This is an optimization exercise on Yosys and OpenROAD, whose aim is small area and a short achievable clock period, not a production implementation.
Function was checked by simulation only, so behaviour that the tests miss may differ from the original.
The series may have gaps, and a smaller design here may also do less where the tests do not look.
Power and IR drop assume default switching activity.

==> flow/design.v <==
module clock_divider (
        input clk,
        input [19:0] speed,
        input rst,
        output logic outClk
);
        logic [25:0] m;      
        wire  buzz, wrap_n, wrap;
        wire  [25:0] inc = m + 26'd1;
        wire  [25:0] hold;   
        wire  [25:0] mnext;
        bd_core u_core (.m(m), .f(speed), .buzz(buzz), .wrap_n(wrap_n));
        bd_inv u_wrap (.a(wrap_n), .y(wrap));
        assign hold[0] = rst | inc[0];
        bd_or2 u_n0 (.a(wrap), .b(hold[0]), .y(mnext[0]));
        genvar gi;
        for (gi = 1; gi < 26; gi = gi + 1) begin : g_next
                assign hold[gi] = rst | ~inc[gi];
                bd_nor2 u_n (.a(wrap), .b(hold[gi]), .y(mnext[gi]));
        end
        always @(posedge clk) begin
                m <= mnext;
                outClk <= ~rst & buzz;
        end
endmodule
module bd_core (
        input  [25:0] m,
        input  [19:0] f,
        output buzz,
        output wrap_n
);
        wire  [25:0] mhi;    
        wire  [27:0] t;      
        wire  [27:0] thi;    
        assign mhi[25] = m[25];
        assign thi[27] = t[27];
        genvar gi;
        for (gi = 0; gi < 25; gi = gi + 1) begin : g_mhi
                assign mhi[gi] = mhi[gi + 1] | m[gi];
        end
        for (gi = 0; gi < 27; gi = gi + 1) begin : g_thi
                assign thi[gi] = thi[gi + 1] | t[gi];
        end
        wire y1, y2, s3, c4, s5, c6, s7, c8, s9, c10, s11, c12, s13, c14, s15, c16, s17, c18, s19, c20, s21, c22, s23, c24, s25, c26, s27, c28, s29, c30, s31, c32, s33, c34, s35, c36, s37, c38, s39, c40, s41, c42, s43, c44, s45, c46, s47, c48, s49, c50, y51, y52, sa53, sb54, sc55, pn56, pn57, pn58, pn59, pn60, pn61, pn62, pn63, pn64, pn65, pn66, pn67, pn68, pn69, pn70, pn71, pn72, pn73, pn74, pn75, pn76, pn77, pn78, pn79, pn80, pn81, o82, sa83, sb84, sc85, pn86, pn87, pn88, pn89, pn90, pn91, pn92, pn93, pn94, pn95, pn96, pn97, pn98, pn99, pn100, pn101, pn102, pn103, pn104, pn105, pn106, pn107, pn108, pn109, o110, sa111, sb112, sc113, pn114, pn115, pn116, pn117, pn118, pn119, pn120, pn121, pn122, pn123, pn124, pn125, pn126, pn127, pn128, pn129, pn130, pn131, pn132, pn133, pn134, pn135, o136, sa137, sb138, sc139, pn140, pn141, pn142, pn143, pn144, pn145, pn146, pn147, pn148, pn149, pn150, pn151, pn152, pn153, pn154, pn155, pn156, pn157, pn158, pn159, o160, sa161, sb162, sc163, pn164, pn165, pn166, pn167, pn168, pn169, pn170, pn171, pn172, pn173, pn174, pn175, pn176, pn177, pn178, pn179, pn180, pn181, o182, sa183, sb184, sc185, pn186, pn187, pn188, pn189, pn190, pn191, pn192, pn193, pn194, pn195, pn196, pn197, pn198, pn199, pn200, pn201, o202, sa203, sb204, sc205, pn206, pn207, pn208, pn209, pn210, pn211, pn212, pn213, pn214, pn215, pn216, pn217, pn218, pn219, o220, sa221, sb222, sc223, pn224, pn225, pn226, pn227, pn228, pn229, pn230, pn231, pn232, pn233, pn234, pn235, o236, sa237, sb238, sc239, pn240, pn241, pn242, pn243, pn244, pn245, pn246, pn247, pn248, pn249, o250, sa251, sb252, sc253, pn254, pn255, pn256, pn257, pn258, pn259, pn260, pn261, o262, y263, y264, s265, c266, s267, c268, s269, c270, s271, c272, s273, c274, s275, c276, s277, c278, y279, y280, s281, c282, s283, c284, y285, y286, s287, c288, s289, c290, s291, c292, s293, c294, y295, y296, s297, c298, s299, c300, s301, c302, s303, c304, s305, c306, s307, c308, s309, c310, s311, c312, s313, c314, s315, c316, s317, c318, s319, c320, s321, c322, s323, c324, s325, c326, s327, c328, s329, c330, s331, c332, s333, c334, s335, c336, s337, c338, s339, c340, s341, c342, s343, c344, s345, c346, s347, c348, s349, c350, y351, y352, s353, c354, s355, c356, y357, y358, s359, c360, s361, c362, s363, c364, s365, c366, s367, c368, s369, c370, s371, c372, s373, c374, s375, c376, s377, c378, s379, c380, s381, c382, s383, c384, s385, c386, s387, c388, s389, c390, s391, c392, s393, c394, s395, c396, s397, c398, s399, c400, s401, c402, s403, c404, s405, c406, s407, c408, s409, c410, s411, c412, s413, c414, s415, c416, s417, c418, y419, y420, s421, c422, s423, c424, s425, c426, s427, c428, s429, c430, s431, c432, s433, c434, s435, c436, s437, c438, s439, c440, s441, c442, s443, c444, s445, c446, s447, c448, s449, c450, s451, c452, s453, c454, s455, c456, s457, c458, y459, y460, s461, c462, s463, c464, s465, c466, s467, c468, s469, c470, s471, c472, s473, c474, s475, c476, s477, c478, s479, c480, s481, c482, s483, c484, s485, c486, s487, c488, s489, c490, s491, c492, s493, c494, s495, c496, s497, c498, s499, c500, s501, c502, y503, y504, y505, y506, y507, y508, y509, y510, y511, y512, y513, y514, y515, y516, y517, y518, y519, y520, y521, y522, y523, y524, y525, y526, y527, y528, y529, y530, y531, y532, y533, y534, y535, y536, y537, y538, y539, y540, y541, y542, y543, y544, y545, y546, y547, y548, y549, y550, y551, y552, y553, y554, y555, y556, y557, y558, y559, y560, y561, y562, y563, y564, y565, y566, y567, y568, y569, y570, y571, y572, y573, y574, y575, y576, y577, y578, y579, y580, y581, y582, y583, y584, y585, y586, y587, y588, y589, y590, y591, y592, y593, y594, y595, y596, y597, y598, y599, y600, y601, y602, y603, y604, y605, y606, y607, y608, y609, y610, y611, y612, y613, y614, y615, y616, y617, y618, y619, y620, y621, y622, y623, y624, y625, y626, y627, y628, y629, y630, y631, y632, y633, y634, y635, y636, y637, y638, y639, y640, y641, y642, y643, y644, y645, y646, y647, y648, y649, y650, y651, y652, y653, y654, y655, y656, y657, y658, s659, c660, y661, s662, c663, y664, s665, c666, y667, s668, c669, y670, s671, c672, y673, s674, c675, y676, s677, c678, y679, s680, c681, y682, s683, c684, y685, s686, c687, y688, s689, c690, y691, s692, c693, y694, s695, c696, y697, s698, c699, y700, s701, c702, y703, s704, c705, y706, s707, c708, y709, s710, c711, y712, y713, y714, y715, y716, y717, y718, y719, y720, y721, y722, y723, y724, y725, y726, y727, y728, y729, y730, y731, y732, y733, y734, y735, y736, y737, y738, y739, y740, y741, y742, y743, y744, y745, y746, y747, y748, y749, y750, y751, y752, y753, y754, y755, y756, y757, y758, y759, y760, y761, y762, y763, y764, y765, y766, y767, y768, y769, y770, y771, y772, y773, y774, y775, y776, y777, y778, y779, y780, y781, y782, y783, y784, y785, y786, y787, y788, y789, y790, y791, y792, y793, y794, y795, y796, y797, y798, y799, y800, y801, y802, y803, y804, y805, y806, y807, y808, y809, y810, y811, y812, y813, y814, y815, y816, y817, y818, y819, y820, y821, y822, y823, y824, y825, y826, y827, y828, y829, y830, y831, y832, y833, y834, y835, y836, y837, y838, y839, y840, y841, y842, y843, y844, y845, y846, y847, y848, y849, y850, y851, y852, y853, y854, y855, y856, y857, y858, y859, y860, y861, y862, y863, y864, y865, y866, y867, y868, y869, y870, y871, y872, y873, ovf874, ov1875, ov2876, y877, y878;
        bd_xor2 u_y1 (.a(m[1]), .b(m[0]), .y(y1));
        bd_and2 u_y2 (.a(m[1]), .b(m[0]), .y(y2));
        bd_fa u_s3 (.a(m[2]), .b(m[1]), .c(y2), .s(s3), .co(c4));
        bd_fa u_s5 (.a(m[3]), .b(m[2]), .c(c4), .s(s5), .co(c6));
        bd_fa u_s7 (.a(m[4]), .b(m[3]), .c(c6), .s(s7), .co(c8));
        bd_fa u_s9 (.a(m[5]), .b(m[4]), .c(c8), .s(s9), .co(c10));
        bd_fa u_s11 (.a(m[6]), .b(m[5]), .c(c10), .s(s11), .co(c12));
        bd_fa u_s13 (.a(m[7]), .b(m[6]), .c(c12), .s(s13), .co(c14));
        bd_fa u_s15 (.a(m[8]), .b(m[7]), .c(c14), .s(s15), .co(c16));
        bd_fa u_s17 (.a(m[9]), .b(m[8]), .c(c16), .s(s17), .co(c18));
        bd_fa u_s19 (.a(m[10]), .b(m[9]), .c(c18), .s(s19), .co(c20));
        bd_fa u_s21 (.a(m[11]), .b(m[10]), .c(c20), .s(s21), .co(c22));
        bd_fa u_s23 (.a(m[12]), .b(m[11]), .c(c22), .s(s23), .co(c24));
        bd_fa u_s25 (.a(m[13]), .b(m[12]), .c(c24), .s(s25), .co(c26));
        bd_fa u_s27 (.a(m[14]), .b(m[13]), .c(c26), .s(s27), .co(c28));
        bd_fa u_s29 (.a(m[15]), .b(m[14]), .c(c28), .s(s29), .co(c30));
        bd_fa u_s31 (.a(m[16]), .b(m[15]), .c(c30), .s(s31), .co(c32));
        bd_fa u_s33 (.a(m[17]), .b(m[16]), .c(c32), .s(s33), .co(c34));
        bd_fa u_s35 (.a(m[18]), .b(m[17]), .c(c34), .s(s35), .co(c36));
        bd_fa u_s37 (.a(m[19]), .b(m[18]), .c(c36), .s(s37), .co(c38));
        bd_fa u_s39 (.a(m[20]), .b(m[19]), .c(c38), .s(s39), .co(c40));
        bd_fa u_s41 (.a(m[21]), .b(m[20]), .c(c40), .s(s41), .co(c42));
        bd_fa u_s43 (.a(m[22]), .b(m[21]), .c(c42), .s(s43), .co(c44));
        bd_fa u_s45 (.a(m[23]), .b(m[22]), .c(c44), .s(s45), .co(c46));
        bd_fa u_s47 (.a(m[24]), .b(m[23]), .c(c46), .s(s47), .co(c48));
        bd_fa u_s49 (.a(m[25]), .b(m[24]), .c(c48), .s(s49), .co(c50));
        bd_xor2 u_y51 (.a(m[25]), .b(c50), .y(y51));
        bd_and2 u_y52 (.a(m[25]), .b(c50), .y(y52));
        assign t = {y52, y51, s49, s47, s45, s43, s41, s39, s37, s35, s33, s31, s29, s27, s25, s23, s21, s19, s17, s15, s13, s11, s9, s7, s5, s3, y1, m[0]};
        assign sa53 = f[0] & ~f[1];
        assign sb54 = ~f[0] & f[1];
        assign sc55 = f[0] & f[1];
        bd_pp2 u_pn56 (.s1(sa53), .a(m[0]), .s3(sc55), .c(t[0]), .y(pn56));
        bd_pp3 u_pn57 (.s1(sa53), .a(m[1]), .s2(sb54), .b(m[0]), .s3(sc55), .c(t[1]), .y(pn57));
        bd_pp3 u_pn58 (.s1(sa53), .a(m[2]), .s2(sb54), .b(m[1]), .s3(sc55), .c(t[2]), .y(pn58));
        bd_pp3 u_pn59 (.s1(sa53), .a(m[3]), .s2(sb54), .b(m[2]), .s3(sc55), .c(t[3]), .y(pn59));
        bd_pp3 u_pn60 (.s1(sa53), .a(m[4]), .s2(sb54), .b(m[3]), .s3(sc55), .c(t[4]), .y(pn60));
        bd_pp3 u_pn61 (.s1(sa53), .a(m[5]), .s2(sb54), .b(m[4]), .s3(sc55), .c(t[5]), .y(pn61));
        bd_pp3 u_pn62 (.s1(sa53), .a(m[6]), .s2(sb54), .b(m[5]), .s3(sc55), .c(t[6]), .y(pn62));
        bd_pp3 u_pn63 (.s1(sa53), .a(m[7]), .s2(sb54), .b(m[6]), .s3(sc55), .c(t[7]), .y(pn63));
        bd_pp3 u_pn64 (.s1(sa53), .a(m[8]), .s2(sb54), .b(m[7]), .s3(sc55), .c(t[8]), .y(pn64));
        bd_pp3 u_pn65 (.s1(sa53), .a(m[9]), .s2(sb54), .b(m[8]), .s3(sc55), .c(t[9]), .y(pn65));
        bd_pp3 u_pn66 (.s1(sa53), .a(m[10]), .s2(sb54), .b(m[9]), .s3(sc55), .c(t[10]), .y(pn66));
        bd_pp3 u_pn67 (.s1(sa53), .a(m[11]), .s2(sb54), .b(m[10]), .s3(sc55), .c(t[11]), .y(pn67));
        bd_pp3 u_pn68 (.s1(sa53), .a(m[12]), .s2(sb54), .b(m[11]), .s3(sc55), .c(t[12]), .y(pn68));
        bd_pp3 u_pn69 (.s1(sa53), .a(m[13]), .s2(sb54), .b(m[12]), .s3(sc55), .c(t[13]), .y(pn69));
        bd_pp3 u_pn70 (.s1(sa53), .a(m[14]), .s2(sb54), .b(m[13]), .s3(sc55), .c(t[14]), .y(pn70));
        bd_pp3 u_pn71 (.s1(sa53), .a(m[15]), .s2(sb54), .b(m[14]), .s3(sc55), .c(t[15]), .y(pn71));
        bd_pp3 u_pn72 (.s1(sa53), .a(m[16]), .s2(sb54), .b(m[15]), .s3(sc55), .c(t[16]), .y(pn72));
        bd_pp3 u_pn73 (.s1(sa53), .a(m[17]), .s2(sb54), .b(m[16]), .s3(sc55), .c(t[17]), .y(pn73));
        bd_pp3 u_pn74 (.s1(sa53), .a(m[18]), .s2(sb54), .b(m[17]), .s3(sc55), .c(t[18]), .y(pn74));
        bd_pp3 u_pn75 (.s1(sa53), .a(m[19]), .s2(sb54), .b(m[18]), .s3(sc55), .c(t[19]), .y(pn75));
        bd_pp3 u_pn76 (.s1(sa53), .a(m[20]), .s2(sb54), .b(m[19]), .s3(sc55), .c(t[20]), .y(pn76));
        bd_pp3 u_pn77 (.s1(sa53), .a(m[21]), .s2(sb54), .b(m[20]), .s3(sc55), .c(t[21]), .y(pn77));
        bd_pp3 u_pn78 (.s1(sa53), .a(m[22]), .s2(sb54), .b(m[21]), .s3(sc55), .c(t[22]), .y(pn78));
        bd_pp3 u_pn79 (.s1(sa53), .a(m[23]), .s2(sb54), .b(m[22]), .s3(sc55), .c(t[23]), .y(pn79));
        bd_pp3 u_pn80 (.s1(sa53), .a(m[24]), .s2(sb54), .b(m[23]), .s3(sc55), .c(t[24]), .y(pn80));
        bd_pp3 u_pn81 (.s1(sa53), .a(m[25]), .s2(sb54), .b(m[24]), .s3(sc55), .c(t[25]), .y(pn81));
        assign o82 = (sb54 & mhi[25]) | (sc55 & thi[26]);
        assign sa83 = f[2] & ~f[3];
        assign sb84 = ~f[2] & f[3];
        assign sc85 = f[2] & f[3];
        bd_pp2 u_pn86 (.s1(sa83), .a(m[0]), .s3(sc85), .c(t[0]), .y(pn86));
        bd_pp3 u_pn87 (.s1(sa83), .a(m[1]), .s2(sb84), .b(m[0]), .s3(sc85), .c(t[1]), .y(pn87));
        bd_pp3 u_pn88 (.s1(sa83), .a(m[2]), .s2(sb84), .b(m[1]), .s3(sc85), .c(t[2]), .y(pn88));
        bd_pp3 u_pn89 (.s1(sa83), .a(m[3]), .s2(sb84), .b(m[2]), .s3(sc85), .c(t[3]), .y(pn89));
        bd_pp3 u_pn90 (.s1(sa83), .a(m[4]), .s2(sb84), .b(m[3]), .s3(sc85), .c(t[4]), .y(pn90));
        bd_pp3 u_pn91 (.s1(sa83), .a(m[5]), .s2(sb84), .b(m[4]), .s3(sc85), .c(t[5]), .y(pn91));
        bd_pp3 u_pn92 (.s1(sa83), .a(m[6]), .s2(sb84), .b(m[5]), .s3(sc85), .c(t[6]), .y(pn92));
        bd_pp3 u_pn93 (.s1(sa83), .a(m[7]), .s2(sb84), .b(m[6]), .s3(sc85), .c(t[7]), .y(pn93));
        bd_pp3 u_pn94 (.s1(sa83), .a(m[8]), .s2(sb84), .b(m[7]), .s3(sc85), .c(t[8]), .y(pn94));
        bd_pp3 u_pn95 (.s1(sa83), .a(m[9]), .s2(sb84), .b(m[8]), .s3(sc85), .c(t[9]), .y(pn95));
        bd_pp3 u_pn96 (.s1(sa83), .a(m[10]), .s2(sb84), .b(m[9]), .s3(sc85), .c(t[10]), .y(pn96));
        bd_pp3 u_pn97 (.s1(sa83), .a(m[11]), .s2(sb84), .b(m[10]), .s3(sc85), .c(t[11]), .y(pn97));
        bd_pp3 u_pn98 (.s1(sa83), .a(m[12]), .s2(sb84), .b(m[11]), .s3(sc85), .c(t[12]), .y(pn98));
        bd_pp3 u_pn99 (.s1(sa83), .a(m[13]), .s2(sb84), .b(m[12]), .s3(sc85), .c(t[13]), .y(pn99));
        bd_pp3 u_pn100 (.s1(sa83), .a(m[14]), .s2(sb84), .b(m[13]), .s3(sc85), .c(t[14]), .y(pn100));
        bd_pp3 u_pn101 (.s1(sa83), .a(m[15]), .s2(sb84), .b(m[14]), .s3(sc85), .c(t[15]), .y(pn101));
        bd_pp3 u_pn102 (.s1(sa83), .a(m[16]), .s2(sb84), .b(m[15]), .s3(sc85), .c(t[16]), .y(pn102));
        bd_pp3 u_pn103 (.s1(sa83), .a(m[17]), .s2(sb84), .b(m[16]), .s3(sc85), .c(t[17]), .y(pn103));
        bd_pp3 u_pn104 (.s1(sa83), .a(m[18]), .s2(sb84), .b(m[17]), .s3(sc85), .c(t[18]), .y(pn104));
        bd_pp3 u_pn105 (.s1(sa83), .a(m[19]), .s2(sb84), .b(m[18]), .s3(sc85), .c(t[19]), .y(pn105));
        bd_pp3 u_pn106 (.s1(sa83), .a(m[20]), .s2(sb84), .b(m[19]), .s3(sc85), .c(t[20]), .y(pn106));
        bd_pp3 u_pn107 (.s1(sa83), .a(m[21]), .s2(sb84), .b(m[20]), .s3(sc85), .c(t[21]), .y(pn107));
        bd_pp3 u_pn108 (.s1(sa83), .a(m[22]), .s2(sb84), .b(m[21]), .s3(sc85), .c(t[22]), .y(pn108));
        bd_pp3 u_pn109 (.s1(sa83), .a(m[23]), .s2(sb84), .b(m[22]), .s3(sc85), .c(t[23]), .y(pn109));
        assign o110 = (sa83 & mhi[24]) | (sb84 & mhi[23]) | (sc85 & thi[24]);
        assign sa111 = f[4] & ~f[5];
        assign sb112 = ~f[4] & f[5];
        assign sc113 = f[4] & f[5];
        bd_pp2 u_pn114 (.s1(sa111), .a(m[0]), .s3(sc113), .c(t[0]), .y(pn114));
        bd_pp3 u_pn115 (.s1(sa111), .a(m[1]), .s2(sb112), .b(m[0]), .s3(sc113), .c(t[1]), .y(pn115));
        bd_pp3 u_pn116 (.s1(sa111), .a(m[2]), .s2(sb112), .b(m[1]), .s3(sc113), .c(t[2]), .y(pn116));
        bd_pp3 u_pn117 (.s1(sa111), .a(m[3]), .s2(sb112), .b(m[2]), .s3(sc113), .c(t[3]), .y(pn117));
        bd_pp3 u_pn118 (.s1(sa111), .a(m[4]), .s2(sb112), .b(m[3]), .s3(sc113), .c(t[4]), .y(pn118));
        bd_pp3 u_pn119 (.s1(sa111), .a(m[5]), .s2(sb112), .b(m[4]), .s3(sc113), .c(t[5]), .y(pn119));
        bd_pp3 u_pn120 (.s1(sa111), .a(m[6]), .s2(sb112), .b(m[5]), .s3(sc113), .c(t[6]), .y(pn120));
        bd_pp3 u_pn121 (.s1(sa111), .a(m[7]), .s2(sb112), .b(m[6]), .s3(sc113), .c(t[7]), .y(pn121));
        bd_pp3 u_pn122 (.s1(sa111), .a(m[8]), .s2(sb112), .b(m[7]), .s3(sc113), .c(t[8]), .y(pn122));
        bd_pp3 u_pn123 (.s1(sa111), .a(m[9]), .s2(sb112), .b(m[8]), .s3(sc113), .c(t[9]), .y(pn123));
        bd_pp3 u_pn124 (.s1(sa111), .a(m[10]), .s2(sb112), .b(m[9]), .s3(sc113), .c(t[10]), .y(pn124));
        bd_pp3 u_pn125 (.s1(sa111), .a(m[11]), .s2(sb112), .b(m[10]), .s3(sc113), .c(t[11]), .y(pn125));
        bd_pp3 u_pn126 (.s1(sa111), .a(m[12]), .s2(sb112), .b(m[11]), .s3(sc113), .c(t[12]), .y(pn126));
        bd_pp3 u_pn127 (.s1(sa111), .a(m[13]), .s2(sb112), .b(m[12]), .s3(sc113), .c(t[13]), .y(pn127));
        bd_pp3 u_pn128 (.s1(sa111), .a(m[14]), .s2(sb112), .b(m[13]), .s3(sc113), .c(t[14]), .y(pn128));
        bd_pp3 u_pn129 (.s1(sa111), .a(m[15]), .s2(sb112), .b(m[14]), .s3(sc113), .c(t[15]), .y(pn129));
        bd_pp3 u_pn130 (.s1(sa111), .a(m[16]), .s2(sb112), .b(m[15]), .s3(sc113), .c(t[16]), .y(pn130));
        bd_pp3 u_pn131 (.s1(sa111), .a(m[17]), .s2(sb112), .b(m[16]), .s3(sc113), .c(t[17]), .y(pn131));
        bd_pp3 u_pn132 (.s1(sa111), .a(m[18]), .s2(sb112), .b(m[17]), .s3(sc113), .c(t[18]), .y(pn132));
        bd_pp3 u_pn133 (.s1(sa111), .a(m[19]), .s2(sb112), .b(m[18]), .s3(sc113), .c(t[19]), .y(pn133));
        bd_pp3 u_pn134 (.s1(sa111), .a(m[20]), .s2(sb112), .b(m[19]), .s3(sc113), .c(t[20]), .y(pn134));
        bd_pp3 u_pn135 (.s1(sa111), .a(m[21]), .s2(sb112), .b(m[20]), .s3(sc113), .c(t[21]), .y(pn135));
        assign o136 = (sa111 & mhi[22]) | (sb112 & mhi[21]) | (sc113 & thi[22]);
        assign sa137 = f[6] & ~f[7];
        assign sb138 = ~f[6] & f[7];
        assign sc139 = f[6] & f[7];
        bd_pp2 u_pn140 (.s1(sa137), .a(m[0]), .s3(sc139), .c(t[0]), .y(pn140));
        bd_pp3 u_pn141 (.s1(sa137), .a(m[1]), .s2(sb138), .b(m[0]), .s3(sc139), .c(t[1]), .y(pn141));
        bd_pp3 u_pn142 (.s1(sa137), .a(m[2]), .s2(sb138), .b(m[1]), .s3(sc139), .c(t[2]), .y(pn142));
        bd_pp3 u_pn143 (.s1(sa137), .a(m[3]), .s2(sb138), .b(m[2]), .s3(sc139), .c(t[3]), .y(pn143));
        bd_pp3 u_pn144 (.s1(sa137), .a(m[4]), .s2(sb138), .b(m[3]), .s3(sc139), .c(t[4]), .y(pn144));
        bd_pp3 u_pn145 (.s1(sa137), .a(m[5]), .s2(sb138), .b(m[4]), .s3(sc139), .c(t[5]), .y(pn145));
        bd_pp3 u_pn146 (.s1(sa137), .a(m[6]), .s2(sb138), .b(m[5]), .s3(sc139), .c(t[6]), .y(pn146));
        bd_pp3 u_pn147 (.s1(sa137), .a(m[7]), .s2(sb138), .b(m[6]), .s3(sc139), .c(t[7]), .y(pn147));
        bd_pp3 u_pn148 (.s1(sa137), .a(m[8]), .s2(sb138), .b(m[7]), .s3(sc139), .c(t[8]), .y(pn148));
        bd_pp3 u_pn149 (.s1(sa137), .a(m[9]), .s2(sb138), .b(m[8]), .s3(sc139), .c(t[9]), .y(pn149));
        bd_pp3 u_pn150 (.s1(sa137), .a(m[10]), .s2(sb138), .b(m[9]), .s3(sc139), .c(t[10]), .y(pn150));
        bd_pp3 u_pn151 (.s1(sa137), .a(m[11]), .s2(sb138), .b(m[10]), .s3(sc139), .c(t[11]), .y(pn151));
        bd_pp3 u_pn152 (.s1(sa137), .a(m[12]), .s2(sb138), .b(m[11]), .s3(sc139), .c(t[12]), .y(pn152));
        bd_pp3 u_pn153 (.s1(sa137), .a(m[13]), .s2(sb138), .b(m[12]), .s3(sc139), .c(t[13]), .y(pn153));
        bd_pp3 u_pn154 (.s1(sa137), .a(m[14]), .s2(sb138), .b(m[13]), .s3(sc139), .c(t[14]), .y(pn154));
        bd_pp3 u_pn155 (.s1(sa137), .a(m[15]), .s2(sb138), .b(m[14]), .s3(sc139), .c(t[15]), .y(pn155));
        bd_pp3 u_pn156 (.s1(sa137), .a(m[16]), .s2(sb138), .b(m[15]), .s3(sc139), .c(t[16]), .y(pn156));
        bd_pp3 u_pn157 (.s1(sa137), .a(m[17]), .s2(sb138), .b(m[16]), .s3(sc139), .c(t[17]), .y(pn157));
        bd_pp3 u_pn158 (.s1(sa137), .a(m[18]), .s2(sb138), .b(m[17]), .s3(sc139), .c(t[18]), .y(pn158));
        bd_pp3 u_pn159 (.s1(sa137), .a(m[19]), .s2(sb138), .b(m[18]), .s3(sc139), .c(t[19]), .y(pn159));
        assign o160 = (sa137 & mhi[20]) | (sb138 & mhi[19]) | (sc139 & thi[20]);
        assign sa161 = f[8] & ~f[9];
        assign sb162 = ~f[8] & f[9];
        assign sc163 = f[8] & f[9];
        bd_pp2 u_pn164 (.s1(sa161), .a(m[0]), .s3(sc163), .c(t[0]), .y(pn164));
        bd_pp3 u_pn165 (.s1(sa161), .a(m[1]), .s2(sb162), .b(m[0]), .s3(sc163), .c(t[1]), .y(pn165));
        bd_pp3 u_pn166 (.s1(sa161), .a(m[2]), .s2(sb162), .b(m[1]), .s3(sc163), .c(t[2]), .y(pn166));
        bd_pp3 u_pn167 (.s1(sa161), .a(m[3]), .s2(sb162), .b(m[2]), .s3(sc163), .c(t[3]), .y(pn167));
        bd_pp3 u_pn168 (.s1(sa161), .a(m[4]), .s2(sb162), .b(m[3]), .s3(sc163), .c(t[4]), .y(pn168));
        bd_pp3 u_pn169 (.s1(sa161), .a(m[5]), .s2(sb162), .b(m[4]), .s3(sc163), .c(t[5]), .y(pn169));
        bd_pp3 u_pn170 (.s1(sa161), .a(m[6]), .s2(sb162), .b(m[5]), .s3(sc163), .c(t[6]), .y(pn170));
        bd_pp3 u_pn171 (.s1(sa161), .a(m[7]), .s2(sb162), .b(m[6]), .s3(sc163), .c(t[7]), .y(pn171));
        bd_pp3 u_pn172 (.s1(sa161), .a(m[8]), .s2(sb162), .b(m[7]), .s3(sc163), .c(t[8]), .y(pn172));
        bd_pp3 u_pn173 (.s1(sa161), .a(m[9]), .s2(sb162), .b(m[8]), .s3(sc163), .c(t[9]), .y(pn173));
        bd_pp3 u_pn174 (.s1(sa161), .a(m[10]), .s2(sb162), .b(m[9]), .s3(sc163), .c(t[10]), .y(pn174));
        bd_pp3 u_pn175 (.s1(sa161), .a(m[11]), .s2(sb162), .b(m[10]), .s3(sc163), .c(t[11]), .y(pn175));
        bd_pp3 u_pn176 (.s1(sa161), .a(m[12]), .s2(sb162), .b(m[11]), .s3(sc163), .c(t[12]), .y(pn176));
        bd_pp3 u_pn177 (.s1(sa161), .a(m[13]), .s2(sb162), .b(m[12]), .s3(sc163), .c(t[13]), .y(pn177));
        bd_pp3 u_pn178 (.s1(sa161), .a(m[14]), .s2(sb162), .b(m[13]), .s3(sc163), .c(t[14]), .y(pn178));
        bd_pp3 u_pn179 (.s1(sa161), .a(m[15]), .s2(sb162), .b(m[14]), .s3(sc163), .c(t[15]), .y(pn179));
        bd_pp3 u_pn180 (.s1(sa161), .a(m[16]), .s2(sb162), .b(m[15]), .s3(sc163), .c(t[16]), .y(pn180));
        bd_pp3 u_pn181 (.s1(sa161), .a(m[17]), .s2(sb162), .b(m[16]), .s3(sc163), .c(t[17]), .y(pn181));
        assign o182 = (sa161 & mhi[18]) | (sb162 & mhi[17]) | (sc163 & thi[18]);
        assign sa183 = f[10] & ~f[11];
        assign sb184 = ~f[10] & f[11];
        assign sc185 = f[10] & f[11];
        bd_pp2 u_pn186 (.s1(sa183), .a(m[0]), .s3(sc185), .c(t[0]), .y(pn186));
        bd_pp3 u_pn187 (.s1(sa183), .a(m[1]), .s2(sb184), .b(m[0]), .s3(sc185), .c(t[1]), .y(pn187));
        bd_pp3 u_pn188 (.s1(sa183), .a(m[2]), .s2(sb184), .b(m[1]), .s3(sc185), .c(t[2]), .y(pn188));
        bd_pp3 u_pn189 (.s1(sa183), .a(m[3]), .s2(sb184), .b(m[2]), .s3(sc185), .c(t[3]), .y(pn189));
        bd_pp3 u_pn190 (.s1(sa183), .a(m[4]), .s2(sb184), .b(m[3]), .s3(sc185), .c(t[4]), .y(pn190));
        bd_pp3 u_pn191 (.s1(sa183), .a(m[5]), .s2(sb184), .b(m[4]), .s3(sc185), .c(t[5]), .y(pn191));
        bd_pp3 u_pn192 (.s1(sa183), .a(m[6]), .s2(sb184), .b(m[5]), .s3(sc185), .c(t[6]), .y(pn192));
        bd_pp3 u_pn193 (.s1(sa183), .a(m[7]), .s2(sb184), .b(m[6]), .s3(sc185), .c(t[7]), .y(pn193));
        bd_pp3 u_pn194 (.s1(sa183), .a(m[8]), .s2(sb184), .b(m[7]), .s3(sc185), .c(t[8]), .y(pn194));
        bd_pp3 u_pn195 (.s1(sa183), .a(m[9]), .s2(sb184), .b(m[8]), .s3(sc185), .c(t[9]), .y(pn195));
        bd_pp3 u_pn196 (.s1(sa183), .a(m[10]), .s2(sb184), .b(m[9]), .s3(sc185), .c(t[10]), .y(pn196));
        bd_pp3 u_pn197 (.s1(sa183), .a(m[11]), .s2(sb184), .b(m[10]), .s3(sc185), .c(t[11]), .y(pn197));
        bd_pp3 u_pn198 (.s1(sa183), .a(m[12]), .s2(sb184), .b(m[11]), .s3(sc185), .c(t[12]), .y(pn198));
        bd_pp3 u_pn199 (.s1(sa183), .a(m[13]), .s2(sb184), .b(m[12]), .s3(sc185), .c(t[13]), .y(pn199));
        bd_pp3 u_pn200 (.s1(sa183), .a(m[14]), .s2(sb184), .b(m[13]), .s3(sc185), .c(t[14]), .y(pn200));
        bd_pp3 u_pn201 (.s1(sa183), .a(m[15]), .s2(sb184), .b(m[14]), .s3(sc185), .c(t[15]), .y(pn201));
        assign o202 = (sa183 & mhi[16]) | (sb184 & mhi[15]) | (sc185 & thi[16]);
        assign sa203 = f[12] & ~f[13];
        assign sb204 = ~f[12] & f[13];
        assign sc205 = f[12] & f[13];
        bd_pp2 u_pn206 (.s1(sa203), .a(m[0]), .s3(sc205), .c(t[0]), .y(pn206));
        bd_pp3 u_pn207 (.s1(sa203), .a(m[1]), .s2(sb204), .b(m[0]), .s3(sc205), .c(t[1]), .y(pn207));
        bd_pp3 u_pn208 (.s1(sa203), .a(m[2]), .s2(sb204), .b(m[1]), .s3(sc205), .c(t[2]), .y(pn208));
        bd_pp3 u_pn209 (.s1(sa203), .a(m[3]), .s2(sb204), .b(m[2]), .s3(sc205), .c(t[3]), .y(pn209));
        bd_pp3 u_pn210 (.s1(sa203), .a(m[4]), .s2(sb204), .b(m[3]), .s3(sc205), .c(t[4]), .y(pn210));
        bd_pp3 u_pn211 (.s1(sa203), .a(m[5]), .s2(sb204), .b(m[4]), .s3(sc205), .c(t[5]), .y(pn211));
        bd_pp3 u_pn212 (.s1(sa203), .a(m[6]), .s2(sb204), .b(m[5]), .s3(sc205), .c(t[6]), .y(pn212));
        bd_pp3 u_pn213 (.s1(sa203), .a(m[7]), .s2(sb204), .b(m[6]), .s3(sc205), .c(t[7]), .y(pn213));
        bd_pp3 u_pn214 (.s1(sa203), .a(m[8]), .s2(sb204), .b(m[7]), .s3(sc205), .c(t[8]), .y(pn214));
        bd_pp3 u_pn215 (.s1(sa203), .a(m[9]), .s2(sb204), .b(m[8]), .s3(sc205), .c(t[9]), .y(pn215));
        bd_pp3 u_pn216 (.s1(sa203), .a(m[10]), .s2(sb204), .b(m[9]), .s3(sc205), .c(t[10]), .y(pn216));
        bd_pp3 u_pn217 (.s1(sa203), .a(m[11]), .s2(sb204), .b(m[10]), .s3(sc205), .c(t[11]), .y(pn217));
        bd_pp3 u_pn218 (.s1(sa203), .a(m[12]), .s2(sb204), .b(m[11]), .s3(sc205), .c(t[12]), .y(pn218));
        bd_pp3 u_pn219 (.s1(sa203), .a(m[13]), .s2(sb204), .b(m[12]), .s3(sc205), .c(t[13]), .y(pn219));
        assign o220 = (sa203 & mhi[14]) | (sb204 & mhi[13]) | (sc205 & thi[14]);
        assign sa221 = f[14] & ~f[15];
        assign sb222 = ~f[14] & f[15];
        assign sc223 = f[14] & f[15];
        bd_pp2 u_pn224 (.s1(sa221), .a(m[0]), .s3(sc223), .c(t[0]), .y(pn224));
        bd_pp3 u_pn225 (.s1(sa221), .a(m[1]), .s2(sb222), .b(m[0]), .s3(sc223), .c(t[1]), .y(pn225));
        bd_pp3 u_pn226 (.s1(sa221), .a(m[2]), .s2(sb222), .b(m[1]), .s3(sc223), .c(t[2]), .y(pn226));
        bd_pp3 u_pn227 (.s1(sa221), .a(m[3]), .s2(sb222), .b(m[2]), .s3(sc223), .c(t[3]), .y(pn227));
        bd_pp3 u_pn228 (.s1(sa221), .a(m[4]), .s2(sb222), .b(m[3]), .s3(sc223), .c(t[4]), .y(pn228));
        bd_pp3 u_pn229 (.s1(sa221), .a(m[5]), .s2(sb222), .b(m[4]), .s3(sc223), .c(t[5]), .y(pn229));
        bd_pp3 u_pn230 (.s1(sa221), .a(m[6]), .s2(sb222), .b(m[5]), .s3(sc223), .c(t[6]), .y(pn230));
        bd_pp3 u_pn231 (.s1(sa221), .a(m[7]), .s2(sb222), .b(m[6]), .s3(sc223), .c(t[7]), .y(pn231));
        bd_pp3 u_pn232 (.s1(sa221), .a(m[8]), .s2(sb222), .b(m[7]), .s3(sc223), .c(t[8]), .y(pn232));
        bd_pp3 u_pn233 (.s1(sa221), .a(m[9]), .s2(sb222), .b(m[8]), .s3(sc223), .c(t[9]), .y(pn233));
        bd_pp3 u_pn234 (.s1(sa221), .a(m[10]), .s2(sb222), .b(m[9]), .s3(sc223), .c(t[10]), .y(pn234));
        bd_pp3 u_pn235 (.s1(sa221), .a(m[11]), .s2(sb222), .b(m[10]), .s3(sc223), .c(t[11]), .y(pn235));
        assign o236 = (sa221 & mhi[12]) | (sb222 & mhi[11]) | (sc223 & thi[12]);
        assign sa237 = f[16] & ~f[17];
        assign sb238 = ~f[16] & f[17];
        assign sc239 = f[16] & f[17];
        bd_pp2 u_pn240 (.s1(sa237), .a(m[0]), .s3(sc239), .c(t[0]), .y(pn240));
        bd_pp3 u_pn241 (.s1(sa237), .a(m[1]), .s2(sb238), .b(m[0]), .s3(sc239), .c(t[1]), .y(pn241));
        bd_pp3 u_pn242 (.s1(sa237), .a(m[2]), .s2(sb238), .b(m[1]), .s3(sc239), .c(t[2]), .y(pn242));
        bd_pp3 u_pn243 (.s1(sa237), .a(m[3]), .s2(sb238), .b(m[2]), .s3(sc239), .c(t[3]), .y(pn243));
        bd_pp3 u_pn244 (.s1(sa237), .a(m[4]), .s2(sb238), .b(m[3]), .s3(sc239), .c(t[4]), .y(pn244));
        bd_pp3 u_pn245 (.s1(sa237), .a(m[5]), .s2(sb238), .b(m[4]), .s3(sc239), .c(t[5]), .y(pn245));
        bd_pp3 u_pn246 (.s1(sa237), .a(m[6]), .s2(sb238), .b(m[5]), .s3(sc239), .c(t[6]), .y(pn246));
        bd_pp3 u_pn247 (.s1(sa237), .a(m[7]), .s2(sb238), .b(m[6]), .s3(sc239), .c(t[7]), .y(pn247));
        bd_pp3 u_pn248 (.s1(sa237), .a(m[8]), .s2(sb238), .b(m[7]), .s3(sc239), .c(t[8]), .y(pn248));
        bd_pp3 u_pn249 (.s1(sa237), .a(m[9]), .s2(sb238), .b(m[8]), .s3(sc239), .c(t[9]), .y(pn249));
        assign o250 = (sa237 & mhi[10]) | (sb238 & mhi[9]) | (sc239 & thi[10]);
        assign sa251 = f[18] & ~f[19];
        assign sb252 = ~f[18] & f[19];
        assign sc253 = f[18] & f[19];
        bd_pp2 u_pn254 (.s1(sa251), .a(m[0]), .s3(sc253), .c(t[0]), .y(pn254));
        bd_pp3 u_pn255 (.s1(sa251), .a(m[1]), .s2(sb252), .b(m[0]), .s3(sc253), .c(t[1]), .y(pn255));
        bd_pp3 u_pn256 (.s1(sa251), .a(m[2]), .s2(sb252), .b(m[1]), .s3(sc253), .c(t[2]), .y(pn256));
        bd_pp3 u_pn257 (.s1(sa251), .a(m[3]), .s2(sb252), .b(m[2]), .s3(sc253), .c(t[3]), .y(pn257));
        bd_pp3 u_pn258 (.s1(sa251), .a(m[4]), .s2(sb252), .b(m[3]), .s3(sc253), .c(t[4]), .y(pn258));
        bd_pp3 u_pn259 (.s1(sa251), .a(m[5]), .s2(sb252), .b(m[4]), .s3(sc253), .c(t[5]), .y(pn259));
        bd_pp3 u_pn260 (.s1(sa251), .a(m[6]), .s2(sb252), .b(m[5]), .s3(sc253), .c(t[6]), .y(pn260));
        bd_pp3 u_pn261 (.s1(sa251), .a(m[7]), .s2(sb252), .b(m[6]), .s3(sc253), .c(t[7]), .y(pn261));
        assign o262 = (sa251 & mhi[8]) | (sb252 & mhi[7]) | (sc253 & thi[8]);
        bd_xnor2 u_y263 (.a(pn74), .b(pn102), .y(y263));
        bd_or2 u_y264 (.a(pn74), .b(pn102), .y(y264));
        bd_fa u_s265 (.a(pn75), .b(pn103), .c(pn129), .s(s265), .co(c266));
        bd_fa u_s267 (.a(pn76), .b(pn104), .c(pn130), .s(s267), .co(c268));
        bd_fa u_s269 (.a(pn77), .b(pn105), .c(pn131), .s(s269), .co(c270));
        bd_fa u_s271 (.a(pn78), .b(pn106), .c(pn132), .s(s271), .co(c272));
        bd_fa u_s273 (.a(pn79), .b(pn107), .c(pn133), .s(s273), .co(c274));
        bd_fa u_s275 (.a(pn80), .b(pn108), .c(pn134), .s(s275), .co(c276));
        bd_fa u_s277 (.a(pn81), .b(pn109), .c(pn135), .s(s277), .co(c278));
        bd_xnor2 u_y279 (.a(pn68), .b(pn96), .y(y279));
        bd_or2 u_y280 (.a(pn68), .b(pn96), .y(y280));
        bd_fa u_s281 (.a(pn69), .b(pn97), .c(pn123), .s(s281), .co(c282));
        bd_fa u_s283 (.a(pn70), .b(pn98), .c(pn124), .s(s283), .co(c284));
        bd_xnor2 u_y285 (.a(pn148), .b(pn170), .y(y285));
        bd_or2 u_y286 (.a(pn148), .b(pn170), .y(y286));
        bd_fa u_s287 (.a(pn71), .b(pn99), .c(pn125), .s(s287), .co(c288));
        bd_fa u_s289 (.a(pn149), .b(pn171), .c(pn191), .s(s289), .co(c290));
        bd_fa u_s291 (.a(pn72), .b(pn100), .c(pn126), .s(s291), .co(c292));
        bd_fa u_s293 (.a(pn150), .b(pn172), .c(pn192), .s(s293), .co(c294));
        bd_xnor2 u_y295 (.a(pn210), .b(pn226), .y(y295));
        bd_or2 u_y296 (.a(pn210), .b(pn226), .y(y296));
        bd_fa u_s297 (.a(pn73), .b(pn101), .c(pn127), .s(s297), .co(c298));
        bd_fa u_s299 (.a(pn151), .b(pn173), .c(pn193), .s(s299), .co(c300));
        bd_fa u_s301 (.a(pn211), .b(pn227), .c(pn241), .s(s301), .co(c302));
        bd_fa u_s303 (.a(pn128), .b(pn152), .c(pn174), .s(s303), .co(c304));
        bd_fa u_s305 (.a(pn194), .b(pn212), .c(pn228), .s(s305), .co(c306));
        bd_fa u_s307 (.a(pn242), .b(pn254), .c(y263), .s(s307), .co(c308));
        bd_fa u_s309 (.a(pn153), .b(pn175), .c(pn195), .s(s309), .co(c310));
        bd_fa u_s311 (.a(pn213), .b(pn229), .c(pn243), .s(s311), .co(c312));
        bd_fa u_s313 (.a(pn255), .b(s265), .c(y264), .s(s313), .co(c314));
        bd_fa u_s315 (.a(pn154), .b(pn176), .c(pn196), .s(s315), .co(c316));
        bd_fa u_s317 (.a(pn214), .b(pn230), .c(pn244), .s(s317), .co(c318));
        bd_fa u_s319 (.a(pn256), .b(s267), .c(c266), .s(s319), .co(c320));
        bd_fa u_s321 (.a(pn155), .b(pn177), .c(pn197), .s(s321), .co(c322));
        bd_fa u_s323 (.a(pn215), .b(pn231), .c(pn245), .s(s323), .co(c324));
        bd_fa u_s325 (.a(pn257), .b(s269), .c(c268), .s(s325), .co(c326));
        bd_fa u_s327 (.a(pn156), .b(pn178), .c(pn198), .s(s327), .co(c328));
        bd_fa u_s329 (.a(pn216), .b(pn232), .c(pn246), .s(s329), .co(c330));
        bd_fa u_s331 (.a(pn258), .b(s271), .c(c270), .s(s331), .co(c332));
        bd_fa u_s333 (.a(pn157), .b(pn179), .c(pn199), .s(s333), .co(c334));
        bd_fa u_s335 (.a(pn217), .b(pn233), .c(pn247), .s(s335), .co(c336));
        bd_fa u_s337 (.a(pn259), .b(s273), .c(c272), .s(s337), .co(c338));
        bd_fa u_s339 (.a(pn158), .b(pn180), .c(pn200), .s(s339), .co(c340));
        bd_fa u_s341 (.a(pn218), .b(pn234), .c(pn248), .s(s341), .co(c342));
        bd_fa u_s343 (.a(pn260), .b(s275), .c(c274), .s(s343), .co(c344));
        bd_fa u_s345 (.a(pn159), .b(pn181), .c(pn201), .s(s345), .co(c346));
        bd_fa u_s347 (.a(pn219), .b(pn235), .c(pn249), .s(s347), .co(c348));
        bd_fa u_s349 (.a(pn261), .b(s277), .c(c276), .s(s349), .co(c350));
        bd_xnor2 u_y351 (.a(pn64), .b(pn92), .y(y351));
        bd_or2 u_y352 (.a(pn64), .b(pn92), .y(y352));
        bd_fa u_s353 (.a(pn65), .b(pn93), .c(pn119), .s(s353), .co(c354));
        bd_fa u_s355 (.a(pn66), .b(pn94), .c(pn120), .s(s355), .co(c356));
        bd_xnor2 u_y357 (.a(pn144), .b(pn166), .y(y357));
        bd_or2 u_y358 (.a(pn144), .b(pn166), .y(y358));
        bd_fa u_s359 (.a(pn67), .b(pn95), .c(pn121), .s(s359), .co(c360));
        bd_fa u_s361 (.a(pn145), .b(pn167), .c(pn187), .s(s361), .co(c362));
        bd_fa u_s363 (.a(pn122), .b(pn146), .c(pn168), .s(s363), .co(c364));
        bd_fa u_s365 (.a(pn188), .b(pn206), .c(y279), .s(s365), .co(c366));
        bd_fa u_s367 (.a(pn147), .b(pn169), .c(pn189), .s(s367), .co(c368));
        bd_fa u_s369 (.a(pn207), .b(s281), .c(y280), .s(s369), .co(c370));
        bd_fa u_s371 (.a(pn190), .b(pn208), .c(pn224), .s(s371), .co(c372));
        bd_fa u_s373 (.a(s283), .b(y285), .c(c282), .s(s373), .co(c374));
        bd_fa u_s375 (.a(pn209), .b(pn225), .c(s287), .s(s375), .co(c376));
        bd_fa u_s377 (.a(s289), .b(c284), .c(y286), .s(s377), .co(c378));
        bd_fa u_s379 (.a(pn240), .b(s291), .c(s293), .s(s379), .co(c380));
        bd_fa u_s381 (.a(y295), .b(c288), .c(c290), .s(s381), .co(c382));
        bd_fa u_s383 (.a(s297), .b(s299), .c(s301), .s(s383), .co(c384));
        bd_fa u_s385 (.a(c292), .b(c294), .c(y296), .s(s385), .co(c386));
        bd_fa u_s387 (.a(s303), .b(s305), .c(s307), .s(s387), .co(c388));
        bd_fa u_s389 (.a(c298), .b(c300), .c(c302), .s(s389), .co(c390));
        bd_fa u_s391 (.a(s309), .b(s311), .c(s313), .s(s391), .co(c392));
        bd_fa u_s393 (.a(c304), .b(c306), .c(c308), .s(s393), .co(c394));
        bd_fa u_s395 (.a(s315), .b(s317), .c(s319), .s(s395), .co(c396));
        bd_fa u_s397 (.a(c310), .b(c312), .c(c314), .s(s397), .co(c398));
        bd_fa u_s399 (.a(s321), .b(s323), .c(s325), .s(s399), .co(c400));
        bd_fa u_s401 (.a(c316), .b(c318), .c(c320), .s(s401), .co(c402));
        bd_fa u_s403 (.a(s327), .b(s329), .c(s331), .s(s403), .co(c404));
        bd_fa u_s405 (.a(c322), .b(c324), .c(c326), .s(s405), .co(c406));
        bd_fa u_s407 (.a(s333), .b(s335), .c(s337), .s(s407), .co(c408));
        bd_fa u_s409 (.a(c328), .b(c330), .c(c332), .s(s409), .co(c410));
        bd_fa u_s411 (.a(s339), .b(s341), .c(s343), .s(s411), .co(c412));
        bd_fa u_s413 (.a(c334), .b(c336), .c(c338), .s(s413), .co(c414));
        bd_fa u_s415 (.a(s345), .b(s347), .c(s349), .s(s415), .co(c416));
        bd_fa u_s417 (.a(c340), .b(c342), .c(c344), .s(s417), .co(c418));
        bd_xnor2 u_y419 (.a(pn62), .b(pn90), .y(y419));
        bd_or2 u_y420 (.a(pn62), .b(pn90), .y(y420));
        bd_fa u_s421 (.a(pn63), .b(pn91), .c(pn117), .s(s421), .co(c422));
        bd_fa u_s423 (.a(pn118), .b(pn142), .c(pn164), .s(s423), .co(c424));
        bd_fa u_s425 (.a(pn143), .b(pn165), .c(s353), .s(s425), .co(c426));
        bd_fa u_s427 (.a(pn186), .b(s355), .c(y357), .s(s427), .co(c428));
        bd_fa u_s429 (.a(s359), .b(s361), .c(c356), .s(s429), .co(c430));
        bd_fa u_s431 (.a(s363), .b(s365), .c(c360), .s(s431), .co(c432));
        bd_fa u_s433 (.a(s367), .b(s369), .c(c364), .s(s433), .co(c434));
        bd_fa u_s435 (.a(s371), .b(s373), .c(c368), .s(s435), .co(c436));
        bd_fa u_s437 (.a(s375), .b(s377), .c(c372), .s(s437), .co(c438));
        bd_fa u_s439 (.a(s379), .b(s381), .c(c376), .s(s439), .co(c440));
        bd_fa u_s441 (.a(s383), .b(s385), .c(c380), .s(s441), .co(c442));
        bd_fa u_s443 (.a(s387), .b(s389), .c(c384), .s(s443), .co(c444));
        bd_fa u_s445 (.a(s391), .b(s393), .c(c388), .s(s445), .co(c446));
        bd_fa u_s447 (.a(s395), .b(s397), .c(c392), .s(s447), .co(c448));
        bd_fa u_s449 (.a(s399), .b(s401), .c(c396), .s(s449), .co(c450));
        bd_fa u_s451 (.a(s403), .b(s405), .c(c400), .s(s451), .co(c452));
        bd_fa u_s453 (.a(s407), .b(s409), .c(c404), .s(s453), .co(c454));
        bd_fa u_s455 (.a(s411), .b(s413), .c(c408), .s(s455), .co(c456));
        bd_fa u_s457 (.a(s415), .b(s417), .c(c412), .s(s457), .co(c458));
        bd_xnor2 u_y459 (.a(pn60), .b(pn88), .y(y459));
        bd_or2 u_y460 (.a(pn60), .b(pn88), .y(y460));
        bd_fa u_s461 (.a(pn61), .b(pn89), .c(pn115), .s(s461), .co(c462));
        bd_fa u_s463 (.a(pn116), .b(pn140), .c(y419), .s(s463), .co(c464));
        bd_fa u_s465 (.a(pn141), .b(s421), .c(y420), .s(s465), .co(c466));
        bd_fa u_s467 (.a(y351), .b(s423), .c(c422), .s(s467), .co(c468));
        bd_fa u_s469 (.a(y352), .b(s425), .c(c424), .s(s469), .co(c470));
        bd_fa u_s471 (.a(c354), .b(s427), .c(c426), .s(s471), .co(c472));
        bd_fa u_s473 (.a(y358), .b(s429), .c(c428), .s(s473), .co(c474));
        bd_fa u_s475 (.a(c362), .b(s431), .c(c430), .s(s475), .co(c476));
        bd_fa u_s477 (.a(c366), .b(s433), .c(c432), .s(s477), .co(c478));
        bd_fa u_s479 (.a(c370), .b(s435), .c(c434), .s(s479), .co(c480));
        bd_fa u_s481 (.a(c374), .b(s437), .c(c436), .s(s481), .co(c482));
        bd_fa u_s483 (.a(c378), .b(s439), .c(c438), .s(s483), .co(c484));
        bd_fa u_s485 (.a(c382), .b(s441), .c(c440), .s(s485), .co(c486));
        bd_fa u_s487 (.a(c386), .b(s443), .c(c442), .s(s487), .co(c488));
        bd_fa u_s489 (.a(c390), .b(s445), .c(c444), .s(s489), .co(c490));
        bd_fa u_s491 (.a(c394), .b(s447), .c(c446), .s(s491), .co(c492));
        bd_fa u_s493 (.a(c398), .b(s449), .c(c448), .s(s493), .co(c494));
        bd_fa u_s495 (.a(c402), .b(s451), .c(c450), .s(s495), .co(c496));
        bd_fa u_s497 (.a(c406), .b(s453), .c(c452), .s(s497), .co(c498));
        bd_fa u_s499 (.a(c410), .b(s455), .c(c454), .s(s499), .co(c500));
        bd_fa u_s501 (.a(c414), .b(s457), .c(c456), .s(s501), .co(c502));
        bd_inv u_y503 (.a(pn56), .y(y503));
        bd_inv u_y504 (.a(pn57), .y(y504));
        bd_xnor2 u_y505 (.a(pn58), .b(pn86), .y(y505));
        bd_nand2 u_y506 (.a(pn58), .b(pn86), .y(y506));
        bd_xnor2 u_y507 (.a(pn59), .b(pn87), .y(y507));
        bd_nand2 u_y508 (.a(pn59), .b(pn87), .y(y508));
        bd_xnor2 u_y509 (.a(pn114), .b(y459), .y(y509));
        bd_nand2 u_y510 (.a(pn114), .b(y459), .y(y510));
        bd_xnor2 u_y511 (.a(s461), .b(y460), .y(y511));
        bd_nand2 u_y512 (.a(s461), .b(y460), .y(y512));
        bd_xor2 u_y513 (.a(s463), .b(c462), .y(y513));
        bd_nor2 u_y514 (.a(s463), .b(c462), .y(y514));
        bd_xnor2 u_y515 (.a(s465), .b(c464), .y(y515));
        bd_nand2 u_y516 (.a(s465), .b(c464), .y(y516));
        bd_xnor2 u_y517 (.a(s467), .b(c466), .y(y517));
        bd_nand2 u_y518 (.a(s467), .b(c466), .y(y518));
        bd_xnor2 u_y519 (.a(s469), .b(c468), .y(y519));
        bd_nand2 u_y520 (.a(s469), .b(c468), .y(y520));
        bd_xnor2 u_y521 (.a(s471), .b(c470), .y(y521));
        bd_nand2 u_y522 (.a(s471), .b(c470), .y(y522));
        bd_xor2 u_y523 (.a(s473), .b(c472), .y(y523));
        bd_nor2 u_y524 (.a(s473), .b(c472), .y(y524));
        bd_xor2 u_y525 (.a(s475), .b(c474), .y(y525));
        bd_nor2 u_y526 (.a(s475), .b(c474), .y(y526));
        bd_xor2 u_y527 (.a(s477), .b(c476), .y(y527));
        bd_nor2 u_y528 (.a(s477), .b(c476), .y(y528));
        bd_xor2 u_y529 (.a(s479), .b(c478), .y(y529));
        bd_nor2 u_y530 (.a(s479), .b(c478), .y(y530));
        bd_xnor2 u_y531 (.a(s481), .b(c480), .y(y531));
        bd_nand2 u_y532 (.a(s481), .b(c480), .y(y532));
        bd_xor2 u_y533 (.a(s483), .b(c482), .y(y533));
        bd_nor2 u_y534 (.a(s483), .b(c482), .y(y534));
        bd_xnor2 u_y535 (.a(s485), .b(c484), .y(y535));
        bd_nand2 u_y536 (.a(s485), .b(c484), .y(y536));
        bd_xor2 u_y537 (.a(s487), .b(c486), .y(y537));
        bd_nor2 u_y538 (.a(s487), .b(c486), .y(y538));
        bd_xor2 u_y539 (.a(s489), .b(c488), .y(y539));
        bd_nor2 u_y540 (.a(s489), .b(c488), .y(y540));
        bd_xor2 u_y541 (.a(s491), .b(c490), .y(y541));
        bd_nor2 u_y542 (.a(s491), .b(c490), .y(y542));
        bd_xor2 u_y543 (.a(s493), .b(c492), .y(y543));
        bd_nor2 u_y544 (.a(s493), .b(c492), .y(y544));
        bd_xor2 u_y545 (.a(s495), .b(c494), .y(y545));
        bd_nor2 u_y546 (.a(s495), .b(c494), .y(y546));
        bd_xnor2 u_y547 (.a(s497), .b(c496), .y(y547));
        bd_nand2 u_y548 (.a(s497), .b(c496), .y(y548));
        bd_xor2 u_y549 (.a(s499), .b(c498), .y(y549));
        bd_nor2 u_y550 (.a(s499), .b(c498), .y(y550));
        bd_xnor2 u_y551 (.a(s501), .b(c500), .y(y551));
        bd_nand2 u_y552 (.a(s501), .b(c500), .y(y552));
        bd_nand2 u_y553 (.a(pn57), .b(y503), .y(y553));
        bd_nor2 u_y554 (.a(pn57), .b(y503), .y(y554));
        bd_nand2 u_y555 (.a(y505), .b(y504), .y(y555));
        bd_nor2 u_y556 (.a(y505), .b(y504), .y(y556));
        bd_nand2 u_y557 (.a(y507), .b(y506), .y(y557));
        bd_nor2 u_y558 (.a(y507), .b(y506), .y(y558));
        bd_nand2 u_y559 (.a(y509), .b(y508), .y(y559));
        bd_nor2 u_y560 (.a(y509), .b(y508), .y(y560));
        bd_nand2 u_y561 (.a(y511), .b(y510), .y(y561));
        bd_nor2 u_y562 (.a(y511), .b(y510), .y(y562));
        bd_nand2 u_y563 (.a(y513), .b(y512), .y(y563));
        bd_nor2 u_y564 (.a(y513), .b(y512), .y(y564));
        bd_nand2 u_y565 (.a(y515), .b(y514), .y(y565));
        bd_nor2 u_y566 (.a(y515), .b(y514), .y(y566));
        bd_nand2 u_y567 (.a(y517), .b(y516), .y(y567));
        bd_nor2 u_y568 (.a(y517), .b(y516), .y(y568));
        bd_nand2 u_y569 (.a(y519), .b(y518), .y(y569));
        bd_nor2 u_y570 (.a(y519), .b(y518), .y(y570));
        bd_nand2 u_y571 (.a(y521), .b(y520), .y(y571));
        bd_nor2 u_y572 (.a(y521), .b(y520), .y(y572));
        bd_nand2 u_y573 (.a(y523), .b(y522), .y(y573));
        bd_nor2 u_y574 (.a(y523), .b(y522), .y(y574));
        bd_nand2 u_y575 (.a(y525), .b(y524), .y(y575));
        bd_nor2 u_y576 (.a(y525), .b(y524), .y(y576));
        bd_nand2 u_y577 (.a(y527), .b(y526), .y(y577));
        bd_nor2 u_y578 (.a(y527), .b(y526), .y(y578));
        bd_nand2 u_y579 (.a(y529), .b(y528), .y(y579));
        bd_nor2 u_y580 (.a(y529), .b(y528), .y(y580));
        bd_nand2 u_y581 (.a(y531), .b(y530), .y(y581));
        bd_nor2 u_y582 (.a(y531), .b(y530), .y(y582));
        bd_nand2 u_y583 (.a(y533), .b(y532), .y(y583));
        bd_nor2 u_y584 (.a(y533), .b(y532), .y(y584));
        bd_nand2 u_y585 (.a(y535), .b(y534), .y(y585));
        bd_nor2 u_y586 (.a(y535), .b(y534), .y(y586));
        bd_nand2 u_y587 (.a(y537), .b(y536), .y(y587));
        bd_nor2 u_y588 (.a(y537), .b(y536), .y(y588));
        bd_nand2 u_y589 (.a(y539), .b(y538), .y(y589));
        bd_nor2 u_y590 (.a(y539), .b(y538), .y(y590));
        bd_nand2 u_y591 (.a(y541), .b(y540), .y(y591));
        bd_nor2 u_y592 (.a(y541), .b(y540), .y(y592));
        bd_nand2 u_y593 (.a(y543), .b(y542), .y(y593));
        bd_nor2 u_y594 (.a(y543), .b(y542), .y(y594));
        bd_nand2 u_y595 (.a(y545), .b(y544), .y(y595));
        bd_nor2 u_y596 (.a(y545), .b(y544), .y(y596));
        bd_nand2 u_y597 (.a(y547), .b(y546), .y(y597));
        bd_nor2 u_y598 (.a(y547), .b(y546), .y(y598));
        bd_nand2 u_y599 (.a(y549), .b(y548), .y(y599));
        bd_nor2 u_y600 (.a(y549), .b(y548), .y(y600));
        bd_nand2 u_y601 (.a(y551), .b(y550), .y(y601));
        bd_nor2 u_y602 (.a(y551), .b(y550), .y(y602));
        bd_o21ai u_y603 (.a1(y556), .a2(y553), .b1(y555), .y(y603));
        bd_o21ai u_y604 (.a1(y560), .a2(y557), .b1(y559), .y(y604));
        bd_nor2 u_y605 (.a(y560), .b(y558), .y(y605));
        bd_o21ai u_y606 (.a1(y564), .a2(y561), .b1(y563), .y(y606));
        bd_nor2 u_y607 (.a(y564), .b(y562), .y(y607));
        bd_o21ai u_y608 (.a1(y568), .a2(y565), .b1(y567), .y(y608));
        bd_nor2 u_y609 (.a(y568), .b(y566), .y(y609));
        bd_o21ai u_y610 (.a1(y572), .a2(y569), .b1(y571), .y(y610));
        bd_nor2 u_y611 (.a(y572), .b(y570), .y(y611));
        bd_o21ai u_y612 (.a1(y576), .a2(y573), .b1(y575), .y(y612));
        bd_nor2 u_y613 (.a(y576), .b(y574), .y(y613));
        bd_o21ai u_y614 (.a1(y580), .a2(y577), .b1(y579), .y(y614));
        bd_nor2 u_y615 (.a(y580), .b(y578), .y(y615));
        bd_o21ai u_y616 (.a1(y584), .a2(y581), .b1(y583), .y(y616));
        bd_nor2 u_y617 (.a(y584), .b(y582), .y(y617));
        bd_o21ai u_y618 (.a1(y588), .a2(y585), .b1(y587), .y(y618));
        bd_nor2 u_y619 (.a(y588), .b(y586), .y(y619));
        bd_o21ai u_y620 (.a1(y592), .a2(y589), .b1(y591), .y(y620));
        bd_nor2 u_y621 (.a(y592), .b(y590), .y(y621));
        bd_o21ai u_y622 (.a1(y596), .a2(y593), .b1(y595), .y(y622));
        bd_nor2 u_y623 (.a(y596), .b(y594), .y(y623));
        bd_o21ai u_y624 (.a1(y600), .a2(y597), .b1(y599), .y(y624));
        bd_nor2 u_y625 (.a(y600), .b(y598), .y(y625));
        bd_inv u_y626 (.a(y601), .y(y626));
        bd_inv u_y627 (.a(y602), .y(y627));
        bd_a21oi u_y628 (.a1(y605), .a2(y603), .b1(y604), .y(y628));
        bd_a21oi u_y629 (.a1(y609), .a2(y606), .b1(y608), .y(y629));
        bd_nand2 u_y630 (.a(y609), .b(y607), .y(y630));
        bd_a21oi u_y631 (.a1(y613), .a2(y610), .b1(y612), .y(y631));
        bd_nand2 u_y632 (.a(y613), .b(y611), .y(y632));
        bd_a21oi u_y633 (.a1(y617), .a2(y614), .b1(y616), .y(y633));
        bd_nand2 u_y634 (.a(y617), .b(y615), .y(y634));
        bd_a21oi u_y635 (.a1(y621), .a2(y618), .b1(y620), .y(y635));
        bd_nand2 u_y636 (.a(y621), .b(y619), .y(y636));
        bd_a21oi u_y637 (.a1(y625), .a2(y622), .b1(y624), .y(y637));
        bd_nand2 u_y638 (.a(y625), .b(y623), .y(y638));
        bd_inv u_y639 (.a(y626), .y(y639));
        bd_inv u_y640 (.a(y627), .y(y640));
        bd_o21ai u_y641 (.a1(y630), .a2(y628), .b1(y629), .y(y641));
        bd_o21ai u_y642 (.a1(y634), .a2(y631), .b1(y633), .y(y642));
        bd_nor2 u_y643 (.a(y634), .b(y632), .y(y643));
        bd_o21ai u_y644 (.a1(y638), .a2(y635), .b1(y637), .y(y644));
        bd_nor2 u_y645 (.a(y638), .b(y636), .y(y645));
        bd_inv u_y646 (.a(y639), .y(y646));
        bd_inv u_y647 (.a(y640), .y(y647));
        bd_a21oi u_y648 (.a1(y643), .a2(y641), .b1(y642), .y(y648));
        bd_a21oi u_y649 (.a1(y647), .a2(y644), .b1(y646), .y(y649));
        bd_nand2 u_y650 (.a(y647), .b(y645), .y(y650));
        bd_o21ai u_y651 (.a1(y650), .a2(y648), .b1(y649), .y(y651));
        bd_inv u_y652 (.a(f[0]), .y(y652));
        bd_xnor2 u_y653 (.a(pn56), .b(y652), .y(y653));
        bd_or2 u_y654 (.a(pn56), .b(y652), .y(y654));
        bd_inv u_y655 (.a(f[1]), .y(y655));
        bd_xnor2 u_y656 (.a(pn57), .b(y655), .y(y656));
        bd_or2 u_y657 (.a(pn57), .b(y655), .y(y657));
        bd_inv u_y658 (.a(f[2]), .y(y658));
        bd_fa u_s659 (.a(pn58), .b(pn86), .c(y658), .s(s659), .co(c660));
        bd_inv u_y661 (.a(f[3]), .y(y661));
        bd_fa u_s662 (.a(pn59), .b(pn87), .c(y661), .s(s662), .co(c663));
        bd_inv u_y664 (.a(f[4]), .y(y664));
        bd_fa u_s665 (.a(pn114), .b(y459), .c(y664), .s(s665), .co(c666));
        bd_inv u_y667 (.a(f[5]), .y(y667));
        bd_fa u_s668 (.a(s461), .b(y460), .c(y667), .s(s668), .co(c669));
        bd_inv u_y670 (.a(f[6]), .y(y670));
        bd_fa u_s671 (.a(s463), .b(c462), .c(y670), .s(s671), .co(c672));
        bd_inv u_y673 (.a(f[7]), .y(y673));
        bd_fa u_s674 (.a(s465), .b(c464), .c(y673), .s(s674), .co(c675));
        bd_inv u_y676 (.a(f[8]), .y(y676));
        bd_fa u_s677 (.a(s467), .b(c466), .c(y676), .s(s677), .co(c678));
        bd_inv u_y679 (.a(f[9]), .y(y679));
        bd_fa u_s680 (.a(s469), .b(c468), .c(y679), .s(s680), .co(c681));
        bd_inv u_y682 (.a(f[10]), .y(y682));
        bd_fa u_s683 (.a(s471), .b(c470), .c(y682), .s(s683), .co(c684));
        bd_inv u_y685 (.a(f[11]), .y(y685));
        bd_fa u_s686 (.a(s473), .b(c472), .c(y685), .s(s686), .co(c687));
        bd_inv u_y688 (.a(f[12]), .y(y688));
        bd_fa u_s689 (.a(s475), .b(c474), .c(y688), .s(s689), .co(c690));
        bd_inv u_y691 (.a(f[13]), .y(y691));
        bd_fa u_s692 (.a(s477), .b(c476), .c(y691), .s(s692), .co(c693));
        bd_inv u_y694 (.a(f[14]), .y(y694));
        bd_fa u_s695 (.a(s479), .b(c478), .c(y694), .s(s695), .co(c696));
        bd_inv u_y697 (.a(f[15]), .y(y697));
        bd_fa u_s698 (.a(s481), .b(c480), .c(y697), .s(s698), .co(c699));
        bd_inv u_y700 (.a(f[16]), .y(y700));
        bd_fa u_s701 (.a(s483), .b(c482), .c(y700), .s(s701), .co(c702));
        bd_inv u_y703 (.a(f[17]), .y(y703));
        bd_fa u_s704 (.a(s485), .b(c484), .c(y703), .s(s704), .co(c705));
        bd_inv u_y706 (.a(f[18]), .y(y706));
        bd_fa u_s707 (.a(s487), .b(c486), .c(y706), .s(s707), .co(c708));
        bd_inv u_y709 (.a(f[19]), .y(y709));
        bd_fa u_s710 (.a(s489), .b(c488), .c(y709), .s(s710), .co(c711));
        bd_xnor2 u_y712 (.a(s491), .b(c490), .y(y712));
        bd_or2 u_y713 (.a(s491), .b(c490), .y(y713));
        bd_xnor2 u_y714 (.a(s493), .b(c492), .y(y714));
        bd_or2 u_y715 (.a(s493), .b(c492), .y(y715));
        bd_xnor2 u_y716 (.a(s495), .b(c494), .y(y716));
        bd_or2 u_y717 (.a(s495), .b(c494), .y(y717));
        bd_xnor2 u_y718 (.a(s497), .b(c496), .y(y718));
        bd_or2 u_y719 (.a(s497), .b(c496), .y(y719));
        bd_xnor2 u_y720 (.a(s499), .b(c498), .y(y720));
        bd_or2 u_y721 (.a(s499), .b(c498), .y(y721));
        bd_xnor2 u_y722 (.a(s501), .b(c500), .y(y722));
        bd_or2 u_y723 (.a(s501), .b(c500), .y(y723));
        bd_inv u_y724 (.a(y653), .y(y724));
        bd_xnor2 u_y725 (.a(y656), .b(y654), .y(y725));
        bd_nand2 u_y726 (.a(y656), .b(y654), .y(y726));
        bd_xnor2 u_y727 (.a(s659), .b(y657), .y(y727));
        bd_nand2 u_y728 (.a(s659), .b(y657), .y(y728));
        bd_xnor2 u_y729 (.a(s662), .b(c660), .y(y729));
        bd_nand2 u_y730 (.a(s662), .b(c660), .y(y730));
        bd_xnor2 u_y731 (.a(s665), .b(c663), .y(y731));
        bd_nand2 u_y732 (.a(s665), .b(c663), .y(y732));
        bd_xnor2 u_y733 (.a(s668), .b(c666), .y(y733));
        bd_nand2 u_y734 (.a(s668), .b(c666), .y(y734));
        bd_xnor2 u_y735 (.a(s671), .b(c669), .y(y735));
        bd_nand2 u_y736 (.a(s671), .b(c669), .y(y736));
        bd_xor2 u_y737 (.a(s674), .b(c672), .y(y737));
        bd_nor2 u_y738 (.a(s674), .b(c672), .y(y738));
        bd_xnor2 u_y739 (.a(s677), .b(c675), .y(y739));
        bd_nand2 u_y740 (.a(s677), .b(c675), .y(y740));
        bd_xnor2 u_y741 (.a(s680), .b(c678), .y(y741));
        bd_nand2 u_y742 (.a(s680), .b(c678), .y(y742));
        bd_xnor2 u_y743 (.a(s683), .b(c681), .y(y743));
        bd_nand2 u_y744 (.a(s683), .b(c681), .y(y744));
        bd_xnor2 u_y745 (.a(s686), .b(c684), .y(y745));
        bd_nand2 u_y746 (.a(s686), .b(c684), .y(y746));
        bd_xor2 u_y747 (.a(s689), .b(c687), .y(y747));
        bd_nor2 u_y748 (.a(s689), .b(c687), .y(y748));
        bd_xor2 u_y749 (.a(s692), .b(c690), .y(y749));
        bd_nor2 u_y750 (.a(s692), .b(c690), .y(y750));
        bd_xor2 u_y751 (.a(s695), .b(c693), .y(y751));
        bd_nor2 u_y752 (.a(s695), .b(c693), .y(y752));
        bd_xor2 u_y753 (.a(s698), .b(c696), .y(y753));
        bd_nor2 u_y754 (.a(s698), .b(c696), .y(y754));
        bd_xnor2 u_y755 (.a(s701), .b(c699), .y(y755));
        bd_nand2 u_y756 (.a(s701), .b(c699), .y(y756));
        bd_xor2 u_y757 (.a(s704), .b(c702), .y(y757));
        bd_nor2 u_y758 (.a(s704), .b(c702), .y(y758));
        bd_xnor2 u_y759 (.a(s707), .b(c705), .y(y759));
        bd_nand2 u_y760 (.a(s707), .b(c705), .y(y760));
        bd_xor2 u_y761 (.a(s710), .b(c708), .y(y761));
        bd_nor2 u_y762 (.a(s710), .b(c708), .y(y762));
        bd_xor2 u_y763 (.a(y712), .b(c711), .y(y763));
        bd_nor2 u_y764 (.a(y712), .b(c711), .y(y764));
        bd_xor2 u_y765 (.a(y714), .b(y713), .y(y765));
        bd_nor2 u_y766 (.a(y714), .b(y713), .y(y766));
        bd_xor2 u_y767 (.a(y716), .b(y715), .y(y767));
        bd_nor2 u_y768 (.a(y716), .b(y715), .y(y768));
        bd_xor2 u_y769 (.a(y718), .b(y717), .y(y769));
        bd_nor2 u_y770 (.a(y718), .b(y717), .y(y770));
        bd_xnor2 u_y771 (.a(y720), .b(y719), .y(y771));
        bd_nand2 u_y772 (.a(y720), .b(y719), .y(y772));
        bd_xor2 u_y773 (.a(y722), .b(y721), .y(y773));
        bd_nor2 u_y774 (.a(y722), .b(y721), .y(y774));
        bd_nand2 u_y775 (.a(y725), .b(y724), .y(y775));
        bd_nor2 u_y776 (.a(y725), .b(y724), .y(y776));
        bd_nand2 u_y777 (.a(y727), .b(y726), .y(y777));
        bd_nor2 u_y778 (.a(y727), .b(y726), .y(y778));
        bd_nand2 u_y779 (.a(y729), .b(y728), .y(y779));
        bd_nor2 u_y780 (.a(y729), .b(y728), .y(y780));
        bd_nand2 u_y781 (.a(y731), .b(y730), .y(y781));
        bd_nor2 u_y782 (.a(y731), .b(y730), .y(y782));
        bd_nand2 u_y783 (.a(y733), .b(y732), .y(y783));
        bd_nor2 u_y784 (.a(y733), .b(y732), .y(y784));
        bd_nand2 u_y785 (.a(y735), .b(y734), .y(y785));
        bd_nor2 u_y786 (.a(y735), .b(y734), .y(y786));
        bd_nand2 u_y787 (.a(y737), .b(y736), .y(y787));
        bd_nor2 u_y788 (.a(y737), .b(y736), .y(y788));
        bd_nand2 u_y789 (.a(y739), .b(y738), .y(y789));
        bd_nor2 u_y790 (.a(y739), .b(y738), .y(y790));
        bd_nand2 u_y791 (.a(y741), .b(y740), .y(y791));
        bd_nor2 u_y792 (.a(y741), .b(y740), .y(y792));
        bd_nand2 u_y793 (.a(y743), .b(y742), .y(y793));
        bd_nor2 u_y794 (.a(y743), .b(y742), .y(y794));
        bd_nand2 u_y795 (.a(y745), .b(y744), .y(y795));
        bd_nor2 u_y796 (.a(y745), .b(y744), .y(y796));
        bd_nand2 u_y797 (.a(y747), .b(y746), .y(y797));
        bd_nor2 u_y798 (.a(y747), .b(y746), .y(y798));
        bd_nand2 u_y799 (.a(y749), .b(y748), .y(y799));
        bd_nor2 u_y800 (.a(y749), .b(y748), .y(y800));
        bd_nand2 u_y801 (.a(y751), .b(y750), .y(y801));
        bd_nor2 u_y802 (.a(y751), .b(y750), .y(y802));
        bd_nand2 u_y803 (.a(y753), .b(y752), .y(y803));
        bd_nor2 u_y804 (.a(y753), .b(y752), .y(y804));
        bd_nand2 u_y805 (.a(y755), .b(y754), .y(y805));
        bd_nor2 u_y806 (.a(y755), .b(y754), .y(y806));
        bd_nand2 u_y807 (.a(y757), .b(y756), .y(y807));
        bd_nor2 u_y808 (.a(y757), .b(y756), .y(y808));
        bd_nand2 u_y809 (.a(y759), .b(y758), .y(y809));
        bd_nor2 u_y810 (.a(y759), .b(y758), .y(y810));
        bd_nand2 u_y811 (.a(y761), .b(y760), .y(y811));
        bd_nor2 u_y812 (.a(y761), .b(y760), .y(y812));
        bd_nand2 u_y813 (.a(y763), .b(y762), .y(y813));
        bd_nor2 u_y814 (.a(y763), .b(y762), .y(y814));
        bd_nand2 u_y815 (.a(y765), .b(y764), .y(y815));
        bd_nor2 u_y816 (.a(y765), .b(y764), .y(y816));
        bd_nand2 u_y817 (.a(y767), .b(y766), .y(y817));
        bd_nor2 u_y818 (.a(y767), .b(y766), .y(y818));
        bd_nand2 u_y819 (.a(y769), .b(y768), .y(y819));
        bd_nor2 u_y820 (.a(y769), .b(y768), .y(y820));
        bd_nand2 u_y821 (.a(y771), .b(y770), .y(y821));
        bd_nor2 u_y822 (.a(y771), .b(y770), .y(y822));
        bd_nand2 u_y823 (.a(y773), .b(y772), .y(y823));
        bd_nor2 u_y824 (.a(y773), .b(y772), .y(y824));
        bd_o21ai u_y825 (.a1(y778), .a2(y775), .b1(y777), .y(y825));
        bd_o21ai u_y826 (.a1(y782), .a2(y779), .b1(y781), .y(y826));
        bd_nor2 u_y827 (.a(y782), .b(y780), .y(y827));
        bd_o21ai u_y828 (.a1(y786), .a2(y783), .b1(y785), .y(y828));
        bd_nor2 u_y829 (.a(y786), .b(y784), .y(y829));
        bd_o21ai u_y830 (.a1(y790), .a2(y787), .b1(y789), .y(y830));
        bd_nor2 u_y831 (.a(y790), .b(y788), .y(y831));
        bd_o21ai u_y832 (.a1(y794), .a2(y791), .b1(y793), .y(y832));
        bd_nor2 u_y833 (.a(y794), .b(y792), .y(y833));
        bd_o21ai u_y834 (.a1(y798), .a2(y795), .b1(y797), .y(y834));
        bd_nor2 u_y835 (.a(y798), .b(y796), .y(y835));
        bd_o21ai u_y836 (.a1(y802), .a2(y799), .b1(y801), .y(y836));
        bd_nor2 u_y837 (.a(y802), .b(y800), .y(y837));
        bd_o21ai u_y838 (.a1(y806), .a2(y803), .b1(y805), .y(y838));
        bd_nor2 u_y839 (.a(y806), .b(y804), .y(y839));
        bd_o21ai u_y840 (.a1(y810), .a2(y807), .b1(y809), .y(y840));
        bd_nor2 u_y841 (.a(y810), .b(y808), .y(y841));
        bd_o21ai u_y842 (.a1(y814), .a2(y811), .b1(y813), .y(y842));
        bd_nor2 u_y843 (.a(y814), .b(y812), .y(y843));
        bd_o21ai u_y844 (.a1(y818), .a2(y815), .b1(y817), .y(y844));
        bd_nor2 u_y845 (.a(y818), .b(y816), .y(y845));
        bd_o21ai u_y846 (.a1(y822), .a2(y819), .b1(y821), .y(y846));
        bd_nor2 u_y847 (.a(y822), .b(y820), .y(y847));
        bd_inv u_y848 (.a(y823), .y(y848));
        bd_inv u_y849 (.a(y824), .y(y849));
        bd_a21oi u_y850 (.a1(y827), .a2(y825), .b1(y826), .y(y850));
        bd_a21oi u_y851 (.a1(y831), .a2(y828), .b1(y830), .y(y851));
        bd_nand2 u_y852 (.a(y831), .b(y829), .y(y852));
        bd_a21oi u_y853 (.a1(y835), .a2(y832), .b1(y834), .y(y853));
        bd_nand2 u_y854 (.a(y835), .b(y833), .y(y854));
        bd_a21oi u_y855 (.a1(y839), .a2(y836), .b1(y838), .y(y855));
        bd_nand2 u_y856 (.a(y839), .b(y837), .y(y856));
        bd_a21oi u_y857 (.a1(y843), .a2(y840), .b1(y842), .y(y857));
        bd_nand2 u_y858 (.a(y843), .b(y841), .y(y858));
        bd_a21oi u_y859 (.a1(y847), .a2(y844), .b1(y846), .y(y859));
        bd_nand2 u_y860 (.a(y847), .b(y845), .y(y860));
        bd_inv u_y861 (.a(y848), .y(y861));
        bd_inv u_y862 (.a(y849), .y(y862));
        bd_o21ai u_y863 (.a1(y852), .a2(y850), .b1(y851), .y(y863));
        bd_o21ai u_y864 (.a1(y856), .a2(y853), .b1(y855), .y(y864));
        bd_nor2 u_y865 (.a(y856), .b(y854), .y(y865));
        bd_o21ai u_y866 (.a1(y860), .a2(y857), .b1(y859), .y(y866));
        bd_nor2 u_y867 (.a(y860), .b(y858), .y(y867));
        bd_inv u_y868 (.a(y861), .y(y868));
        bd_inv u_y869 (.a(y862), .y(y869));
        bd_a21oi u_y870 (.a1(y865), .a2(y863), .b1(y864), .y(y870));
        bd_a21oi u_y871 (.a1(y869), .a2(y866), .b1(y868), .y(y871));
        bd_nand2 u_y872 (.a(y869), .b(y867), .y(y872));
        bd_o21ai u_y873 (.a1(y872), .a2(y870), .b1(y871), .y(y873));
        assign ovf874 = o82 | o110 | o136 | o160 | o182 | o202 | o220 | o236 | o250 | o262 | ~c278 | ~c346 | ~c348 | ~c350 | ~c416 | ~c418 | ~c458 | ~c502;
        assign ov1875 = ovf874 | y552;
        assign ov2876 = ovf874 | y774 | ~y723;
        bd_or2 u_y877 (.a(y651), .b(ov1875), .y(y877));
        bd_nor2 u_y878 (.a(y873), .b(ov2876), .y(y878));
        assign buzz = y877;
        assign wrap_n = y878;
endmodule
module bd_fa (input a, input b, input c, output s, output co);
        assign s = a ^ b ^ c;
        assign co = (a & b) | (c & (a ^ b));
endmodule
module bd_pp3 (input s1, input a, input s2, input b, input s3, input c, output y);
        assign y = ~((s1 & a) | (s2 & b) | (s3 & c));
endmodule
module bd_pp2 (input s1, input a, input s3, input c, output y);
        assign y = ~((s1 & a) | (s3 & c));
endmodule
module bd_inv (input a, output y);
        assign y = ~a;
endmodule
module bd_and2 (input a, input b, output y);
        assign y = a & b;
endmodule
module bd_or2 (input a, input b, output y);
        assign y = a | b;
endmodule
module bd_nand2 (input a, input b, output y);
        assign y = ~(a & b);
endmodule
module bd_nor2 (input a, input b, output y);
        assign y = ~(a | b);
endmodule
module bd_xor2 (input a, input b, output y);
        assign y = a ^ b;
endmodule
module bd_xnor2 (input a, input b, output y);
        assign y = ~(a ^ b);
endmodule
module bd_a21oi (input a1, input a2, input b1, output y);
        assign y = ~((a1 & a2) | b1);
endmodule
module bd_o21ai (input a1, input a2, input b1, output y);
        assign y = ~((a1 | a2) & b1);
endmodule
module buzzer(
        input baseClk,
        input [$clog2(1000000) - 1:0] freq,
        input rst,
        output buzz_clk
);
        clock_divider freq_generator(
                .clk(baseClk),
                .speed(freq),
                .rst(rst),
                .outClk(buzz_clk)
        );
endmodule
==> flow/run.sh <==
#!/bin/bash
# synth_recipe.tcl (not shown) runs the flow's synth.tcl, then flattens the netlist and writes it again
# the make line also repeats each setting of config.mk as NAME=value (left out here)
make -C /OpenROAD-flow-scripts/flow DESIGN_CONFIG=/design/flow/config.mk WORK_HOME=/design/flow/orfs CLKGATE_MAP_FILE= SYNTH_SCRIPT=/design/flow/synth_recipe.tcl finish
==> flow/constraint.sdc <==
create_clock -name core_clock -period 120.0 [get_ports {baseClk}]
set_input_delay 24.0000 -clock core_clock [delete_from_list [all_inputs] [get_ports {baseClk}]]
set_output_delay 24.0000 -clock core_clock [all_outputs]
set_load 0.01 [all_outputs]
==> flow/config.mk <==
export PLATFORM = sky130hd
export DESIGN_NAME = buzzer
export DESIGN_NICKNAME = buzzer
export VERILOG_FILES = /design/flow/design.v
export SDC_FILE = /design/flow/constraint.sdc
export NUM_CORES = 4
export LEC_CHECK = 0
export CAP_MARGIN = 20
export CORE_MARGIN = 2
export CORE_UTILIZATION = 40
export SLEW_MARGIN = 20
export SYNTH_HIERARCHICAL = 1
export SYNTH_MINIMUM_KEEP_SIZE = 0
run_1/placement.png
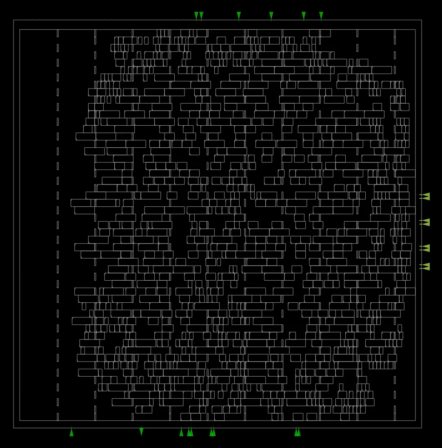
Fill cells: 2045
Non-Filler Instances: 1268
sequential cell count: 27
Tapcell Cnt: 275
sequential cell area share: 5.75%

run_1/layer_met2.png
Bar = 50 um.
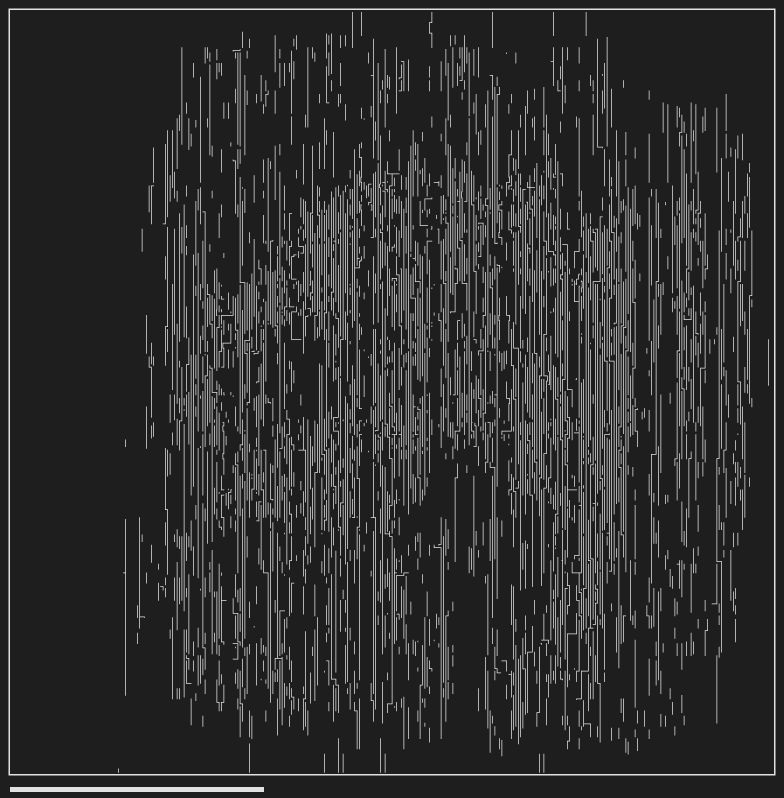
longest straight run: 64.3 um
main direction: vertical
vias: 8454
GR Layer Usage met2: 39.8%

==> impl_metrics.csv, run 1 <==
group,metric,value,unit
synth,synth-edff-count,0,
critical_path,crit_start,"freq[3]",
hold_path,hold_path_class,"flip-flop to flip-flop",
final_layout,clock_tree_area_fraction,0.851,%
synth,synthMuxAreaShare,0.350,%
final_layout,layout_common_cells,"a222oi_1 (160), fa_1 (154), nor2_1 (143)",
floorplanning,die_w,150,um
critical_path,cpMostUsedCell,"fa_1",
power_and_ir_drop,peakVddDrop,0.00435,mV
synth,synthArstFlopShare,0,%
synth,synth_compound_area_share,26.6,%
global_routing,grt_pass1_vias,8041,
drt,route.met2.wl,12.8,mm
final_layout,top_regs,"freq_generator.m x26, freq_generator.outClk x1",
sta,layout_setup_ws,89.47,ns
synth,yosysMostFrequentCell,"a222oi_1",
synth,ys_seq_area_share,6.31,%
power_and_ir_drop,p_comb_share,70.0,%
power_and_ir_drop,swShare,49.7,%
clock_network,cts.sinks,27,
final_layout,multi_input_area_share,83.4,%
critical_path,rrSetupSlack,104.55,ns
floorplanning,initial_core_util,40.8,%
sta,finalMaxSlewViolations,0,
sta,fin_crit_sh,25.4,%
sta,worst_pin_slew,1.20,ns
synth,yosys.area.top_type_share,36.0,%
critical_path,crit_slowest_cell,"and2_1",
final_layout,num-multi-input-gates,869,
power_and_ir_drop,p_clk,7.72,uW
critical_path,start_kind,"input pin",
clock_network,holdBufCountCts,0,
final_layout,layout.nonclk_buf_share,4.66,%
clock_network,htree_levels,1,
critical_path,cpPeakStageDelay,0.81,ns
run_status,status,"complete, no violations",
drt,drcViolationCount,0,
run_1/placement_by_type.png
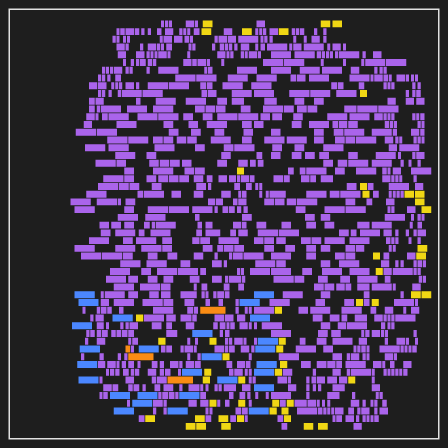
[purple] combinational and other logic | cells: 911
[blue] flops | cells: 27
[orange] clock drivers and dummy loads | cells: 4
[yellow] other buffers and delay cells | cells: 51

--- run 2 (changed files replaced; the others as in run 1) ---
==> flow/design.v <==
module clock_divider (
        input clk,
        input [19:0] speed,
        input rst,
        output logic outClk
);
        logic [25:0] m;      
        wire  buzz, wrap;
        bd_core u_core (.m(m), .f(speed), .buzz(buzz), .wrap(wrap));
        always @(posedge clk) begin
                if (rst | wrap)
                        m <= 26'd1;
                else
                        m <= m + 26'd1;
                outClk <= ~rst & buzz;
        end
endmodule
module bd_core (
        input  [25:0] m,
        input  [19:0] f,
        output buzz,
        output wrap
);
        wire  [25:0] mhi;    
        assign mhi[25] = m[25];
        genvar gi;
        for (gi = 0; gi < 25; gi = gi + 1) begin : g_mhi
                assign mhi[gi] = mhi[gi + 1] | m[gi];
        end
        wire pn1, pn2, pn3, pn4, pn5, pn6, pn7, pn8, pn9, pn10, pn11, pn12, pn13, pn14, pn15, pn16, pn17, pn18, pn19, pn20, pn21, pn22, pn23, pn24, pn25, pn26, pn27, pn28, pn29, pn30, pn31, pn32, pn33, pn34, pn35, pn36, pn37, pn38, pn39, pn40, pn41, pn42, pn43, pn44, pn45, pn46, pn47, pn48, pn49, pn50, pn51, pn52, pn53, pn54, pn55, pn56, pn57, pn58, pn59, pn60, pn61, pn62, pn63, pn64, pn65, pn66, pn67, pn68, pn69, pn70, pn71, pn72, pn73, pn74, pn75, pn76, pn77, pn78, pn79, pn80, pn81, pn82, pn83, pn84, pn85, pn86, pn87, pn88, pn89, pn90, pn91, pn92, pn93, pn94, pn95, pn96, pn97, pn98, pn99, pn100, pn101, pn102, pn103, pn104, pn105, pn106, pn107, pn108, pn109, pn110, pn111, pn112, pn113, pn114, pn115, pn116, pn117, pn118, pn119, pn120, pn121, pn122, pn123, pn124, pn125, pn126, pn127, pn128, pn129, pn130, pn131, pn132, pn133, pn134, pn135, pn136, pn137, pn138, pn139, pn140, pn141, pn142, pn143, pn144, pn145, pn146, pn147, pn148, pn149, pn150, pn151, pn152, pn153, pn154, pn155, pn156, pn157, pn158, pn159, pn160, pn161, pn162, pn163, pn164, pn165, pn166, pn167, pn168, pn169, pn170, pn171, pn172, pn173, pn174, pn175, pn176, pn177, pn178, pn179, pn180, pn181, pn182, pn183, pn184, pn185, pn186, pn187, pn188, pn189, pn190, pn191, pn192, pn193, pn194, pn195, pn196, pn197, pn198, pn199, pn200, pn201, pn202, pn203, pn204, pn205, pn206, pn207, pn208, pn209, pn210, pn211, pn212, pn213, pn214, pn215, pn216, pn217, pn218, pn219, pn220, pn221, pn222, pn223, pn224, pn225, pn226, pn227, pn228, pn229, pn230, pn231, pn232, pn233, pn234, pn235, pn236, pn237, pn238, pn239, pn240, pn241, pn242, pn243, pn244, pn245, pn246, pn247, pn248, pn249, pn250, pn251, pn252, pn253, pn254, pn255, pn256, pn257, pn258, pn259, pn260, pn261, pn262, pn263, pn264, pn265, pn266, pn267, pn268, pn269, pn270, pn271, pn272, pn273, pn274, pn275, pn276, pn277, pn278, pn279, pn280, pn281, pn282, pn283, pn284, pn285, pn286, pn287, pn288, pn289, pn290, pn291, pn292, pn293, pn294, pn295, pn296, pn297, pn298, pn299, pn300, pn301, pn302, pn303, pn304, pn305, pn306, pn307, pn308, pn309, pn310, pn311, pn312, pn313, pn314, pn315, pn316, pn317, pn318, pn319, pn320, pn321, pn322, pn323, pn324, pn325, pn326, pn327, pn328, pn329, pn330, o331, o332, o333, o334, o335, o336, o337, o338, o339, o340, o341, o342, o343, o344, o345, o346, o347, o348, o349, y350, y351, sn352, cn353, sn354, cn355, sn356, cn357, sn358, cn359, sn360, cn361, sn362, cn363, y364, y365, sn366, cn367, y368, y369, sn370, cn371, sn372, cn373, y374, y375, sn376, cn377, sn378, cn379, sn380, cn381, y382, y383, sn384, cn385, sn386, cn387, sn388, cn389, sn390, cn391, y392, y393, sn394, cn395, sn396, cn397, sn398, cn399, sn400, cn401, sn402, cn403, y404, y405, sn406, cn407, sn408, cn409, sn410, cn411, sn412, cn413, sn414, cn415, sn416, cn417, sn418, cn419, sn420, cn421, sn422, cn423, sn424, cn425, sn426, cn427, sn428, cn429, sn430, cn431, sn432, cn433, sn434, cn435, sn436, cn437, sn438, cn439, sn440, cn441, sn442, cn443, sn444, cn445, sn446, cn447, sn448, cn449, sn450, cn451, sn452, cn453, sn454, cn455, sn456, cn457, sn458, cn459, sn460, cn461, sn462, cn463, sn464, cn465, sn466, cn467, sn468, cn469, sn470, cn471, sn472, cn473, sn474, cn475, sn476, cn477, sn478, cn479, sn480, cn481, sn482, cn483, sn484, cn485, sn486, cn487, sn488, cn489, y490, y491, sn492, cn493, y494, y495, sn496, cn497, sn498, cn499, y500, y501, sn502, cn503, sn504, cn505, sn506, cn507, y508, y509, sn510, cn511, sn512, cn513, sn514, cn515, sn516, cn517, sn518, cn519, sn520, cn521, sn522, cn523, sn524, cn525, sn526, cn527, sn528, cn529, sn530, cn531, sn532, cn533, sn534, cn535, sn536, cn537, sn538, cn539, sn540, cn541, sn542, cn543, sn544, cn545, sn546, cn547, sn548, cn549, sn550, cn551, sn552, cn553, sn554, cn555, sn556, cn557, sn558, cn559, sn560, cn561, sn562, cn563, sn564, cn565, sn566, cn567, sn568, cn569, sn570, cn571, sn572, cn573, sn574, cn575, sn576, cn577, sn578, cn579, sn580, cn581, sn582, cn583, sn584, cn585, sn586, cn587, sn588, cn589, sn590, cn591, sn592, cn593, sn594, cn595, sn596, cn597, sn598, cn599, sn600, cn601, sn602, cn603, sn604, cn605, sn606, cn607, sn608, cn609, sn610, cn611, sn612, cn613, y614, y615, sn616, cn617, y618, y619, sn620, cn621, sn622, cn623, y624, y625, sn626, cn627, sn628, cn629, sn630, cn631, sn632, cn633, sn634, cn635, sn636, cn637, sn638, cn639, sn640, cn641, sn642, cn643, sn644, cn645, sn646, cn647, sn648, cn649, sn650, cn651, sn652, cn653, sn654, cn655, sn656, cn657, sn658, cn659, sn660, cn661, sn662, cn663, sn664, cn665, sn666, cn667, sn668, cn669, sn670, cn671, sn672, cn673, sn674, cn675, sn676, cn677, sn678, cn679, sn680, cn681, sn682, cn683, sn684, cn685, sn686, cn687, sn688, cn689, sn690, cn691, sn692, cn693, sn694, cn695, sn696, cn697, sn698, cn699, sn700, cn701, sn702, cn703, sn704, cn705, sn706, cn707, sn708, cn709, sn710, cn711, sn712, cn713, sn714, cn715, sn716, cn717, sn718, cn719, sn720, cn721, sn722, cn723, sn724, cn725, sn726, cn727, y728, y729, sn730, cn731, y732, y733, sn734, cn735, sn736, cn737, sn738, cn739, sn740, cn741, sn742, cn743, sn744, cn745, sn746, cn747, sn748, cn749, sn750, cn751, sn752, cn753, sn754, cn755, sn756, cn757, sn758, cn759, sn760, cn761, sn762, cn763, sn764, cn765, sn766, cn767, sn768, cn769, sn770, cn771, sn772, cn773, sn774, cn775, sn776, cn777, sn778, cn779, sn780, cn781, sn782, cn783, sn784, cn785, sn786, cn787, sn788, cn789, sn790, cn791, sn792, cn793, sn794, cn795, sn796, cn797, sn798, cn799, sn800, cn801, sn802, cn803, sn804, cn805, sn806, cn807, sn808, cn809, sn810, cn811, sn812, cn813, y814, y815, sn816, cn817, sn818, cn819, sn820, cn821, sn822, cn823, sn824, cn825, sn826, cn827, sn828, cn829, sn830, cn831, sn832, cn833, sn834, cn835, sn836, cn837, sn838, cn839, sn840, cn841, sn842, cn843, sn844, cn845, sn846, cn847, sn848, cn849, sn850, cn851, sn852, cn853, sn854, cn855, sn856, cn857, sn858, cn859, y860, y861, sn862, cn863, sn864, cn865, sn866, cn867, sn868, cn869, sn870, cn871, sn872, cn873, sn874, cn875, sn876, cn877, sn878, cn879, sn880, cn881, sn882, cn883, sn884, cn885, sn886, cn887, sn888, cn889, sn890, cn891, sn892, cn893, sn894, cn895, sn896, cn897, sn898, cn899, sn900, cn901, sn902, cn903, sn904, cn905, sn906, cn907, y908, y909, y910, y911, y912, y913, y914, y915, y916, y917, y918, y919, y920, y921, y922, y923, y924, y925, y926, y927, y928, y929, y930, y931, y932, y933, y934, y935, y936, y937, y938, y939, y940, y941, y942, y943, y944, y945, y946, y947, y948, y949, y950, y951, y952, y953, y954, y955, y956, y957, g958, q959, g960, q961, g962, q963, g964, q965, g966, q967, g968, q969, g970, q971, g972, q973, g974, q975, g976, q977, g978, q979, g980, q981, g982, q983, g984, q985, g986, q987, g988, q989, g990, q991, g992, q993, g994, q995, g996, q997, g998, q999, g1000, q1001, g1002, q1003, g1004, q1005, g1006, q1007, g1008, q1009, g1010, q1011, g1012, q1013, g1014, q1015, g1016, q1017, g1018, q1019, g1020, q1021, g1022, q1023, g1024, q1025, g1026, q1027, g1028, q1029, g1030, q1031, g1032, q1033, g1034, q1035, g1036, q1037, g1038, q1039, g1040, q1041, g1042, q1043, g1044, q1045, g1046, q1047, g1048, q1049, g1050, q1051, g1052, q1053, g1054, q1055, g1056, q1057, g1058, q1059, gt1_1060, fn1061, y1062, y1063, fn1064, sn1065, cn1066, fn1067, sn1068, cn1069, fn1070, sn1071, cn1072, fn1073, sn1074, cn1075, fn1076, sn1077, cn1078, fn1079, sn1080, cn1081, fn1082, sn1083, cn1084, fn1085, sn1086, cn1087, fn1088, sn1089, cn1090, fn1091, sn1092, cn1093, fn1094, sn1095, cn1096, fn1097, sn1098, cn1099, fn1100, sn1101, cn1102, fn1103, sn1104, cn1105, fn1106, sn1107, cn1108, fn1109, sn1110, cn1111, fn1112, sn1113, cn1114, fn1115, sn1116, cn1117, fn1118, sn1119, cn1120, y1121, y1122, y1123, y1124, y1125, y1126, y1127, y1128, y1129, y1130, y1131, y1132, y1133, y1134, y1135, y1136, y1137, y1138, y1139, y1140, y1141, y1142, y1143, y1144, y1145, y1146, y1147, y1148, y1149, y1150, y1151, y1152, y1153, y1154, y1155, y1156, y1157, y1158, y1159, y1160, y1161, y1162, y1163, y1164, y1165, y1166, y1167, y1168, y1169, y1170, y1171, y1172, y1173, y1174, y1175, y1176, y1177, y1178, y1179, y1180, y1181, y1182, g1183, q1184, g1185, q1186, g1187, q1188, g1189, q1190, g1191, q1192, g1193, q1194, g1195, q1196, g1197, q1198, g1199, q1200, g1201, q1202, g1203, q1204, g1205, q1206, g1207, q1208, g1209, q1210, g1211, q1212, g1213, q1214, g1215, q1216, g1217, q1218, g1219, q1220, g1221, q1222, g1223, q1224, g1225, q1226, g1227, q1228, g1229, q1230, g1231, q1232, g1233, q1234, g1235, q1236, g1237, q1238, g1239, q1240, g1241, q1242, g1243, q1244, g1245, q1246, g1247, q1248, g1249, q1250, g1251, q1252, g1253, q1254, g1255, q1256, g1257, q1258, g1259, q1260, g1261, q1262, g1263, q1264, g1265, q1266, g1267, q1268, g1269, q1270, g1271, q1272, g1273, q1274, g1275, q1276, g1277, q1278, g1279, q1280, g1281, q1282, g1283, q1284, gt2_1285, ovf1286;
        assign pn1 = ~(m[0] & f[0]);
        assign pn2 = ~(m[1] & f[0]);
        assign pn3 = ~(m[2] & f[0]);
        assign pn4 = ~(m[3] & f[0]);
        assign pn5 = ~(m[4] & f[0]);
        assign pn6 = ~(m[5] & f[0]);
        assign pn7 = ~(m[6] & f[0]);
        assign pn8 = ~(m[7] & f[0]);
        assign pn9 = ~(m[8] & f[0]);
        assign pn10 = ~(m[9] & f[0]);
        assign pn11 = ~(m[10] & f[0]);
        assign pn12 = ~(m[11] & f[0]);
        assign pn13 = ~(m[12] & f[0]);
        assign pn14 = ~(m[13] & f[0]);
        assign pn15 = ~(m[14] & f[0]);
        assign pn16 = ~(m[15] & f[0]);
        assign pn17 = ~(m[16] & f[0]);
        assign pn18 = ~(m[17] & f[0]);
        assign pn19 = ~(m[18] & f[0]);
        assign pn20 = ~(m[19] & f[0]);
        assign pn21 = ~(m[20] & f[0]);
        assign pn22 = ~(m[21] & f[0]);
        assign pn23 = ~(m[22] & f[0]);
        assign pn24 = ~(m[23] & f[0]);
        assign pn25 = ~(m[24] & f[0]);
        assign pn26 = ~(m[25] & f[0]);
        assign pn27 = ~(m[0] & f[1]);
        assign pn28 = ~(m[1] & f[1]);
        assign pn29 = ~(m[2] & f[1]);
        assign pn30 = ~(m[3] & f[1]);
        assign pn31 = ~(m[4] & f[1]);
        assign pn32 = ~(m[5] & f[1]);
        assign pn33 = ~(m[6] & f[1]);
        assign pn34 = ~(m[7] & f[1]);
        assign pn35 = ~(m[8] & f[1]);
        assign pn36 = ~(m[9] & f[1]);
        assign pn37 = ~(m[10] & f[1]);
        assign pn38 = ~(m[11] & f[1]);
        assign pn39 = ~(m[12] & f[1]);
        assign pn40 = ~(m[13] & f[1]);
        assign pn41 = ~(m[14] & f[1]);
        assign pn42 = ~(m[15] & f[1]);
        assign pn43 = ~(m[16] & f[1]);
        assign pn44 = ~(m[17] & f[1]);
        assign pn45 = ~(m[18] & f[1]);
        assign pn46 = ~(m[19] & f[1]);
        assign pn47 = ~(m[20] & f[1]);
        assign pn48 = ~(m[21] & f[1]);
        assign pn49 = ~(m[22] & f[1]);
        assign pn50 = ~(m[23] & f[1]);
        assign pn51 = ~(m[24] & f[1]);
        assign pn52 = ~(m[0] & f[2]);
        assign pn53 = ~(m[1] & f[2]);
        assign pn54 = ~(m[2] & f[2]);
        assign pn55 = ~(m[3] & f[2]);
        assign pn56 = ~(m[4] & f[2]);
        assign pn57 = ~(m[5] & f[2]);
        assign pn58 = ~(m[6] & f[2]);
        assign pn59 = ~(m[7] & f[2]);
        assign pn60 = ~(m[8] & f[2]);
        assign pn61 = ~(m[9] & f[2]);
        assign pn62 = ~(m[10] & f[2]);
        assign pn63 = ~(m[11] & f[2]);
        assign pn64 = ~(m[12] & f[2]);
        assign pn65 = ~(m[13] & f[2]);
        assign pn66 = ~(m[14] & f[2]);
        assign pn67 = ~(m[15] & f[2]);
        assign pn68 = ~(m[16] & f[2]);
        assign pn69 = ~(m[17] & f[2]);
        assign pn70 = ~(m[18] & f[2]);
        assign pn71 = ~(m[19] & f[2]);
        assign pn72 = ~(m[20] & f[2]);
        assign pn73 = ~(m[21] & f[2]);
        assign pn74 = ~(m[22] & f[2]);
        assign pn75 = ~(m[23] & f[2]);
        assign pn76 = ~(m[0] & f[3]);
        assign pn77 = ~(m[1] & f[3]);
        assign pn78 = ~(m[2] & f[3]);
        assign pn79 = ~(m[3] & f[3]);
        assign pn80 = ~(m[4] & f[3]);
        assign pn81 = ~(m[5] & f[3]);
        assign pn82 = ~(m[6] & f[3]);
        assign pn83 = ~(m[7] & f[3]);
        assign pn84 = ~(m[8] & f[3]);
        assign pn85 = ~(m[9] & f[3]);
        assign pn86 = ~(m[10] & f[3]);
        assign pn87 = ~(m[11] & f[3]);
        assign pn88 = ~(m[12] & f[3]);
        assign pn89 = ~(m[13] & f[3]);
        assign pn90 = ~(m[14] & f[3]);
        assign pn91 = ~(m[15] & f[3]);
        assign pn92 = ~(m[16] & f[3]);
        assign pn93 = ~(m[17] & f[3]);
        assign pn94 = ~(m[18] & f[3]);
        assign pn95 = ~(m[19] & f[3]);
        assign pn96 = ~(m[20] & f[3]);
        assign pn97 = ~(m[21] & f[3]);
        assign pn98 = ~(m[22] & f[3]);
        assign pn99 = ~(m[0] & f[4]);
        assign pn100 = ~(m[1] & f[4]);
        assign pn101 = ~(m[2] & f[4]);
        assign pn102 = ~(m[3] & f[4]);
        assign pn103 = ~(m[4] & f[4]);
        assign pn104 = ~(m[5] & f[4]);
        assign pn105 = ~(m[6] & f[4]);
        assign pn106 = ~(m[7] & f[4]);
        assign pn107 = ~(m[8] & f[4]);
        assign pn108 = ~(m[9] & f[4]);
        assign pn109 = ~(m[10] & f[4]);
        assign pn110 = ~(m[11] & f[4]);
        assign pn111 = ~(m[12] & f[4]);
        assign pn112 = ~(m[13] & f[4]);
        assign pn113 = ~(m[14] & f[4]);
        assign pn114 = ~(m[15] & f[4]);
        assign pn115 = ~(m[16] & f[4]);
        assign pn116 = ~(m[17] & f[4]);
        assign pn117 = ~(m[18] & f[4]);
        assign pn118 = ~(m[19] & f[4]);
        assign pn119 = ~(m[20] & f[4]);
        assign pn120 = ~(m[21] & f[4]);
        assign pn121 = ~(m[0] & f[5]);
        assign pn122 = ~(m[1] & f[5]);
        assign pn123 = ~(m[2] & f[5]);
        assign pn124 = ~(m[3] & f[5]);
        assign pn125 = ~(m[4] & f[5]);
        assign pn126 = ~(m[5] & f[5]);
        assign pn127 = ~(m[6] & f[5]);
        assign pn128 = ~(m[7] & f[5]);
        assign pn129 = ~(m[8] & f[5]);
        assign pn130 = ~(m[9] & f[5]);
        assign pn131 = ~(m[10] & f[5]);
        assign pn132 = ~(m[11] & f[5]);
        assign pn133 = ~(m[12] & f[5]);
        assign pn134 = ~(m[13] & f[5]);
        assign pn135 = ~(m[14] & f[5]);
        assign pn136 = ~(m[15] & f[5]);
        assign pn137 = ~(m[16] & f[5]);
        assign pn138 = ~(m[17] & f[5]);
        assign pn139 = ~(m[18] & f[5]);
        assign pn140 = ~(m[19] & f[5]);
        assign pn141 = ~(m[20] & f[5]);
        assign pn142 = ~(m[0] & f[6]);
        assign pn143 = ~(m[1] & f[6]);
        assign pn144 = ~(m[2] & f[6]);
        assign pn145 = ~(m[3] & f[6]);
        assign pn146 = ~(m[4] & f[6]);
        assign pn147 = ~(m[5] & f[6]);
        assign pn148 = ~(m[6] & f[6]);
        assign pn149 = ~(m[7] & f[6]);
        assign pn150 = ~(m[8] & f[6]);
        assign pn151 = ~(m[9] & f[6]);
        assign pn152 = ~(m[10] & f[6]);
        assign pn153 = ~(m[11] & f[6]);
        assign pn154 = ~(m[12] & f[6]);
        assign pn155 = ~(m[13] & f[6]);
        assign pn156 = ~(m[14] & f[6]);
        assign pn157 = ~(m[15] & f[6]);
        assign pn158 = ~(m[16] & f[6]);
        assign pn159 = ~(m[17] & f[6]);
        assign pn160 = ~(m[18] & f[6]);
        assign pn161 = ~(m[19] & f[6]);
        assign pn162 = ~(m[0] & f[7]);
        assign pn163 = ~(m[1] & f[7]);
        assign pn164 = ~(m[2] & f[7]);
        assign pn165 = ~(m[3] & f[7]);
        assign pn166 = ~(m[4] & f[7]);
        assign pn167 = ~(m[5] & f[7]);
        assign pn168 = ~(m[6] & f[7]);
        assign pn169 = ~(m[7] & f[7]);
        assign pn170 = ~(m[8] & f[7]);
        assign pn171 = ~(m[9] & f[7]);
        assign pn172 = ~(m[10] & f[7]);
        assign pn173 = ~(m[11] & f[7]);
        assign pn174 = ~(m[12] & f[7]);
        assign pn175 = ~(m[13] & f[7]);
        assign pn176 = ~(m[14] & f[7]);
        assign pn177 = ~(m[15] & f[7]);
        assign pn178 = ~(m[16] & f[7]);
        assign pn179 = ~(m[17] & f[7]);
        assign pn180 = ~(m[18] & f[7]);
        assign pn181 = ~(m[0] & f[8]);
        assign pn182 = ~(m[1] & f[8]);
        assign pn183 = ~(m[2] & f[8]);
        assign pn184 = ~(m[3] & f[8]);
        assign pn185 = ~(m[4] & f[8]);
        assign pn186 = ~(m[5] & f[8]);
        assign pn187 = ~(m[6] & f[8]);
        assign pn188 = ~(m[7] & f[8]);
        assign pn189 = ~(m[8] & f[8]);
        assign pn190 = ~(m[9] & f[8]);
        assign pn191 = ~(m[10] & f[8]);
        assign pn192 = ~(m[11] & f[8]);
        assign pn193 = ~(m[12] & f[8]);
        assign pn194 = ~(m[13] & f[8]);
        assign pn195 = ~(m[14] & f[8]);
        assign pn196 = ~(m[15] & f[8]);
        assign pn197 = ~(m[16] & f[8]);
        assign pn198 = ~(m[17] & f[8]);
        assign pn199 = ~(m[0] & f[9]);
        assign pn200 = ~(m[1] & f[9]);
        assign pn201 = ~(m[2] & f[9]);
        assign pn202 = ~(m[3] & f[9]);
        assign pn203 = ~(m[4] & f[9]);
        assign pn204 = ~(m[5] & f[9]);
        assign pn205 = ~(m[6] & f[9]);
        assign pn206 = ~(m[7] & f[9]);
        assign pn207 = ~(m[8] & f[9]);
        assign pn208 = ~(m[9] & f[9]);
        assign pn209 = ~(m[10] & f[9]);
        assign pn210 = ~(m[11] & f[9]);
        assign pn211 = ~(m[12] & f[9]);
        assign pn212 = ~(m[13] & f[9]);
        assign pn213 = ~(m[14] & f[9]);
        assign pn214 = ~(m[15] & f[9]);
        assign pn215 = ~(m[16] & f[9]);
        assign pn216 = ~(m[0] & f[10]);
        assign pn217 = ~(m[1] & f[10]);
        assign pn218 = ~(m[2] & f[10]);
        assign pn219 = ~(m[3] & f[10]);
        assign pn220 = ~(m[4] & f[10]);
        assign pn221 = ~(m[5] & f[10]);
        assign pn222 = ~(m[6] & f[10]);
        assign pn223 = ~(m[7] & f[10]);
        assign pn224 = ~(m[8] & f[10]);
        assign pn225 = ~(m[9] & f[10]);
        assign pn226 = ~(m[10] & f[10]);
        assign pn227 = ~(m[11] & f[10]);
        assign pn228 = ~(m[12] & f[10]);
        assign pn229 = ~(m[13] & f[10]);
        assign pn230 = ~(m[14] & f[10]);
        assign pn231 = ~(m[15] & f[10]);
        assign pn232 = ~(m[0] & f[11]);
        assign pn233 = ~(m[1] & f[11]);
        assign pn234 = ~(m[2] & f[11]);
        assign pn235 = ~(m[3] & f[11]);
        assign pn236 = ~(m[4] & f[11]);
        assign pn237 = ~(m[5] & f[11]);
        assign pn238 = ~(m[6] & f[11]);
        assign pn239 = ~(m[7] & f[11]);
        assign pn240 = ~(m[8] & f[11]);
        assign pn241 = ~(m[9] & f[11]);
        assign pn242 = ~(m[10] & f[11]);
        assign pn243 = ~(m[11] & f[11]);
        assign pn244 = ~(m[12] & f[11]);
        assign pn245 = ~(m[13] & f[11]);
        assign pn246 = ~(m[14] & f[11]);
        assign pn247 = ~(m[0] & f[12]);
        assign pn248 = ~(m[1] & f[12]);
        assign pn249 = ~(m[2] & f[12]);
        assign pn250 = ~(m[3] & f[12]);
        assign pn251 = ~(m[4] & f[12]);
        assign pn252 = ~(m[5] & f[12]);
        assign pn253 = ~(m[6] & f[12]);
        assign pn254 = ~(m[7] & f[12]);
        assign pn255 = ~(m[8] & f[12]);
        assign pn256 = ~(m[9] & f[12]);
        assign pn257 = ~(m[10] & f[12]);
        assign pn258 = ~(m[11] & f[12]);
        assign pn259 = ~(m[12] & f[12]);
        assign pn260 = ~(m[13] & f[12]);
        assign pn261 = ~(m[0] & f[13]);
        assign pn262 = ~(m[1] & f[13]);
        assign pn263 = ~(m[2] & f[13]);
        assign pn264 = ~(m[3] & f[13]);
        assign pn265 = ~(m[4] & f[13]);
        assign pn266 = ~(m[5] & f[13]);
        assign pn267 = ~(m[6] & f[13]);
        assign pn268 = ~(m[7] & f[13]);
        assign pn269 = ~(m[8] & f[13]);
        assign pn270 = ~(m[9] & f[13]);
        assign pn271 = ~(m[10] & f[13]);
        assign pn272 = ~(m[11] & f[13]);
        assign pn273 = ~(m[12] & f[13]);
        assign pn274 = ~(m[0] & f[14]);
        assign pn275 = ~(m[1] & f[14]);
        assign pn276 = ~(m[2] & f[14]);
        assign pn277 = ~(m[3] & f[14]);
        assign pn278 = ~(m[4] & f[14]);
        assign pn279 = ~(m[5] & f[14]);
        assign pn280 = ~(m[6] & f[14]);
        assign pn281 = ~(m[7] & f[14]);
        assign pn282 = ~(m[8] & f[14]);
        assign pn283 = ~(m[9] & f[14]);
        assign pn284 = ~(m[10] & f[14]);
        assign pn285 = ~(m[11] & f[14]);
        assign pn286 = ~(m[0] & f[15]);
        assign pn287 = ~(m[1] & f[15]);
        assign pn288 = ~(m[2] & f[15]);
        assign pn289 = ~(m[3] & f[15]);
        assign pn290 = ~(m[4] & f[15]);
        assign pn291 = ~(m[5] & f[15]);
        assign pn292 = ~(m[6] & f[15]);
        assign pn293 = ~(m[7] & f[15]);
        assign pn294 = ~(m[8] & f[15]);
        assign pn295 = ~(m[9] & f[15]);
        assign pn296 = ~(m[10] & f[15]);
        assign pn297 = ~(m[0] & f[16]);
        assign pn298 = ~(m[1] & f[16]);
        assign pn299 = ~(m[2] & f[16]);
        assign pn300 = ~(m[3] & f[16]);
        assign pn301 = ~(m[4] & f[16]);
        assign pn302 = ~(m[5] & f[16]);
        assign pn303 = ~(m[6] & f[16]);
        assign pn304 = ~(m[7] & f[16]);
        assign pn305 = ~(m[8] & f[16]);
        assign pn306 = ~(m[9] & f[16]);
        assign pn307 = ~(m[0] & f[17]);
        assign pn308 = ~(m[1] & f[17]);
        assign pn309 = ~(m[2] & f[17]);
        assign pn310 = ~(m[3] & f[17]);
        assign pn311 = ~(m[4] & f[17]);
        assign pn312 = ~(m[5] & f[17]);
        assign pn313 = ~(m[6] & f[17]);
        assign pn314 = ~(m[7] & f[17]);
        assign pn315 = ~(m[8] & f[17]);
        assign pn316 = ~(m[0] & f[18]);
        assign pn317 = ~(m[1] & f[18]);
        assign pn318 = ~(m[2] & f[18]);
        assign pn319 = ~(m[3] & f[18]);
        assign pn320 = ~(m[4] & f[18]);
        assign pn321 = ~(m[5] & f[18]);
        assign pn322 = ~(m[6] & f[18]);
        assign pn323 = ~(m[7] & f[18]);
        assign pn324 = ~(m[0] & f[19]);
        assign pn325 = ~(m[1] & f[19]);
        assign pn326 = ~(m[2] & f[19]);
        assign pn327 = ~(m[3] & f[19]);
        assign pn328 = ~(m[4] & f[19]);
        assign pn329 = ~(m[5] & f[19]);
        assign pn330 = ~(m[6] & f[19]);
        assign o331 = f[1] & mhi[25];
        assign o332 = f[2] & mhi[24];
        assign o333 = f[3] & mhi[23];
        assign o334 = f[4] & mhi[22];
        assign o335 = f[5] & mhi[21];
        assign o336 = f[6] & mhi[20];
        assign o337 = f[7] & mhi[19];
        assign o338 = f[8] & mhi[18];
        assign o339 = f[9] & mhi[17];
        assign o340 = f[10] & mhi[16];
        assign o341 = f[11] & mhi[15];
        assign o342 = f[12] & mhi[14];
        assign o343 = f[13] & mhi[13];
        assign o344 = f[14] & mhi[12];
        assign o345 = f[15] & mhi[11];
        assign o346 = f[16] & mhi[10];
        assign o347 = f[17] & mhi[9];
        assign o348 = f[18] & mhi[8];
        assign o349 = f[19] & mhi[7];
        bd_xnor u_y350 (.a(pn20), .b(pn45), .y(y350));
        bd_or u_y351 (.a(pn20), .b(pn45), .y(y351));
        bd_fa u_sn352 (.a(pn21), .b(pn46), .c(pn70), .s(sn352), .co(cn353));
        bd_fa u_sn354 (.a(pn22), .b(pn47), .c(pn71), .s(sn354), .co(cn355));
        bd_fa u_sn356 (.a(pn23), .b(pn48), .c(pn72), .s(sn356), .co(cn357));
        bd_fa u_sn358 (.a(pn24), .b(pn49), .c(pn73), .s(sn358), .co(cn359));
        bd_fa u_sn360 (.a(pn25), .b(pn50), .c(pn74), .s(sn360), .co(cn361));
        bd_fa u_sn362 (.a(pn26), .b(pn51), .c(pn75), .s(sn362), .co(cn363));
        bd_xnor u_y364 (.a(pn14), .b(pn39), .y(y364));
        bd_or u_y365 (.a(pn14), .b(pn39), .y(y365));
        bd_fa u_sn366 (.a(pn15), .b(pn40), .c(pn64), .s(sn366), .co(cn367));
        bd_xnor u_y368 (.a(pn87), .b(pn109), .y(y368));
        bd_or u_y369 (.a(pn87), .b(pn109), .y(y369));
        bd_fa u_sn370 (.a(pn16), .b(pn41), .c(pn65), .s(sn370), .co(cn371));
        bd_fa u_sn372 (.a(pn88), .b(pn110), .c(pn131), .s(sn372), .co(cn373));
        bd_xnor u_y374 (.a(pn151), .b(pn170), .y(y374));
        bd_or u_y375 (.a(pn151), .b(pn170), .y(y375));
        bd_fa u_sn376 (.a(pn17), .b(pn42), .c(pn66), .s(sn376), .co(cn377));
        bd_fa u_sn378 (.a(pn89), .b(pn111), .c(pn132), .s(sn378), .co(cn379));
        bd_fa u_sn380 (.a(pn152), .b(pn171), .c(pn189), .s(sn380), .co(cn381));
        bd_xnor u_y382 (.a(pn206), .b(pn222), .y(y382));
        bd_or u_y383 (.a(pn206), .b(pn222), .y(y383));
        bd_fa u_sn384 (.a(pn18), .b(pn43), .c(pn67), .s(sn384), .co(cn385));
        bd_fa u_sn386 (.a(pn90), .b(pn112), .c(pn133), .s(sn386), .co(cn387));
        bd_fa u_sn388 (.a(pn153), .b(pn172), .c(pn190), .s(sn388), .co(cn389));
        bd_fa u_sn390 (.a(pn207), .b(pn223), .c(pn238), .s(sn390), .co(cn391));
        bd_xnor u_y392 (.a(pn252), .b(pn265), .y(y392));
        bd_or u_y393 (.a(pn252), .b(pn265), .y(y393));
        bd_fa u_sn394 (.a(pn19), .b(pn44), .c(pn68), .s(sn394), .co(cn395));
        bd_fa u_sn396 (.a(pn91), .b(pn113), .c(pn134), .s(sn396), .co(cn397));
        bd_fa u_sn398 (.a(pn154), .b(pn173), .c(pn191), .s(sn398), .co(cn399));
        bd_fa u_sn400 (.a(pn208), .b(pn224), .c(pn239), .s(sn400), .co(cn401));
        bd_fa u_sn402 (.a(pn253), .b(pn266), .c(pn278), .s(sn402), .co(cn403));
        bd_xnor u_y404 (.a(pn289), .b(pn299), .y(y404));
        bd_or u_y405 (.a(pn289), .b(pn299), .y(y405));
        bd_fa u_sn406 (.a(pn69), .b(pn92), .c(pn114), .s(sn406), .co(cn407));
        bd_fa u_sn408 (.a(pn135), .b(pn155), .c(pn174), .s(sn408), .co(cn409));
        bd_fa u_sn410 (.a(pn192), .b(pn209), .c(pn225), .s(sn410), .co(cn411));
        bd_fa u_sn412 (.a(pn240), .b(pn254), .c(pn267), .s(sn412), .co(cn413));
        bd_fa u_sn414 (.a(pn279), .b(pn290), .c(pn300), .s(sn414), .co(cn415));
        bd_fa u_sn416 (.a(pn309), .b(pn317), .c(pn324), .s(sn416), .co(cn417));
        bd_fa u_sn418 (.a(pn93), .b(pn115), .c(pn136), .s(sn418), .co(cn419));
        bd_fa u_sn420 (.a(pn156), .b(pn175), .c(pn193), .s(sn420), .co(cn421));
        bd_fa u_sn422 (.a(pn210), .b(pn226), .c(pn241), .s(sn422), .co(cn423));
        bd_fa u_sn424 (.a(pn255), .b(pn268), .c(pn280), .s(sn424), .co(cn425));
        bd_fa u_sn426 (.a(pn291), .b(pn301), .c(pn310), .s(sn426), .co(cn427));
        bd_fa u_sn428 (.a(pn318), .b(pn325), .c(sn352), .s(sn428), .co(cn429));
        bd_fa u_sn430 (.a(pn94), .b(pn116), .c(pn137), .s(sn430), .co(cn431));
        bd_fa u_sn432 (.a(pn157), .b(pn176), .c(pn194), .s(sn432), .co(cn433));
        bd_fa u_sn434 (.a(pn211), .b(pn227), .c(pn242), .s(sn434), .co(cn435));
        bd_fa u_sn436 (.a(pn256), .b(pn269), .c(pn281), .s(sn436), .co(cn437));
        bd_fa u_sn438 (.a(pn292), .b(pn302), .c(pn311), .s(sn438), .co(cn439));
        bd_fa u_sn440 (.a(pn319), .b(pn326), .c(sn354), .s(sn440), .co(cn441));
        bd_fa u_sn442 (.a(pn95), .b(pn117), .c(pn138), .s(sn442), .co(cn443));
        bd_fa u_sn444 (.a(pn158), .b(pn177), .c(pn195), .s(sn444), .co(cn445));
        bd_fa u_sn446 (.a(pn212), .b(pn228), .c(pn243), .s(sn446), .co(cn447));
        bd_fa u_sn448 (.a(pn257), .b(pn270), .c(pn282), .s(sn448), .co(cn449));
        bd_fa u_sn450 (.a(pn293), .b(pn303), .c(pn312), .s(sn450), .co(cn451));
        bd_fa u_sn452 (.a(pn320), .b(pn327), .c(sn356), .s(sn452), .co(cn453));
        bd_fa u_sn454 (.a(pn96), .b(pn118), .c(pn139), .s(sn454), .co(cn455));
        bd_fa u_sn456 (.a(pn159), .b(pn178), .c(pn196), .s(sn456), .co(cn457));
        bd_fa u_sn458 (.a(pn213), .b(pn229), .c(pn244), .s(sn458), .co(cn459));
        bd_fa u_sn460 (.a(pn258), .b(pn271), .c(pn283), .s(sn460), .co(cn461));
        bd_fa u_sn462 (.a(pn294), .b(pn304), .c(pn313), .s(sn462), .co(cn463));
        bd_fa u_sn464 (.a(pn321), .b(pn328), .c(sn358), .s(sn464), .co(cn465));
        bd_fa u_sn466 (.a(pn97), .b(pn119), .c(pn140), .s(sn466), .co(cn467));
        bd_fa u_sn468 (.a(pn160), .b(pn179), .c(pn197), .s(sn468), .co(cn469));
        bd_fa u_sn470 (.a(pn214), .b(pn230), .c(pn245), .s(sn470), .co(cn471));
        bd_fa u_sn472 (.a(pn259), .b(pn272), .c(pn284), .s(sn472), .co(cn473));
        bd_fa u_sn474 (.a(pn295), .b(pn305), .c(pn314), .s(sn474), .co(cn475));
        bd_fa u_sn476 (.a(pn322), .b(pn329), .c(sn360), .s(sn476), .co(cn477));
        bd_fa u_sn478 (.a(pn98), .b(pn120), .c(pn141), .s(sn478), .co(cn479));
        bd_fa u_sn480 (.a(pn161), .b(pn180), .c(pn198), .s(sn480), .co(cn481));
        bd_fa u_sn482 (.a(pn215), .b(pn231), .c(pn246), .s(sn482), .co(cn483));
        bd_fa u_sn484 (.a(pn260), .b(pn273), .c(pn285), .s(sn484), .co(cn485));
        bd_fa u_sn486 (.a(pn296), .b(pn306), .c(pn315), .s(sn486), .co(cn487));
        bd_fa u_sn488 (.a(pn323), .b(pn330), .c(sn362), .s(sn488), .co(cn489));
        bd_xnor u_y490 (.a(pn10), .b(pn35), .y(y490));
        bd_or u_y491 (.a(pn10), .b(pn35), .y(y491));
        bd_fa u_sn492 (.a(pn11), .b(pn36), .c(pn60), .s(sn492), .co(cn493));
        bd_xnor u_y494 (.a(pn83), .b(pn105), .y(y494));
        bd_or u_y495 (.a(pn83), .b(pn105), .y(y495));
        bd_fa u_sn496 (.a(pn12), .b(pn37), .c(pn61), .s(sn496), .co(cn497));
        bd_fa u_sn498 (.a(pn84), .b(pn106), .c(pn127), .s(sn498), .co(cn499));
        bd_xnor u_y500 (.a(pn147), .b(pn166), .y(y500));
        bd_or u_y501 (.a(pn147), .b(pn166), .y(y501));
        bd_fa u_sn502 (.a(pn13), .b(pn38), .c(pn62), .s(sn502), .co(cn503));
        bd_fa u_sn504 (.a(pn85), .b(pn107), .c(pn128), .s(sn504), .co(cn505));
        bd_fa u_sn506 (.a(pn148), .b(pn167), .c(pn185), .s(sn506), .co(cn507));
        bd_xnor u_y508 (.a(pn202), .b(pn218), .y(y508));
        bd_or u_y509 (.a(pn202), .b(pn218), .y(y509));
        bd_fa u_sn510 (.a(pn63), .b(pn86), .c(pn108), .s(sn510), .co(cn511));
        bd_fa u_sn512 (.a(pn129), .b(pn149), .c(pn168), .s(sn512), .co(cn513));
        bd_fa u_sn514 (.a(pn186), .b(pn203), .c(pn219), .s(sn514), .co(cn515));
        bd_fa u_sn516 (.a(pn234), .b(pn248), .c(pn261), .s(sn516), .co(cn517));
        bd_fa u_sn518 (.a(pn130), .b(pn150), .c(pn169), .s(sn518), .co(cn519));
        bd_fa u_sn520 (.a(pn187), .b(pn204), .c(pn220), .s(sn520), .co(cn521));
        bd_fa u_sn522 (.a(pn235), .b(pn249), .c(pn262), .s(sn522), .co(cn523));
        bd_fa u_sn524 (.a(pn274), .b(sn366), .c(y368), .s(sn524), .co(cn525));
        bd_fa u_sn526 (.a(pn188), .b(pn205), .c(pn221), .s(sn526), .co(cn527));
        bd_fa u_sn528 (.a(pn236), .b(pn250), .c(pn263), .s(sn528), .co(cn529));
        bd_fa u_sn530 (.a(pn275), .b(pn286), .c(sn370), .s(sn530), .co(cn531));
        bd_fa u_sn532 (.a(sn372), .b(y374), .c(cn367), .s(sn532), .co(cn533));
        bd_fa u_sn534 (.a(pn237), .b(pn251), .c(pn264), .s(sn534), .co(cn535));
        bd_fa u_sn536 (.a(pn276), .b(pn287), .c(pn297), .s(sn536), .co(cn537));
        bd_fa u_sn538 (.a(sn376), .b(sn378), .c(sn380), .s(sn538), .co(cn539));
        bd_fa u_sn540 (.a(y382), .b(cn371), .c(cn373), .s(sn540), .co(cn541));
        bd_fa u_sn542 (.a(pn277), .b(pn288), .c(pn298), .s(sn542), .co(cn543));
        bd_fa u_sn544 (.a(pn307), .b(sn384), .c(sn386), .s(sn544), .co(cn545));
        bd_fa u_sn546 (.a(sn388), .b(sn390), .c(y392), .s(sn546), .co(cn547));
        bd_fa u_sn548 (.a(cn377), .b(cn379), .c(cn381), .s(sn548), .co(cn549));
        bd_fa u_sn550 (.a(pn308), .b(pn316), .c(sn394), .s(sn550), .co(cn551));
        bd_fa u_sn552 (.a(sn396), .b(sn398), .c(sn400), .s(sn552), .co(cn553));
        bd_fa u_sn554 (.a(sn402), .b(y404), .c(cn385), .s(sn554), .co(cn555));
        bd_fa u_sn556 (.a(cn387), .b(cn389), .c(cn391), .s(sn556), .co(cn557));
        bd_fa u_sn558 (.a(y350), .b(sn406), .c(sn408), .s(sn558), .co(cn559));
        bd_fa u_sn560 (.a(sn410), .b(sn412), .c(sn414), .s(sn560), .co(cn561));
        bd_fa u_sn562 (.a(sn416), .b(cn395), .c(cn397), .s(sn562), .co(cn563));
        bd_fa u_sn564 (.a(cn399), .b(cn401), .c(cn403), .s(sn564), .co(cn565));
        bd_fa u_sn566 (.a(y351), .b(sn418), .c(sn420), .s(sn566), .co(cn567));
        bd_fa u_sn568 (.a(sn422), .b(sn424), .c(sn426), .s(sn568), .co(cn569));
        bd_fa u_sn570 (.a(sn428), .b(cn407), .c(cn409), .s(sn570), .co(cn571));
        bd_fa u_sn572 (.a(cn411), .b(cn413), .c(cn415), .s(sn572), .co(cn573));
        bd_fa u_sn574 (.a(cn353), .b(sn430), .c(sn432), .s(sn574), .co(cn575));
        bd_fa u_sn576 (.a(sn434), .b(sn436), .c(sn438), .s(sn576), .co(cn577));
        bd_fa u_sn578 (.a(sn440), .b(cn419), .c(cn421), .s(sn578), .co(cn579));
        bd_fa u_sn580 (.a(cn423), .b(cn425), .c(cn427), .s(sn580), .co(cn581));
        bd_fa u_sn582 (.a(cn355), .b(sn442), .c(sn444), .s(sn582), .co(cn583));
        bd_fa u_sn584 (.a(sn446), .b(sn448), .c(sn450), .s(sn584), .co(cn585));
        bd_fa u_sn586 (.a(sn452), .b(cn431), .c(cn433), .s(sn586), .co(cn587));
        bd_fa u_sn588 (.a(cn435), .b(cn437), .c(cn439), .s(sn588), .co(cn589));
        bd_fa u_sn590 (.a(cn357), .b(sn454), .c(sn456), .s(sn590), .co(cn591));
        bd_fa u_sn592 (.a(sn458), .b(sn460), .c(sn462), .s(sn592), .co(cn593));
        bd_fa u_sn594 (.a(sn464), .b(cn443), .c(cn445), .s(sn594), .co(cn595));
        bd_fa u_sn596 (.a(cn447), .b(cn449), .c(cn451), .s(sn596), .co(cn597));
        bd_fa u_sn598 (.a(cn359), .b(sn466), .c(sn468), .s(sn598), .co(cn599));
        bd_fa u_sn600 (.a(sn470), .b(sn472), .c(sn474), .s(sn600), .co(cn601));
        bd_fa u_sn602 (.a(sn476), .b(cn455), .c(cn457), .s(sn602), .co(cn603));
        bd_fa u_sn604 (.a(cn459), .b(cn461), .c(cn463), .s(sn604), .co(cn605));
        bd_fa u_sn606 (.a(cn361), .b(sn478), .c(sn480), .s(sn606), .co(cn607));
        bd_fa u_sn608 (.a(sn482), .b(sn484), .c(sn486), .s(sn608), .co(cn609));
        bd_fa u_sn610 (.a(sn488), .b(cn467), .c(cn469), .s(sn610), .co(cn611));
        bd_fa u_sn612 (.a(cn471), .b(cn473), .c(cn475), .s(sn612), .co(cn613));
        bd_xnor u_y614 (.a(pn7), .b(pn32), .y(y614));
        bd_or u_y615 (.a(pn7), .b(pn32), .y(y615));
        bd_fa u_sn616 (.a(pn8), .b(pn33), .c(pn57), .s(sn616), .co(cn617));
        bd_xnor u_y618 (.a(pn80), .b(pn102), .y(y618));
        bd_or u_y619 (.a(pn80), .b(pn102), .y(y619));
        bd_fa u_sn620 (.a(pn9), .b(pn34), .c(pn58), .s(sn620), .co(cn621));
        bd_fa u_sn622 (.a(pn81), .b(pn103), .c(pn124), .s(sn622), .co(cn623));
        bd_xnor u_y624 (.a(pn144), .b(pn163), .y(y624));
        bd_or u_y625 (.a(pn144), .b(pn163), .y(y625));
        bd_fa u_sn626 (.a(pn59), .b(pn82), .c(pn104), .s(sn626), .co(cn627));
        bd_fa u_sn628 (.a(pn125), .b(pn145), .c(pn164), .s(sn628), .co(cn629));
        bd_fa u_sn630 (.a(pn182), .b(pn199), .c(y490), .s(sn630), .co(cn631));
        bd_fa u_sn632 (.a(pn126), .b(pn146), .c(pn165), .s(sn632), .co(cn633));
        bd_fa u_sn634 (.a(pn183), .b(pn200), .c(pn216), .s(sn634), .co(cn635));
        bd_fa u_sn636 (.a(sn492), .b(y494), .c(y491), .s(sn636), .co(cn637));
        bd_fa u_sn638 (.a(pn184), .b(pn201), .c(pn217), .s(sn638), .co(cn639));
        bd_fa u_sn640 (.a(pn232), .b(sn496), .c(sn498), .s(sn640), .co(cn641));
        bd_fa u_sn642 (.a(y500), .b(cn493), .c(y495), .s(sn642), .co(cn643));
        bd_fa u_sn644 (.a(pn233), .b(pn247), .c(sn502), .s(sn644), .co(cn645));
        bd_fa u_sn646 (.a(sn504), .b(sn506), .c(y508), .s(sn646), .co(cn647));
        bd_fa u_sn648 (.a(cn497), .b(cn499), .c(y501), .s(sn648), .co(cn649));
        bd_fa u_sn650 (.a(y364), .b(sn510), .c(sn512), .s(sn650), .co(cn651));
        bd_fa u_sn652 (.a(sn514), .b(sn516), .c(cn503), .s(sn652), .co(cn653));
        bd_fa u_sn654 (.a(cn505), .b(cn507), .c(y509), .s(sn654), .co(cn655));
        bd_fa u_sn656 (.a(y365), .b(sn518), .c(sn520), .s(sn656), .co(cn657));
        bd_fa u_sn658 (.a(sn522), .b(sn524), .c(cn511), .s(sn658), .co(cn659));
        bd_fa u_sn660 (.a(cn513), .b(cn515), .c(cn517), .s(sn660), .co(cn661));
        bd_fa u_sn662 (.a(y369), .b(sn526), .c(sn528), .s(sn662), .co(cn663));
        bd_fa u_sn664 (.a(sn530), .b(sn532), .c(cn519), .s(sn664), .co(cn665));
        bd_fa u_sn666 (.a(cn521), .b(cn523), .c(cn525), .s(sn666), .co(cn667));
        bd_fa u_sn668 (.a(y375), .b(sn534), .c(sn536), .s(sn668), .co(cn669));
        bd_fa u_sn670 (.a(sn538), .b(sn540), .c(cn527), .s(sn670), .co(cn671));
        bd_fa u_sn672 (.a(cn529), .b(cn531), .c(cn533), .s(sn672), .co(cn673));
        bd_fa u_sn674 (.a(y383), .b(sn542), .c(sn544), .s(sn674), .co(cn675));
        bd_fa u_sn676 (.a(sn546), .b(sn548), .c(cn535), .s(sn676), .co(cn677));
        bd_fa u_sn678 (.a(cn537), .b(cn539), .c(cn541), .s(sn678), .co(cn679));
        bd_fa u_sn680 (.a(y393), .b(sn550), .c(sn552), .s(sn680), .co(cn681));
        bd_fa u_sn682 (.a(sn554), .b(sn556), .c(cn543), .s(sn682), .co(cn683));
        bd_fa u_sn684 (.a(cn545), .b(cn547), .c(cn549), .s(sn684), .co(cn685));
        bd_fa u_sn686 (.a(y405), .b(sn558), .c(sn560), .s(sn686), .co(cn687));
        bd_fa u_sn688 (.a(sn562), .b(sn564), .c(cn551), .s(sn688), .co(cn689));
        bd_fa u_sn690 (.a(cn553), .b(cn555), .c(cn557), .s(sn690), .co(cn691));
        bd_fa u_sn692 (.a(cn417), .b(sn566), .c(sn568), .s(sn692), .co(cn693));
        bd_fa u_sn694 (.a(sn570), .b(sn572), .c(cn559), .s(sn694), .co(cn695));
        bd_fa u_sn696 (.a(cn561), .b(cn563), .c(cn565), .s(sn696), .co(cn697));
        bd_fa u_sn698 (.a(cn429), .b(sn574), .c(sn576), .s(sn698), .co(cn699));
        bd_fa u_sn700 (.a(sn578), .b(sn580), .c(cn567), .s(sn700), .co(cn701));
        bd_fa u_sn702 (.a(cn569), .b(cn571), .c(cn573), .s(sn702), .co(cn703));
        bd_fa u_sn704 (.a(cn441), .b(sn582), .c(sn584), .s(sn704), .co(cn705));
        bd_fa u_sn706 (.a(sn586), .b(sn588), .c(cn575), .s(sn706), .co(cn707));
        bd_fa u_sn708 (.a(cn577), .b(cn579), .c(cn581), .s(sn708), .co(cn709));
        bd_fa u_sn710 (.a(cn453), .b(sn590), .c(sn592), .s(sn710), .co(cn711));
        bd_fa u_sn712 (.a(sn594), .b(sn596), .c(cn583), .s(sn712), .co(cn713));
        bd_fa u_sn714 (.a(cn585), .b(cn587), .c(cn589), .s(sn714), .co(cn715));
        bd_fa u_sn716 (.a(cn465), .b(sn598), .c(sn600), .s(sn716), .co(cn717));
        bd_fa u_sn718 (.a(sn602), .b(sn604), .c(cn591), .s(sn718), .co(cn719));
        bd_fa u_sn720 (.a(cn593), .b(cn595), .c(cn597), .s(sn720), .co(cn721));
        bd_fa u_sn722 (.a(cn477), .b(sn606), .c(sn608), .s(sn722), .co(cn723));
        bd_fa u_sn724 (.a(sn610), .b(sn612), .c(cn599), .s(sn724), .co(cn725));
        bd_fa u_sn726 (.a(cn601), .b(cn603), .c(cn605), .s(sn726), .co(cn727));
        bd_xnor u_y728 (.a(pn5), .b(pn30), .y(y728));
        bd_or u_y729 (.a(pn5), .b(pn30), .y(y729));
        bd_fa u_sn730 (.a(pn6), .b(pn31), .c(pn55), .s(sn730), .co(cn731));
        bd_xnor u_y732 (.a(pn78), .b(pn100), .y(y732));
        bd_or u_y733 (.a(pn78), .b(pn100), .y(y733));
        bd_fa u_sn734 (.a(pn56), .b(pn79), .c(pn101), .s(sn734), .co(cn735));
        bd_fa u_sn736 (.a(pn122), .b(pn142), .c(y614), .s(sn736), .co(cn737));
        bd_fa u_sn738 (.a(pn123), .b(pn143), .c(pn162), .s(sn738), .co(cn739));
        bd_fa u_sn740 (.a(sn616), .b(y618), .c(y615), .s(sn740), .co(cn741));
        bd_fa u_sn742 (.a(pn181), .b(sn620), .c(sn622), .s(sn742), .co(cn743));
        bd_fa u_sn744 (.a(y624), .b(cn617), .c(y619), .s(sn744), .co(cn745));
        bd_fa u_sn746 (.a(sn626), .b(sn628), .c(sn630), .s(sn746), .co(cn747));
        bd_fa u_sn748 (.a(cn621), .b(cn623), .c(y625), .s(sn748), .co(cn749));
        bd_fa u_sn750 (.a(sn632), .b(sn634), .c(sn636), .s(sn750), .co(cn751));
        bd_fa u_sn752 (.a(cn627), .b(cn629), .c(cn631), .s(sn752), .co(cn753));
        bd_fa u_sn754 (.a(sn638), .b(sn640), .c(sn642), .s(sn754), .co(cn755));
        bd_fa u_sn756 (.a(cn633), .b(cn635), .c(cn637), .s(sn756), .co(cn757));
        bd_fa u_sn758 (.a(sn644), .b(sn646), .c(sn648), .s(sn758), .co(cn759));
        bd_fa u_sn760 (.a(cn639), .b(cn641), .c(cn643), .s(sn760), .co(cn761));
        bd_fa u_sn762 (.a(sn650), .b(sn652), .c(sn654), .s(sn762), .co(cn763));
        bd_fa u_sn764 (.a(cn645), .b(cn647), .c(cn649), .s(sn764), .co(cn765));
        bd_fa u_sn766 (.a(sn656), .b(sn658), .c(sn660), .s(sn766), .co(cn767));
        bd_fa u_sn768 (.a(cn651), .b(cn653), .c(cn655), .s(sn768), .co(cn769));
        bd_fa u_sn770 (.a(sn662), .b(sn664), .c(sn666), .s(sn770), .co(cn771));
        bd_fa u_sn772 (.a(cn657), .b(cn659), .c(cn661), .s(sn772), .co(cn773));
        bd_fa u_sn774 (.a(sn668), .b(sn670), .c(sn672), .s(sn774), .co(cn775));
        bd_fa u_sn776 (.a(cn663), .b(cn665), .c(cn667), .s(sn776), .co(cn777));
        bd_fa u_sn778 (.a(sn674), .b(sn676), .c(sn678), .s(sn778), .co(cn779));
        bd_fa u_sn780 (.a(cn669), .b(cn671), .c(cn673), .s(sn780), .co(cn781));
        bd_fa u_sn782 (.a(sn680), .b(sn682), .c(sn684), .s(sn782), .co(cn783));
        bd_fa u_sn784 (.a(cn675), .b(cn677), .c(cn679), .s(sn784), .co(cn785));
        bd_fa u_sn786 (.a(sn686), .b(sn688), .c(sn690), .s(sn786), .co(cn787));
        bd_fa u_sn788 (.a(cn681), .b(cn683), .c(cn685), .s(sn788), .co(cn789));
        bd_fa u_sn790 (.a(sn692), .b(sn694), .c(sn696), .s(sn790), .co(cn791));
        bd_fa u_sn792 (.a(cn687), .b(cn689), .c(cn691), .s(sn792), .co(cn793));
        bd_fa u_sn794 (.a(sn698), .b(sn700), .c(sn702), .s(sn794), .co(cn795));
        bd_fa u_sn796 (.a(cn693), .b(cn695), .c(cn697), .s(sn796), .co(cn797));
        bd_fa u_sn798 (.a(sn704), .b(sn706), .c(sn708), .s(sn798), .co(cn799));
        bd_fa u_sn800 (.a(cn699), .b(cn701), .c(cn703), .s(sn800), .co(cn801));
        bd_fa u_sn802 (.a(sn710), .b(sn712), .c(sn714), .s(sn802), .co(cn803));
        bd_fa u_sn804 (.a(cn705), .b(cn707), .c(cn709), .s(sn804), .co(cn805));
        bd_fa u_sn806 (.a(sn716), .b(sn718), .c(sn720), .s(sn806), .co(cn807));
        bd_fa u_sn808 (.a(cn711), .b(cn713), .c(cn715), .s(sn808), .co(cn809));
        bd_fa u_sn810 (.a(sn722), .b(sn724), .c(sn726), .s(sn810), .co(cn811));
        bd_fa u_sn812 (.a(cn717), .b(cn719), .c(cn721), .s(sn812), .co(cn813));
        bd_xnor u_y814 (.a(pn4), .b(pn29), .y(y814));
        bd_or u_y815 (.a(pn4), .b(pn29), .y(y815));
        bd_fa u_sn816 (.a(pn54), .b(pn77), .c(pn99), .s(sn816), .co(cn817));
        bd_fa u_sn818 (.a(pn121), .b(sn730), .c(y732), .s(sn818), .co(cn819));
        bd_fa u_sn820 (.a(sn734), .b(sn736), .c(cn731), .s(sn820), .co(cn821));
        bd_fa u_sn822 (.a(sn738), .b(sn740), .c(cn735), .s(sn822), .co(cn823));
        bd_fa u_sn824 (.a(sn742), .b(sn744), .c(cn739), .s(sn824), .co(cn825));
        bd_fa u_sn826 (.a(sn746), .b(sn748), .c(cn743), .s(sn826), .co(cn827));
        bd_fa u_sn828 (.a(sn750), .b(sn752), .c(cn747), .s(sn828), .co(cn829));
        bd_fa u_sn830 (.a(sn754), .b(sn756), .c(cn751), .s(sn830), .co(cn831));
        bd_fa u_sn832 (.a(sn758), .b(sn760), .c(cn755), .s(sn832), .co(cn833));
        bd_fa u_sn834 (.a(sn762), .b(sn764), .c(cn759), .s(sn834), .co(cn835));
        bd_fa u_sn836 (.a(sn766), .b(sn768), .c(cn763), .s(sn836), .co(cn837));
        bd_fa u_sn838 (.a(sn770), .b(sn772), .c(cn767), .s(sn838), .co(cn839));
        bd_fa u_sn840 (.a(sn774), .b(sn776), .c(cn771), .s(sn840), .co(cn841));
        bd_fa u_sn842 (.a(sn778), .b(sn780), .c(cn775), .s(sn842), .co(cn843));
        bd_fa u_sn844 (.a(sn782), .b(sn784), .c(cn779), .s(sn844), .co(cn845));
        bd_fa u_sn846 (.a(sn786), .b(sn788), .c(cn783), .s(sn846), .co(cn847));
        bd_fa u_sn848 (.a(sn790), .b(sn792), .c(cn787), .s(sn848), .co(cn849));
        bd_fa u_sn850 (.a(sn794), .b(sn796), .c(cn791), .s(sn850), .co(cn851));
        bd_fa u_sn852 (.a(sn798), .b(sn800), .c(cn795), .s(sn852), .co(cn853));
        bd_fa u_sn854 (.a(sn802), .b(sn804), .c(cn799), .s(sn854), .co(cn855));
        bd_fa u_sn856 (.a(sn806), .b(sn808), .c(cn803), .s(sn856), .co(cn857));
        bd_fa u_sn858 (.a(sn810), .b(sn812), .c(cn807), .s(sn858), .co(cn859));
        bd_xnor u_y860 (.a(pn3), .b(pn28), .y(y860));
        bd_or u_y861 (.a(pn3), .b(pn28), .y(y861));
        bd_fa u_sn862 (.a(pn53), .b(pn76), .c(y814), .s(sn862), .co(cn863));
        bd_fa u_sn864 (.a(y728), .b(sn816), .c(y815), .s(sn864), .co(cn865));
        bd_fa u_sn866 (.a(y729), .b(sn818), .c(cn817), .s(sn866), .co(cn867));
        bd_fa u_sn868 (.a(y733), .b(sn820), .c(cn819), .s(sn868), .co(cn869));
        bd_fa u_sn870 (.a(cn737), .b(sn822), .c(cn821), .s(sn870), .co(cn871));
        bd_fa u_sn872 (.a(cn741), .b(sn824), .c(cn823), .s(sn872), .co(cn873));
        bd_fa u_sn874 (.a(cn745), .b(sn826), .c(cn825), .s(sn874), .co(cn875));
        bd_fa u_sn876 (.a(cn749), .b(sn828), .c(cn827), .s(sn876), .co(cn877));
        bd_fa u_sn878 (.a(cn753), .b(sn830), .c(cn829), .s(sn878), .co(cn879));
        bd_fa u_sn880 (.a(cn757), .b(sn832), .c(cn831), .s(sn880), .co(cn881));
        bd_fa u_sn882 (.a(cn761), .b(sn834), .c(cn833), .s(sn882), .co(cn883));
        bd_fa u_sn884 (.a(cn765), .b(sn836), .c(cn835), .s(sn884), .co(cn885));
        bd_fa u_sn886 (.a(cn769), .b(sn838), .c(cn837), .s(sn886), .co(cn887));
        bd_fa u_sn888 (.a(cn773), .b(sn840), .c(cn839), .s(sn888), .co(cn889));
        bd_fa u_sn890 (.a(cn777), .b(sn842), .c(cn841), .s(sn890), .co(cn891));
        bd_fa u_sn892 (.a(cn781), .b(sn844), .c(cn843), .s(sn892), .co(cn893));
        bd_fa u_sn894 (.a(cn785), .b(sn846), .c(cn845), .s(sn894), .co(cn895));
        bd_fa u_sn896 (.a(cn789), .b(sn848), .c(cn847), .s(sn896), .co(cn897));
        bd_fa u_sn898 (.a(cn793), .b(sn850), .c(cn849), .s(sn898), .co(cn899));
        bd_fa u_sn900 (.a(cn797), .b(sn852), .c(cn851), .s(sn900), .co(cn901));
        bd_fa u_sn902 (.a(cn801), .b(sn854), .c(cn853), .s(sn902), .co(cn903));
        bd_fa u_sn904 (.a(cn805), .b(sn856), .c(cn855), .s(sn904), .co(cn905));
        bd_fa u_sn906 (.a(cn809), .b(sn858), .c(cn857), .s(sn906), .co(cn907));
        bd_xnor u_y908 (.a(pn2), .b(pn27), .y(y908));
        bd_nand u_y909 (.a(pn2), .b(pn27), .y(y909));
        bd_xnor u_y910 (.a(pn52), .b(y860), .y(y910));
        bd_nand u_y911 (.a(pn52), .b(y860), .y(y911));
        bd_xnor u_y912 (.a(sn862), .b(y861), .y(y912));
        bd_nand u_y913 (.a(sn862), .b(y861), .y(y913));
        bd_xnor u_y914 (.a(sn864), .b(cn863), .y(y914));
        bd_nand u_y915 (.a(sn864), .b(cn863), .y(y915));
        bd_xnor u_y916 (.a(sn866), .b(cn865), .y(y916));
        bd_nand u_y917 (.a(sn866), .b(cn865), .y(y917));
        bd_xor u_y918 (.a(sn868), .b(cn867), .y(y918));
        bd_nor u_y919 (.a(sn868), .b(cn867), .y(y919));
        bd_xnor u_y920 (.a(sn870), .b(cn869), .y(y920));
        bd_nand u_y921 (.a(sn870), .b(cn869), .y(y921));
        bd_xnor u_y922 (.a(sn872), .b(cn871), .y(y922));
        bd_nand u_y923 (.a(sn872), .b(cn871), .y(y923));
        bd_xnor u_y924 (.a(sn874), .b(cn873), .y(y924));
        bd_nand u_y925 (.a(sn874), .b(cn873), .y(y925));
        bd_xnor u_y926 (.a(sn876), .b(cn875), .y(y926));
        bd_nand u_y927 (.a(sn876), .b(cn875), .y(y927));
        bd_xor u_y928 (.a(sn878), .b(cn877), .y(y928));
        bd_nor u_y929 (.a(sn878), .b(cn877), .y(y929));
        bd_xor u_y930 (.a(sn880), .b(cn879), .y(y930));
        bd_nor u_y931 (.a(sn880), .b(cn879), .y(y931));
        bd_xor u_y932 (.a(sn882), .b(cn881), .y(y932));
        bd_nor u_y933 (.a(sn882), .b(cn881), .y(y933));
        bd_xor u_y934 (.a(sn884), .b(cn883), .y(y934));
        bd_nor u_y935 (.a(sn884), .b(cn883), .y(y935));
        bd_xnor u_y936 (.a(sn886), .b(cn885), .y(y936));
        bd_nand u_y937 (.a(sn886), .b(cn885), .y(y937));
        bd_xor u_y938 (.a(sn888), .b(cn887), .y(y938));
        bd_nor u_y939 (.a(sn888), .b(cn887), .y(y939));
        bd_xnor u_y940 (.a(sn890), .b(cn889), .y(y940));
        bd_nand u_y941 (.a(sn890), .b(cn889), .y(y941));
        bd_xor u_y942 (.a(sn892), .b(cn891), .y(y942));
        bd_nor u_y943 (.a(sn892), .b(cn891), .y(y943));
        bd_xor u_y944 (.a(sn894), .b(cn893), .y(y944));
        bd_nor u_y945 (.a(sn894), .b(cn893), .y(y945));
        bd_xor u_y946 (.a(sn896), .b(cn895), .y(y946));
        bd_nor u_y947 (.a(sn896), .b(cn895), .y(y947));
        bd_xor u_y948 (.a(sn898), .b(cn897), .y(y948));
        bd_nor u_y949 (.a(sn898), .b(cn897), .y(y949));
        bd_xor u_y950 (.a(sn900), .b(cn899), .y(y950));
        bd_nor u_y951 (.a(sn900), .b(cn899), .y(y951));
        bd_xnor u_y952 (.a(sn902), .b(cn901), .y(y952));
        bd_nand u_y953 (.a(sn902), .b(cn901), .y(y953));
        bd_xor u_y954 (.a(sn904), .b(cn903), .y(y954));
        bd_nor u_y955 (.a(sn904), .b(cn903), .y(y955));
        bd_xnor u_y956 (.a(sn906), .b(cn905), .y(y956));
        bd_nand u_y957 (.a(sn906), .b(cn905), .y(y957));
        assign g958 = pn1 & 1'b0;
        assign q959 = pn1 | 1'b0;
        assign g960 = y908 & ~pn1;
        assign q961 = y908 | ~pn1;
        assign g962 = y910 & y909;
        assign q963 = y910 | y909;
        assign g964 = y912 & y911;
        assign q965 = y912 | y911;
        assign g966 = y914 & y913;
        assign q967 = y914 | y913;
        assign g968 = y916 & y915;
        assign q969 = y916 | y915;
        assign g970 = y918 & y917;
        assign q971 = y918 | y917;
        assign g972 = y920 & y919;
        assign q973 = y920 | y919;
        assign g974 = y922 & y921;
        assign q975 = y922 | y921;
        assign g976 = y924 & y923;
        assign q977 = y924 | y923;
        assign g978 = y926 & y925;
        assign q979 = y926 | y925;
        assign g980 = y928 & y927;
        assign q981 = y928 | y927;
        assign g982 = y930 & y929;
        assign q983 = y930 | y929;
        assign g984 = y932 & y931;
        assign q985 = y932 | y931;
        assign g986 = y934 & y933;
        assign q987 = y934 | y933;
        assign g988 = y936 & y935;
        assign q989 = y936 | y935;
        assign g990 = y938 & y937;
        assign q991 = y938 | y937;
        assign g992 = y940 & y939;
        assign q993 = y940 | y939;
        assign g994 = y942 & y941;
        assign q995 = y942 | y941;
        assign g996 = y944 & y943;
        assign q997 = y944 | y943;
        assign g998 = y946 & y945;
        assign q999 = y946 | y945;
        assign g1000 = y948 & y947;
        assign q1001 = y948 | y947;
        assign g1002 = y950 & y949;
        assign q1003 = y950 | y949;
        assign g1004 = y952 & y951;
        assign q1005 = y952 | y951;
        assign g1006 = y954 & y953;
        assign q1007 = y954 | y953;
        assign g1008 = y956 & y955;
        assign q1009 = y956 | y955;
        assign g1010 = g960 | (q961 & g958);
        assign q1011 = q961 & q959;
        assign g1012 = g964 | (q965 & g962);
        assign q1013 = q965 & q963;
        assign g1014 = g968 | (q969 & g966);
        assign q1015 = q969 & q967;
        assign g1016 = g972 | (q973 & g970);
        assign q1017 = q973 & q971;
        assign g1018 = g976 | (q977 & g974);
        assign q1019 = q977 & q975;
        assign g1020 = g980 | (q981 & g978);
        assign q1021 = q981 & q979;
        assign g1022 = g984 | (q985 & g982);
        assign q1023 = q985 & q983;
        assign g1024 = g988 | (q989 & g986);
        assign q1025 = q989 & q987;
        assign g1026 = g992 | (q993 & g990);
        assign q1027 = q993 & q991;
        assign g1028 = g996 | (q997 & g994);
        assign q1029 = q997 & q995;
        assign g1030 = g1000 | (q1001 & g998);
        assign q1031 = q1001 & q999;
        assign g1032 = g1004 | (q1005 & g1002);
        assign q1033 = q1005 & q1003;
        assign g1034 = g1008 | (q1009 & g1006);
        assign q1035 = q1009 & q1007;
        assign g1036 = g1012 | (q1013 & g1010);
        assign q1037 = q1013 & q1011;
        assign g1038 = g1016 | (q1017 & g1014);
        assign q1039 = q1017 & q1015;
        assign g1040 = g1020 | (q1021 & g1018);
        assign q1041 = q1021 & q1019;
        assign g1042 = g1024 | (q1025 & g1022);
        assign q1043 = q1025 & q1023;
        assign g1044 = g1028 | (q1029 & g1026);
        assign q1045 = q1029 & q1027;
        assign g1046 = g1032 | (q1033 & g1030);
        assign q1047 = q1033 & q1031;
        assign g1048 = g1038 | (q1039 & g1036);
        assign q1049 = q1039 & q1037;
        assign g1050 = g1042 | (q1043 & g1040);
        assign q1051 = q1043 & q1041;
        assign g1052 = g1046 | (q1047 & g1044);
        assign q1053 = q1047 & q1045;
        assign g1054 = g1050 | (q1051 & g1048);
        assign q1055 = q1051 & q1049;
        assign g1056 = g1034 | (q1035 & g1052);
        assign q1057 = q1035 & q1053;
        assign g1058 = g1056 | (q1057 & g1054);
        assign q1059 = q1057 & q1055;
        assign gt1_1060 = y957 | g1058;
        assign fn1061 = ~f[0];
        bd_xnor u_y1062 (.a(pn1), .b(fn1061), .y(y1062));
        bd_or u_y1063 (.a(pn1), .b(fn1061), .y(y1063));
        assign fn1064 = ~f[1];
        bd_fa u_sn1065 (.a(pn2), .b(pn27), .c(fn1064), .s(sn1065), .co(cn1066));
        assign fn1067 = ~f[2];
        bd_fa u_sn1068 (.a(pn52), .b(y860), .c(fn1067), .s(sn1068), .co(cn1069));
        assign fn1070 = ~f[3];
        bd_fa u_sn1071 (.a(sn862), .b(y861), .c(fn1070), .s(sn1071), .co(cn1072));
        assign fn1073 = ~f[4];
        bd_fa u_sn1074 (.a(sn864), .b(cn863), .c(fn1073), .s(sn1074), .co(cn1075));
        assign fn1076 = ~f[5];
        bd_fa u_sn1077 (.a(sn866), .b(cn865), .c(fn1076), .s(sn1077), .co(cn1078));
        assign fn1079 = ~f[6];
        bd_fa u_sn1080 (.a(sn868), .b(cn867), .c(fn1079), .s(sn1080), .co(cn1081));
        assign fn1082 = ~f[7];
        bd_fa u_sn1083 (.a(sn870), .b(cn869), .c(fn1082), .s(sn1083), .co(cn1084));
        assign fn1085 = ~f[8];
        bd_fa u_sn1086 (.a(sn872), .b(cn871), .c(fn1085), .s(sn1086), .co(cn1087));
        assign fn1088 = ~f[9];
        bd_fa u_sn1089 (.a(sn874), .b(cn873), .c(fn1088), .s(sn1089), .co(cn1090));
        assign fn1091 = ~f[10];
        bd_fa u_sn1092 (.a(sn876), .b(cn875), .c(fn1091), .s(sn1092), .co(cn1093));
        assign fn1094 = ~f[11];
        bd_fa u_sn1095 (.a(sn878), .b(cn877), .c(fn1094), .s(sn1095), .co(cn1096));
        assign fn1097 = ~f[12];
        bd_fa u_sn1098 (.a(sn880), .b(cn879), .c(fn1097), .s(sn1098), .co(cn1099));
        assign fn1100 = ~f[13];
        bd_fa u_sn1101 (.a(sn882), .b(cn881), .c(fn1100), .s(sn1101), .co(cn1102));
        assign fn1103 = ~f[14];
        bd_fa u_sn1104 (.a(sn884), .b(cn883), .c(fn1103), .s(sn1104), .co(cn1105));
        assign fn1106 = ~f[15];
        bd_fa u_sn1107 (.a(sn886), .b(cn885), .c(fn1106), .s(sn1107), .co(cn1108));
        assign fn1109 = ~f[16];
        bd_fa u_sn1110 (.a(sn888), .b(cn887), .c(fn1109), .s(sn1110), .co(cn1111));
        assign fn1112 = ~f[17];
        bd_fa u_sn1113 (.a(sn890), .b(cn889), .c(fn1112), .s(sn1113), .co(cn1114));
        assign fn1115 = ~f[18];
        bd_fa u_sn1116 (.a(sn892), .b(cn891), .c(fn1115), .s(sn1116), .co(cn1117));
        assign fn1118 = ~f[19];
        bd_fa u_sn1119 (.a(sn894), .b(cn893), .c(fn1118), .s(sn1119), .co(cn1120));
        bd_xnor u_y1121 (.a(sn896), .b(cn895), .y(y1121));
        bd_or u_y1122 (.a(sn896), .b(cn895), .y(y1122));
        bd_xnor u_y1123 (.a(sn898), .b(cn897), .y(y1123));
        bd_or u_y1124 (.a(sn898), .b(cn897), .y(y1124));
        bd_xnor u_y1125 (.a(sn900), .b(cn899), .y(y1125));
        bd_or u_y1126 (.a(sn900), .b(cn899), .y(y1126));
        bd_xnor u_y1127 (.a(sn902), .b(cn901), .y(y1127));
        bd_or u_y1128 (.a(sn902), .b(cn901), .y(y1128));
        bd_xnor u_y1129 (.a(sn904), .b(cn903), .y(y1129));
        bd_or u_y1130 (.a(sn904), .b(cn903), .y(y1130));
        bd_xnor u_y1131 (.a(sn906), .b(cn905), .y(y1131));
        bd_or u_y1132 (.a(sn906), .b(cn905), .y(y1132));
        bd_xnor u_y1133 (.a(sn1065), .b(y1063), .y(y1133));
        bd_nand u_y1134 (.a(sn1065), .b(y1063), .y(y1134));
        bd_xnor u_y1135 (.a(sn1068), .b(cn1066), .y(y1135));
        bd_nand u_y1136 (.a(sn1068), .b(cn1066), .y(y1136));
        bd_xnor u_y1137 (.a(sn1071), .b(cn1069), .y(y1137));
        bd_nand u_y1138 (.a(sn1071), .b(cn1069), .y(y1138));
        bd_xnor u_y1139 (.a(sn1074), .b(cn1072), .y(y1139));
        bd_nand u_y1140 (.a(sn1074), .b(cn1072), .y(y1140));
        bd_xnor u_y1141 (.a(sn1077), .b(cn1075), .y(y1141));
        bd_nand u_y1142 (.a(sn1077), .b(cn1075), .y(y1142));
        bd_xnor u_y1143 (.a(sn1080), .b(cn1078), .y(y1143));
        bd_nand u_y1144 (.a(sn1080), .b(cn1078), .y(y1144));
        bd_xor u_y1145 (.a(sn1083), .b(cn1081), .y(y1145));
        bd_nor u_y1146 (.a(sn1083), .b(cn1081), .y(y1146));
        bd_xnor u_y1147 (.a(sn1086), .b(cn1084), .y(y1147));
        bd_nand u_y1148 (.a(sn1086), .b(cn1084), .y(y1148));
        bd_xnor u_y1149 (.a(sn1089), .b(cn1087), .y(y1149));
        bd_nand u_y1150 (.a(sn1089), .b(cn1087), .y(y1150));
        bd_xnor u_y1151 (.a(sn1092), .b(cn1090), .y(y1151));
        bd_nand u_y1152 (.a(sn1092), .b(cn1090), .y(y1152));
        bd_xnor u_y1153 (.a(sn1095), .b(cn1093), .y(y1153));
        bd_nand u_y1154 (.a(sn1095), .b(cn1093), .y(y1154));
        bd_xor u_y1155 (.a(sn1098), .b(cn1096), .y(y1155));
        bd_nor u_y1156 (.a(sn1098), .b(cn1096), .y(y1156));
        bd_xor u_y1157 (.a(sn1101), .b(cn1099), .y(y1157));
        bd_nor u_y1158 (.a(sn1101), .b(cn1099), .y(y1158));
        bd_xor u_y1159 (.a(sn1104), .b(cn1102), .y(y1159));
        bd_nor u_y1160 (.a(sn1104), .b(cn1102), .y(y1160));
        bd_xor u_y1161 (.a(sn1107), .b(cn1105), .y(y1161));
        bd_nor u_y1162 (.a(sn1107), .b(cn1105), .y(y1162));
        bd_xnor u_y1163 (.a(sn1110), .b(cn1108), .y(y1163));
        bd_nand u_y1164 (.a(sn1110), .b(cn1108), .y(y1164));
        bd_xor u_y1165 (.a(sn1113), .b(cn1111), .y(y1165));
        bd_nor u_y1166 (.a(sn1113), .b(cn1111), .y(y1166));
        bd_xnor u_y1167 (.a(sn1116), .b(cn1114), .y(y1167));
        bd_nand u_y1168 (.a(sn1116), .b(cn1114), .y(y1168));
        bd_xor u_y1169 (.a(sn1119), .b(cn1117), .y(y1169));
        bd_nor u_y1170 (.a(sn1119), .b(cn1117), .y(y1170));
        bd_xor u_y1171 (.a(y1121), .b(cn1120), .y(y1171));
        bd_nor u_y1172 (.a(y1121), .b(cn1120), .y(y1172));
        bd_xor u_y1173 (.a(y1123), .b(y1122), .y(y1173));
        bd_nor u_y1174 (.a(y1123), .b(y1122), .y(y1174));
        bd_xor u_y1175 (.a(y1125), .b(y1124), .y(y1175));
        bd_nor u_y1176 (.a(y1125), .b(y1124), .y(y1176));
        bd_xor u_y1177 (.a(y1127), .b(y1126), .y(y1177));
        bd_nor u_y1178 (.a(y1127), .b(y1126), .y(y1178));
        bd_xnor u_y1179 (.a(y1129), .b(y1128), .y(y1179));
        bd_nand u_y1180 (.a(y1129), .b(y1128), .y(y1180));
        bd_xor u_y1181 (.a(y1131), .b(y1130), .y(y1181));
        bd_nor u_y1182 (.a(y1131), .b(y1130), .y(y1182));
        assign g1183 = y1062 & 1'b0;
        assign q1184 = y1062 | 1'b0;
        assign g1185 = y1133 & ~y1062;
        assign q1186 = y1133 | ~y1062;
        assign g1187 = y1135 & y1134;
        assign q1188 = y1135 | y1134;
        assign g1189 = y1137 & y1136;
        assign q1190 = y1137 | y1136;
        assign g1191 = y1139 & y1138;
        assign q1192 = y1139 | y1138;
        assign g1193 = y1141 & y1140;
        assign q1194 = y1141 | y1140;
        assign g1195 = y1143 & y1142;
        assign q1196 = y1143 | y1142;
        assign g1197 = y1145 & y1144;
        assign q1198 = y1145 | y1144;
        assign g1199 = y1147 & y1146;
        assign q1200 = y1147 | y1146;
        assign g1201 = y1149 & y1148;
        assign q1202 = y1149 | y1148;
        assign g1203 = y1151 & y1150;
        assign q1204 = y1151 | y1150;
        assign g1205 = y1153 & y1152;
        assign q1206 = y1153 | y1152;
        assign g1207 = y1155 & y1154;
        assign q1208 = y1155 | y1154;
        assign g1209 = y1157 & y1156;
        assign q1210 = y1157 | y1156;
        assign g1211 = y1159 & y1158;
        assign q1212 = y1159 | y1158;
        assign g1213 = y1161 & y1160;
        assign q1214 = y1161 | y1160;
        assign g1215 = y1163 & y1162;
        assign q1216 = y1163 | y1162;
        assign g1217 = y1165 & y1164;
        assign q1218 = y1165 | y1164;
        assign g1219 = y1167 & y1166;
        assign q1220 = y1167 | y1166;
        assign g1221 = y1169 & y1168;
        assign q1222 = y1169 | y1168;
        assign g1223 = y1171 & y1170;
        assign q1224 = y1171 | y1170;
        assign g1225 = y1173 & y1172;
        assign q1226 = y1173 | y1172;
        assign g1227 = y1175 & y1174;
        assign q1228 = y1175 | y1174;
        assign g1229 = y1177 & y1176;
        assign q1230 = y1177 | y1176;
        assign g1231 = y1179 & y1178;
        assign q1232 = y1179 | y1178;
        assign g1233 = y1181 & y1180;
        assign q1234 = y1181 | y1180;
        assign g1235 = g1185 | (q1186 & g1183);
        assign q1236 = q1186 & q1184;
        assign g1237 = g1189 | (q1190 & g1187);
        assign q1238 = q1190 & q1188;
        assign g1239 = g1193 | (q1194 & g1191);
        assign q1240 = q1194 & q1192;
        assign g1241 = g1197 | (q1198 & g1195);
        assign q1242 = q1198 & q1196;
        assign g1243 = g1201 | (q1202 & g1199);
        assign q1244 = q1202 & q1200;
        assign g1245 = g1205 | (q1206 & g1203);
        assign q1246 = q1206 & q1204;
        assign g1247 = g1209 | (q1210 & g1207);
        assign q1248 = q1210 & q1208;
        assign g1249 = g1213 | (q1214 & g1211);
        assign q1250 = q1214 & q1212;
        assign g1251 = g1217 | (q1218 & g1215);
        assign q1252 = q1218 & q1216;
        assign g1253 = g1221 | (q1222 & g1219);
        assign q1254 = q1222 & q1220;
        assign g1255 = g1225 | (q1226 & g1223);
        assign q1256 = q1226 & q1224;
        assign g1257 = g1229 | (q1230 & g1227);
        assign q1258 = q1230 & q1228;
        assign g1259 = g1233 | (q1234 & g1231);
        assign q1260 = q1234 & q1232;
        assign g1261 = g1237 | (q1238 & g1235);
        assign q1262 = q1238 & q1236;
        assign g1263 = g1241 | (q1242 & g1239);
        assign q1264 = q1242 & q1240;
        assign g1265 = g1245 | (q1246 & g1243);
        assign q1266 = q1246 & q1244;
        assign g1267 = g1249 | (q1250 & g1247);
        assign q1268 = q1250 & q1248;
        assign g1269 = g1253 | (q1254 & g1251);
        assign q1270 = q1254 & q1252;
        assign g1271 = g1257 | (q1258 & g1255);
        assign q1272 = q1258 & q1256;
        assign g1273 = g1263 | (q1264 & g1261);
        assign q1274 = q1264 & q1262;
        assign g1275 = g1267 | (q1268 & g1265);
        assign q1276 = q1268 & q1266;
        assign g1277 = g1271 | (q1272 & g1269);
        assign q1278 = q1272 & q1270;
        assign g1279 = g1275 | (q1276 & g1273);
        assign q1280 = q1276 & q1274;
        assign g1281 = g1259 | (q1260 & g1277);
        assign q1282 = q1260 & q1278;
        assign g1283 = g1281 | (q1282 & g1279);
        assign q1284 = q1282 & q1280;
        assign gt2_1285 = y1182 | g1283;
        assign ovf1286 = o331 | o332 | o333 | o334 | o335 | o336 | o337 | o338 | o339 | o340 | o341 | o342 | o343 | o344 | o345 | o346 | o347 | o348 | o349 | ~cn363 | ~cn479 | ~cn481 | ~cn483 | ~cn485 | ~cn487 | ~cn489 | ~cn607 | ~cn609 | ~cn611 | ~cn613 | ~cn723 | ~cn725 | ~cn727 | ~cn811 | ~cn813 | ~cn859 | ~cn907 | ~y1132;
        assign buzz = ovf1286 | gt1_1060;
        assign wrap = ovf1286 | gt2_1285;
endmodule
module bd_fa (input a, input b, input c, output s, output co);
        assign s = a ^ b ^ c;
        assign co = (a & b) | (c & (a ^ b));
endmodule
module bd_xor (input a, input b, output y);
        assign y = a ^ b;
endmodule
module bd_xnor (input a, input b, output y);
        assign y = ~(a ^ b);
endmodule
module bd_nand (input a, input b, output y);
        assign y = ~(a & b);
endmodule
module bd_nor (input a, input b, output y);
        assign y = ~(a | b);
endmodule
module bd_or (input a, input b, output y);
        assign y = a | b;
endmodule
module buzzer(
        input baseClk,
        input [$clog2(1000000) - 1:0] freq,
        input rst,
        output buzz_clk
);
        clock_divider freq_generator(
                .clk(baseClk),
                .speed(freq),
                .rst(rst),
                .outClk(buzz_clk)
        );
endmodule
run_2/sizes.png
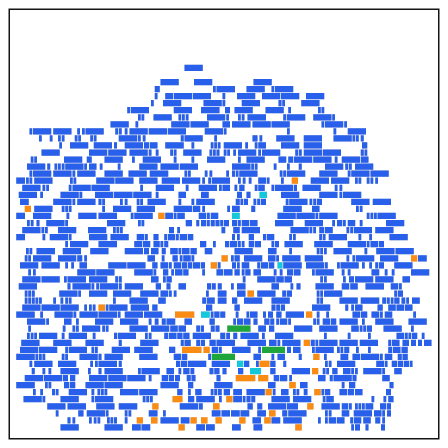
[cyan] _2 cells | cells: 6 | share: 0.54% | most used: a31o_2
[orange] _3 and _4 cells | cells: 36 | share: 3.2% | most used: buf_4
[blue] _0 and _1 cells | cells: 1075 | share: 96% | most used: nand2_1
[green] _6 and larger | cells: 3 | share: 0.27% | most used: clkbuf_16

==> run 2 against run 1 <==
  * Clock skew is 0.0027 ns lower
  * Sequential share of layout area decreased by 0.85 points
  * Sequential power hardly changed
  * Still clean
  * Utilization shrank 1.2 points
  * Non-clock buffer count unchanged
  * Wire length increased by 17%
  * Clock power increased by 2.7%
  * Largest cell class unchanged
  * Synthesized cell count up 20%
  * Flip-flop and latch count is the same
  * Area after synthesis rose by 21%
  * Critical path type unchanged
==> impl_metrics.csv, run 2 <==
group,metric,value,unit
sta,fin_crit_sh,26.1,%
clock_network,clkLatencyLatePin,0.27,ns
drt,drtAntennaViolNets,0,
power_and_ir_drop,p_comb_share,74.5,%
critical_path,path_depth,20,
synth,yosys.area.top_type_share,53.9,%
sta,hold-worst-slack,0.609,ns
critical_path,rrSetupSlack,112.49,ns
critical_path,cpPeakStageDelay,0.61,ns
critical_path,crit_start,"freq[1]",
global_routing,met2_usage,41.6,%
global_routing,grt-busiest-layer,"met2",
final_layout,num-multi-input-gates,1016,
place,routabilityCongestion,0.855,
sta,finalMaxSlewViolations,0,
clock_network,cts.sinks,27,
power_and_ir_drop,power.group.top,"combinational logic",
final_layout,layout_common_cells,"nand2_1 (379), fa_1 (280), xnor2_1 (55)",
drt,top_layer,"met4",
drt,drt_iter0_drc,721,
floorplanning,tapCellCount,330,
final_layout,multi_input_area_share,85.9,%
sta,worst_pin_slew,1.04,ns
drt,route.met2.wl,15.4,mm
clock_network,holdBufCountCts,0,
hold_path,hold_path_class,"flip-flop to flip-flop",
drt,wirelength,32.9,mm
synth,yosysMostFrequentCell,"nand2_1",
critical_path,cpMostUsedCell,"fa_1",
power_and_ir_drop,peakVddDrop,0.00767,mV
clock_network,postCtsResizedCells,0,
floorplanning,initial_core_util,41.0,%
drt,drt-wirelength-per-cell,22.7,um
final_layout,seq_cells,27,
final_layout,top_regs,"freq_generator.m x26, freq_generator.outClk x1",
synth,synthArstFlopShare,0,%
drt,drcViolationCount,0,
drt,num_vias,8489,
clock_network,htree_levels,1,
synth,postSynthNetCount,1439,
sta,relSlewSlack,30.7,%
critical_path,crit_slowest_cell,"fa_1",
synth,synth_compound_area_share,7.62,%
global_routing,grt_pass1_vias,9058,
hold_path,min_path_cells,3,
floorplanning,die_w,165,um
synth,synthMuxAreaShare,0,%
run_status,status,"complete, no violations",
synth,ys_seq_area_share,5.20,%
synth,synth_top_area_cell,"fa_1",
power_and_ir_drop,p_clk,7.93,uW
critical_path,start_kind,"input pin",
final_layout,clock_tree_area_fraction,0.748,%
synth,synth-edff-count,0,
power_and_ir_drop,swShare,50.0,%
final_layout,layout.nonclk_buf_share,3.97,%
synth,synth_fa_ha_area_share,54.2,%
sta,layout_setup_ws,88.67,ns
run_2/placement.png
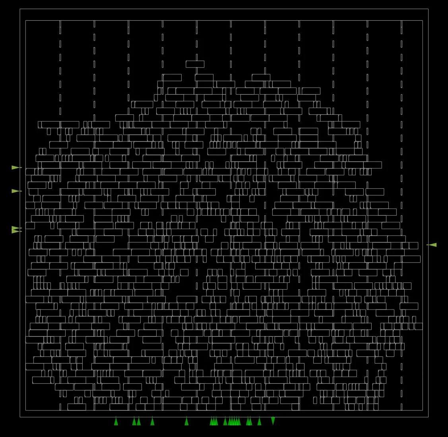
Rows: 58
Non-Filler Instances: 1450
Fill cells: 2506
sequential cell area share: 4.90%

==> run 3: too many edits to list; what changed since run 2 <==
flow/design.v: 1071 -> 808 lines; modules unchanged: 2
  clock_divider: edited, 17 -> 28 lines
  bd_core: edited, 1022 -> 713 lines
  bd_pp3: new, 3 lines
  bd_inv: new, 3 lines
  bd_and2: new, 3 lines
  bd_or2: new, 3 lines
  bd_nand2: new, 3 lines
  bd_nor2: new, 3 lines
  bd_xor2: new, 3 lines
  bd_xnor2: new, 3 lines
  bd_a21oi: new, 3 lines
  bd_o21ai: new, 3 lines
  bd_gp3l: new, 6 lines
  bd_gp4: new, 8 lines
  bd_gp4l: new, 6 lines
  removed: bd_xor, bd_xnor, bd_nand, bd_nor, bd_or
==> module bd_xor2 as of run 3 <==
module bd_xor2 (input a, input b, output y);
        assign y = a ^ b;
endmodule
==> module bd_xnor2 as of run 3 <==
module bd_xnor2 (input a, input b, output y);
        assign y = ~(a ^ b);
endmodule
==> module bd_nor2 as of run 3 <==
module bd_nor2 (input a, input b, output y);
        assign y = ~(a | b);
endmodule
==> module bd_a21oi as of run 3 <==
module bd_a21oi (input a1, input a2, input b1, output y);
        assign y = ~((a1 & a2) | b1);
endmodule
==> module bd_gp4 as of run 3 <==
module bd_gp4 (input g0, input p0, input g1, input p1, input g2, input p2, input g3, input p3, output G, output P);
        wire x0 = ~(g1 | (p1 & g0));
        wire y0 = ~(p1 & p0);
        wire x2 = ~(g3 | (p3 & g2));
        wire y2 = ~(p3 & p2);
        assign G = ~(x2 & (y2 | x0));
        assign P = ~(y2 | y0);
endmodule
==> module bd_or2 as of run 3 <==
module bd_or2 (input a, input b, output y);
        assign y = a | b;
endmodule
==> module bd_and2 as of run 3 <==
module bd_and2 (input a, input b, output y);
        assign y = a & b;
endmodule
==> module bd_gp4l as of run 3 <==
module bd_gp4l (input g0, input g1, input p1, input g2, input p2, input g3, input p3, output G);
        wire x0 = ~(g1 | (p1 & g0));
        wire x2 = ~(g3 | (p3 & g2));
        wire y2 = ~(p3 & p2);
        assign G = ~(x2 & (y2 | x0));
endmodule
==> module bd_inv as of run 3 <==
module bd_inv (input a, output y);
        assign y = ~a;
endmodule
==> module bd_o21ai as of run 3 <==
module bd_o21ai (input a1, input a2, input b1, output y);
        assign y = ~((a1 | a2) & b1);
endmodule
==> module bd_gp3l as of run 3 <==
module bd_gp3l (input g0, input g1, input p1, input g2, input p2, output G);
        wire x0 = ~(g1 | (p1 & g0));
        wire x2 = ~g2;
        wire y2 = ~p2;
        assign G = ~(x2 & (y2 | x0));
endmodule
==> module bd_pp3 as of run 3 <==
module bd_pp3 (input s1, input a, input s2, input b, input s3, input c, output y);
        assign y = ~((s1 & a) | (s2 & b) | (s3 & c));
endmodule
==> module clock_divider as of run 3 <==
module clock_divider (
        input clk,
        input [19:0] speed,
        input rst,
        output logic outClk
);
        logic [25:0] m;      
        wire  buzz_n;
        wire  [25:1] ic;     
        wire  [25:1] ninc;   
        wire  [25:0] mnext;
        wire  [2:0]  wrap;   
        bd_core u_core (.m(m), .f(speed), .rst(rst), .buzz_n(buzz_n), .wrap(wrap));
        assign mnext[0] = wrap[0] | ~m[0];
        assign ic[1] = m[0];
        genvar gi;
        for (gi = 1; gi < 25; gi = gi + 1) begin : g_inc
                bd_and2 u_c (.a(ic[gi]), .b(m[gi]), .y(ic[gi + 1]));
        end
        for (gi = 1; gi < 26; gi = gi + 1) begin : g_next
                bd_xnor2 u_s (.a(m[gi]), .b(ic[gi]), .y(ninc[gi]));
                bd_nor2 u_n (.a(wrap[gi / 9]), .b(ninc[gi]), .y(mnext[gi]));
        end
        always @(posedge clk) begin
                m <= mnext;
                outClk <= ~(rst | buzz_n);
        end
endmodule
==> module bd_nand2 as of run 3 <==
module bd_nand2 (input a, input b, output y);
        assign y = ~(a & b);
endmodule
--- a/flow/config.mk
+++ b/flow/config.mk
@@ -7,6 +7,9 @@
 export LEC_CHECK = 0
 export CAP_MARGIN = 20
+export CELL_PAD_IN_SITES_DETAIL_PLACEMENT = 1
+export CELL_PAD_IN_SITES_GLOBAL_PLACEMENT = 1
 export CORE_MARGIN = 2
-export CORE_UTILIZATION = 40
+export CORE_UTILIZATION = 30
+export PLACE_DENSITY = 0.45
 export SLEW_MARGIN = 20
 export SYNTH_HIERARCHICAL = 1
run_3/wires.png
Only two layers are drawn.
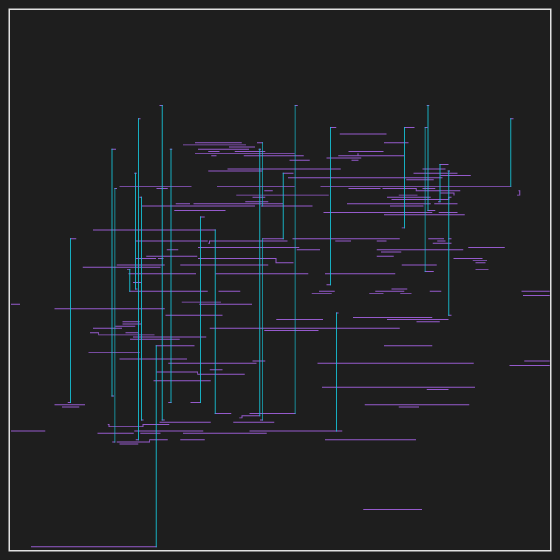
[purple] metal 3 | wire length: 2260 um
[cyan] metal 4 | wire length: 1320 um
routed wire length: 34.2 mm
gr usage total: 24.4%
post-DR wirelength/cell: 26.6 um

==> run 3 against run 2 <==
  * Area after synthesis fell by 22%
  * Still clean
  * Via count is 3.4% lower
  * Critical path depth down 3
  * Clock power grew 6.8%
  * Final cell count fell by 11%
  * Largest cell class unchanged
  * Setup slack better by 1.5 ns
  * Utilization down 9.8 points
  * Combinational power grew 14%
  * Die area up 3.6%
  * Final area shrank 18%
==> impl_metrics.csv, run 3 <==
group,metric,value,unit
run_status,status,"complete, no violations",
power_and_ir_drop,swShare,54.7,%
global_routing,met2_usage,42.4,%
critical_path,crit_slowest_cell,"nor2_1",
clock_network,holdBufCountCts,0,
synth,synth_top_area_cell,"fa_1",
clock_network,clkLatencyLatePin,0.28,ns
sta,worst_pin_slew,1.09,ns
final_layout,n_fill_cell,3137,
place,routabilityCongestion,0.845,
floorplanning,die_w,168,um
final_layout,seq_area_share,5.98,%
clock_network,htree_levels,1,
synth,yosysMostFrequentCell,"nor2_1",
synth,yosys.area.top_type_share,38.1,%
critical_path,start_kind,"input pin",
global_routing,grt-busiest-layer,"met2",
global_routing,grt_pass1_vias,8737,
synth,postSynthNetCount,1068,
sta,finalMaxSlewViolations,0,
final_layout,fin_cells,1287,
drt,drcViolationCount,0,
power_and_ir_drop,peakVddDrop,0.00447,mV
floorplanning,initial_core_util,30.2,%
synth,ys_seq_area_share,6.69,%
final_layout,seq_cells,27,
drt,num_vias,8199,
synth,synthArstFlopShare,0,%
final_layout,num-multi-input-gates,824,
run_3/sizes.png
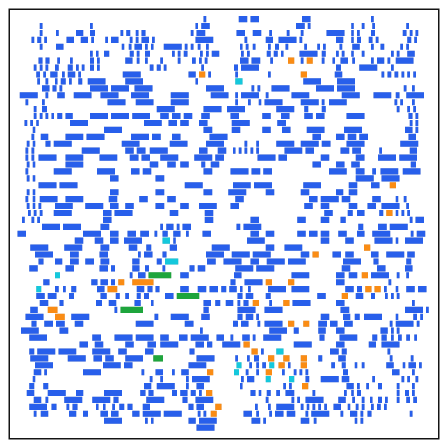
Area Growth Syn to Fin: 11.8%
final setup margin: 90.14 ns

==> inputs of run 4 (changes only) <==
==> flow/flow/run.sh (new file) <==
#!/bin/bash
# The standard layout (standard.sh), with plain port buffers in place of the
# default delay buffer; every port still gets its buffer.
set -euo pipefail
export BUFFER_PORTS_ARGS="-buffer_cell sky130_fd_sc_hd__buf_1"
bash standard.sh > standard.log 2>&1
==> flow/standard.sh (new file) <==
#!/bin/bash
# synth_recipe.tcl (not shown) runs the flow's synth.tcl, then flattens the netlist and writes it again
# the make line also repeats each setting of config.mk as NAME=value (left out here)
make -C /OpenROAD-flow-scripts/flow DESIGN_CONFIG=/design/flow/config.mk WORK_HOME=/design/flow/orfs CLKGATE_MAP_FILE= SYNTH_SCRIPT=/design/flow/synth_recipe.tcl "${@:-finish}"
removed: flow/run.sh
run_4/placement.png
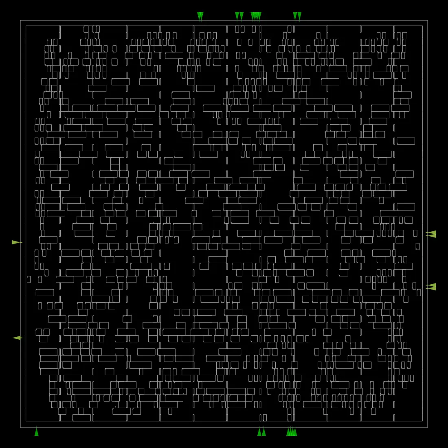
Tapcell Cnt: 341
Non-Filler Instances: 1281
Fill cells: 3145

==> run 4 against run 3 <==
  * Largest power group unchanged
  * Via count fell by 1.5%
  * Critical path type unchanged
  * Setup slack improved by 0.30 ns
  * Final cell count fell by 0.47%
  * Non-clock buffer count fell by 6
  * First-iteration DRC count rose by 4.4%
  * Worst hold slack improved by 0.021 ns
==> impl_metrics.csv, run 4 <==
group,metric,value,unit
synth,synthMuxAreaShare,0,%
critical_path,cpMostUsedCell,"fa_1",
power_and_ir_drop,swShare,53.7,%
clock_network,holdBufCountCts,0,
place,routabilityCongestion,0.854,
final_layout,layout.nonclk_buf_share,3.14,%
floorplanning,initial_core_util,30.2,%
sta,layout_setup_ws,90.44,ns
global_routing,grt_usage,23.8,%
floorplanning,die_w,168,um
critical_path,cpPeakStageDelay,0.85,ns
power_and_ir_drop,p_comb_share,75.9,%
drt,drt-wirelength-per-cell,26.1,um
run_status,status,"complete, no violations",
power_and_ir_drop,peakVddDrop,0.00383,mV
sta,finalMaxSlewViolations,0,
clock_network,cts.sinks,27,
synth,synth-edff-count,0,
critical_path,crit_start,"freq[2]",
final_layout,layout_common_cells,"nor2_1 (173), a222oi_1 (160), fa_1 (154)",
clock_network,postCtsResizedCells,0,
clock_network,clkLatencyLatePin,0.27,ns
final_layout,clock_tree_area_fraction,0.892,%
hold_path,min_path_cells,2,
synth,synthArstFlopShare,0,%
floorplanning,rows,60,
power_and_ir_drop,power.group.top,"combinational logic",
run_4/wires.png
Only two layers are drawn.
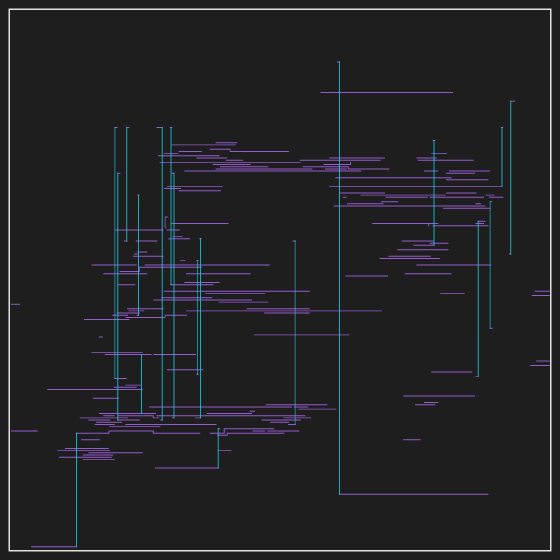
[cyan] metal 4 | wire length: 979 um
[purple] metal 3 | wire length: 2170 um

==> inputs of run 5 (changes only) <==
--- a/flow/config.mk
+++ b/flow/config.mk
@@ -10,6 +10,7 @@
 export CELL_PAD_IN_SITES_GLOBAL_PLACEMENT = 1
 export CORE_MARGIN = 2
 export CORE_UTILIZATION = 30
+export GPL_TIMING_DRIVEN = 0
 export PLACE_DENSITY = 0.45
 export SLEW_MARGIN = 20
 export SYNTH_HIERARCHICAL = 1
run_5/placement_by_type.png
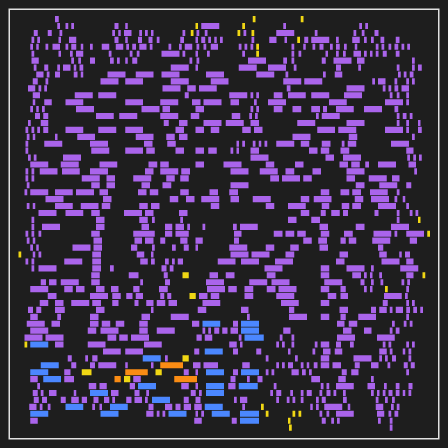
fin area: 0.00871 sq mm
CORE AREA: 0.0267 sq mm
sequential cell area share: 6.26%

==> run 5 against run 4 <==
  * Still clean
  * Utilization is 0.48 points lower
  * Clock power down 3.9%
  * Sequential share of layout area grew 0.15 points
  * Global-route usage down 0.68 points
  * Final area shrank 1.4%
  * Combinational power is 4.6% lower
  * Synthesized cell count stayed put
  * Largest cell class unchanged
  * Highest routed layer unchanged
==> impl_metrics.csv, run 5 <==
group,metric,value,unit
run_status,status,"complete, no violations",
sta,fin_crit_sh,24.8,%
power_and_ir_drop,swShare,53.1,%
drt,drt-wirelength-per-cell,25.5,um
final_layout,top_regs,"freq_generator.m x26, freq_generator.outClk x1",
clock_network,clkLatencyLatePin,0.26,ns
critical_path,cpMostUsedCell,"fa_1",
clock_network,holdBufCountCts,0,
sta,relSlewSlack,20.5,%
synth,synth_fa_ha_area_share,38.1,%
final_layout,multi_input_area_share,84.8,%
synth,synth-edff-count,0,
sta,worst_pin_slew,1.19,ns
hold_path,min_path_cells,2,
drt,drt_iter0_drc,1350,
place,routabilityCongestion,0.854,
critical_path,crit_start,"freq[0]",
synth,postSynthNetCount,1068,
final_layout,layout.nonclk_buf_share,1.51,%
global_routing,grt-busiest-layer,"met2",
drt,drtAntennaViolNets,0,
power_and_ir_drop,peakVddDrop,0.00500,mV
sta,hold-worst-slack,0.685,ns
final_layout,syn_to_final_growth,7.76,%
critical_path,rrSetupSlack,104.93,ns
clock_network,htree_levels,1,
global_routing,grt_pass1_vias,8635,
drt,route.met2.wl,15.7,mm
run_5/placement.png
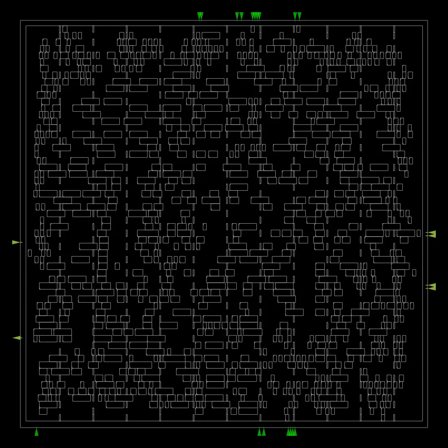
Non-Filler Instances: 1261
Util after Layout: 32.6%
Fill cells: 3131
Rows: 60

--- run 6: outline of the changes from run 5 ---
flow/design.v: 808 -> 790 lines; modules unchanged: 15
  clock_divider: edited, 28 -> 28 lines
  bd_core: edited, 713 -> 692 lines
  bd_ornb: new, 3 lines
==> module clock_divider as of run 6 <==
module clock_divider (
        input clk,
        input [19:0] speed,
        input rst,
        output logic outClk
);
        logic [25:0] m;      
        wire  buzz_n;
        wire  [25:1] ic;     
        wire  [25:1] ninc;   
        wire  [25:0] mnext;
        wire  [2:0]  wrap;   
        bd_core u_core (.m(m), .f(speed), .rst(rst), .buzz_n(buzz_n), .wrap(wrap));
        bd_ornb u_n0 (.a(wrap[0]), .b(m[0]), .y(mnext[0]));
        assign ic[1] = m[0];
        genvar gi;
        for (gi = 1; gi < 25; gi = gi + 1) begin : g_inc
                bd_and2 u_c (.a(ic[gi]), .b(m[gi]), .y(ic[gi + 1]));
        end
        for (gi = 1; gi < 26; gi = gi + 1) begin : g_next
                bd_xnor2 u_s (.a(m[gi]), .b(ic[gi]), .y(ninc[gi]));
                bd_nor2 u_n (.a(wrap[gi / 9]), .b(ninc[gi]), .y(mnext[gi]));
        end
        always @(posedge clk) begin
                m <= mnext;
                outClk <= ~(rst | buzz_n);
        end
endmodule
==> module bd_ornb as of run 6 <==
module bd_ornb (input a, input b, output y);
        assign y = a | ~b;
endmodule
run_6/placement_by_type.png
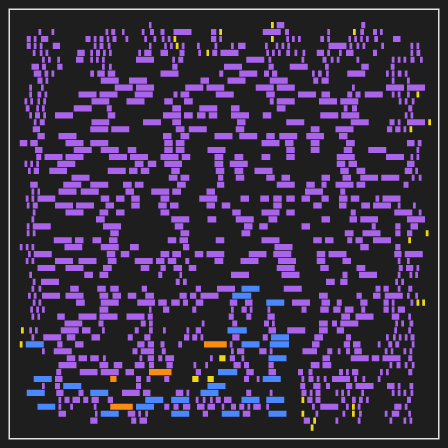
[purple] combinational and other logic | cells: 841
[orange] clock drivers and dummy loads | cells: 4
[blue] flops | cells: 27
[yellow] other buffers and delay cells | cells: 25

==> run 6 against run 5 <==
  * Area after synthesis is 0.46% lower
  * Sequential share of layout area hardly changed
  * Utilization is 0.41 points higher
  * Combinational power is 7.7% lower
  * Critical path depth stayed put
  * Wire length is 0.79% lower
  * Setup slack better by 0.061 ns
  * Clock power is 2.8% higher
  * Total power is 5.8% lower
  * Synthesized cell count is 2.4% lower
  * Clock skew is 0.0014 ns higher
  * Critical path type unchanged
==> impl_metrics.csv, run 6 <==
group,metric,value,unit
run_status,status,"complete, no violations",
final_layout,top_regs,"freq_generator.m x26, freq_generator.outClk x1",
final_layout,final_area,0.00865,sq mm
synth,synth_top_area_cell,"fa_1",
final_layout,multi_input_area_share,85.0,%
synth,synth_compound_area_share,25.4,%
final_layout,syn_to_final_growth,7.48,%
critical_path,cpPeakStageDelay,0.89,ns
sta,hold-worst-slack,0.679,ns
clock_network,cts.sinks,27,
synth,yosys.area.top_type_share,38.3,%
clock_network,htree_levels,1,
power_and_ir_drop,peakVddDrop,0.00545,mV
drt,route.met2.wl,15.6,mm
clock_network,postCtsResizedCells,0,
critical_path,crit_slowest_cell,"and2_1",
drt,top_layer,"met4",
global_routing,met2_usage,40.3,%
sta,fin_crit_sh,24.7,%
floorplanning,initial_core_util,30.7,%
global_routing,grt-busiest-layer,"met2",
hold_path,min_path_cells,2,
drt,drcViolationCount,0,
synth,yosysMostFrequentCell,"a222oi_1",
floorplanning,core_area,0.0262,sq mm
power_and_ir_drop,power.group.top,"combinational logic",
synth,synthMuxAreaShare,0,%
critical_path,crit_start,"freq[3]",
synth,postSynthNetCount,1047,
synth,synth_fa_ha_area_share,38.3,%
final_layout,seq_area_share,6.31,%
sta,relSlewSlack,23.1,%
global_routing,grt_usage,23.2,%
drt,wirelength,32.0,mm
run_6/sizes.png
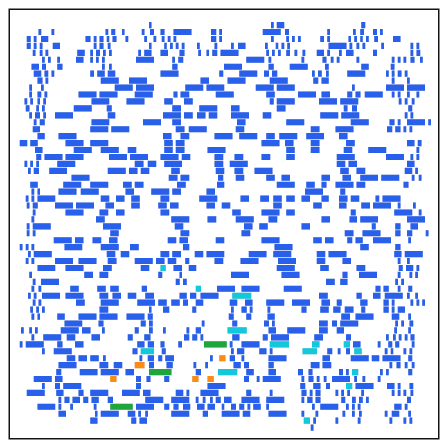
[cyan] _2 cells | cells: 14 | share: 1.6%
[green] _6 and larger | cells: 3 | share: 0.33% | most used: clkbuf_16
[orange] _3 and _4 cells | cells: 5 | share: 0.56% | most used: buf_4
[blue] _0 and _1 cells | cells: 875 | share: 98% | most used: a222oi_1

==> inputs of run 7 (changes only) <==
--- a/flow/config.mk
+++ b/flow/config.mk
@@ -11,7 +11,7 @@
 export CORE_MARGIN = 2
 export CORE_UTILIZATION = 30
 export GPL_TIMING_DRIVEN = 0
-export PLACE_DENSITY = 0.45
+export PLACE_DENSITY = 0.6
 export SLEW_MARGIN = 20
 export SYNTH_HIERARCHICAL = 1
 export SYNTH_MINIMUM_KEEP_SIZE = 0
run_7/sizes.png
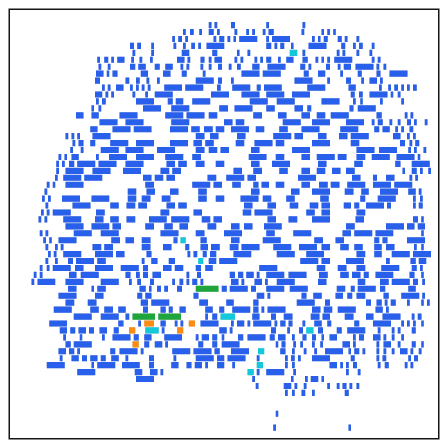
fin area: 0.00864 sq mm
final setup margin: 90.55 ns

==> run 7 against run 6 <==
  * Still clean on timing, DRC and antenna
  * Total power is 1.3% lower
  * Setup slack better by 0.20 ns
  * Via count is 1.7% lower
  * Clock skew is 0.0012 ns lower
==> impl_metrics.csv, run 7 <==
group,metric,value,unit
drt,drt-wirelength-per-cell,23.0,um
final_layout,seq_cells,27,
hold_path,min_path_cells,2,
critical_path,cpPeakStageDelay,0.77,ns
global_routing,grt-busiest-layer,"met2",
synth,synth_fa_ha_area_share,38.3,%
synth,synth_top_area_cell,"fa_1",
power_and_ir_drop,p_clk,7.94,uW
sta,worst_pin_slew,1.15,ns
drt,wirelength,28.3,mm
synth,yosysMostFrequentCell,"a222oi_1",
critical_path,rrSetupSlack,104.70,ns
global_routing,grt_pass1_vias,8060,
synth,postSynthNetCount,1047,
clock_network,htree_levels,1,
floorplanning,die_w,168,um
synth,synthMuxAreaShare,0,%
power_and_ir_drop,p_comb_share,72.2,%
critical_path,crit_slowest_cell,"a222oi_1",
synth,ys_seq_area_share,6.72,%
final_layout,multi_input_area_share,85.1,%
final_layout,syn_to_final_growth,7.40,%
sta,hold-worst-slack,0.692,ns
critical_path,start_kind,"input pin",
power_and_ir_drop,peakVddDrop,0.00460,mV
final_layout,n_fill_cell,3031,
drt,drtAntennaViolNets,0,
drt,drt_iter0_drc,1567,
drt,drcViolationCount,0,
power_and_ir_drop,swShare,52.2,%
critical_path,cpMostUsedCell,"fa_1",
drt,top_layer,"met4",
hold_path,hold_path_class,"flip-flop to flip-flop",
final_layout,layout_common_cells,"a222oi_1 (163), fa_1 (154), nor2_1 (119)",
floorplanning,initial_core_util,30.7,%
run_status,status,"complete, no violations",
final_layout,clock_tree_area_fraction,0.956,%
synth,synthArstFlopShare,0,%
drt,num_vias,7793,
power_and_ir_drop,power.group.top,"combinational logic",
final_layout,top_regs,"freq_generator.m x26, freq_generator.outClk x1",
clock_network,cts.sinks,27,
synth,synth_compound_area_share,25.4,%
final_layout,seq_area_share,6.26,%
final_layout,layout.nonclk_buf_share,1.22,%
run_7/placement.png
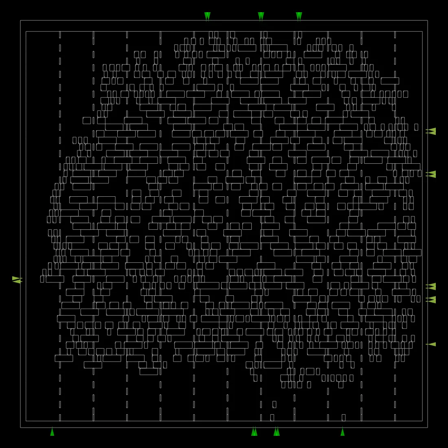
Rows: 59
Non-Filler Instances: 1232
Tapcell Cnt: 335
Util after Layout: 33.0%

--- run 8: outline of the changes from run 7 ---
flow/design.v: 790 -> 789 lines; modules unchanged: 17
  bd_core: edited, 692 -> 691 lines
run_8/sizes.png
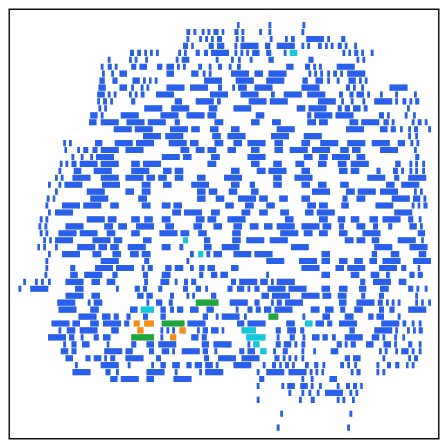
[blue] _0 and _1 cells | cells: 880 | share: 98% | most used: a222oi_1
[orange] _3 and _4 cells | cells: 5 | share: 0.56% | most used: buf_4
[cyan] _2 cells | cells: 9 | share: 1.0%
[green] _6 and larger | cells: 4 | share: 0.45% | most used: clkbuf_16
Area Growth Syn to Fin: 7.54%
Non-CTS buffers: 26
final setup margin: 90.53 ns
fin area: 0.00865 sq mm

==> run 8 against run 7 <==
  * Setup slack got worse by 0.026 ns
  * Flip-flop and latch count stayed put
  * Synthesized cell count stayed put
  * Via count rose by 0.92%
  * Still clean on timing, DRC and antenna
  * Clock power is 1% lower
  * First-iteration DRC count hardly changed
  * Wire length grew 0.34%
  * Combinational power rose by 1%
==> impl_metrics.csv, run 8 <==
group,metric,value,unit
run_status,status,"complete, no violations",
clock_network,cts.sinks,27,
final_layout,seq_cells,27,
clock_network,holdBufCountCts,0,
power_and_ir_drop,p_comb_share,72.4,%
critical_path,crit_slowest_cell,"a222oi_1",
clock_network,htree_levels,1,
global_routing,grt_usage,20.2,%
hold_path,hold_path_class,"flip-flop to flip-flop",
synth,yosysMostFrequentCell,"a222oi_1",
synth,synth_compound_area_share,25.4,%
final_layout,num-multi-input-gates,803,
final_layout,layout_common_cells,"a222oi_1 (163), fa_1 (154), nor2_1 (119)",
drt,top_layer,"met4",
sta,hold-worst-slack,0.673,ns
sta,relSlewSlack,23.6,%
drt,route.met2.wl,13.5,mm
synth,synth-edff-count,0,
global_routing,grt_pass1_vias,8007,
place,routabilityCongestion,0.828,
power_and_ir_drop,peakVddDrop,0.00366,mV
final_layout,top_regs,"freq_generator.m x26, freq_generator.outClk x1",
floorplanning,initial_core_util,30.7,%
critical_path,path_depth,19,
clock_network,clkLatencyLatePin,0.26,ns
floorplanning,tapCellCount,335,
final_layout,multi_input_area_share,84.9,%
drt,drcViolationCount,0,
floorplanning,rows,59,
floorplanning,core_area,0.0262,sq mm
drt,num_vias,7865,
critical_path,cpPeakStageDelay,0.78,ns
synth,synth_top_area_cell,"fa_1",
final_layout,seq_area_share,6.26,%
floorplanning,die_w,168,um
synth,yosys.area.top_type_share,38.3,%
drt,drt_iter0_drc,1566,
clock_network,postCtsResizedCells,0,
final_layout,layout.nonclk_buf_share,1.34,%
critical_path,start_kind,"input pin",
drt,wirelength,28.4,mm
critical_path,crit_start,"freq[1]",
critical_path,cpMostUsedCell,"fa_1",
power_and_ir_drop,p_clk,7.84,uW
global_routing,grt-busiest-layer,"met2",
synth,synth_fa_ha_area_share,38.3,%
sta,worst_pin_slew,1.15,ns
drt,drtAntennaViolNets,0,
critical_path,rrSetupSlack,104.82,ns
run_8/placement.png
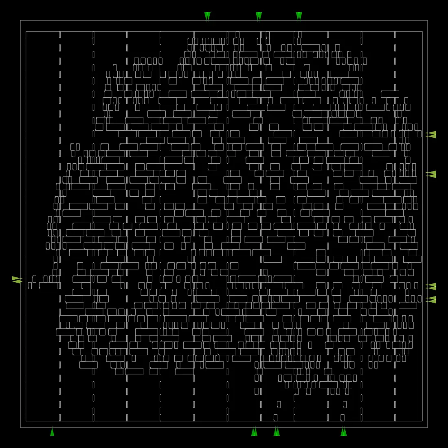
Fill cells: 3054
Util after Layout: 33.0%
Non-Filler Instances: 1233

==> inputs of run 9 (changes only) <==
--- a/flow/design.v
+++ b/flow/design.v
@@ -10,7 +10,11 @@
         wire  [25:1] ninc;   
         wire  [25:0] mnext;
         wire  [2:0]  wrap;   
-        bd_core u_core (.m(m), .f(speed), .rst(rst), .buzz_n(buzz_n), .wrap(wrap));
+        wire  wrap_a, wrap_b;
+        bd_core u_core (.m(m), .f(speed), .rst(rst), .buzz_n(buzz_n), .wrap_a(wrap_a), .wrap_b(wrap_b));
+        bd_nand2 u_wrap0 (.a(wrap_a), .b(wrap_b), .y(wrap[0]));
+        bd_nand2 u_wrap1 (.a(wrap_a), .b(wrap_b), .y(wrap[1]));
+        bd_nand2 u_wrap2 (.a(wrap_a), .b(wrap_b), .y(wrap[2]));
         bd_ornb u_n0 (.a(wrap[0]), .b(m[0]), .y(mnext[0]));
         assign ic[1] = m[0];
         genvar gi;
@@ -31,7 +35,8 @@
         input  [19:0] f,
         input  rst,
         output buzz_n,
-        output [2:0] wrap
+        output wrap_a,
+        output wrap_b
 );
         wire  [25:0] mhi;    
         wire  [27:0] t;      
@@ -45,7 +50,7 @@
         for (gi = 0; gi < 27; gi = gi + 1) begin : g_thi
                 assign thi[gi] = thi[gi + 1] | t[gi];
         end
-        wire y1, y2, s3, c4, s5, c6, s7, c8, s9, c10, s11, c12, s13, c14, s15, c16, s17, c18, s19, c20, s21, c22, s23, c24, s25, c26, s27, c28, s29, c30, s31, c32, s33, c34, s35, c36, s37, c38, s39, c40, s41, c42, s43, c44, s45, c46, s47, c48, s49, c50, y51, y52, y53, y54, y55, y56, y57, y58, y59, y60, y61, y62, y63, y64, y65, y66, y67, y68, y69, y70, y71, y72, y73, y74, y75, pn76, pn77, pn78, pn79, pn80, pn81, pn82, pn83, pn84, pn85, pn86, pn87, pn88, pn89, pn90, pn91, pn92, pn93, pn94, pn95, pn96, pn97, pn98, pn99, pn100, pn101, o102, y103, y104, y105, pn106, pn107, pn108, pn109, pn110, pn111, pn112, pn113, pn114, pn115, pn116, pn117, pn118, pn119, pn120, pn121, pn122, pn123, pn124, pn125, pn126, pn127, pn128, pn129, o130, y131, y132, y133, pn134, pn135, pn136, pn137, pn138, pn139, pn140, pn141, pn142, pn143, pn144, pn145, pn146, pn147, pn148, pn149, pn150, pn151, pn152, pn153, pn154, pn155, o156, y157, y158, y159, pn160, pn161, pn162, pn163, pn164, pn165, pn166, pn167, pn168, pn169, pn170, pn171, pn172, pn173, pn174, pn175, pn176, pn177, pn178, pn179, o180, y181, y182, y183, pn184, pn185, pn186, pn187, pn188, pn189, pn190, pn191, pn192, pn193, pn194, pn195, pn196, pn197, pn198, pn199, pn200, pn201, o202, y203, y204, y205, pn206, pn207, pn208, pn209, pn210, pn211, pn212, pn213, pn214, pn215, pn216, pn217, pn218, pn219, pn220, pn221, o222, y223, y224, y225, pn226, pn227, pn228, pn229, pn230, pn231, pn232, pn233, pn234, pn235, pn236, pn237, pn238, pn239, o240, y241, y242, y243, pn244, pn245, pn246, pn247, pn248, pn249, pn250, pn251, pn252, pn253, pn254, pn255, o256, y257, y258, y259, pn260, pn261, pn262, pn263, pn264, pn265, pn266, pn267, pn268, pn269, o270, y271, y272, y273, pn274, pn275, pn276, pn277, pn278, pn279, pn280, pn281, o282, y283, y284, y285, y286, y287, y288, y289, y290, y291, s292, c293, y294, y295, s296, c297, y298, y299, s300, c301, s302, c303, y304, y305, y306, y307, s308, c309, s310, c311, y312, y313, y314, y315, s316, c317, s318, c319, s320, c321, y322, y323, s324, c325, s326, c327, s328, c329, y330, y331, y332, y333, s334, c335, s336, c337, s338, c339, s340, c341, s342, c343, s344, c345, s346, c347, s348, c349, s350, c351, s352, c353, s354, c355, s356, c357, s358, c359, s360, c361, s362, c363, s364, c365, s366, c367, s368, c369, s370, c371, y372, y373, s374, c375, s376, c377, s378, c379, s380, c381, s382, c383, s384, c385, y386, y387, s388, c389, s390, c391, s392, c393, s394, c395, s396, c397, s398, c399, s400, c401, s402, c403, s404, c405, s406, c407, s408, c409, s410, c411, s412, c413, y414, y415, s416, c417, s418, c419, s420, c421, s422, c423, s424, c425, s426, c427, s428, c429, s430, c431, s432, c433, s434, c435, s436, c437, s438, c439, s440, c441, s442, c443, s444, c445, s446, c447, s448, c449, s450, c451, s452, c453, s454, c455, s456, c457, s458, c459, s460, c461, s462, c463, s464, c465, s466, c467, s468, c469, s470, c471, s472, c473, s474, c475, s476, c477, s478, c479, s480, c481, s482, c483, s484, c485, s486, c487, s488, c489, s490, c491, s492, c493, s494, c495, s496, c497, s498, c499, s500, c501, s502, c503, s504, c505, s506, c507, s508, c509, y510, y511, s512, c513, s514, c515, s516, c517, s518, c519, s520, c521, s522, c523, s524, c525, y526, y527, s528, c529, s530, c531, s532, c533, s534, c535, s536, c537, s538, c539, s540, c541, s542, c543, y544, y545, y546, y547, y548, y549, y550, y551, y552, y553, y554, y555, y556, y557, y558, y559, y560, y561, y562, y563, y564, y565, y566, y567, y568, y569, y570, y571, y572, y573, y574, y575, y576, y577, y578, y579, y580, y581, y582, y583, y584, y585, y586, y587, y588, y589, y590, y591, y592, y593, y594, y595, y596, y597, y598, y599, y600, y601, y602, y603, y604, y605, y606, y607, y608, y609, y610, y611, y612, y613, y614, y615, y616, y617, y618, y619, y620, y621, y622, y623, y624, y625, y626, y627, y628, y629, y630, y631, y632, y633, y634, y635, y636, y637, y638, y639, y640, y641, y642, y643, y644, y645, y646, y647, y648, y649, y650, y651, y652, y653, y654, y655, y656, y657, y658, y659, y660, y661, y662, y663, y664, y665, y666, y667, y668, y669, g670, q671, g672, q673, g674, q675, g676, y677, y678, y679, s680, c681, s682, c683, s684, c685, s686, c687, s688, c689, s690, c691, s692, c693, s694, c695, s696, c697, s698, c699, s700, c701, s702, c703, s704, c705, s706, c707, s708, c709, s710, c711, s712, c713, s714, c715, y716, y717, y718, y719, y720, y721, y722, y723, y724, y725, y726, y727, y728, y729, y730, y731, y732, y733, y734, y735, y736, y737, y738, y739, y740, y741, y742, y743, y744, y745, y746, y747, y748, y749, y750, y751, y752, y753, y754, y755, y756, y757, y758, y759, y760, y761, y762, y763, y764, y765, y766, y767, y768, y769, y770, y771, y772, y773, y774, y775, y776, g777, q778, g779, q780, g781, q782, g783, q784, g785, q786, g787, q788, g789, q790, g791, y792, ove793, y794, y795, y796, y797, y798, y799, y800, y801, y802, y803, y804, y805, y806, y807, y808, y809, y810, y811, y812, y813, y814, y815, y816, y817, y818, y819, y820, y821, y822, y823, y824, y825, y826, y827, y828, y829, y830, y831;
+        wire y1, y2, s3, c4, s5, c6, s7, c8, s9, c10, s11, c12, s13, c14, s15, c16, s17, c18, s19, c20, s21, c22, s23, c24, s25, c26, s27, c28, s29, c30, s31, c32, s33, c34, s35, c36, s37, c38, s39, c40, s41, c42, s43, c44, s45, c46, s47, c48, s49, c50, y51, y52, y53, y54, y55, y56, y57, y58, y59, y60, y61, y62, y63, y64, y65, y66, y67, y68, y69, y70, y71, y72, y73, y74, y75, pn76, pn77, pn78, pn79, pn80, pn81, pn82, pn83, pn84, pn85, pn86, pn87, pn88, pn89, pn90, pn91, pn92, pn93, pn94, pn95, pn96, pn97, pn98, pn99, pn100, pn101, o102, y103, y104, y105, pn106, pn107, pn108, pn109, pn110, pn111, pn112, pn113, pn114, pn115, pn116, pn117, pn118, pn119, pn120, pn121, pn122, pn123, pn124, pn125, pn126, pn127, pn128, pn129, o130, y131, y132, y133, pn134, pn135, pn136, pn137, pn138, pn139, pn140, pn141, pn142, pn143, pn144, pn145, pn146, pn147, pn148, pn149, pn150, pn151, pn152, pn153, pn154, pn155, o156, y157, y158, y159, pn160, pn161, pn162, pn163, pn164, pn165, pn166, pn167, pn168, pn169, pn170, pn171, pn172, pn173, pn174, pn175, pn176, pn177, pn178, pn179, o180, y181, y182, y183, pn184, pn185, pn186, pn187, pn188, pn189, pn190, pn191, pn192, pn193, pn194, pn195, pn196, pn197, pn198, pn199, pn200, pn201, o202, y203, y204, y205, pn206, pn207, pn208, pn209, pn210, pn211, pn212, pn213, pn214, pn215, pn216, pn217, pn218, pn219, pn220, pn221, o222, y223, y224, y225, pn226, pn227, pn228, pn229, pn230, pn231, pn232, pn233, pn234, pn235, pn236, pn237, pn238, pn239, o240, y241, y242, y243, pn244, pn245, pn246, pn247, pn248, pn249, pn250, pn251, pn252, pn253, pn254, pn255, o256, y257, y258, y259, pn260, pn261, pn262, pn263, pn264, pn265, pn266, pn267, pn268, pn269, o270, y271, y272, y273, pn274, pn275, pn276, pn277, pn278, pn279, pn280, pn281, o282, y283, y284, y285, y286, y287, y288, y289, y290, y291, s292, c293, y294, y295, s296, c297, y298, y299, s300, c301, s302, c303, y304, y305, y306, y307, s308, c309, s310, c311, y312, y313, y314, y315, s316, c317, s318, c319, s320, c321, y322, y323, s324, c325, s326, c327, s328, c329, y330, y331, y332, y333, s334, c335, s336, c337, s338, c339, s340, c341, s342, c343, s344, c345, s346, c347, s348, c349, s350, c351, s352, c353, s354, c355, s356, c357, s358, c359, s360, c361, s362, c363, s364, c365, s366, c367, s368, c369, s370, c371, y372, y373, s374, c375, s376, c377, s378, c379, s380, c381, s382, c383, s384, c385, y386, y387, s388, c389, s390, c391, s392, c393, s394, c395, s396, c397, s398, c399, s400, c401, s402, c403, s404, c405, s406, c407, s408, c409, s410, c411, s412, c413, y414, y415, s416, c417, s418, c419, s420, c421, s422, c423, s424, c425, s426, c427, s428, c429, s430, c431, s432, c433, s434, c435, s436, c437, s438, c439, s440, c441, s442, c443, s444, c445, s446, c447, s448, c449, s450, c451, s452, c453, s454, c455, s456, c457, s458, c459, s460, c461, s462, c463, s464, c465, s466, c467, s468, c469, s470, c471, s472, c473, s474, c475, s476, c477, s478, c479, s480, c481, s482, c483, s484, c485, s486, c487, s488, c489, s490, c491, s492, c493, s494, c495, s496, c497, s498, c499, s500, c501, s502, c503, s504, c505, s506, c507, s508, c509, y510, y511, s512, c513, s514, c515, s516, c517, s518, c519, s520, c521, s522, c523, s524, c525, y526, y527, s528, c529, s530, c531, s532, c533, s534, c535, s536, c537, s538, c539, s540, c541, s542, c543, y544, y545, y546, y547, y548, y549, y550, y551, y552, y553, y554, y555, y556, y557, y558, y559, y560, y561, y562, y563, y564, y565, y566, y567, y568, y569, y570, y571, y572, y573, y574, y575, y576, y577, y578, y579, y580, y581, y582, y583, y584, y585, y586, y587, y588, y589, y590, y591, y592, y593, y594, y595, y596, y597, y598, y599, y600, y601, y602, y603, y604, y605, y606, y607, y608, y609, y610, y611, y612, y613, y614, y615, y616, y617, y618, y619, y620, y621, y622, y623, y624, y625, y626, y627, y628, y629, y630, y631, y632, y633, y634, y635, y636, y637, y638, y639, y640, y641, y642, y643, y644, y645, y646, y647, y648, y649, y650, y651, y652, y653, y654, y655, y656, y657, y658, y659, y660, y661, y662, y663, y664, y665, y666, y667, y668, y669, g670, q671, g672, q673, g674, q675, g676, y677, y678, y679, s680, c681, s682, c683, s684, c685, s686, c687, s688, c689, s690, c691, s692, c693, s694, c695, s696, c697, s698, c699, s700, c701, s702, c703, s704, c705, s706, c707, s708, c709, s710, c711, s712, c713, s714, c715, y716, y717, y718, y719, y720, y721, y722, y723, y724, y725, y726, y727, y728, y729, y730, y731, y732, y733, y734, y735, y736, y737, y738, y739, y740, y741, y742, y743, y744, y745, y746, y747, y748, y749, y750, y751, y752, y753, y754, y755, y756, y757, y758, y759, y760, y761, y762, y763, y764, y765, y766, y767, y768, y769, y770, y771, y772, y773, y774, y775, y776, g777, q778, g779, q780, g781, q782, g783, q784, g785, q786, g787, q788, g789, q790, g791, y792, ove793, y794, y795, y796, y797, y798, y799, y800, y801, y802, y803, y804, y805, y806, y807, y808, y809, y810, y811, y812, y813, y814, y815, y816, y817, y818, y819, y820, y821, y822, y823, y824, y825, y826, y827, y828;
         bd_xor2 u_y1 (.a(m[1]), .b(m[0]), .y(y1));
         bd_and2 u_y2 (.a(m[1]), .b(m[0]), .y(y2));
         bd_fa u_s3 (.a(m[2]), .b(m[1]), .c(y2), .s(s3), .co(c4));
@@ -711,11 +716,9 @@
         bd_inv u_y826 (.a(y825), .y(y826));
         bd_nand2 u_y827 (.a(y826), .b(y727), .y(y827));
         bd_inv u_y828 (.a(y827), .y(y828));
-        bd_nand2 u_y829 (.a(y792), .b(y828), .y(y829));
-        bd_nand2 u_y830 (.a(y792), .b(y828), .y(y830));
-        bd_nand2 u_y831 (.a(y792), .b(y828), .y(y831));
         assign buzz_n = y810;
-        assign wrap = {y829, y830, y831};
+        assign wrap_a = y792;
+        assign wrap_b = y828;
 endmodule
 module bd_fa (input a, input b, input c, output s, output co);
         assign s = a ^ b ^ c;
run_9/sizes.png
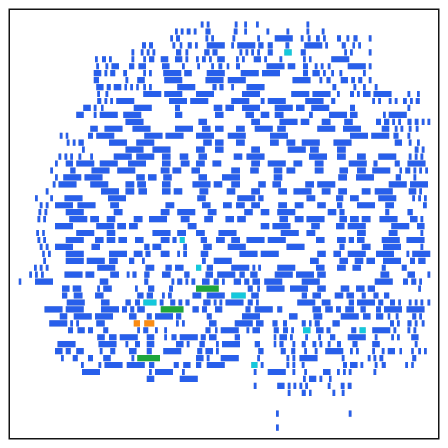
final setup margin: 90.43 ns
Area Growth Syn to Fin: 7.41%
fin area: 0.00862 sq mm

==> run 9 against run 8 <==
  * Final cell count decreased by 0.32%
  * Register-to-register slack got worse by 0.17 ns
  * Via count about the same
  * Critical path depth decreased by 1
  * Total power decreased by 0.92%
  * Global-route usage about the same
  * Highest routed layer unchanged
  * Count of clock-buffer cells in the layout unchanged
  * Area after synthesis decreased by 0.28%
  * Critical endpoint unchanged
==> impl_metrics.csv, run 9 <==
group,metric,value,unit
final_layout,multi_input_area_share,85.3,%
final_layout,seq_cells,27,
drt,drcViolationCount,0,
power_and_ir_drop,swShare,52.2,%
critical_path,path_depth,18,
final_layout,seq_area_share,6.27,%
critical_path,crit_start,"freq[1]",
final_layout,clock_tree_area_fraction,0.958,%
clock_network,clkLatencyLatePin,0.27,ns
floorplanning,tapCellCount,335,
synth,yosysMostFrequentCell,"a222oi_1",
floorplanning,die_w,168,um
sta,worst_pin_slew,1.15,ns
clock_network,postCtsResizedCells,0,
run_status,status,"complete, no violations",
critical_path,start_kind,"input pin",
global_routing,grt_usage,20.2,%
drt,drtAntennaViolNets,0,
drt,drt-wirelength-per-cell,22.9,um
power_and_ir_drop,peakVddDrop,0.00403,mV
hold_path,min_path_cells,2,
place,routabilityCongestion,0.824,
synth,postSynthNetCount,1044,
power_and_ir_drop,power.group.top,"combinational logic",
final_layout,fin_util,33.0,%
synth,synthArstFlopShare,0,%
global_routing,grt-busiest-layer,"met2",
power_and_ir_drop,p_comb_share,72.2,%
drt,route.met2.wl,13.3,mm
clock_network,htree_levels,1,
sta,hold-worst-slack,0.703,ns
drt,drt_iter0_drc,1691,
critical_path,cpPeakStageDelay,0.79,ns
clock_network,holdBufCountCts,0,
synth,synth_top_area_cell,"fa_1",
run_9/layer_met2.png
Bar = 50 um.
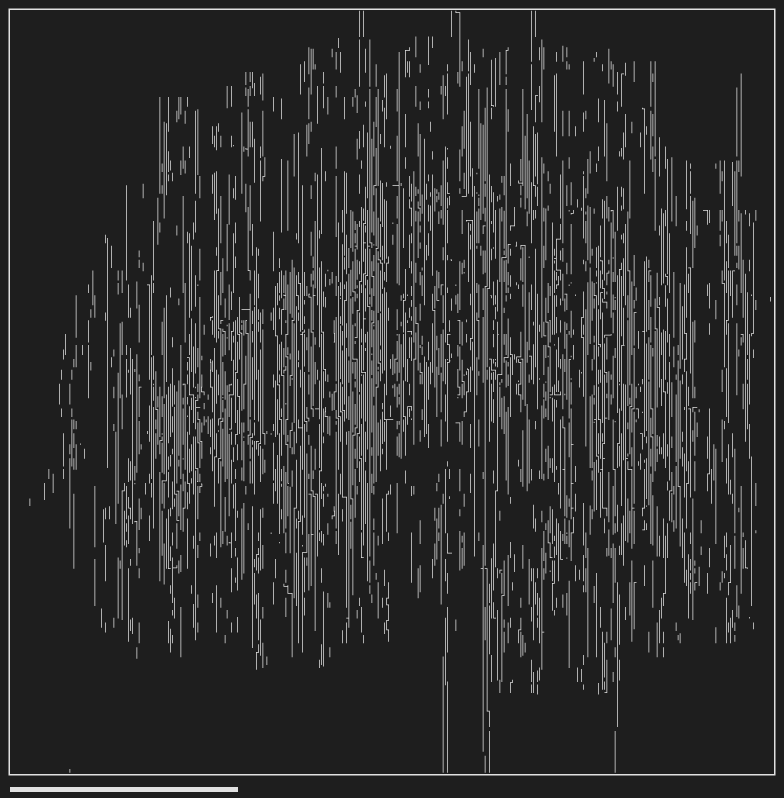
GR Layer Usage met2: 33.6%
routed wire length: 28.1 mm

==> inputs of run 10 (changes only) <==
--- a/flow/config.mk
+++ b/flow/config.mk
@@ -9,7 +9,7 @@
 export CELL_PAD_IN_SITES_DETAIL_PLACEMENT = 1
 export CELL_PAD_IN_SITES_GLOBAL_PLACEMENT = 1
 export CORE_MARGIN = 2
-export CORE_UTILIZATION = 30
+export CORE_UTILIZATION = 50
 export GPL_TIMING_DRIVEN = 0
 export PLACE_DENSITY = 0.6
 export SLEW_MARGIN = 20
run_10/wires.png
Only two layers are drawn.
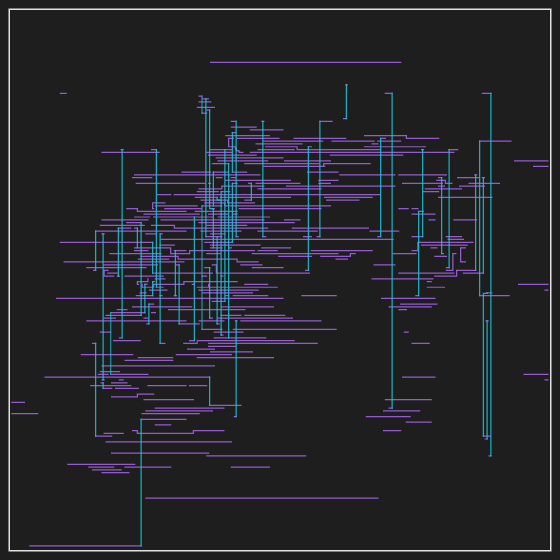
[cyan] metal 4 | wire length: 1200 um
[purple] metal 3 | wire length: 2810 um
post-DR wirelength/cell: 25.8 um
vias: 8174
gr usage total: 34.3%
routed wire length: 28.7 mm

==> run 10 against run 9 <==
  * Largest power group unchanged
  * Critical path depth fell by 1
  * Sequential power barely moved
  * Final cell count fell by 9.7%
  * Via count rose by 4.0%
  * Clock skew fell by 0.0014 ns
==> impl_metrics.csv, run 10 <==
group,metric,value,unit
run_status,status,"complete, no violations",
critical_path,cpPeakStageDelay,0.89,ns
power_and_ir_drop,peakVddDrop,0.00518,mV
final_layout,multi_input_area_share,86.8,%
critical_path,path_depth,17,
global_routing,grt-busiest-layer,"met2",
synth,yosys.area.top_type_share,38.4,%
critical_path,rrSetupSlack,104.63,ns
final_layout,final_area,0.00846,sq mm
floorplanning,tapCellCount,216,
drt,route.met2.wl,14.0,mm
drt,drtAntennaViolNets,0,
hold_path,hold_path_class,"flip-flop to flip-flop",
critical_path,crit_slowest_cell,"and2_1",
final_layout,buffers,22,
critical_path,crit_start,"freq[5]",
global_routing,grt_pass1_vias,8244,
synth,synth_fa_ha_area_share,38.4,%
synth,synthArstFlopShare,0,%
final_layout,n_fill_cell,1880,
drt,top_layer,"met4",
floorplanning,die_w,131,um
final_layout,layout.nonclk_buf_share,0.976,%
sta,hold-worst-slack,0.688,ns
clock_network,holdBufCountCts,0,
drt,drt_iter0_drc,1917,
synth,synth-edff-count,0,
final_layout,top_regs,"freq_generator.m x26, freq_generator.outClk x1",
final_layout,clock_tree_area_fraction,0.976,%
synth,synth_top_area_cell,"fa_1",
synth,synth_compound_area_share,25.5,%
hold_path,min_path_cells,2,
sta,fin_crit_sh,24.7,%
run_10/placement.png
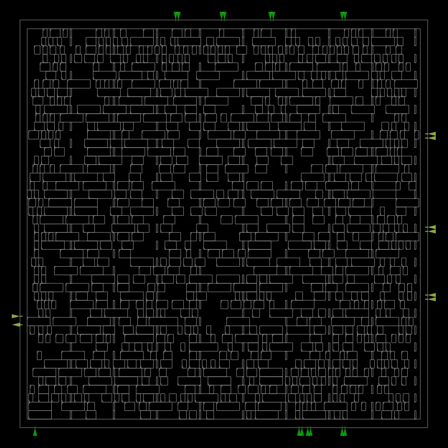
CORE AREA: 0.0158 sq mm
Rows: 46
Non-Filler Instances: 1110
sequential cell area share: 6.39%
Util after Layout: 53.6%


==> notes/layouts.md <==
Pictures saved along the way, in no particular order.

Signal wires by layer.
Only two layers are drawn.
panel A
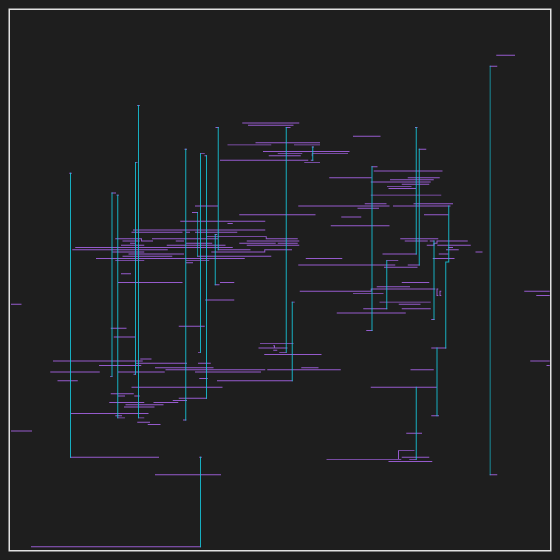
panel B
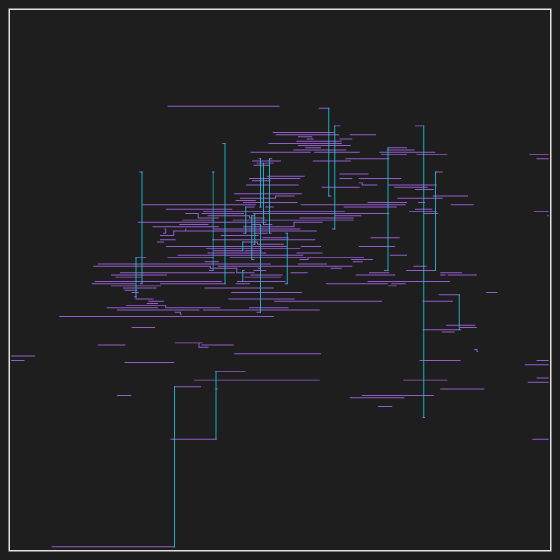
panel C
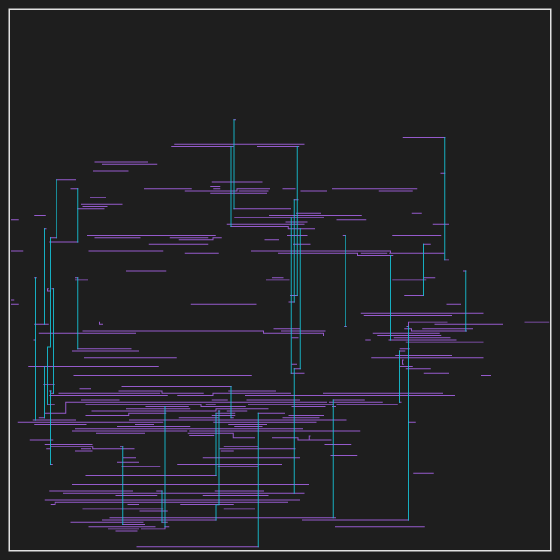
panel D
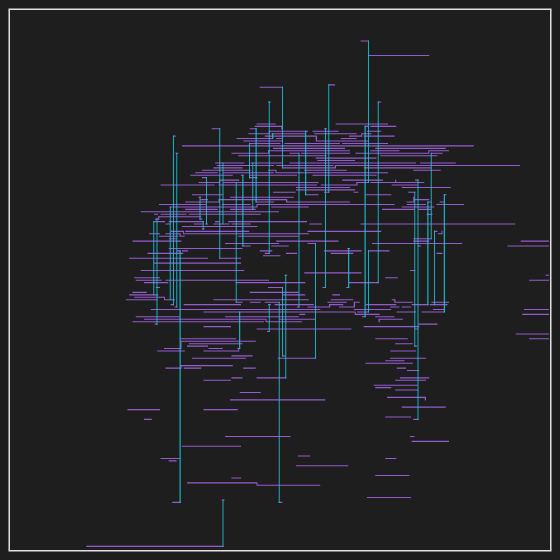
panel A: run 5
panel B: run 9
panel C: run 2
panel D: run 1

Key to panel D:
[purple] metal 3 | wire length: 2930 um
[cyan] metal 4 | wire length: 1160 um


==> screenshots <==
Drive-strength map.
picture 1
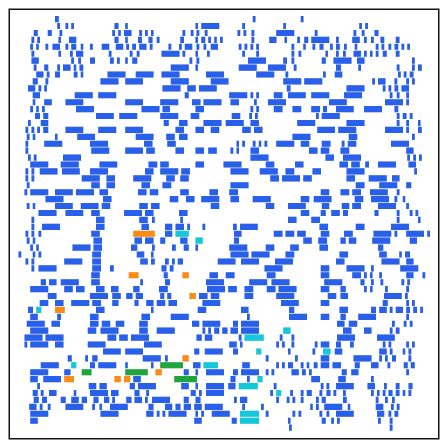
picture 2
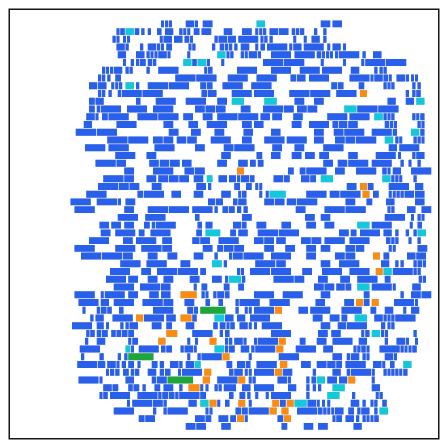
picture 3
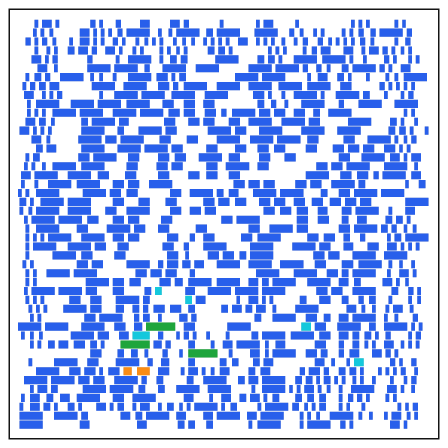
picture 4
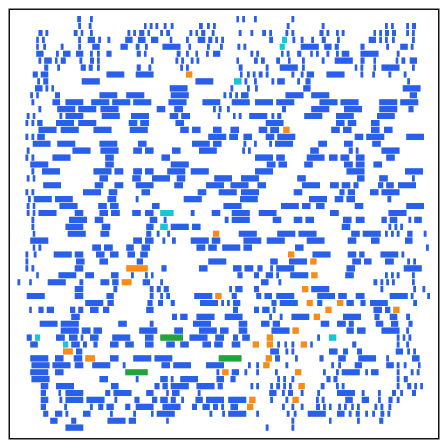
picture 1: run 5
picture 2: run 1
picture 4: run 4
picture 3: run 10

Key to picture 4:
[green] _6 and larger | cells: 3 | share: 0.32% | most used: clkbuf_16
[blue] _0 and _1 cells | cells: 899 | share: 96% | most used: nor2_1
[orange] _3 and _4 cells | cells: 30 | share: 3.2% | most used: buf_4
[cyan] _2 cells | cells: 8 | share: 0.85% | most used: a21oi_2

-- port drivers added, routing unchanged --
The flow's constraints put no driver on any port. The routed layouts listed below were extracted and timed again, unchanged, in two steps.
Step 1, drivers: a clkbuf_16 drives baseClk and a buf_2 each remaining input, both assumed.
Step 2, shift: input delay + t, output delay - t, t = (earliest + latest rising clock arrival at the registers) / 2. This alone moves slack from input paths to output paths.
Three values: ideal ports, drivers, drivers and shift; two values: the first two.
run	shift t [ns]	setup slack, ns	worst setup path after step 2	latest minus earliest clock arrival (ns)	worst data-port slew with drivers (ns)
run 1	0.293	89.470 / 89.477 / 89.184	input to register	0.007 / 0.008	0.03
run 2	0.298	88.670 / 88.681 / 88.383	input to register	0.004 / 0.005	0.03
run 3	0.312	90.139 / 90.150 / 89.838	input to register	0.008 / 0.008	0.04
run 4	0.303	90.442 / 90.452 / 90.149	input to register	0.004 / 0.004	0.04
run 5	0.287	90.289 / 90.295 / 90.007	input to register	0.005 / 0.005	0.04
run 6	0.296	90.350 / 90.359 / 90.063	input to register	0.006 / 0.006	0.04
run 7	0.296	90.554 / 90.565 / 90.268	input to register	0.005 / 0.005	0.04
run 8	0.294	90.528 / 90.539 / 90.245	input to register	0.004 / 0.004	0.04
run 9	0.300	90.435 / 90.448 / 90.148	input to register	0.005 / 0.005	0.04
run 10	0.295	90.412 / 90.421 / 90.126	input to register	0.003 / 0.003	0.04
After both steps setup and hold are still met in every run listed. The setup slack of run 3, which loses most, moves by +0.011 ns with the drivers and by -0.301 ns with both steps.
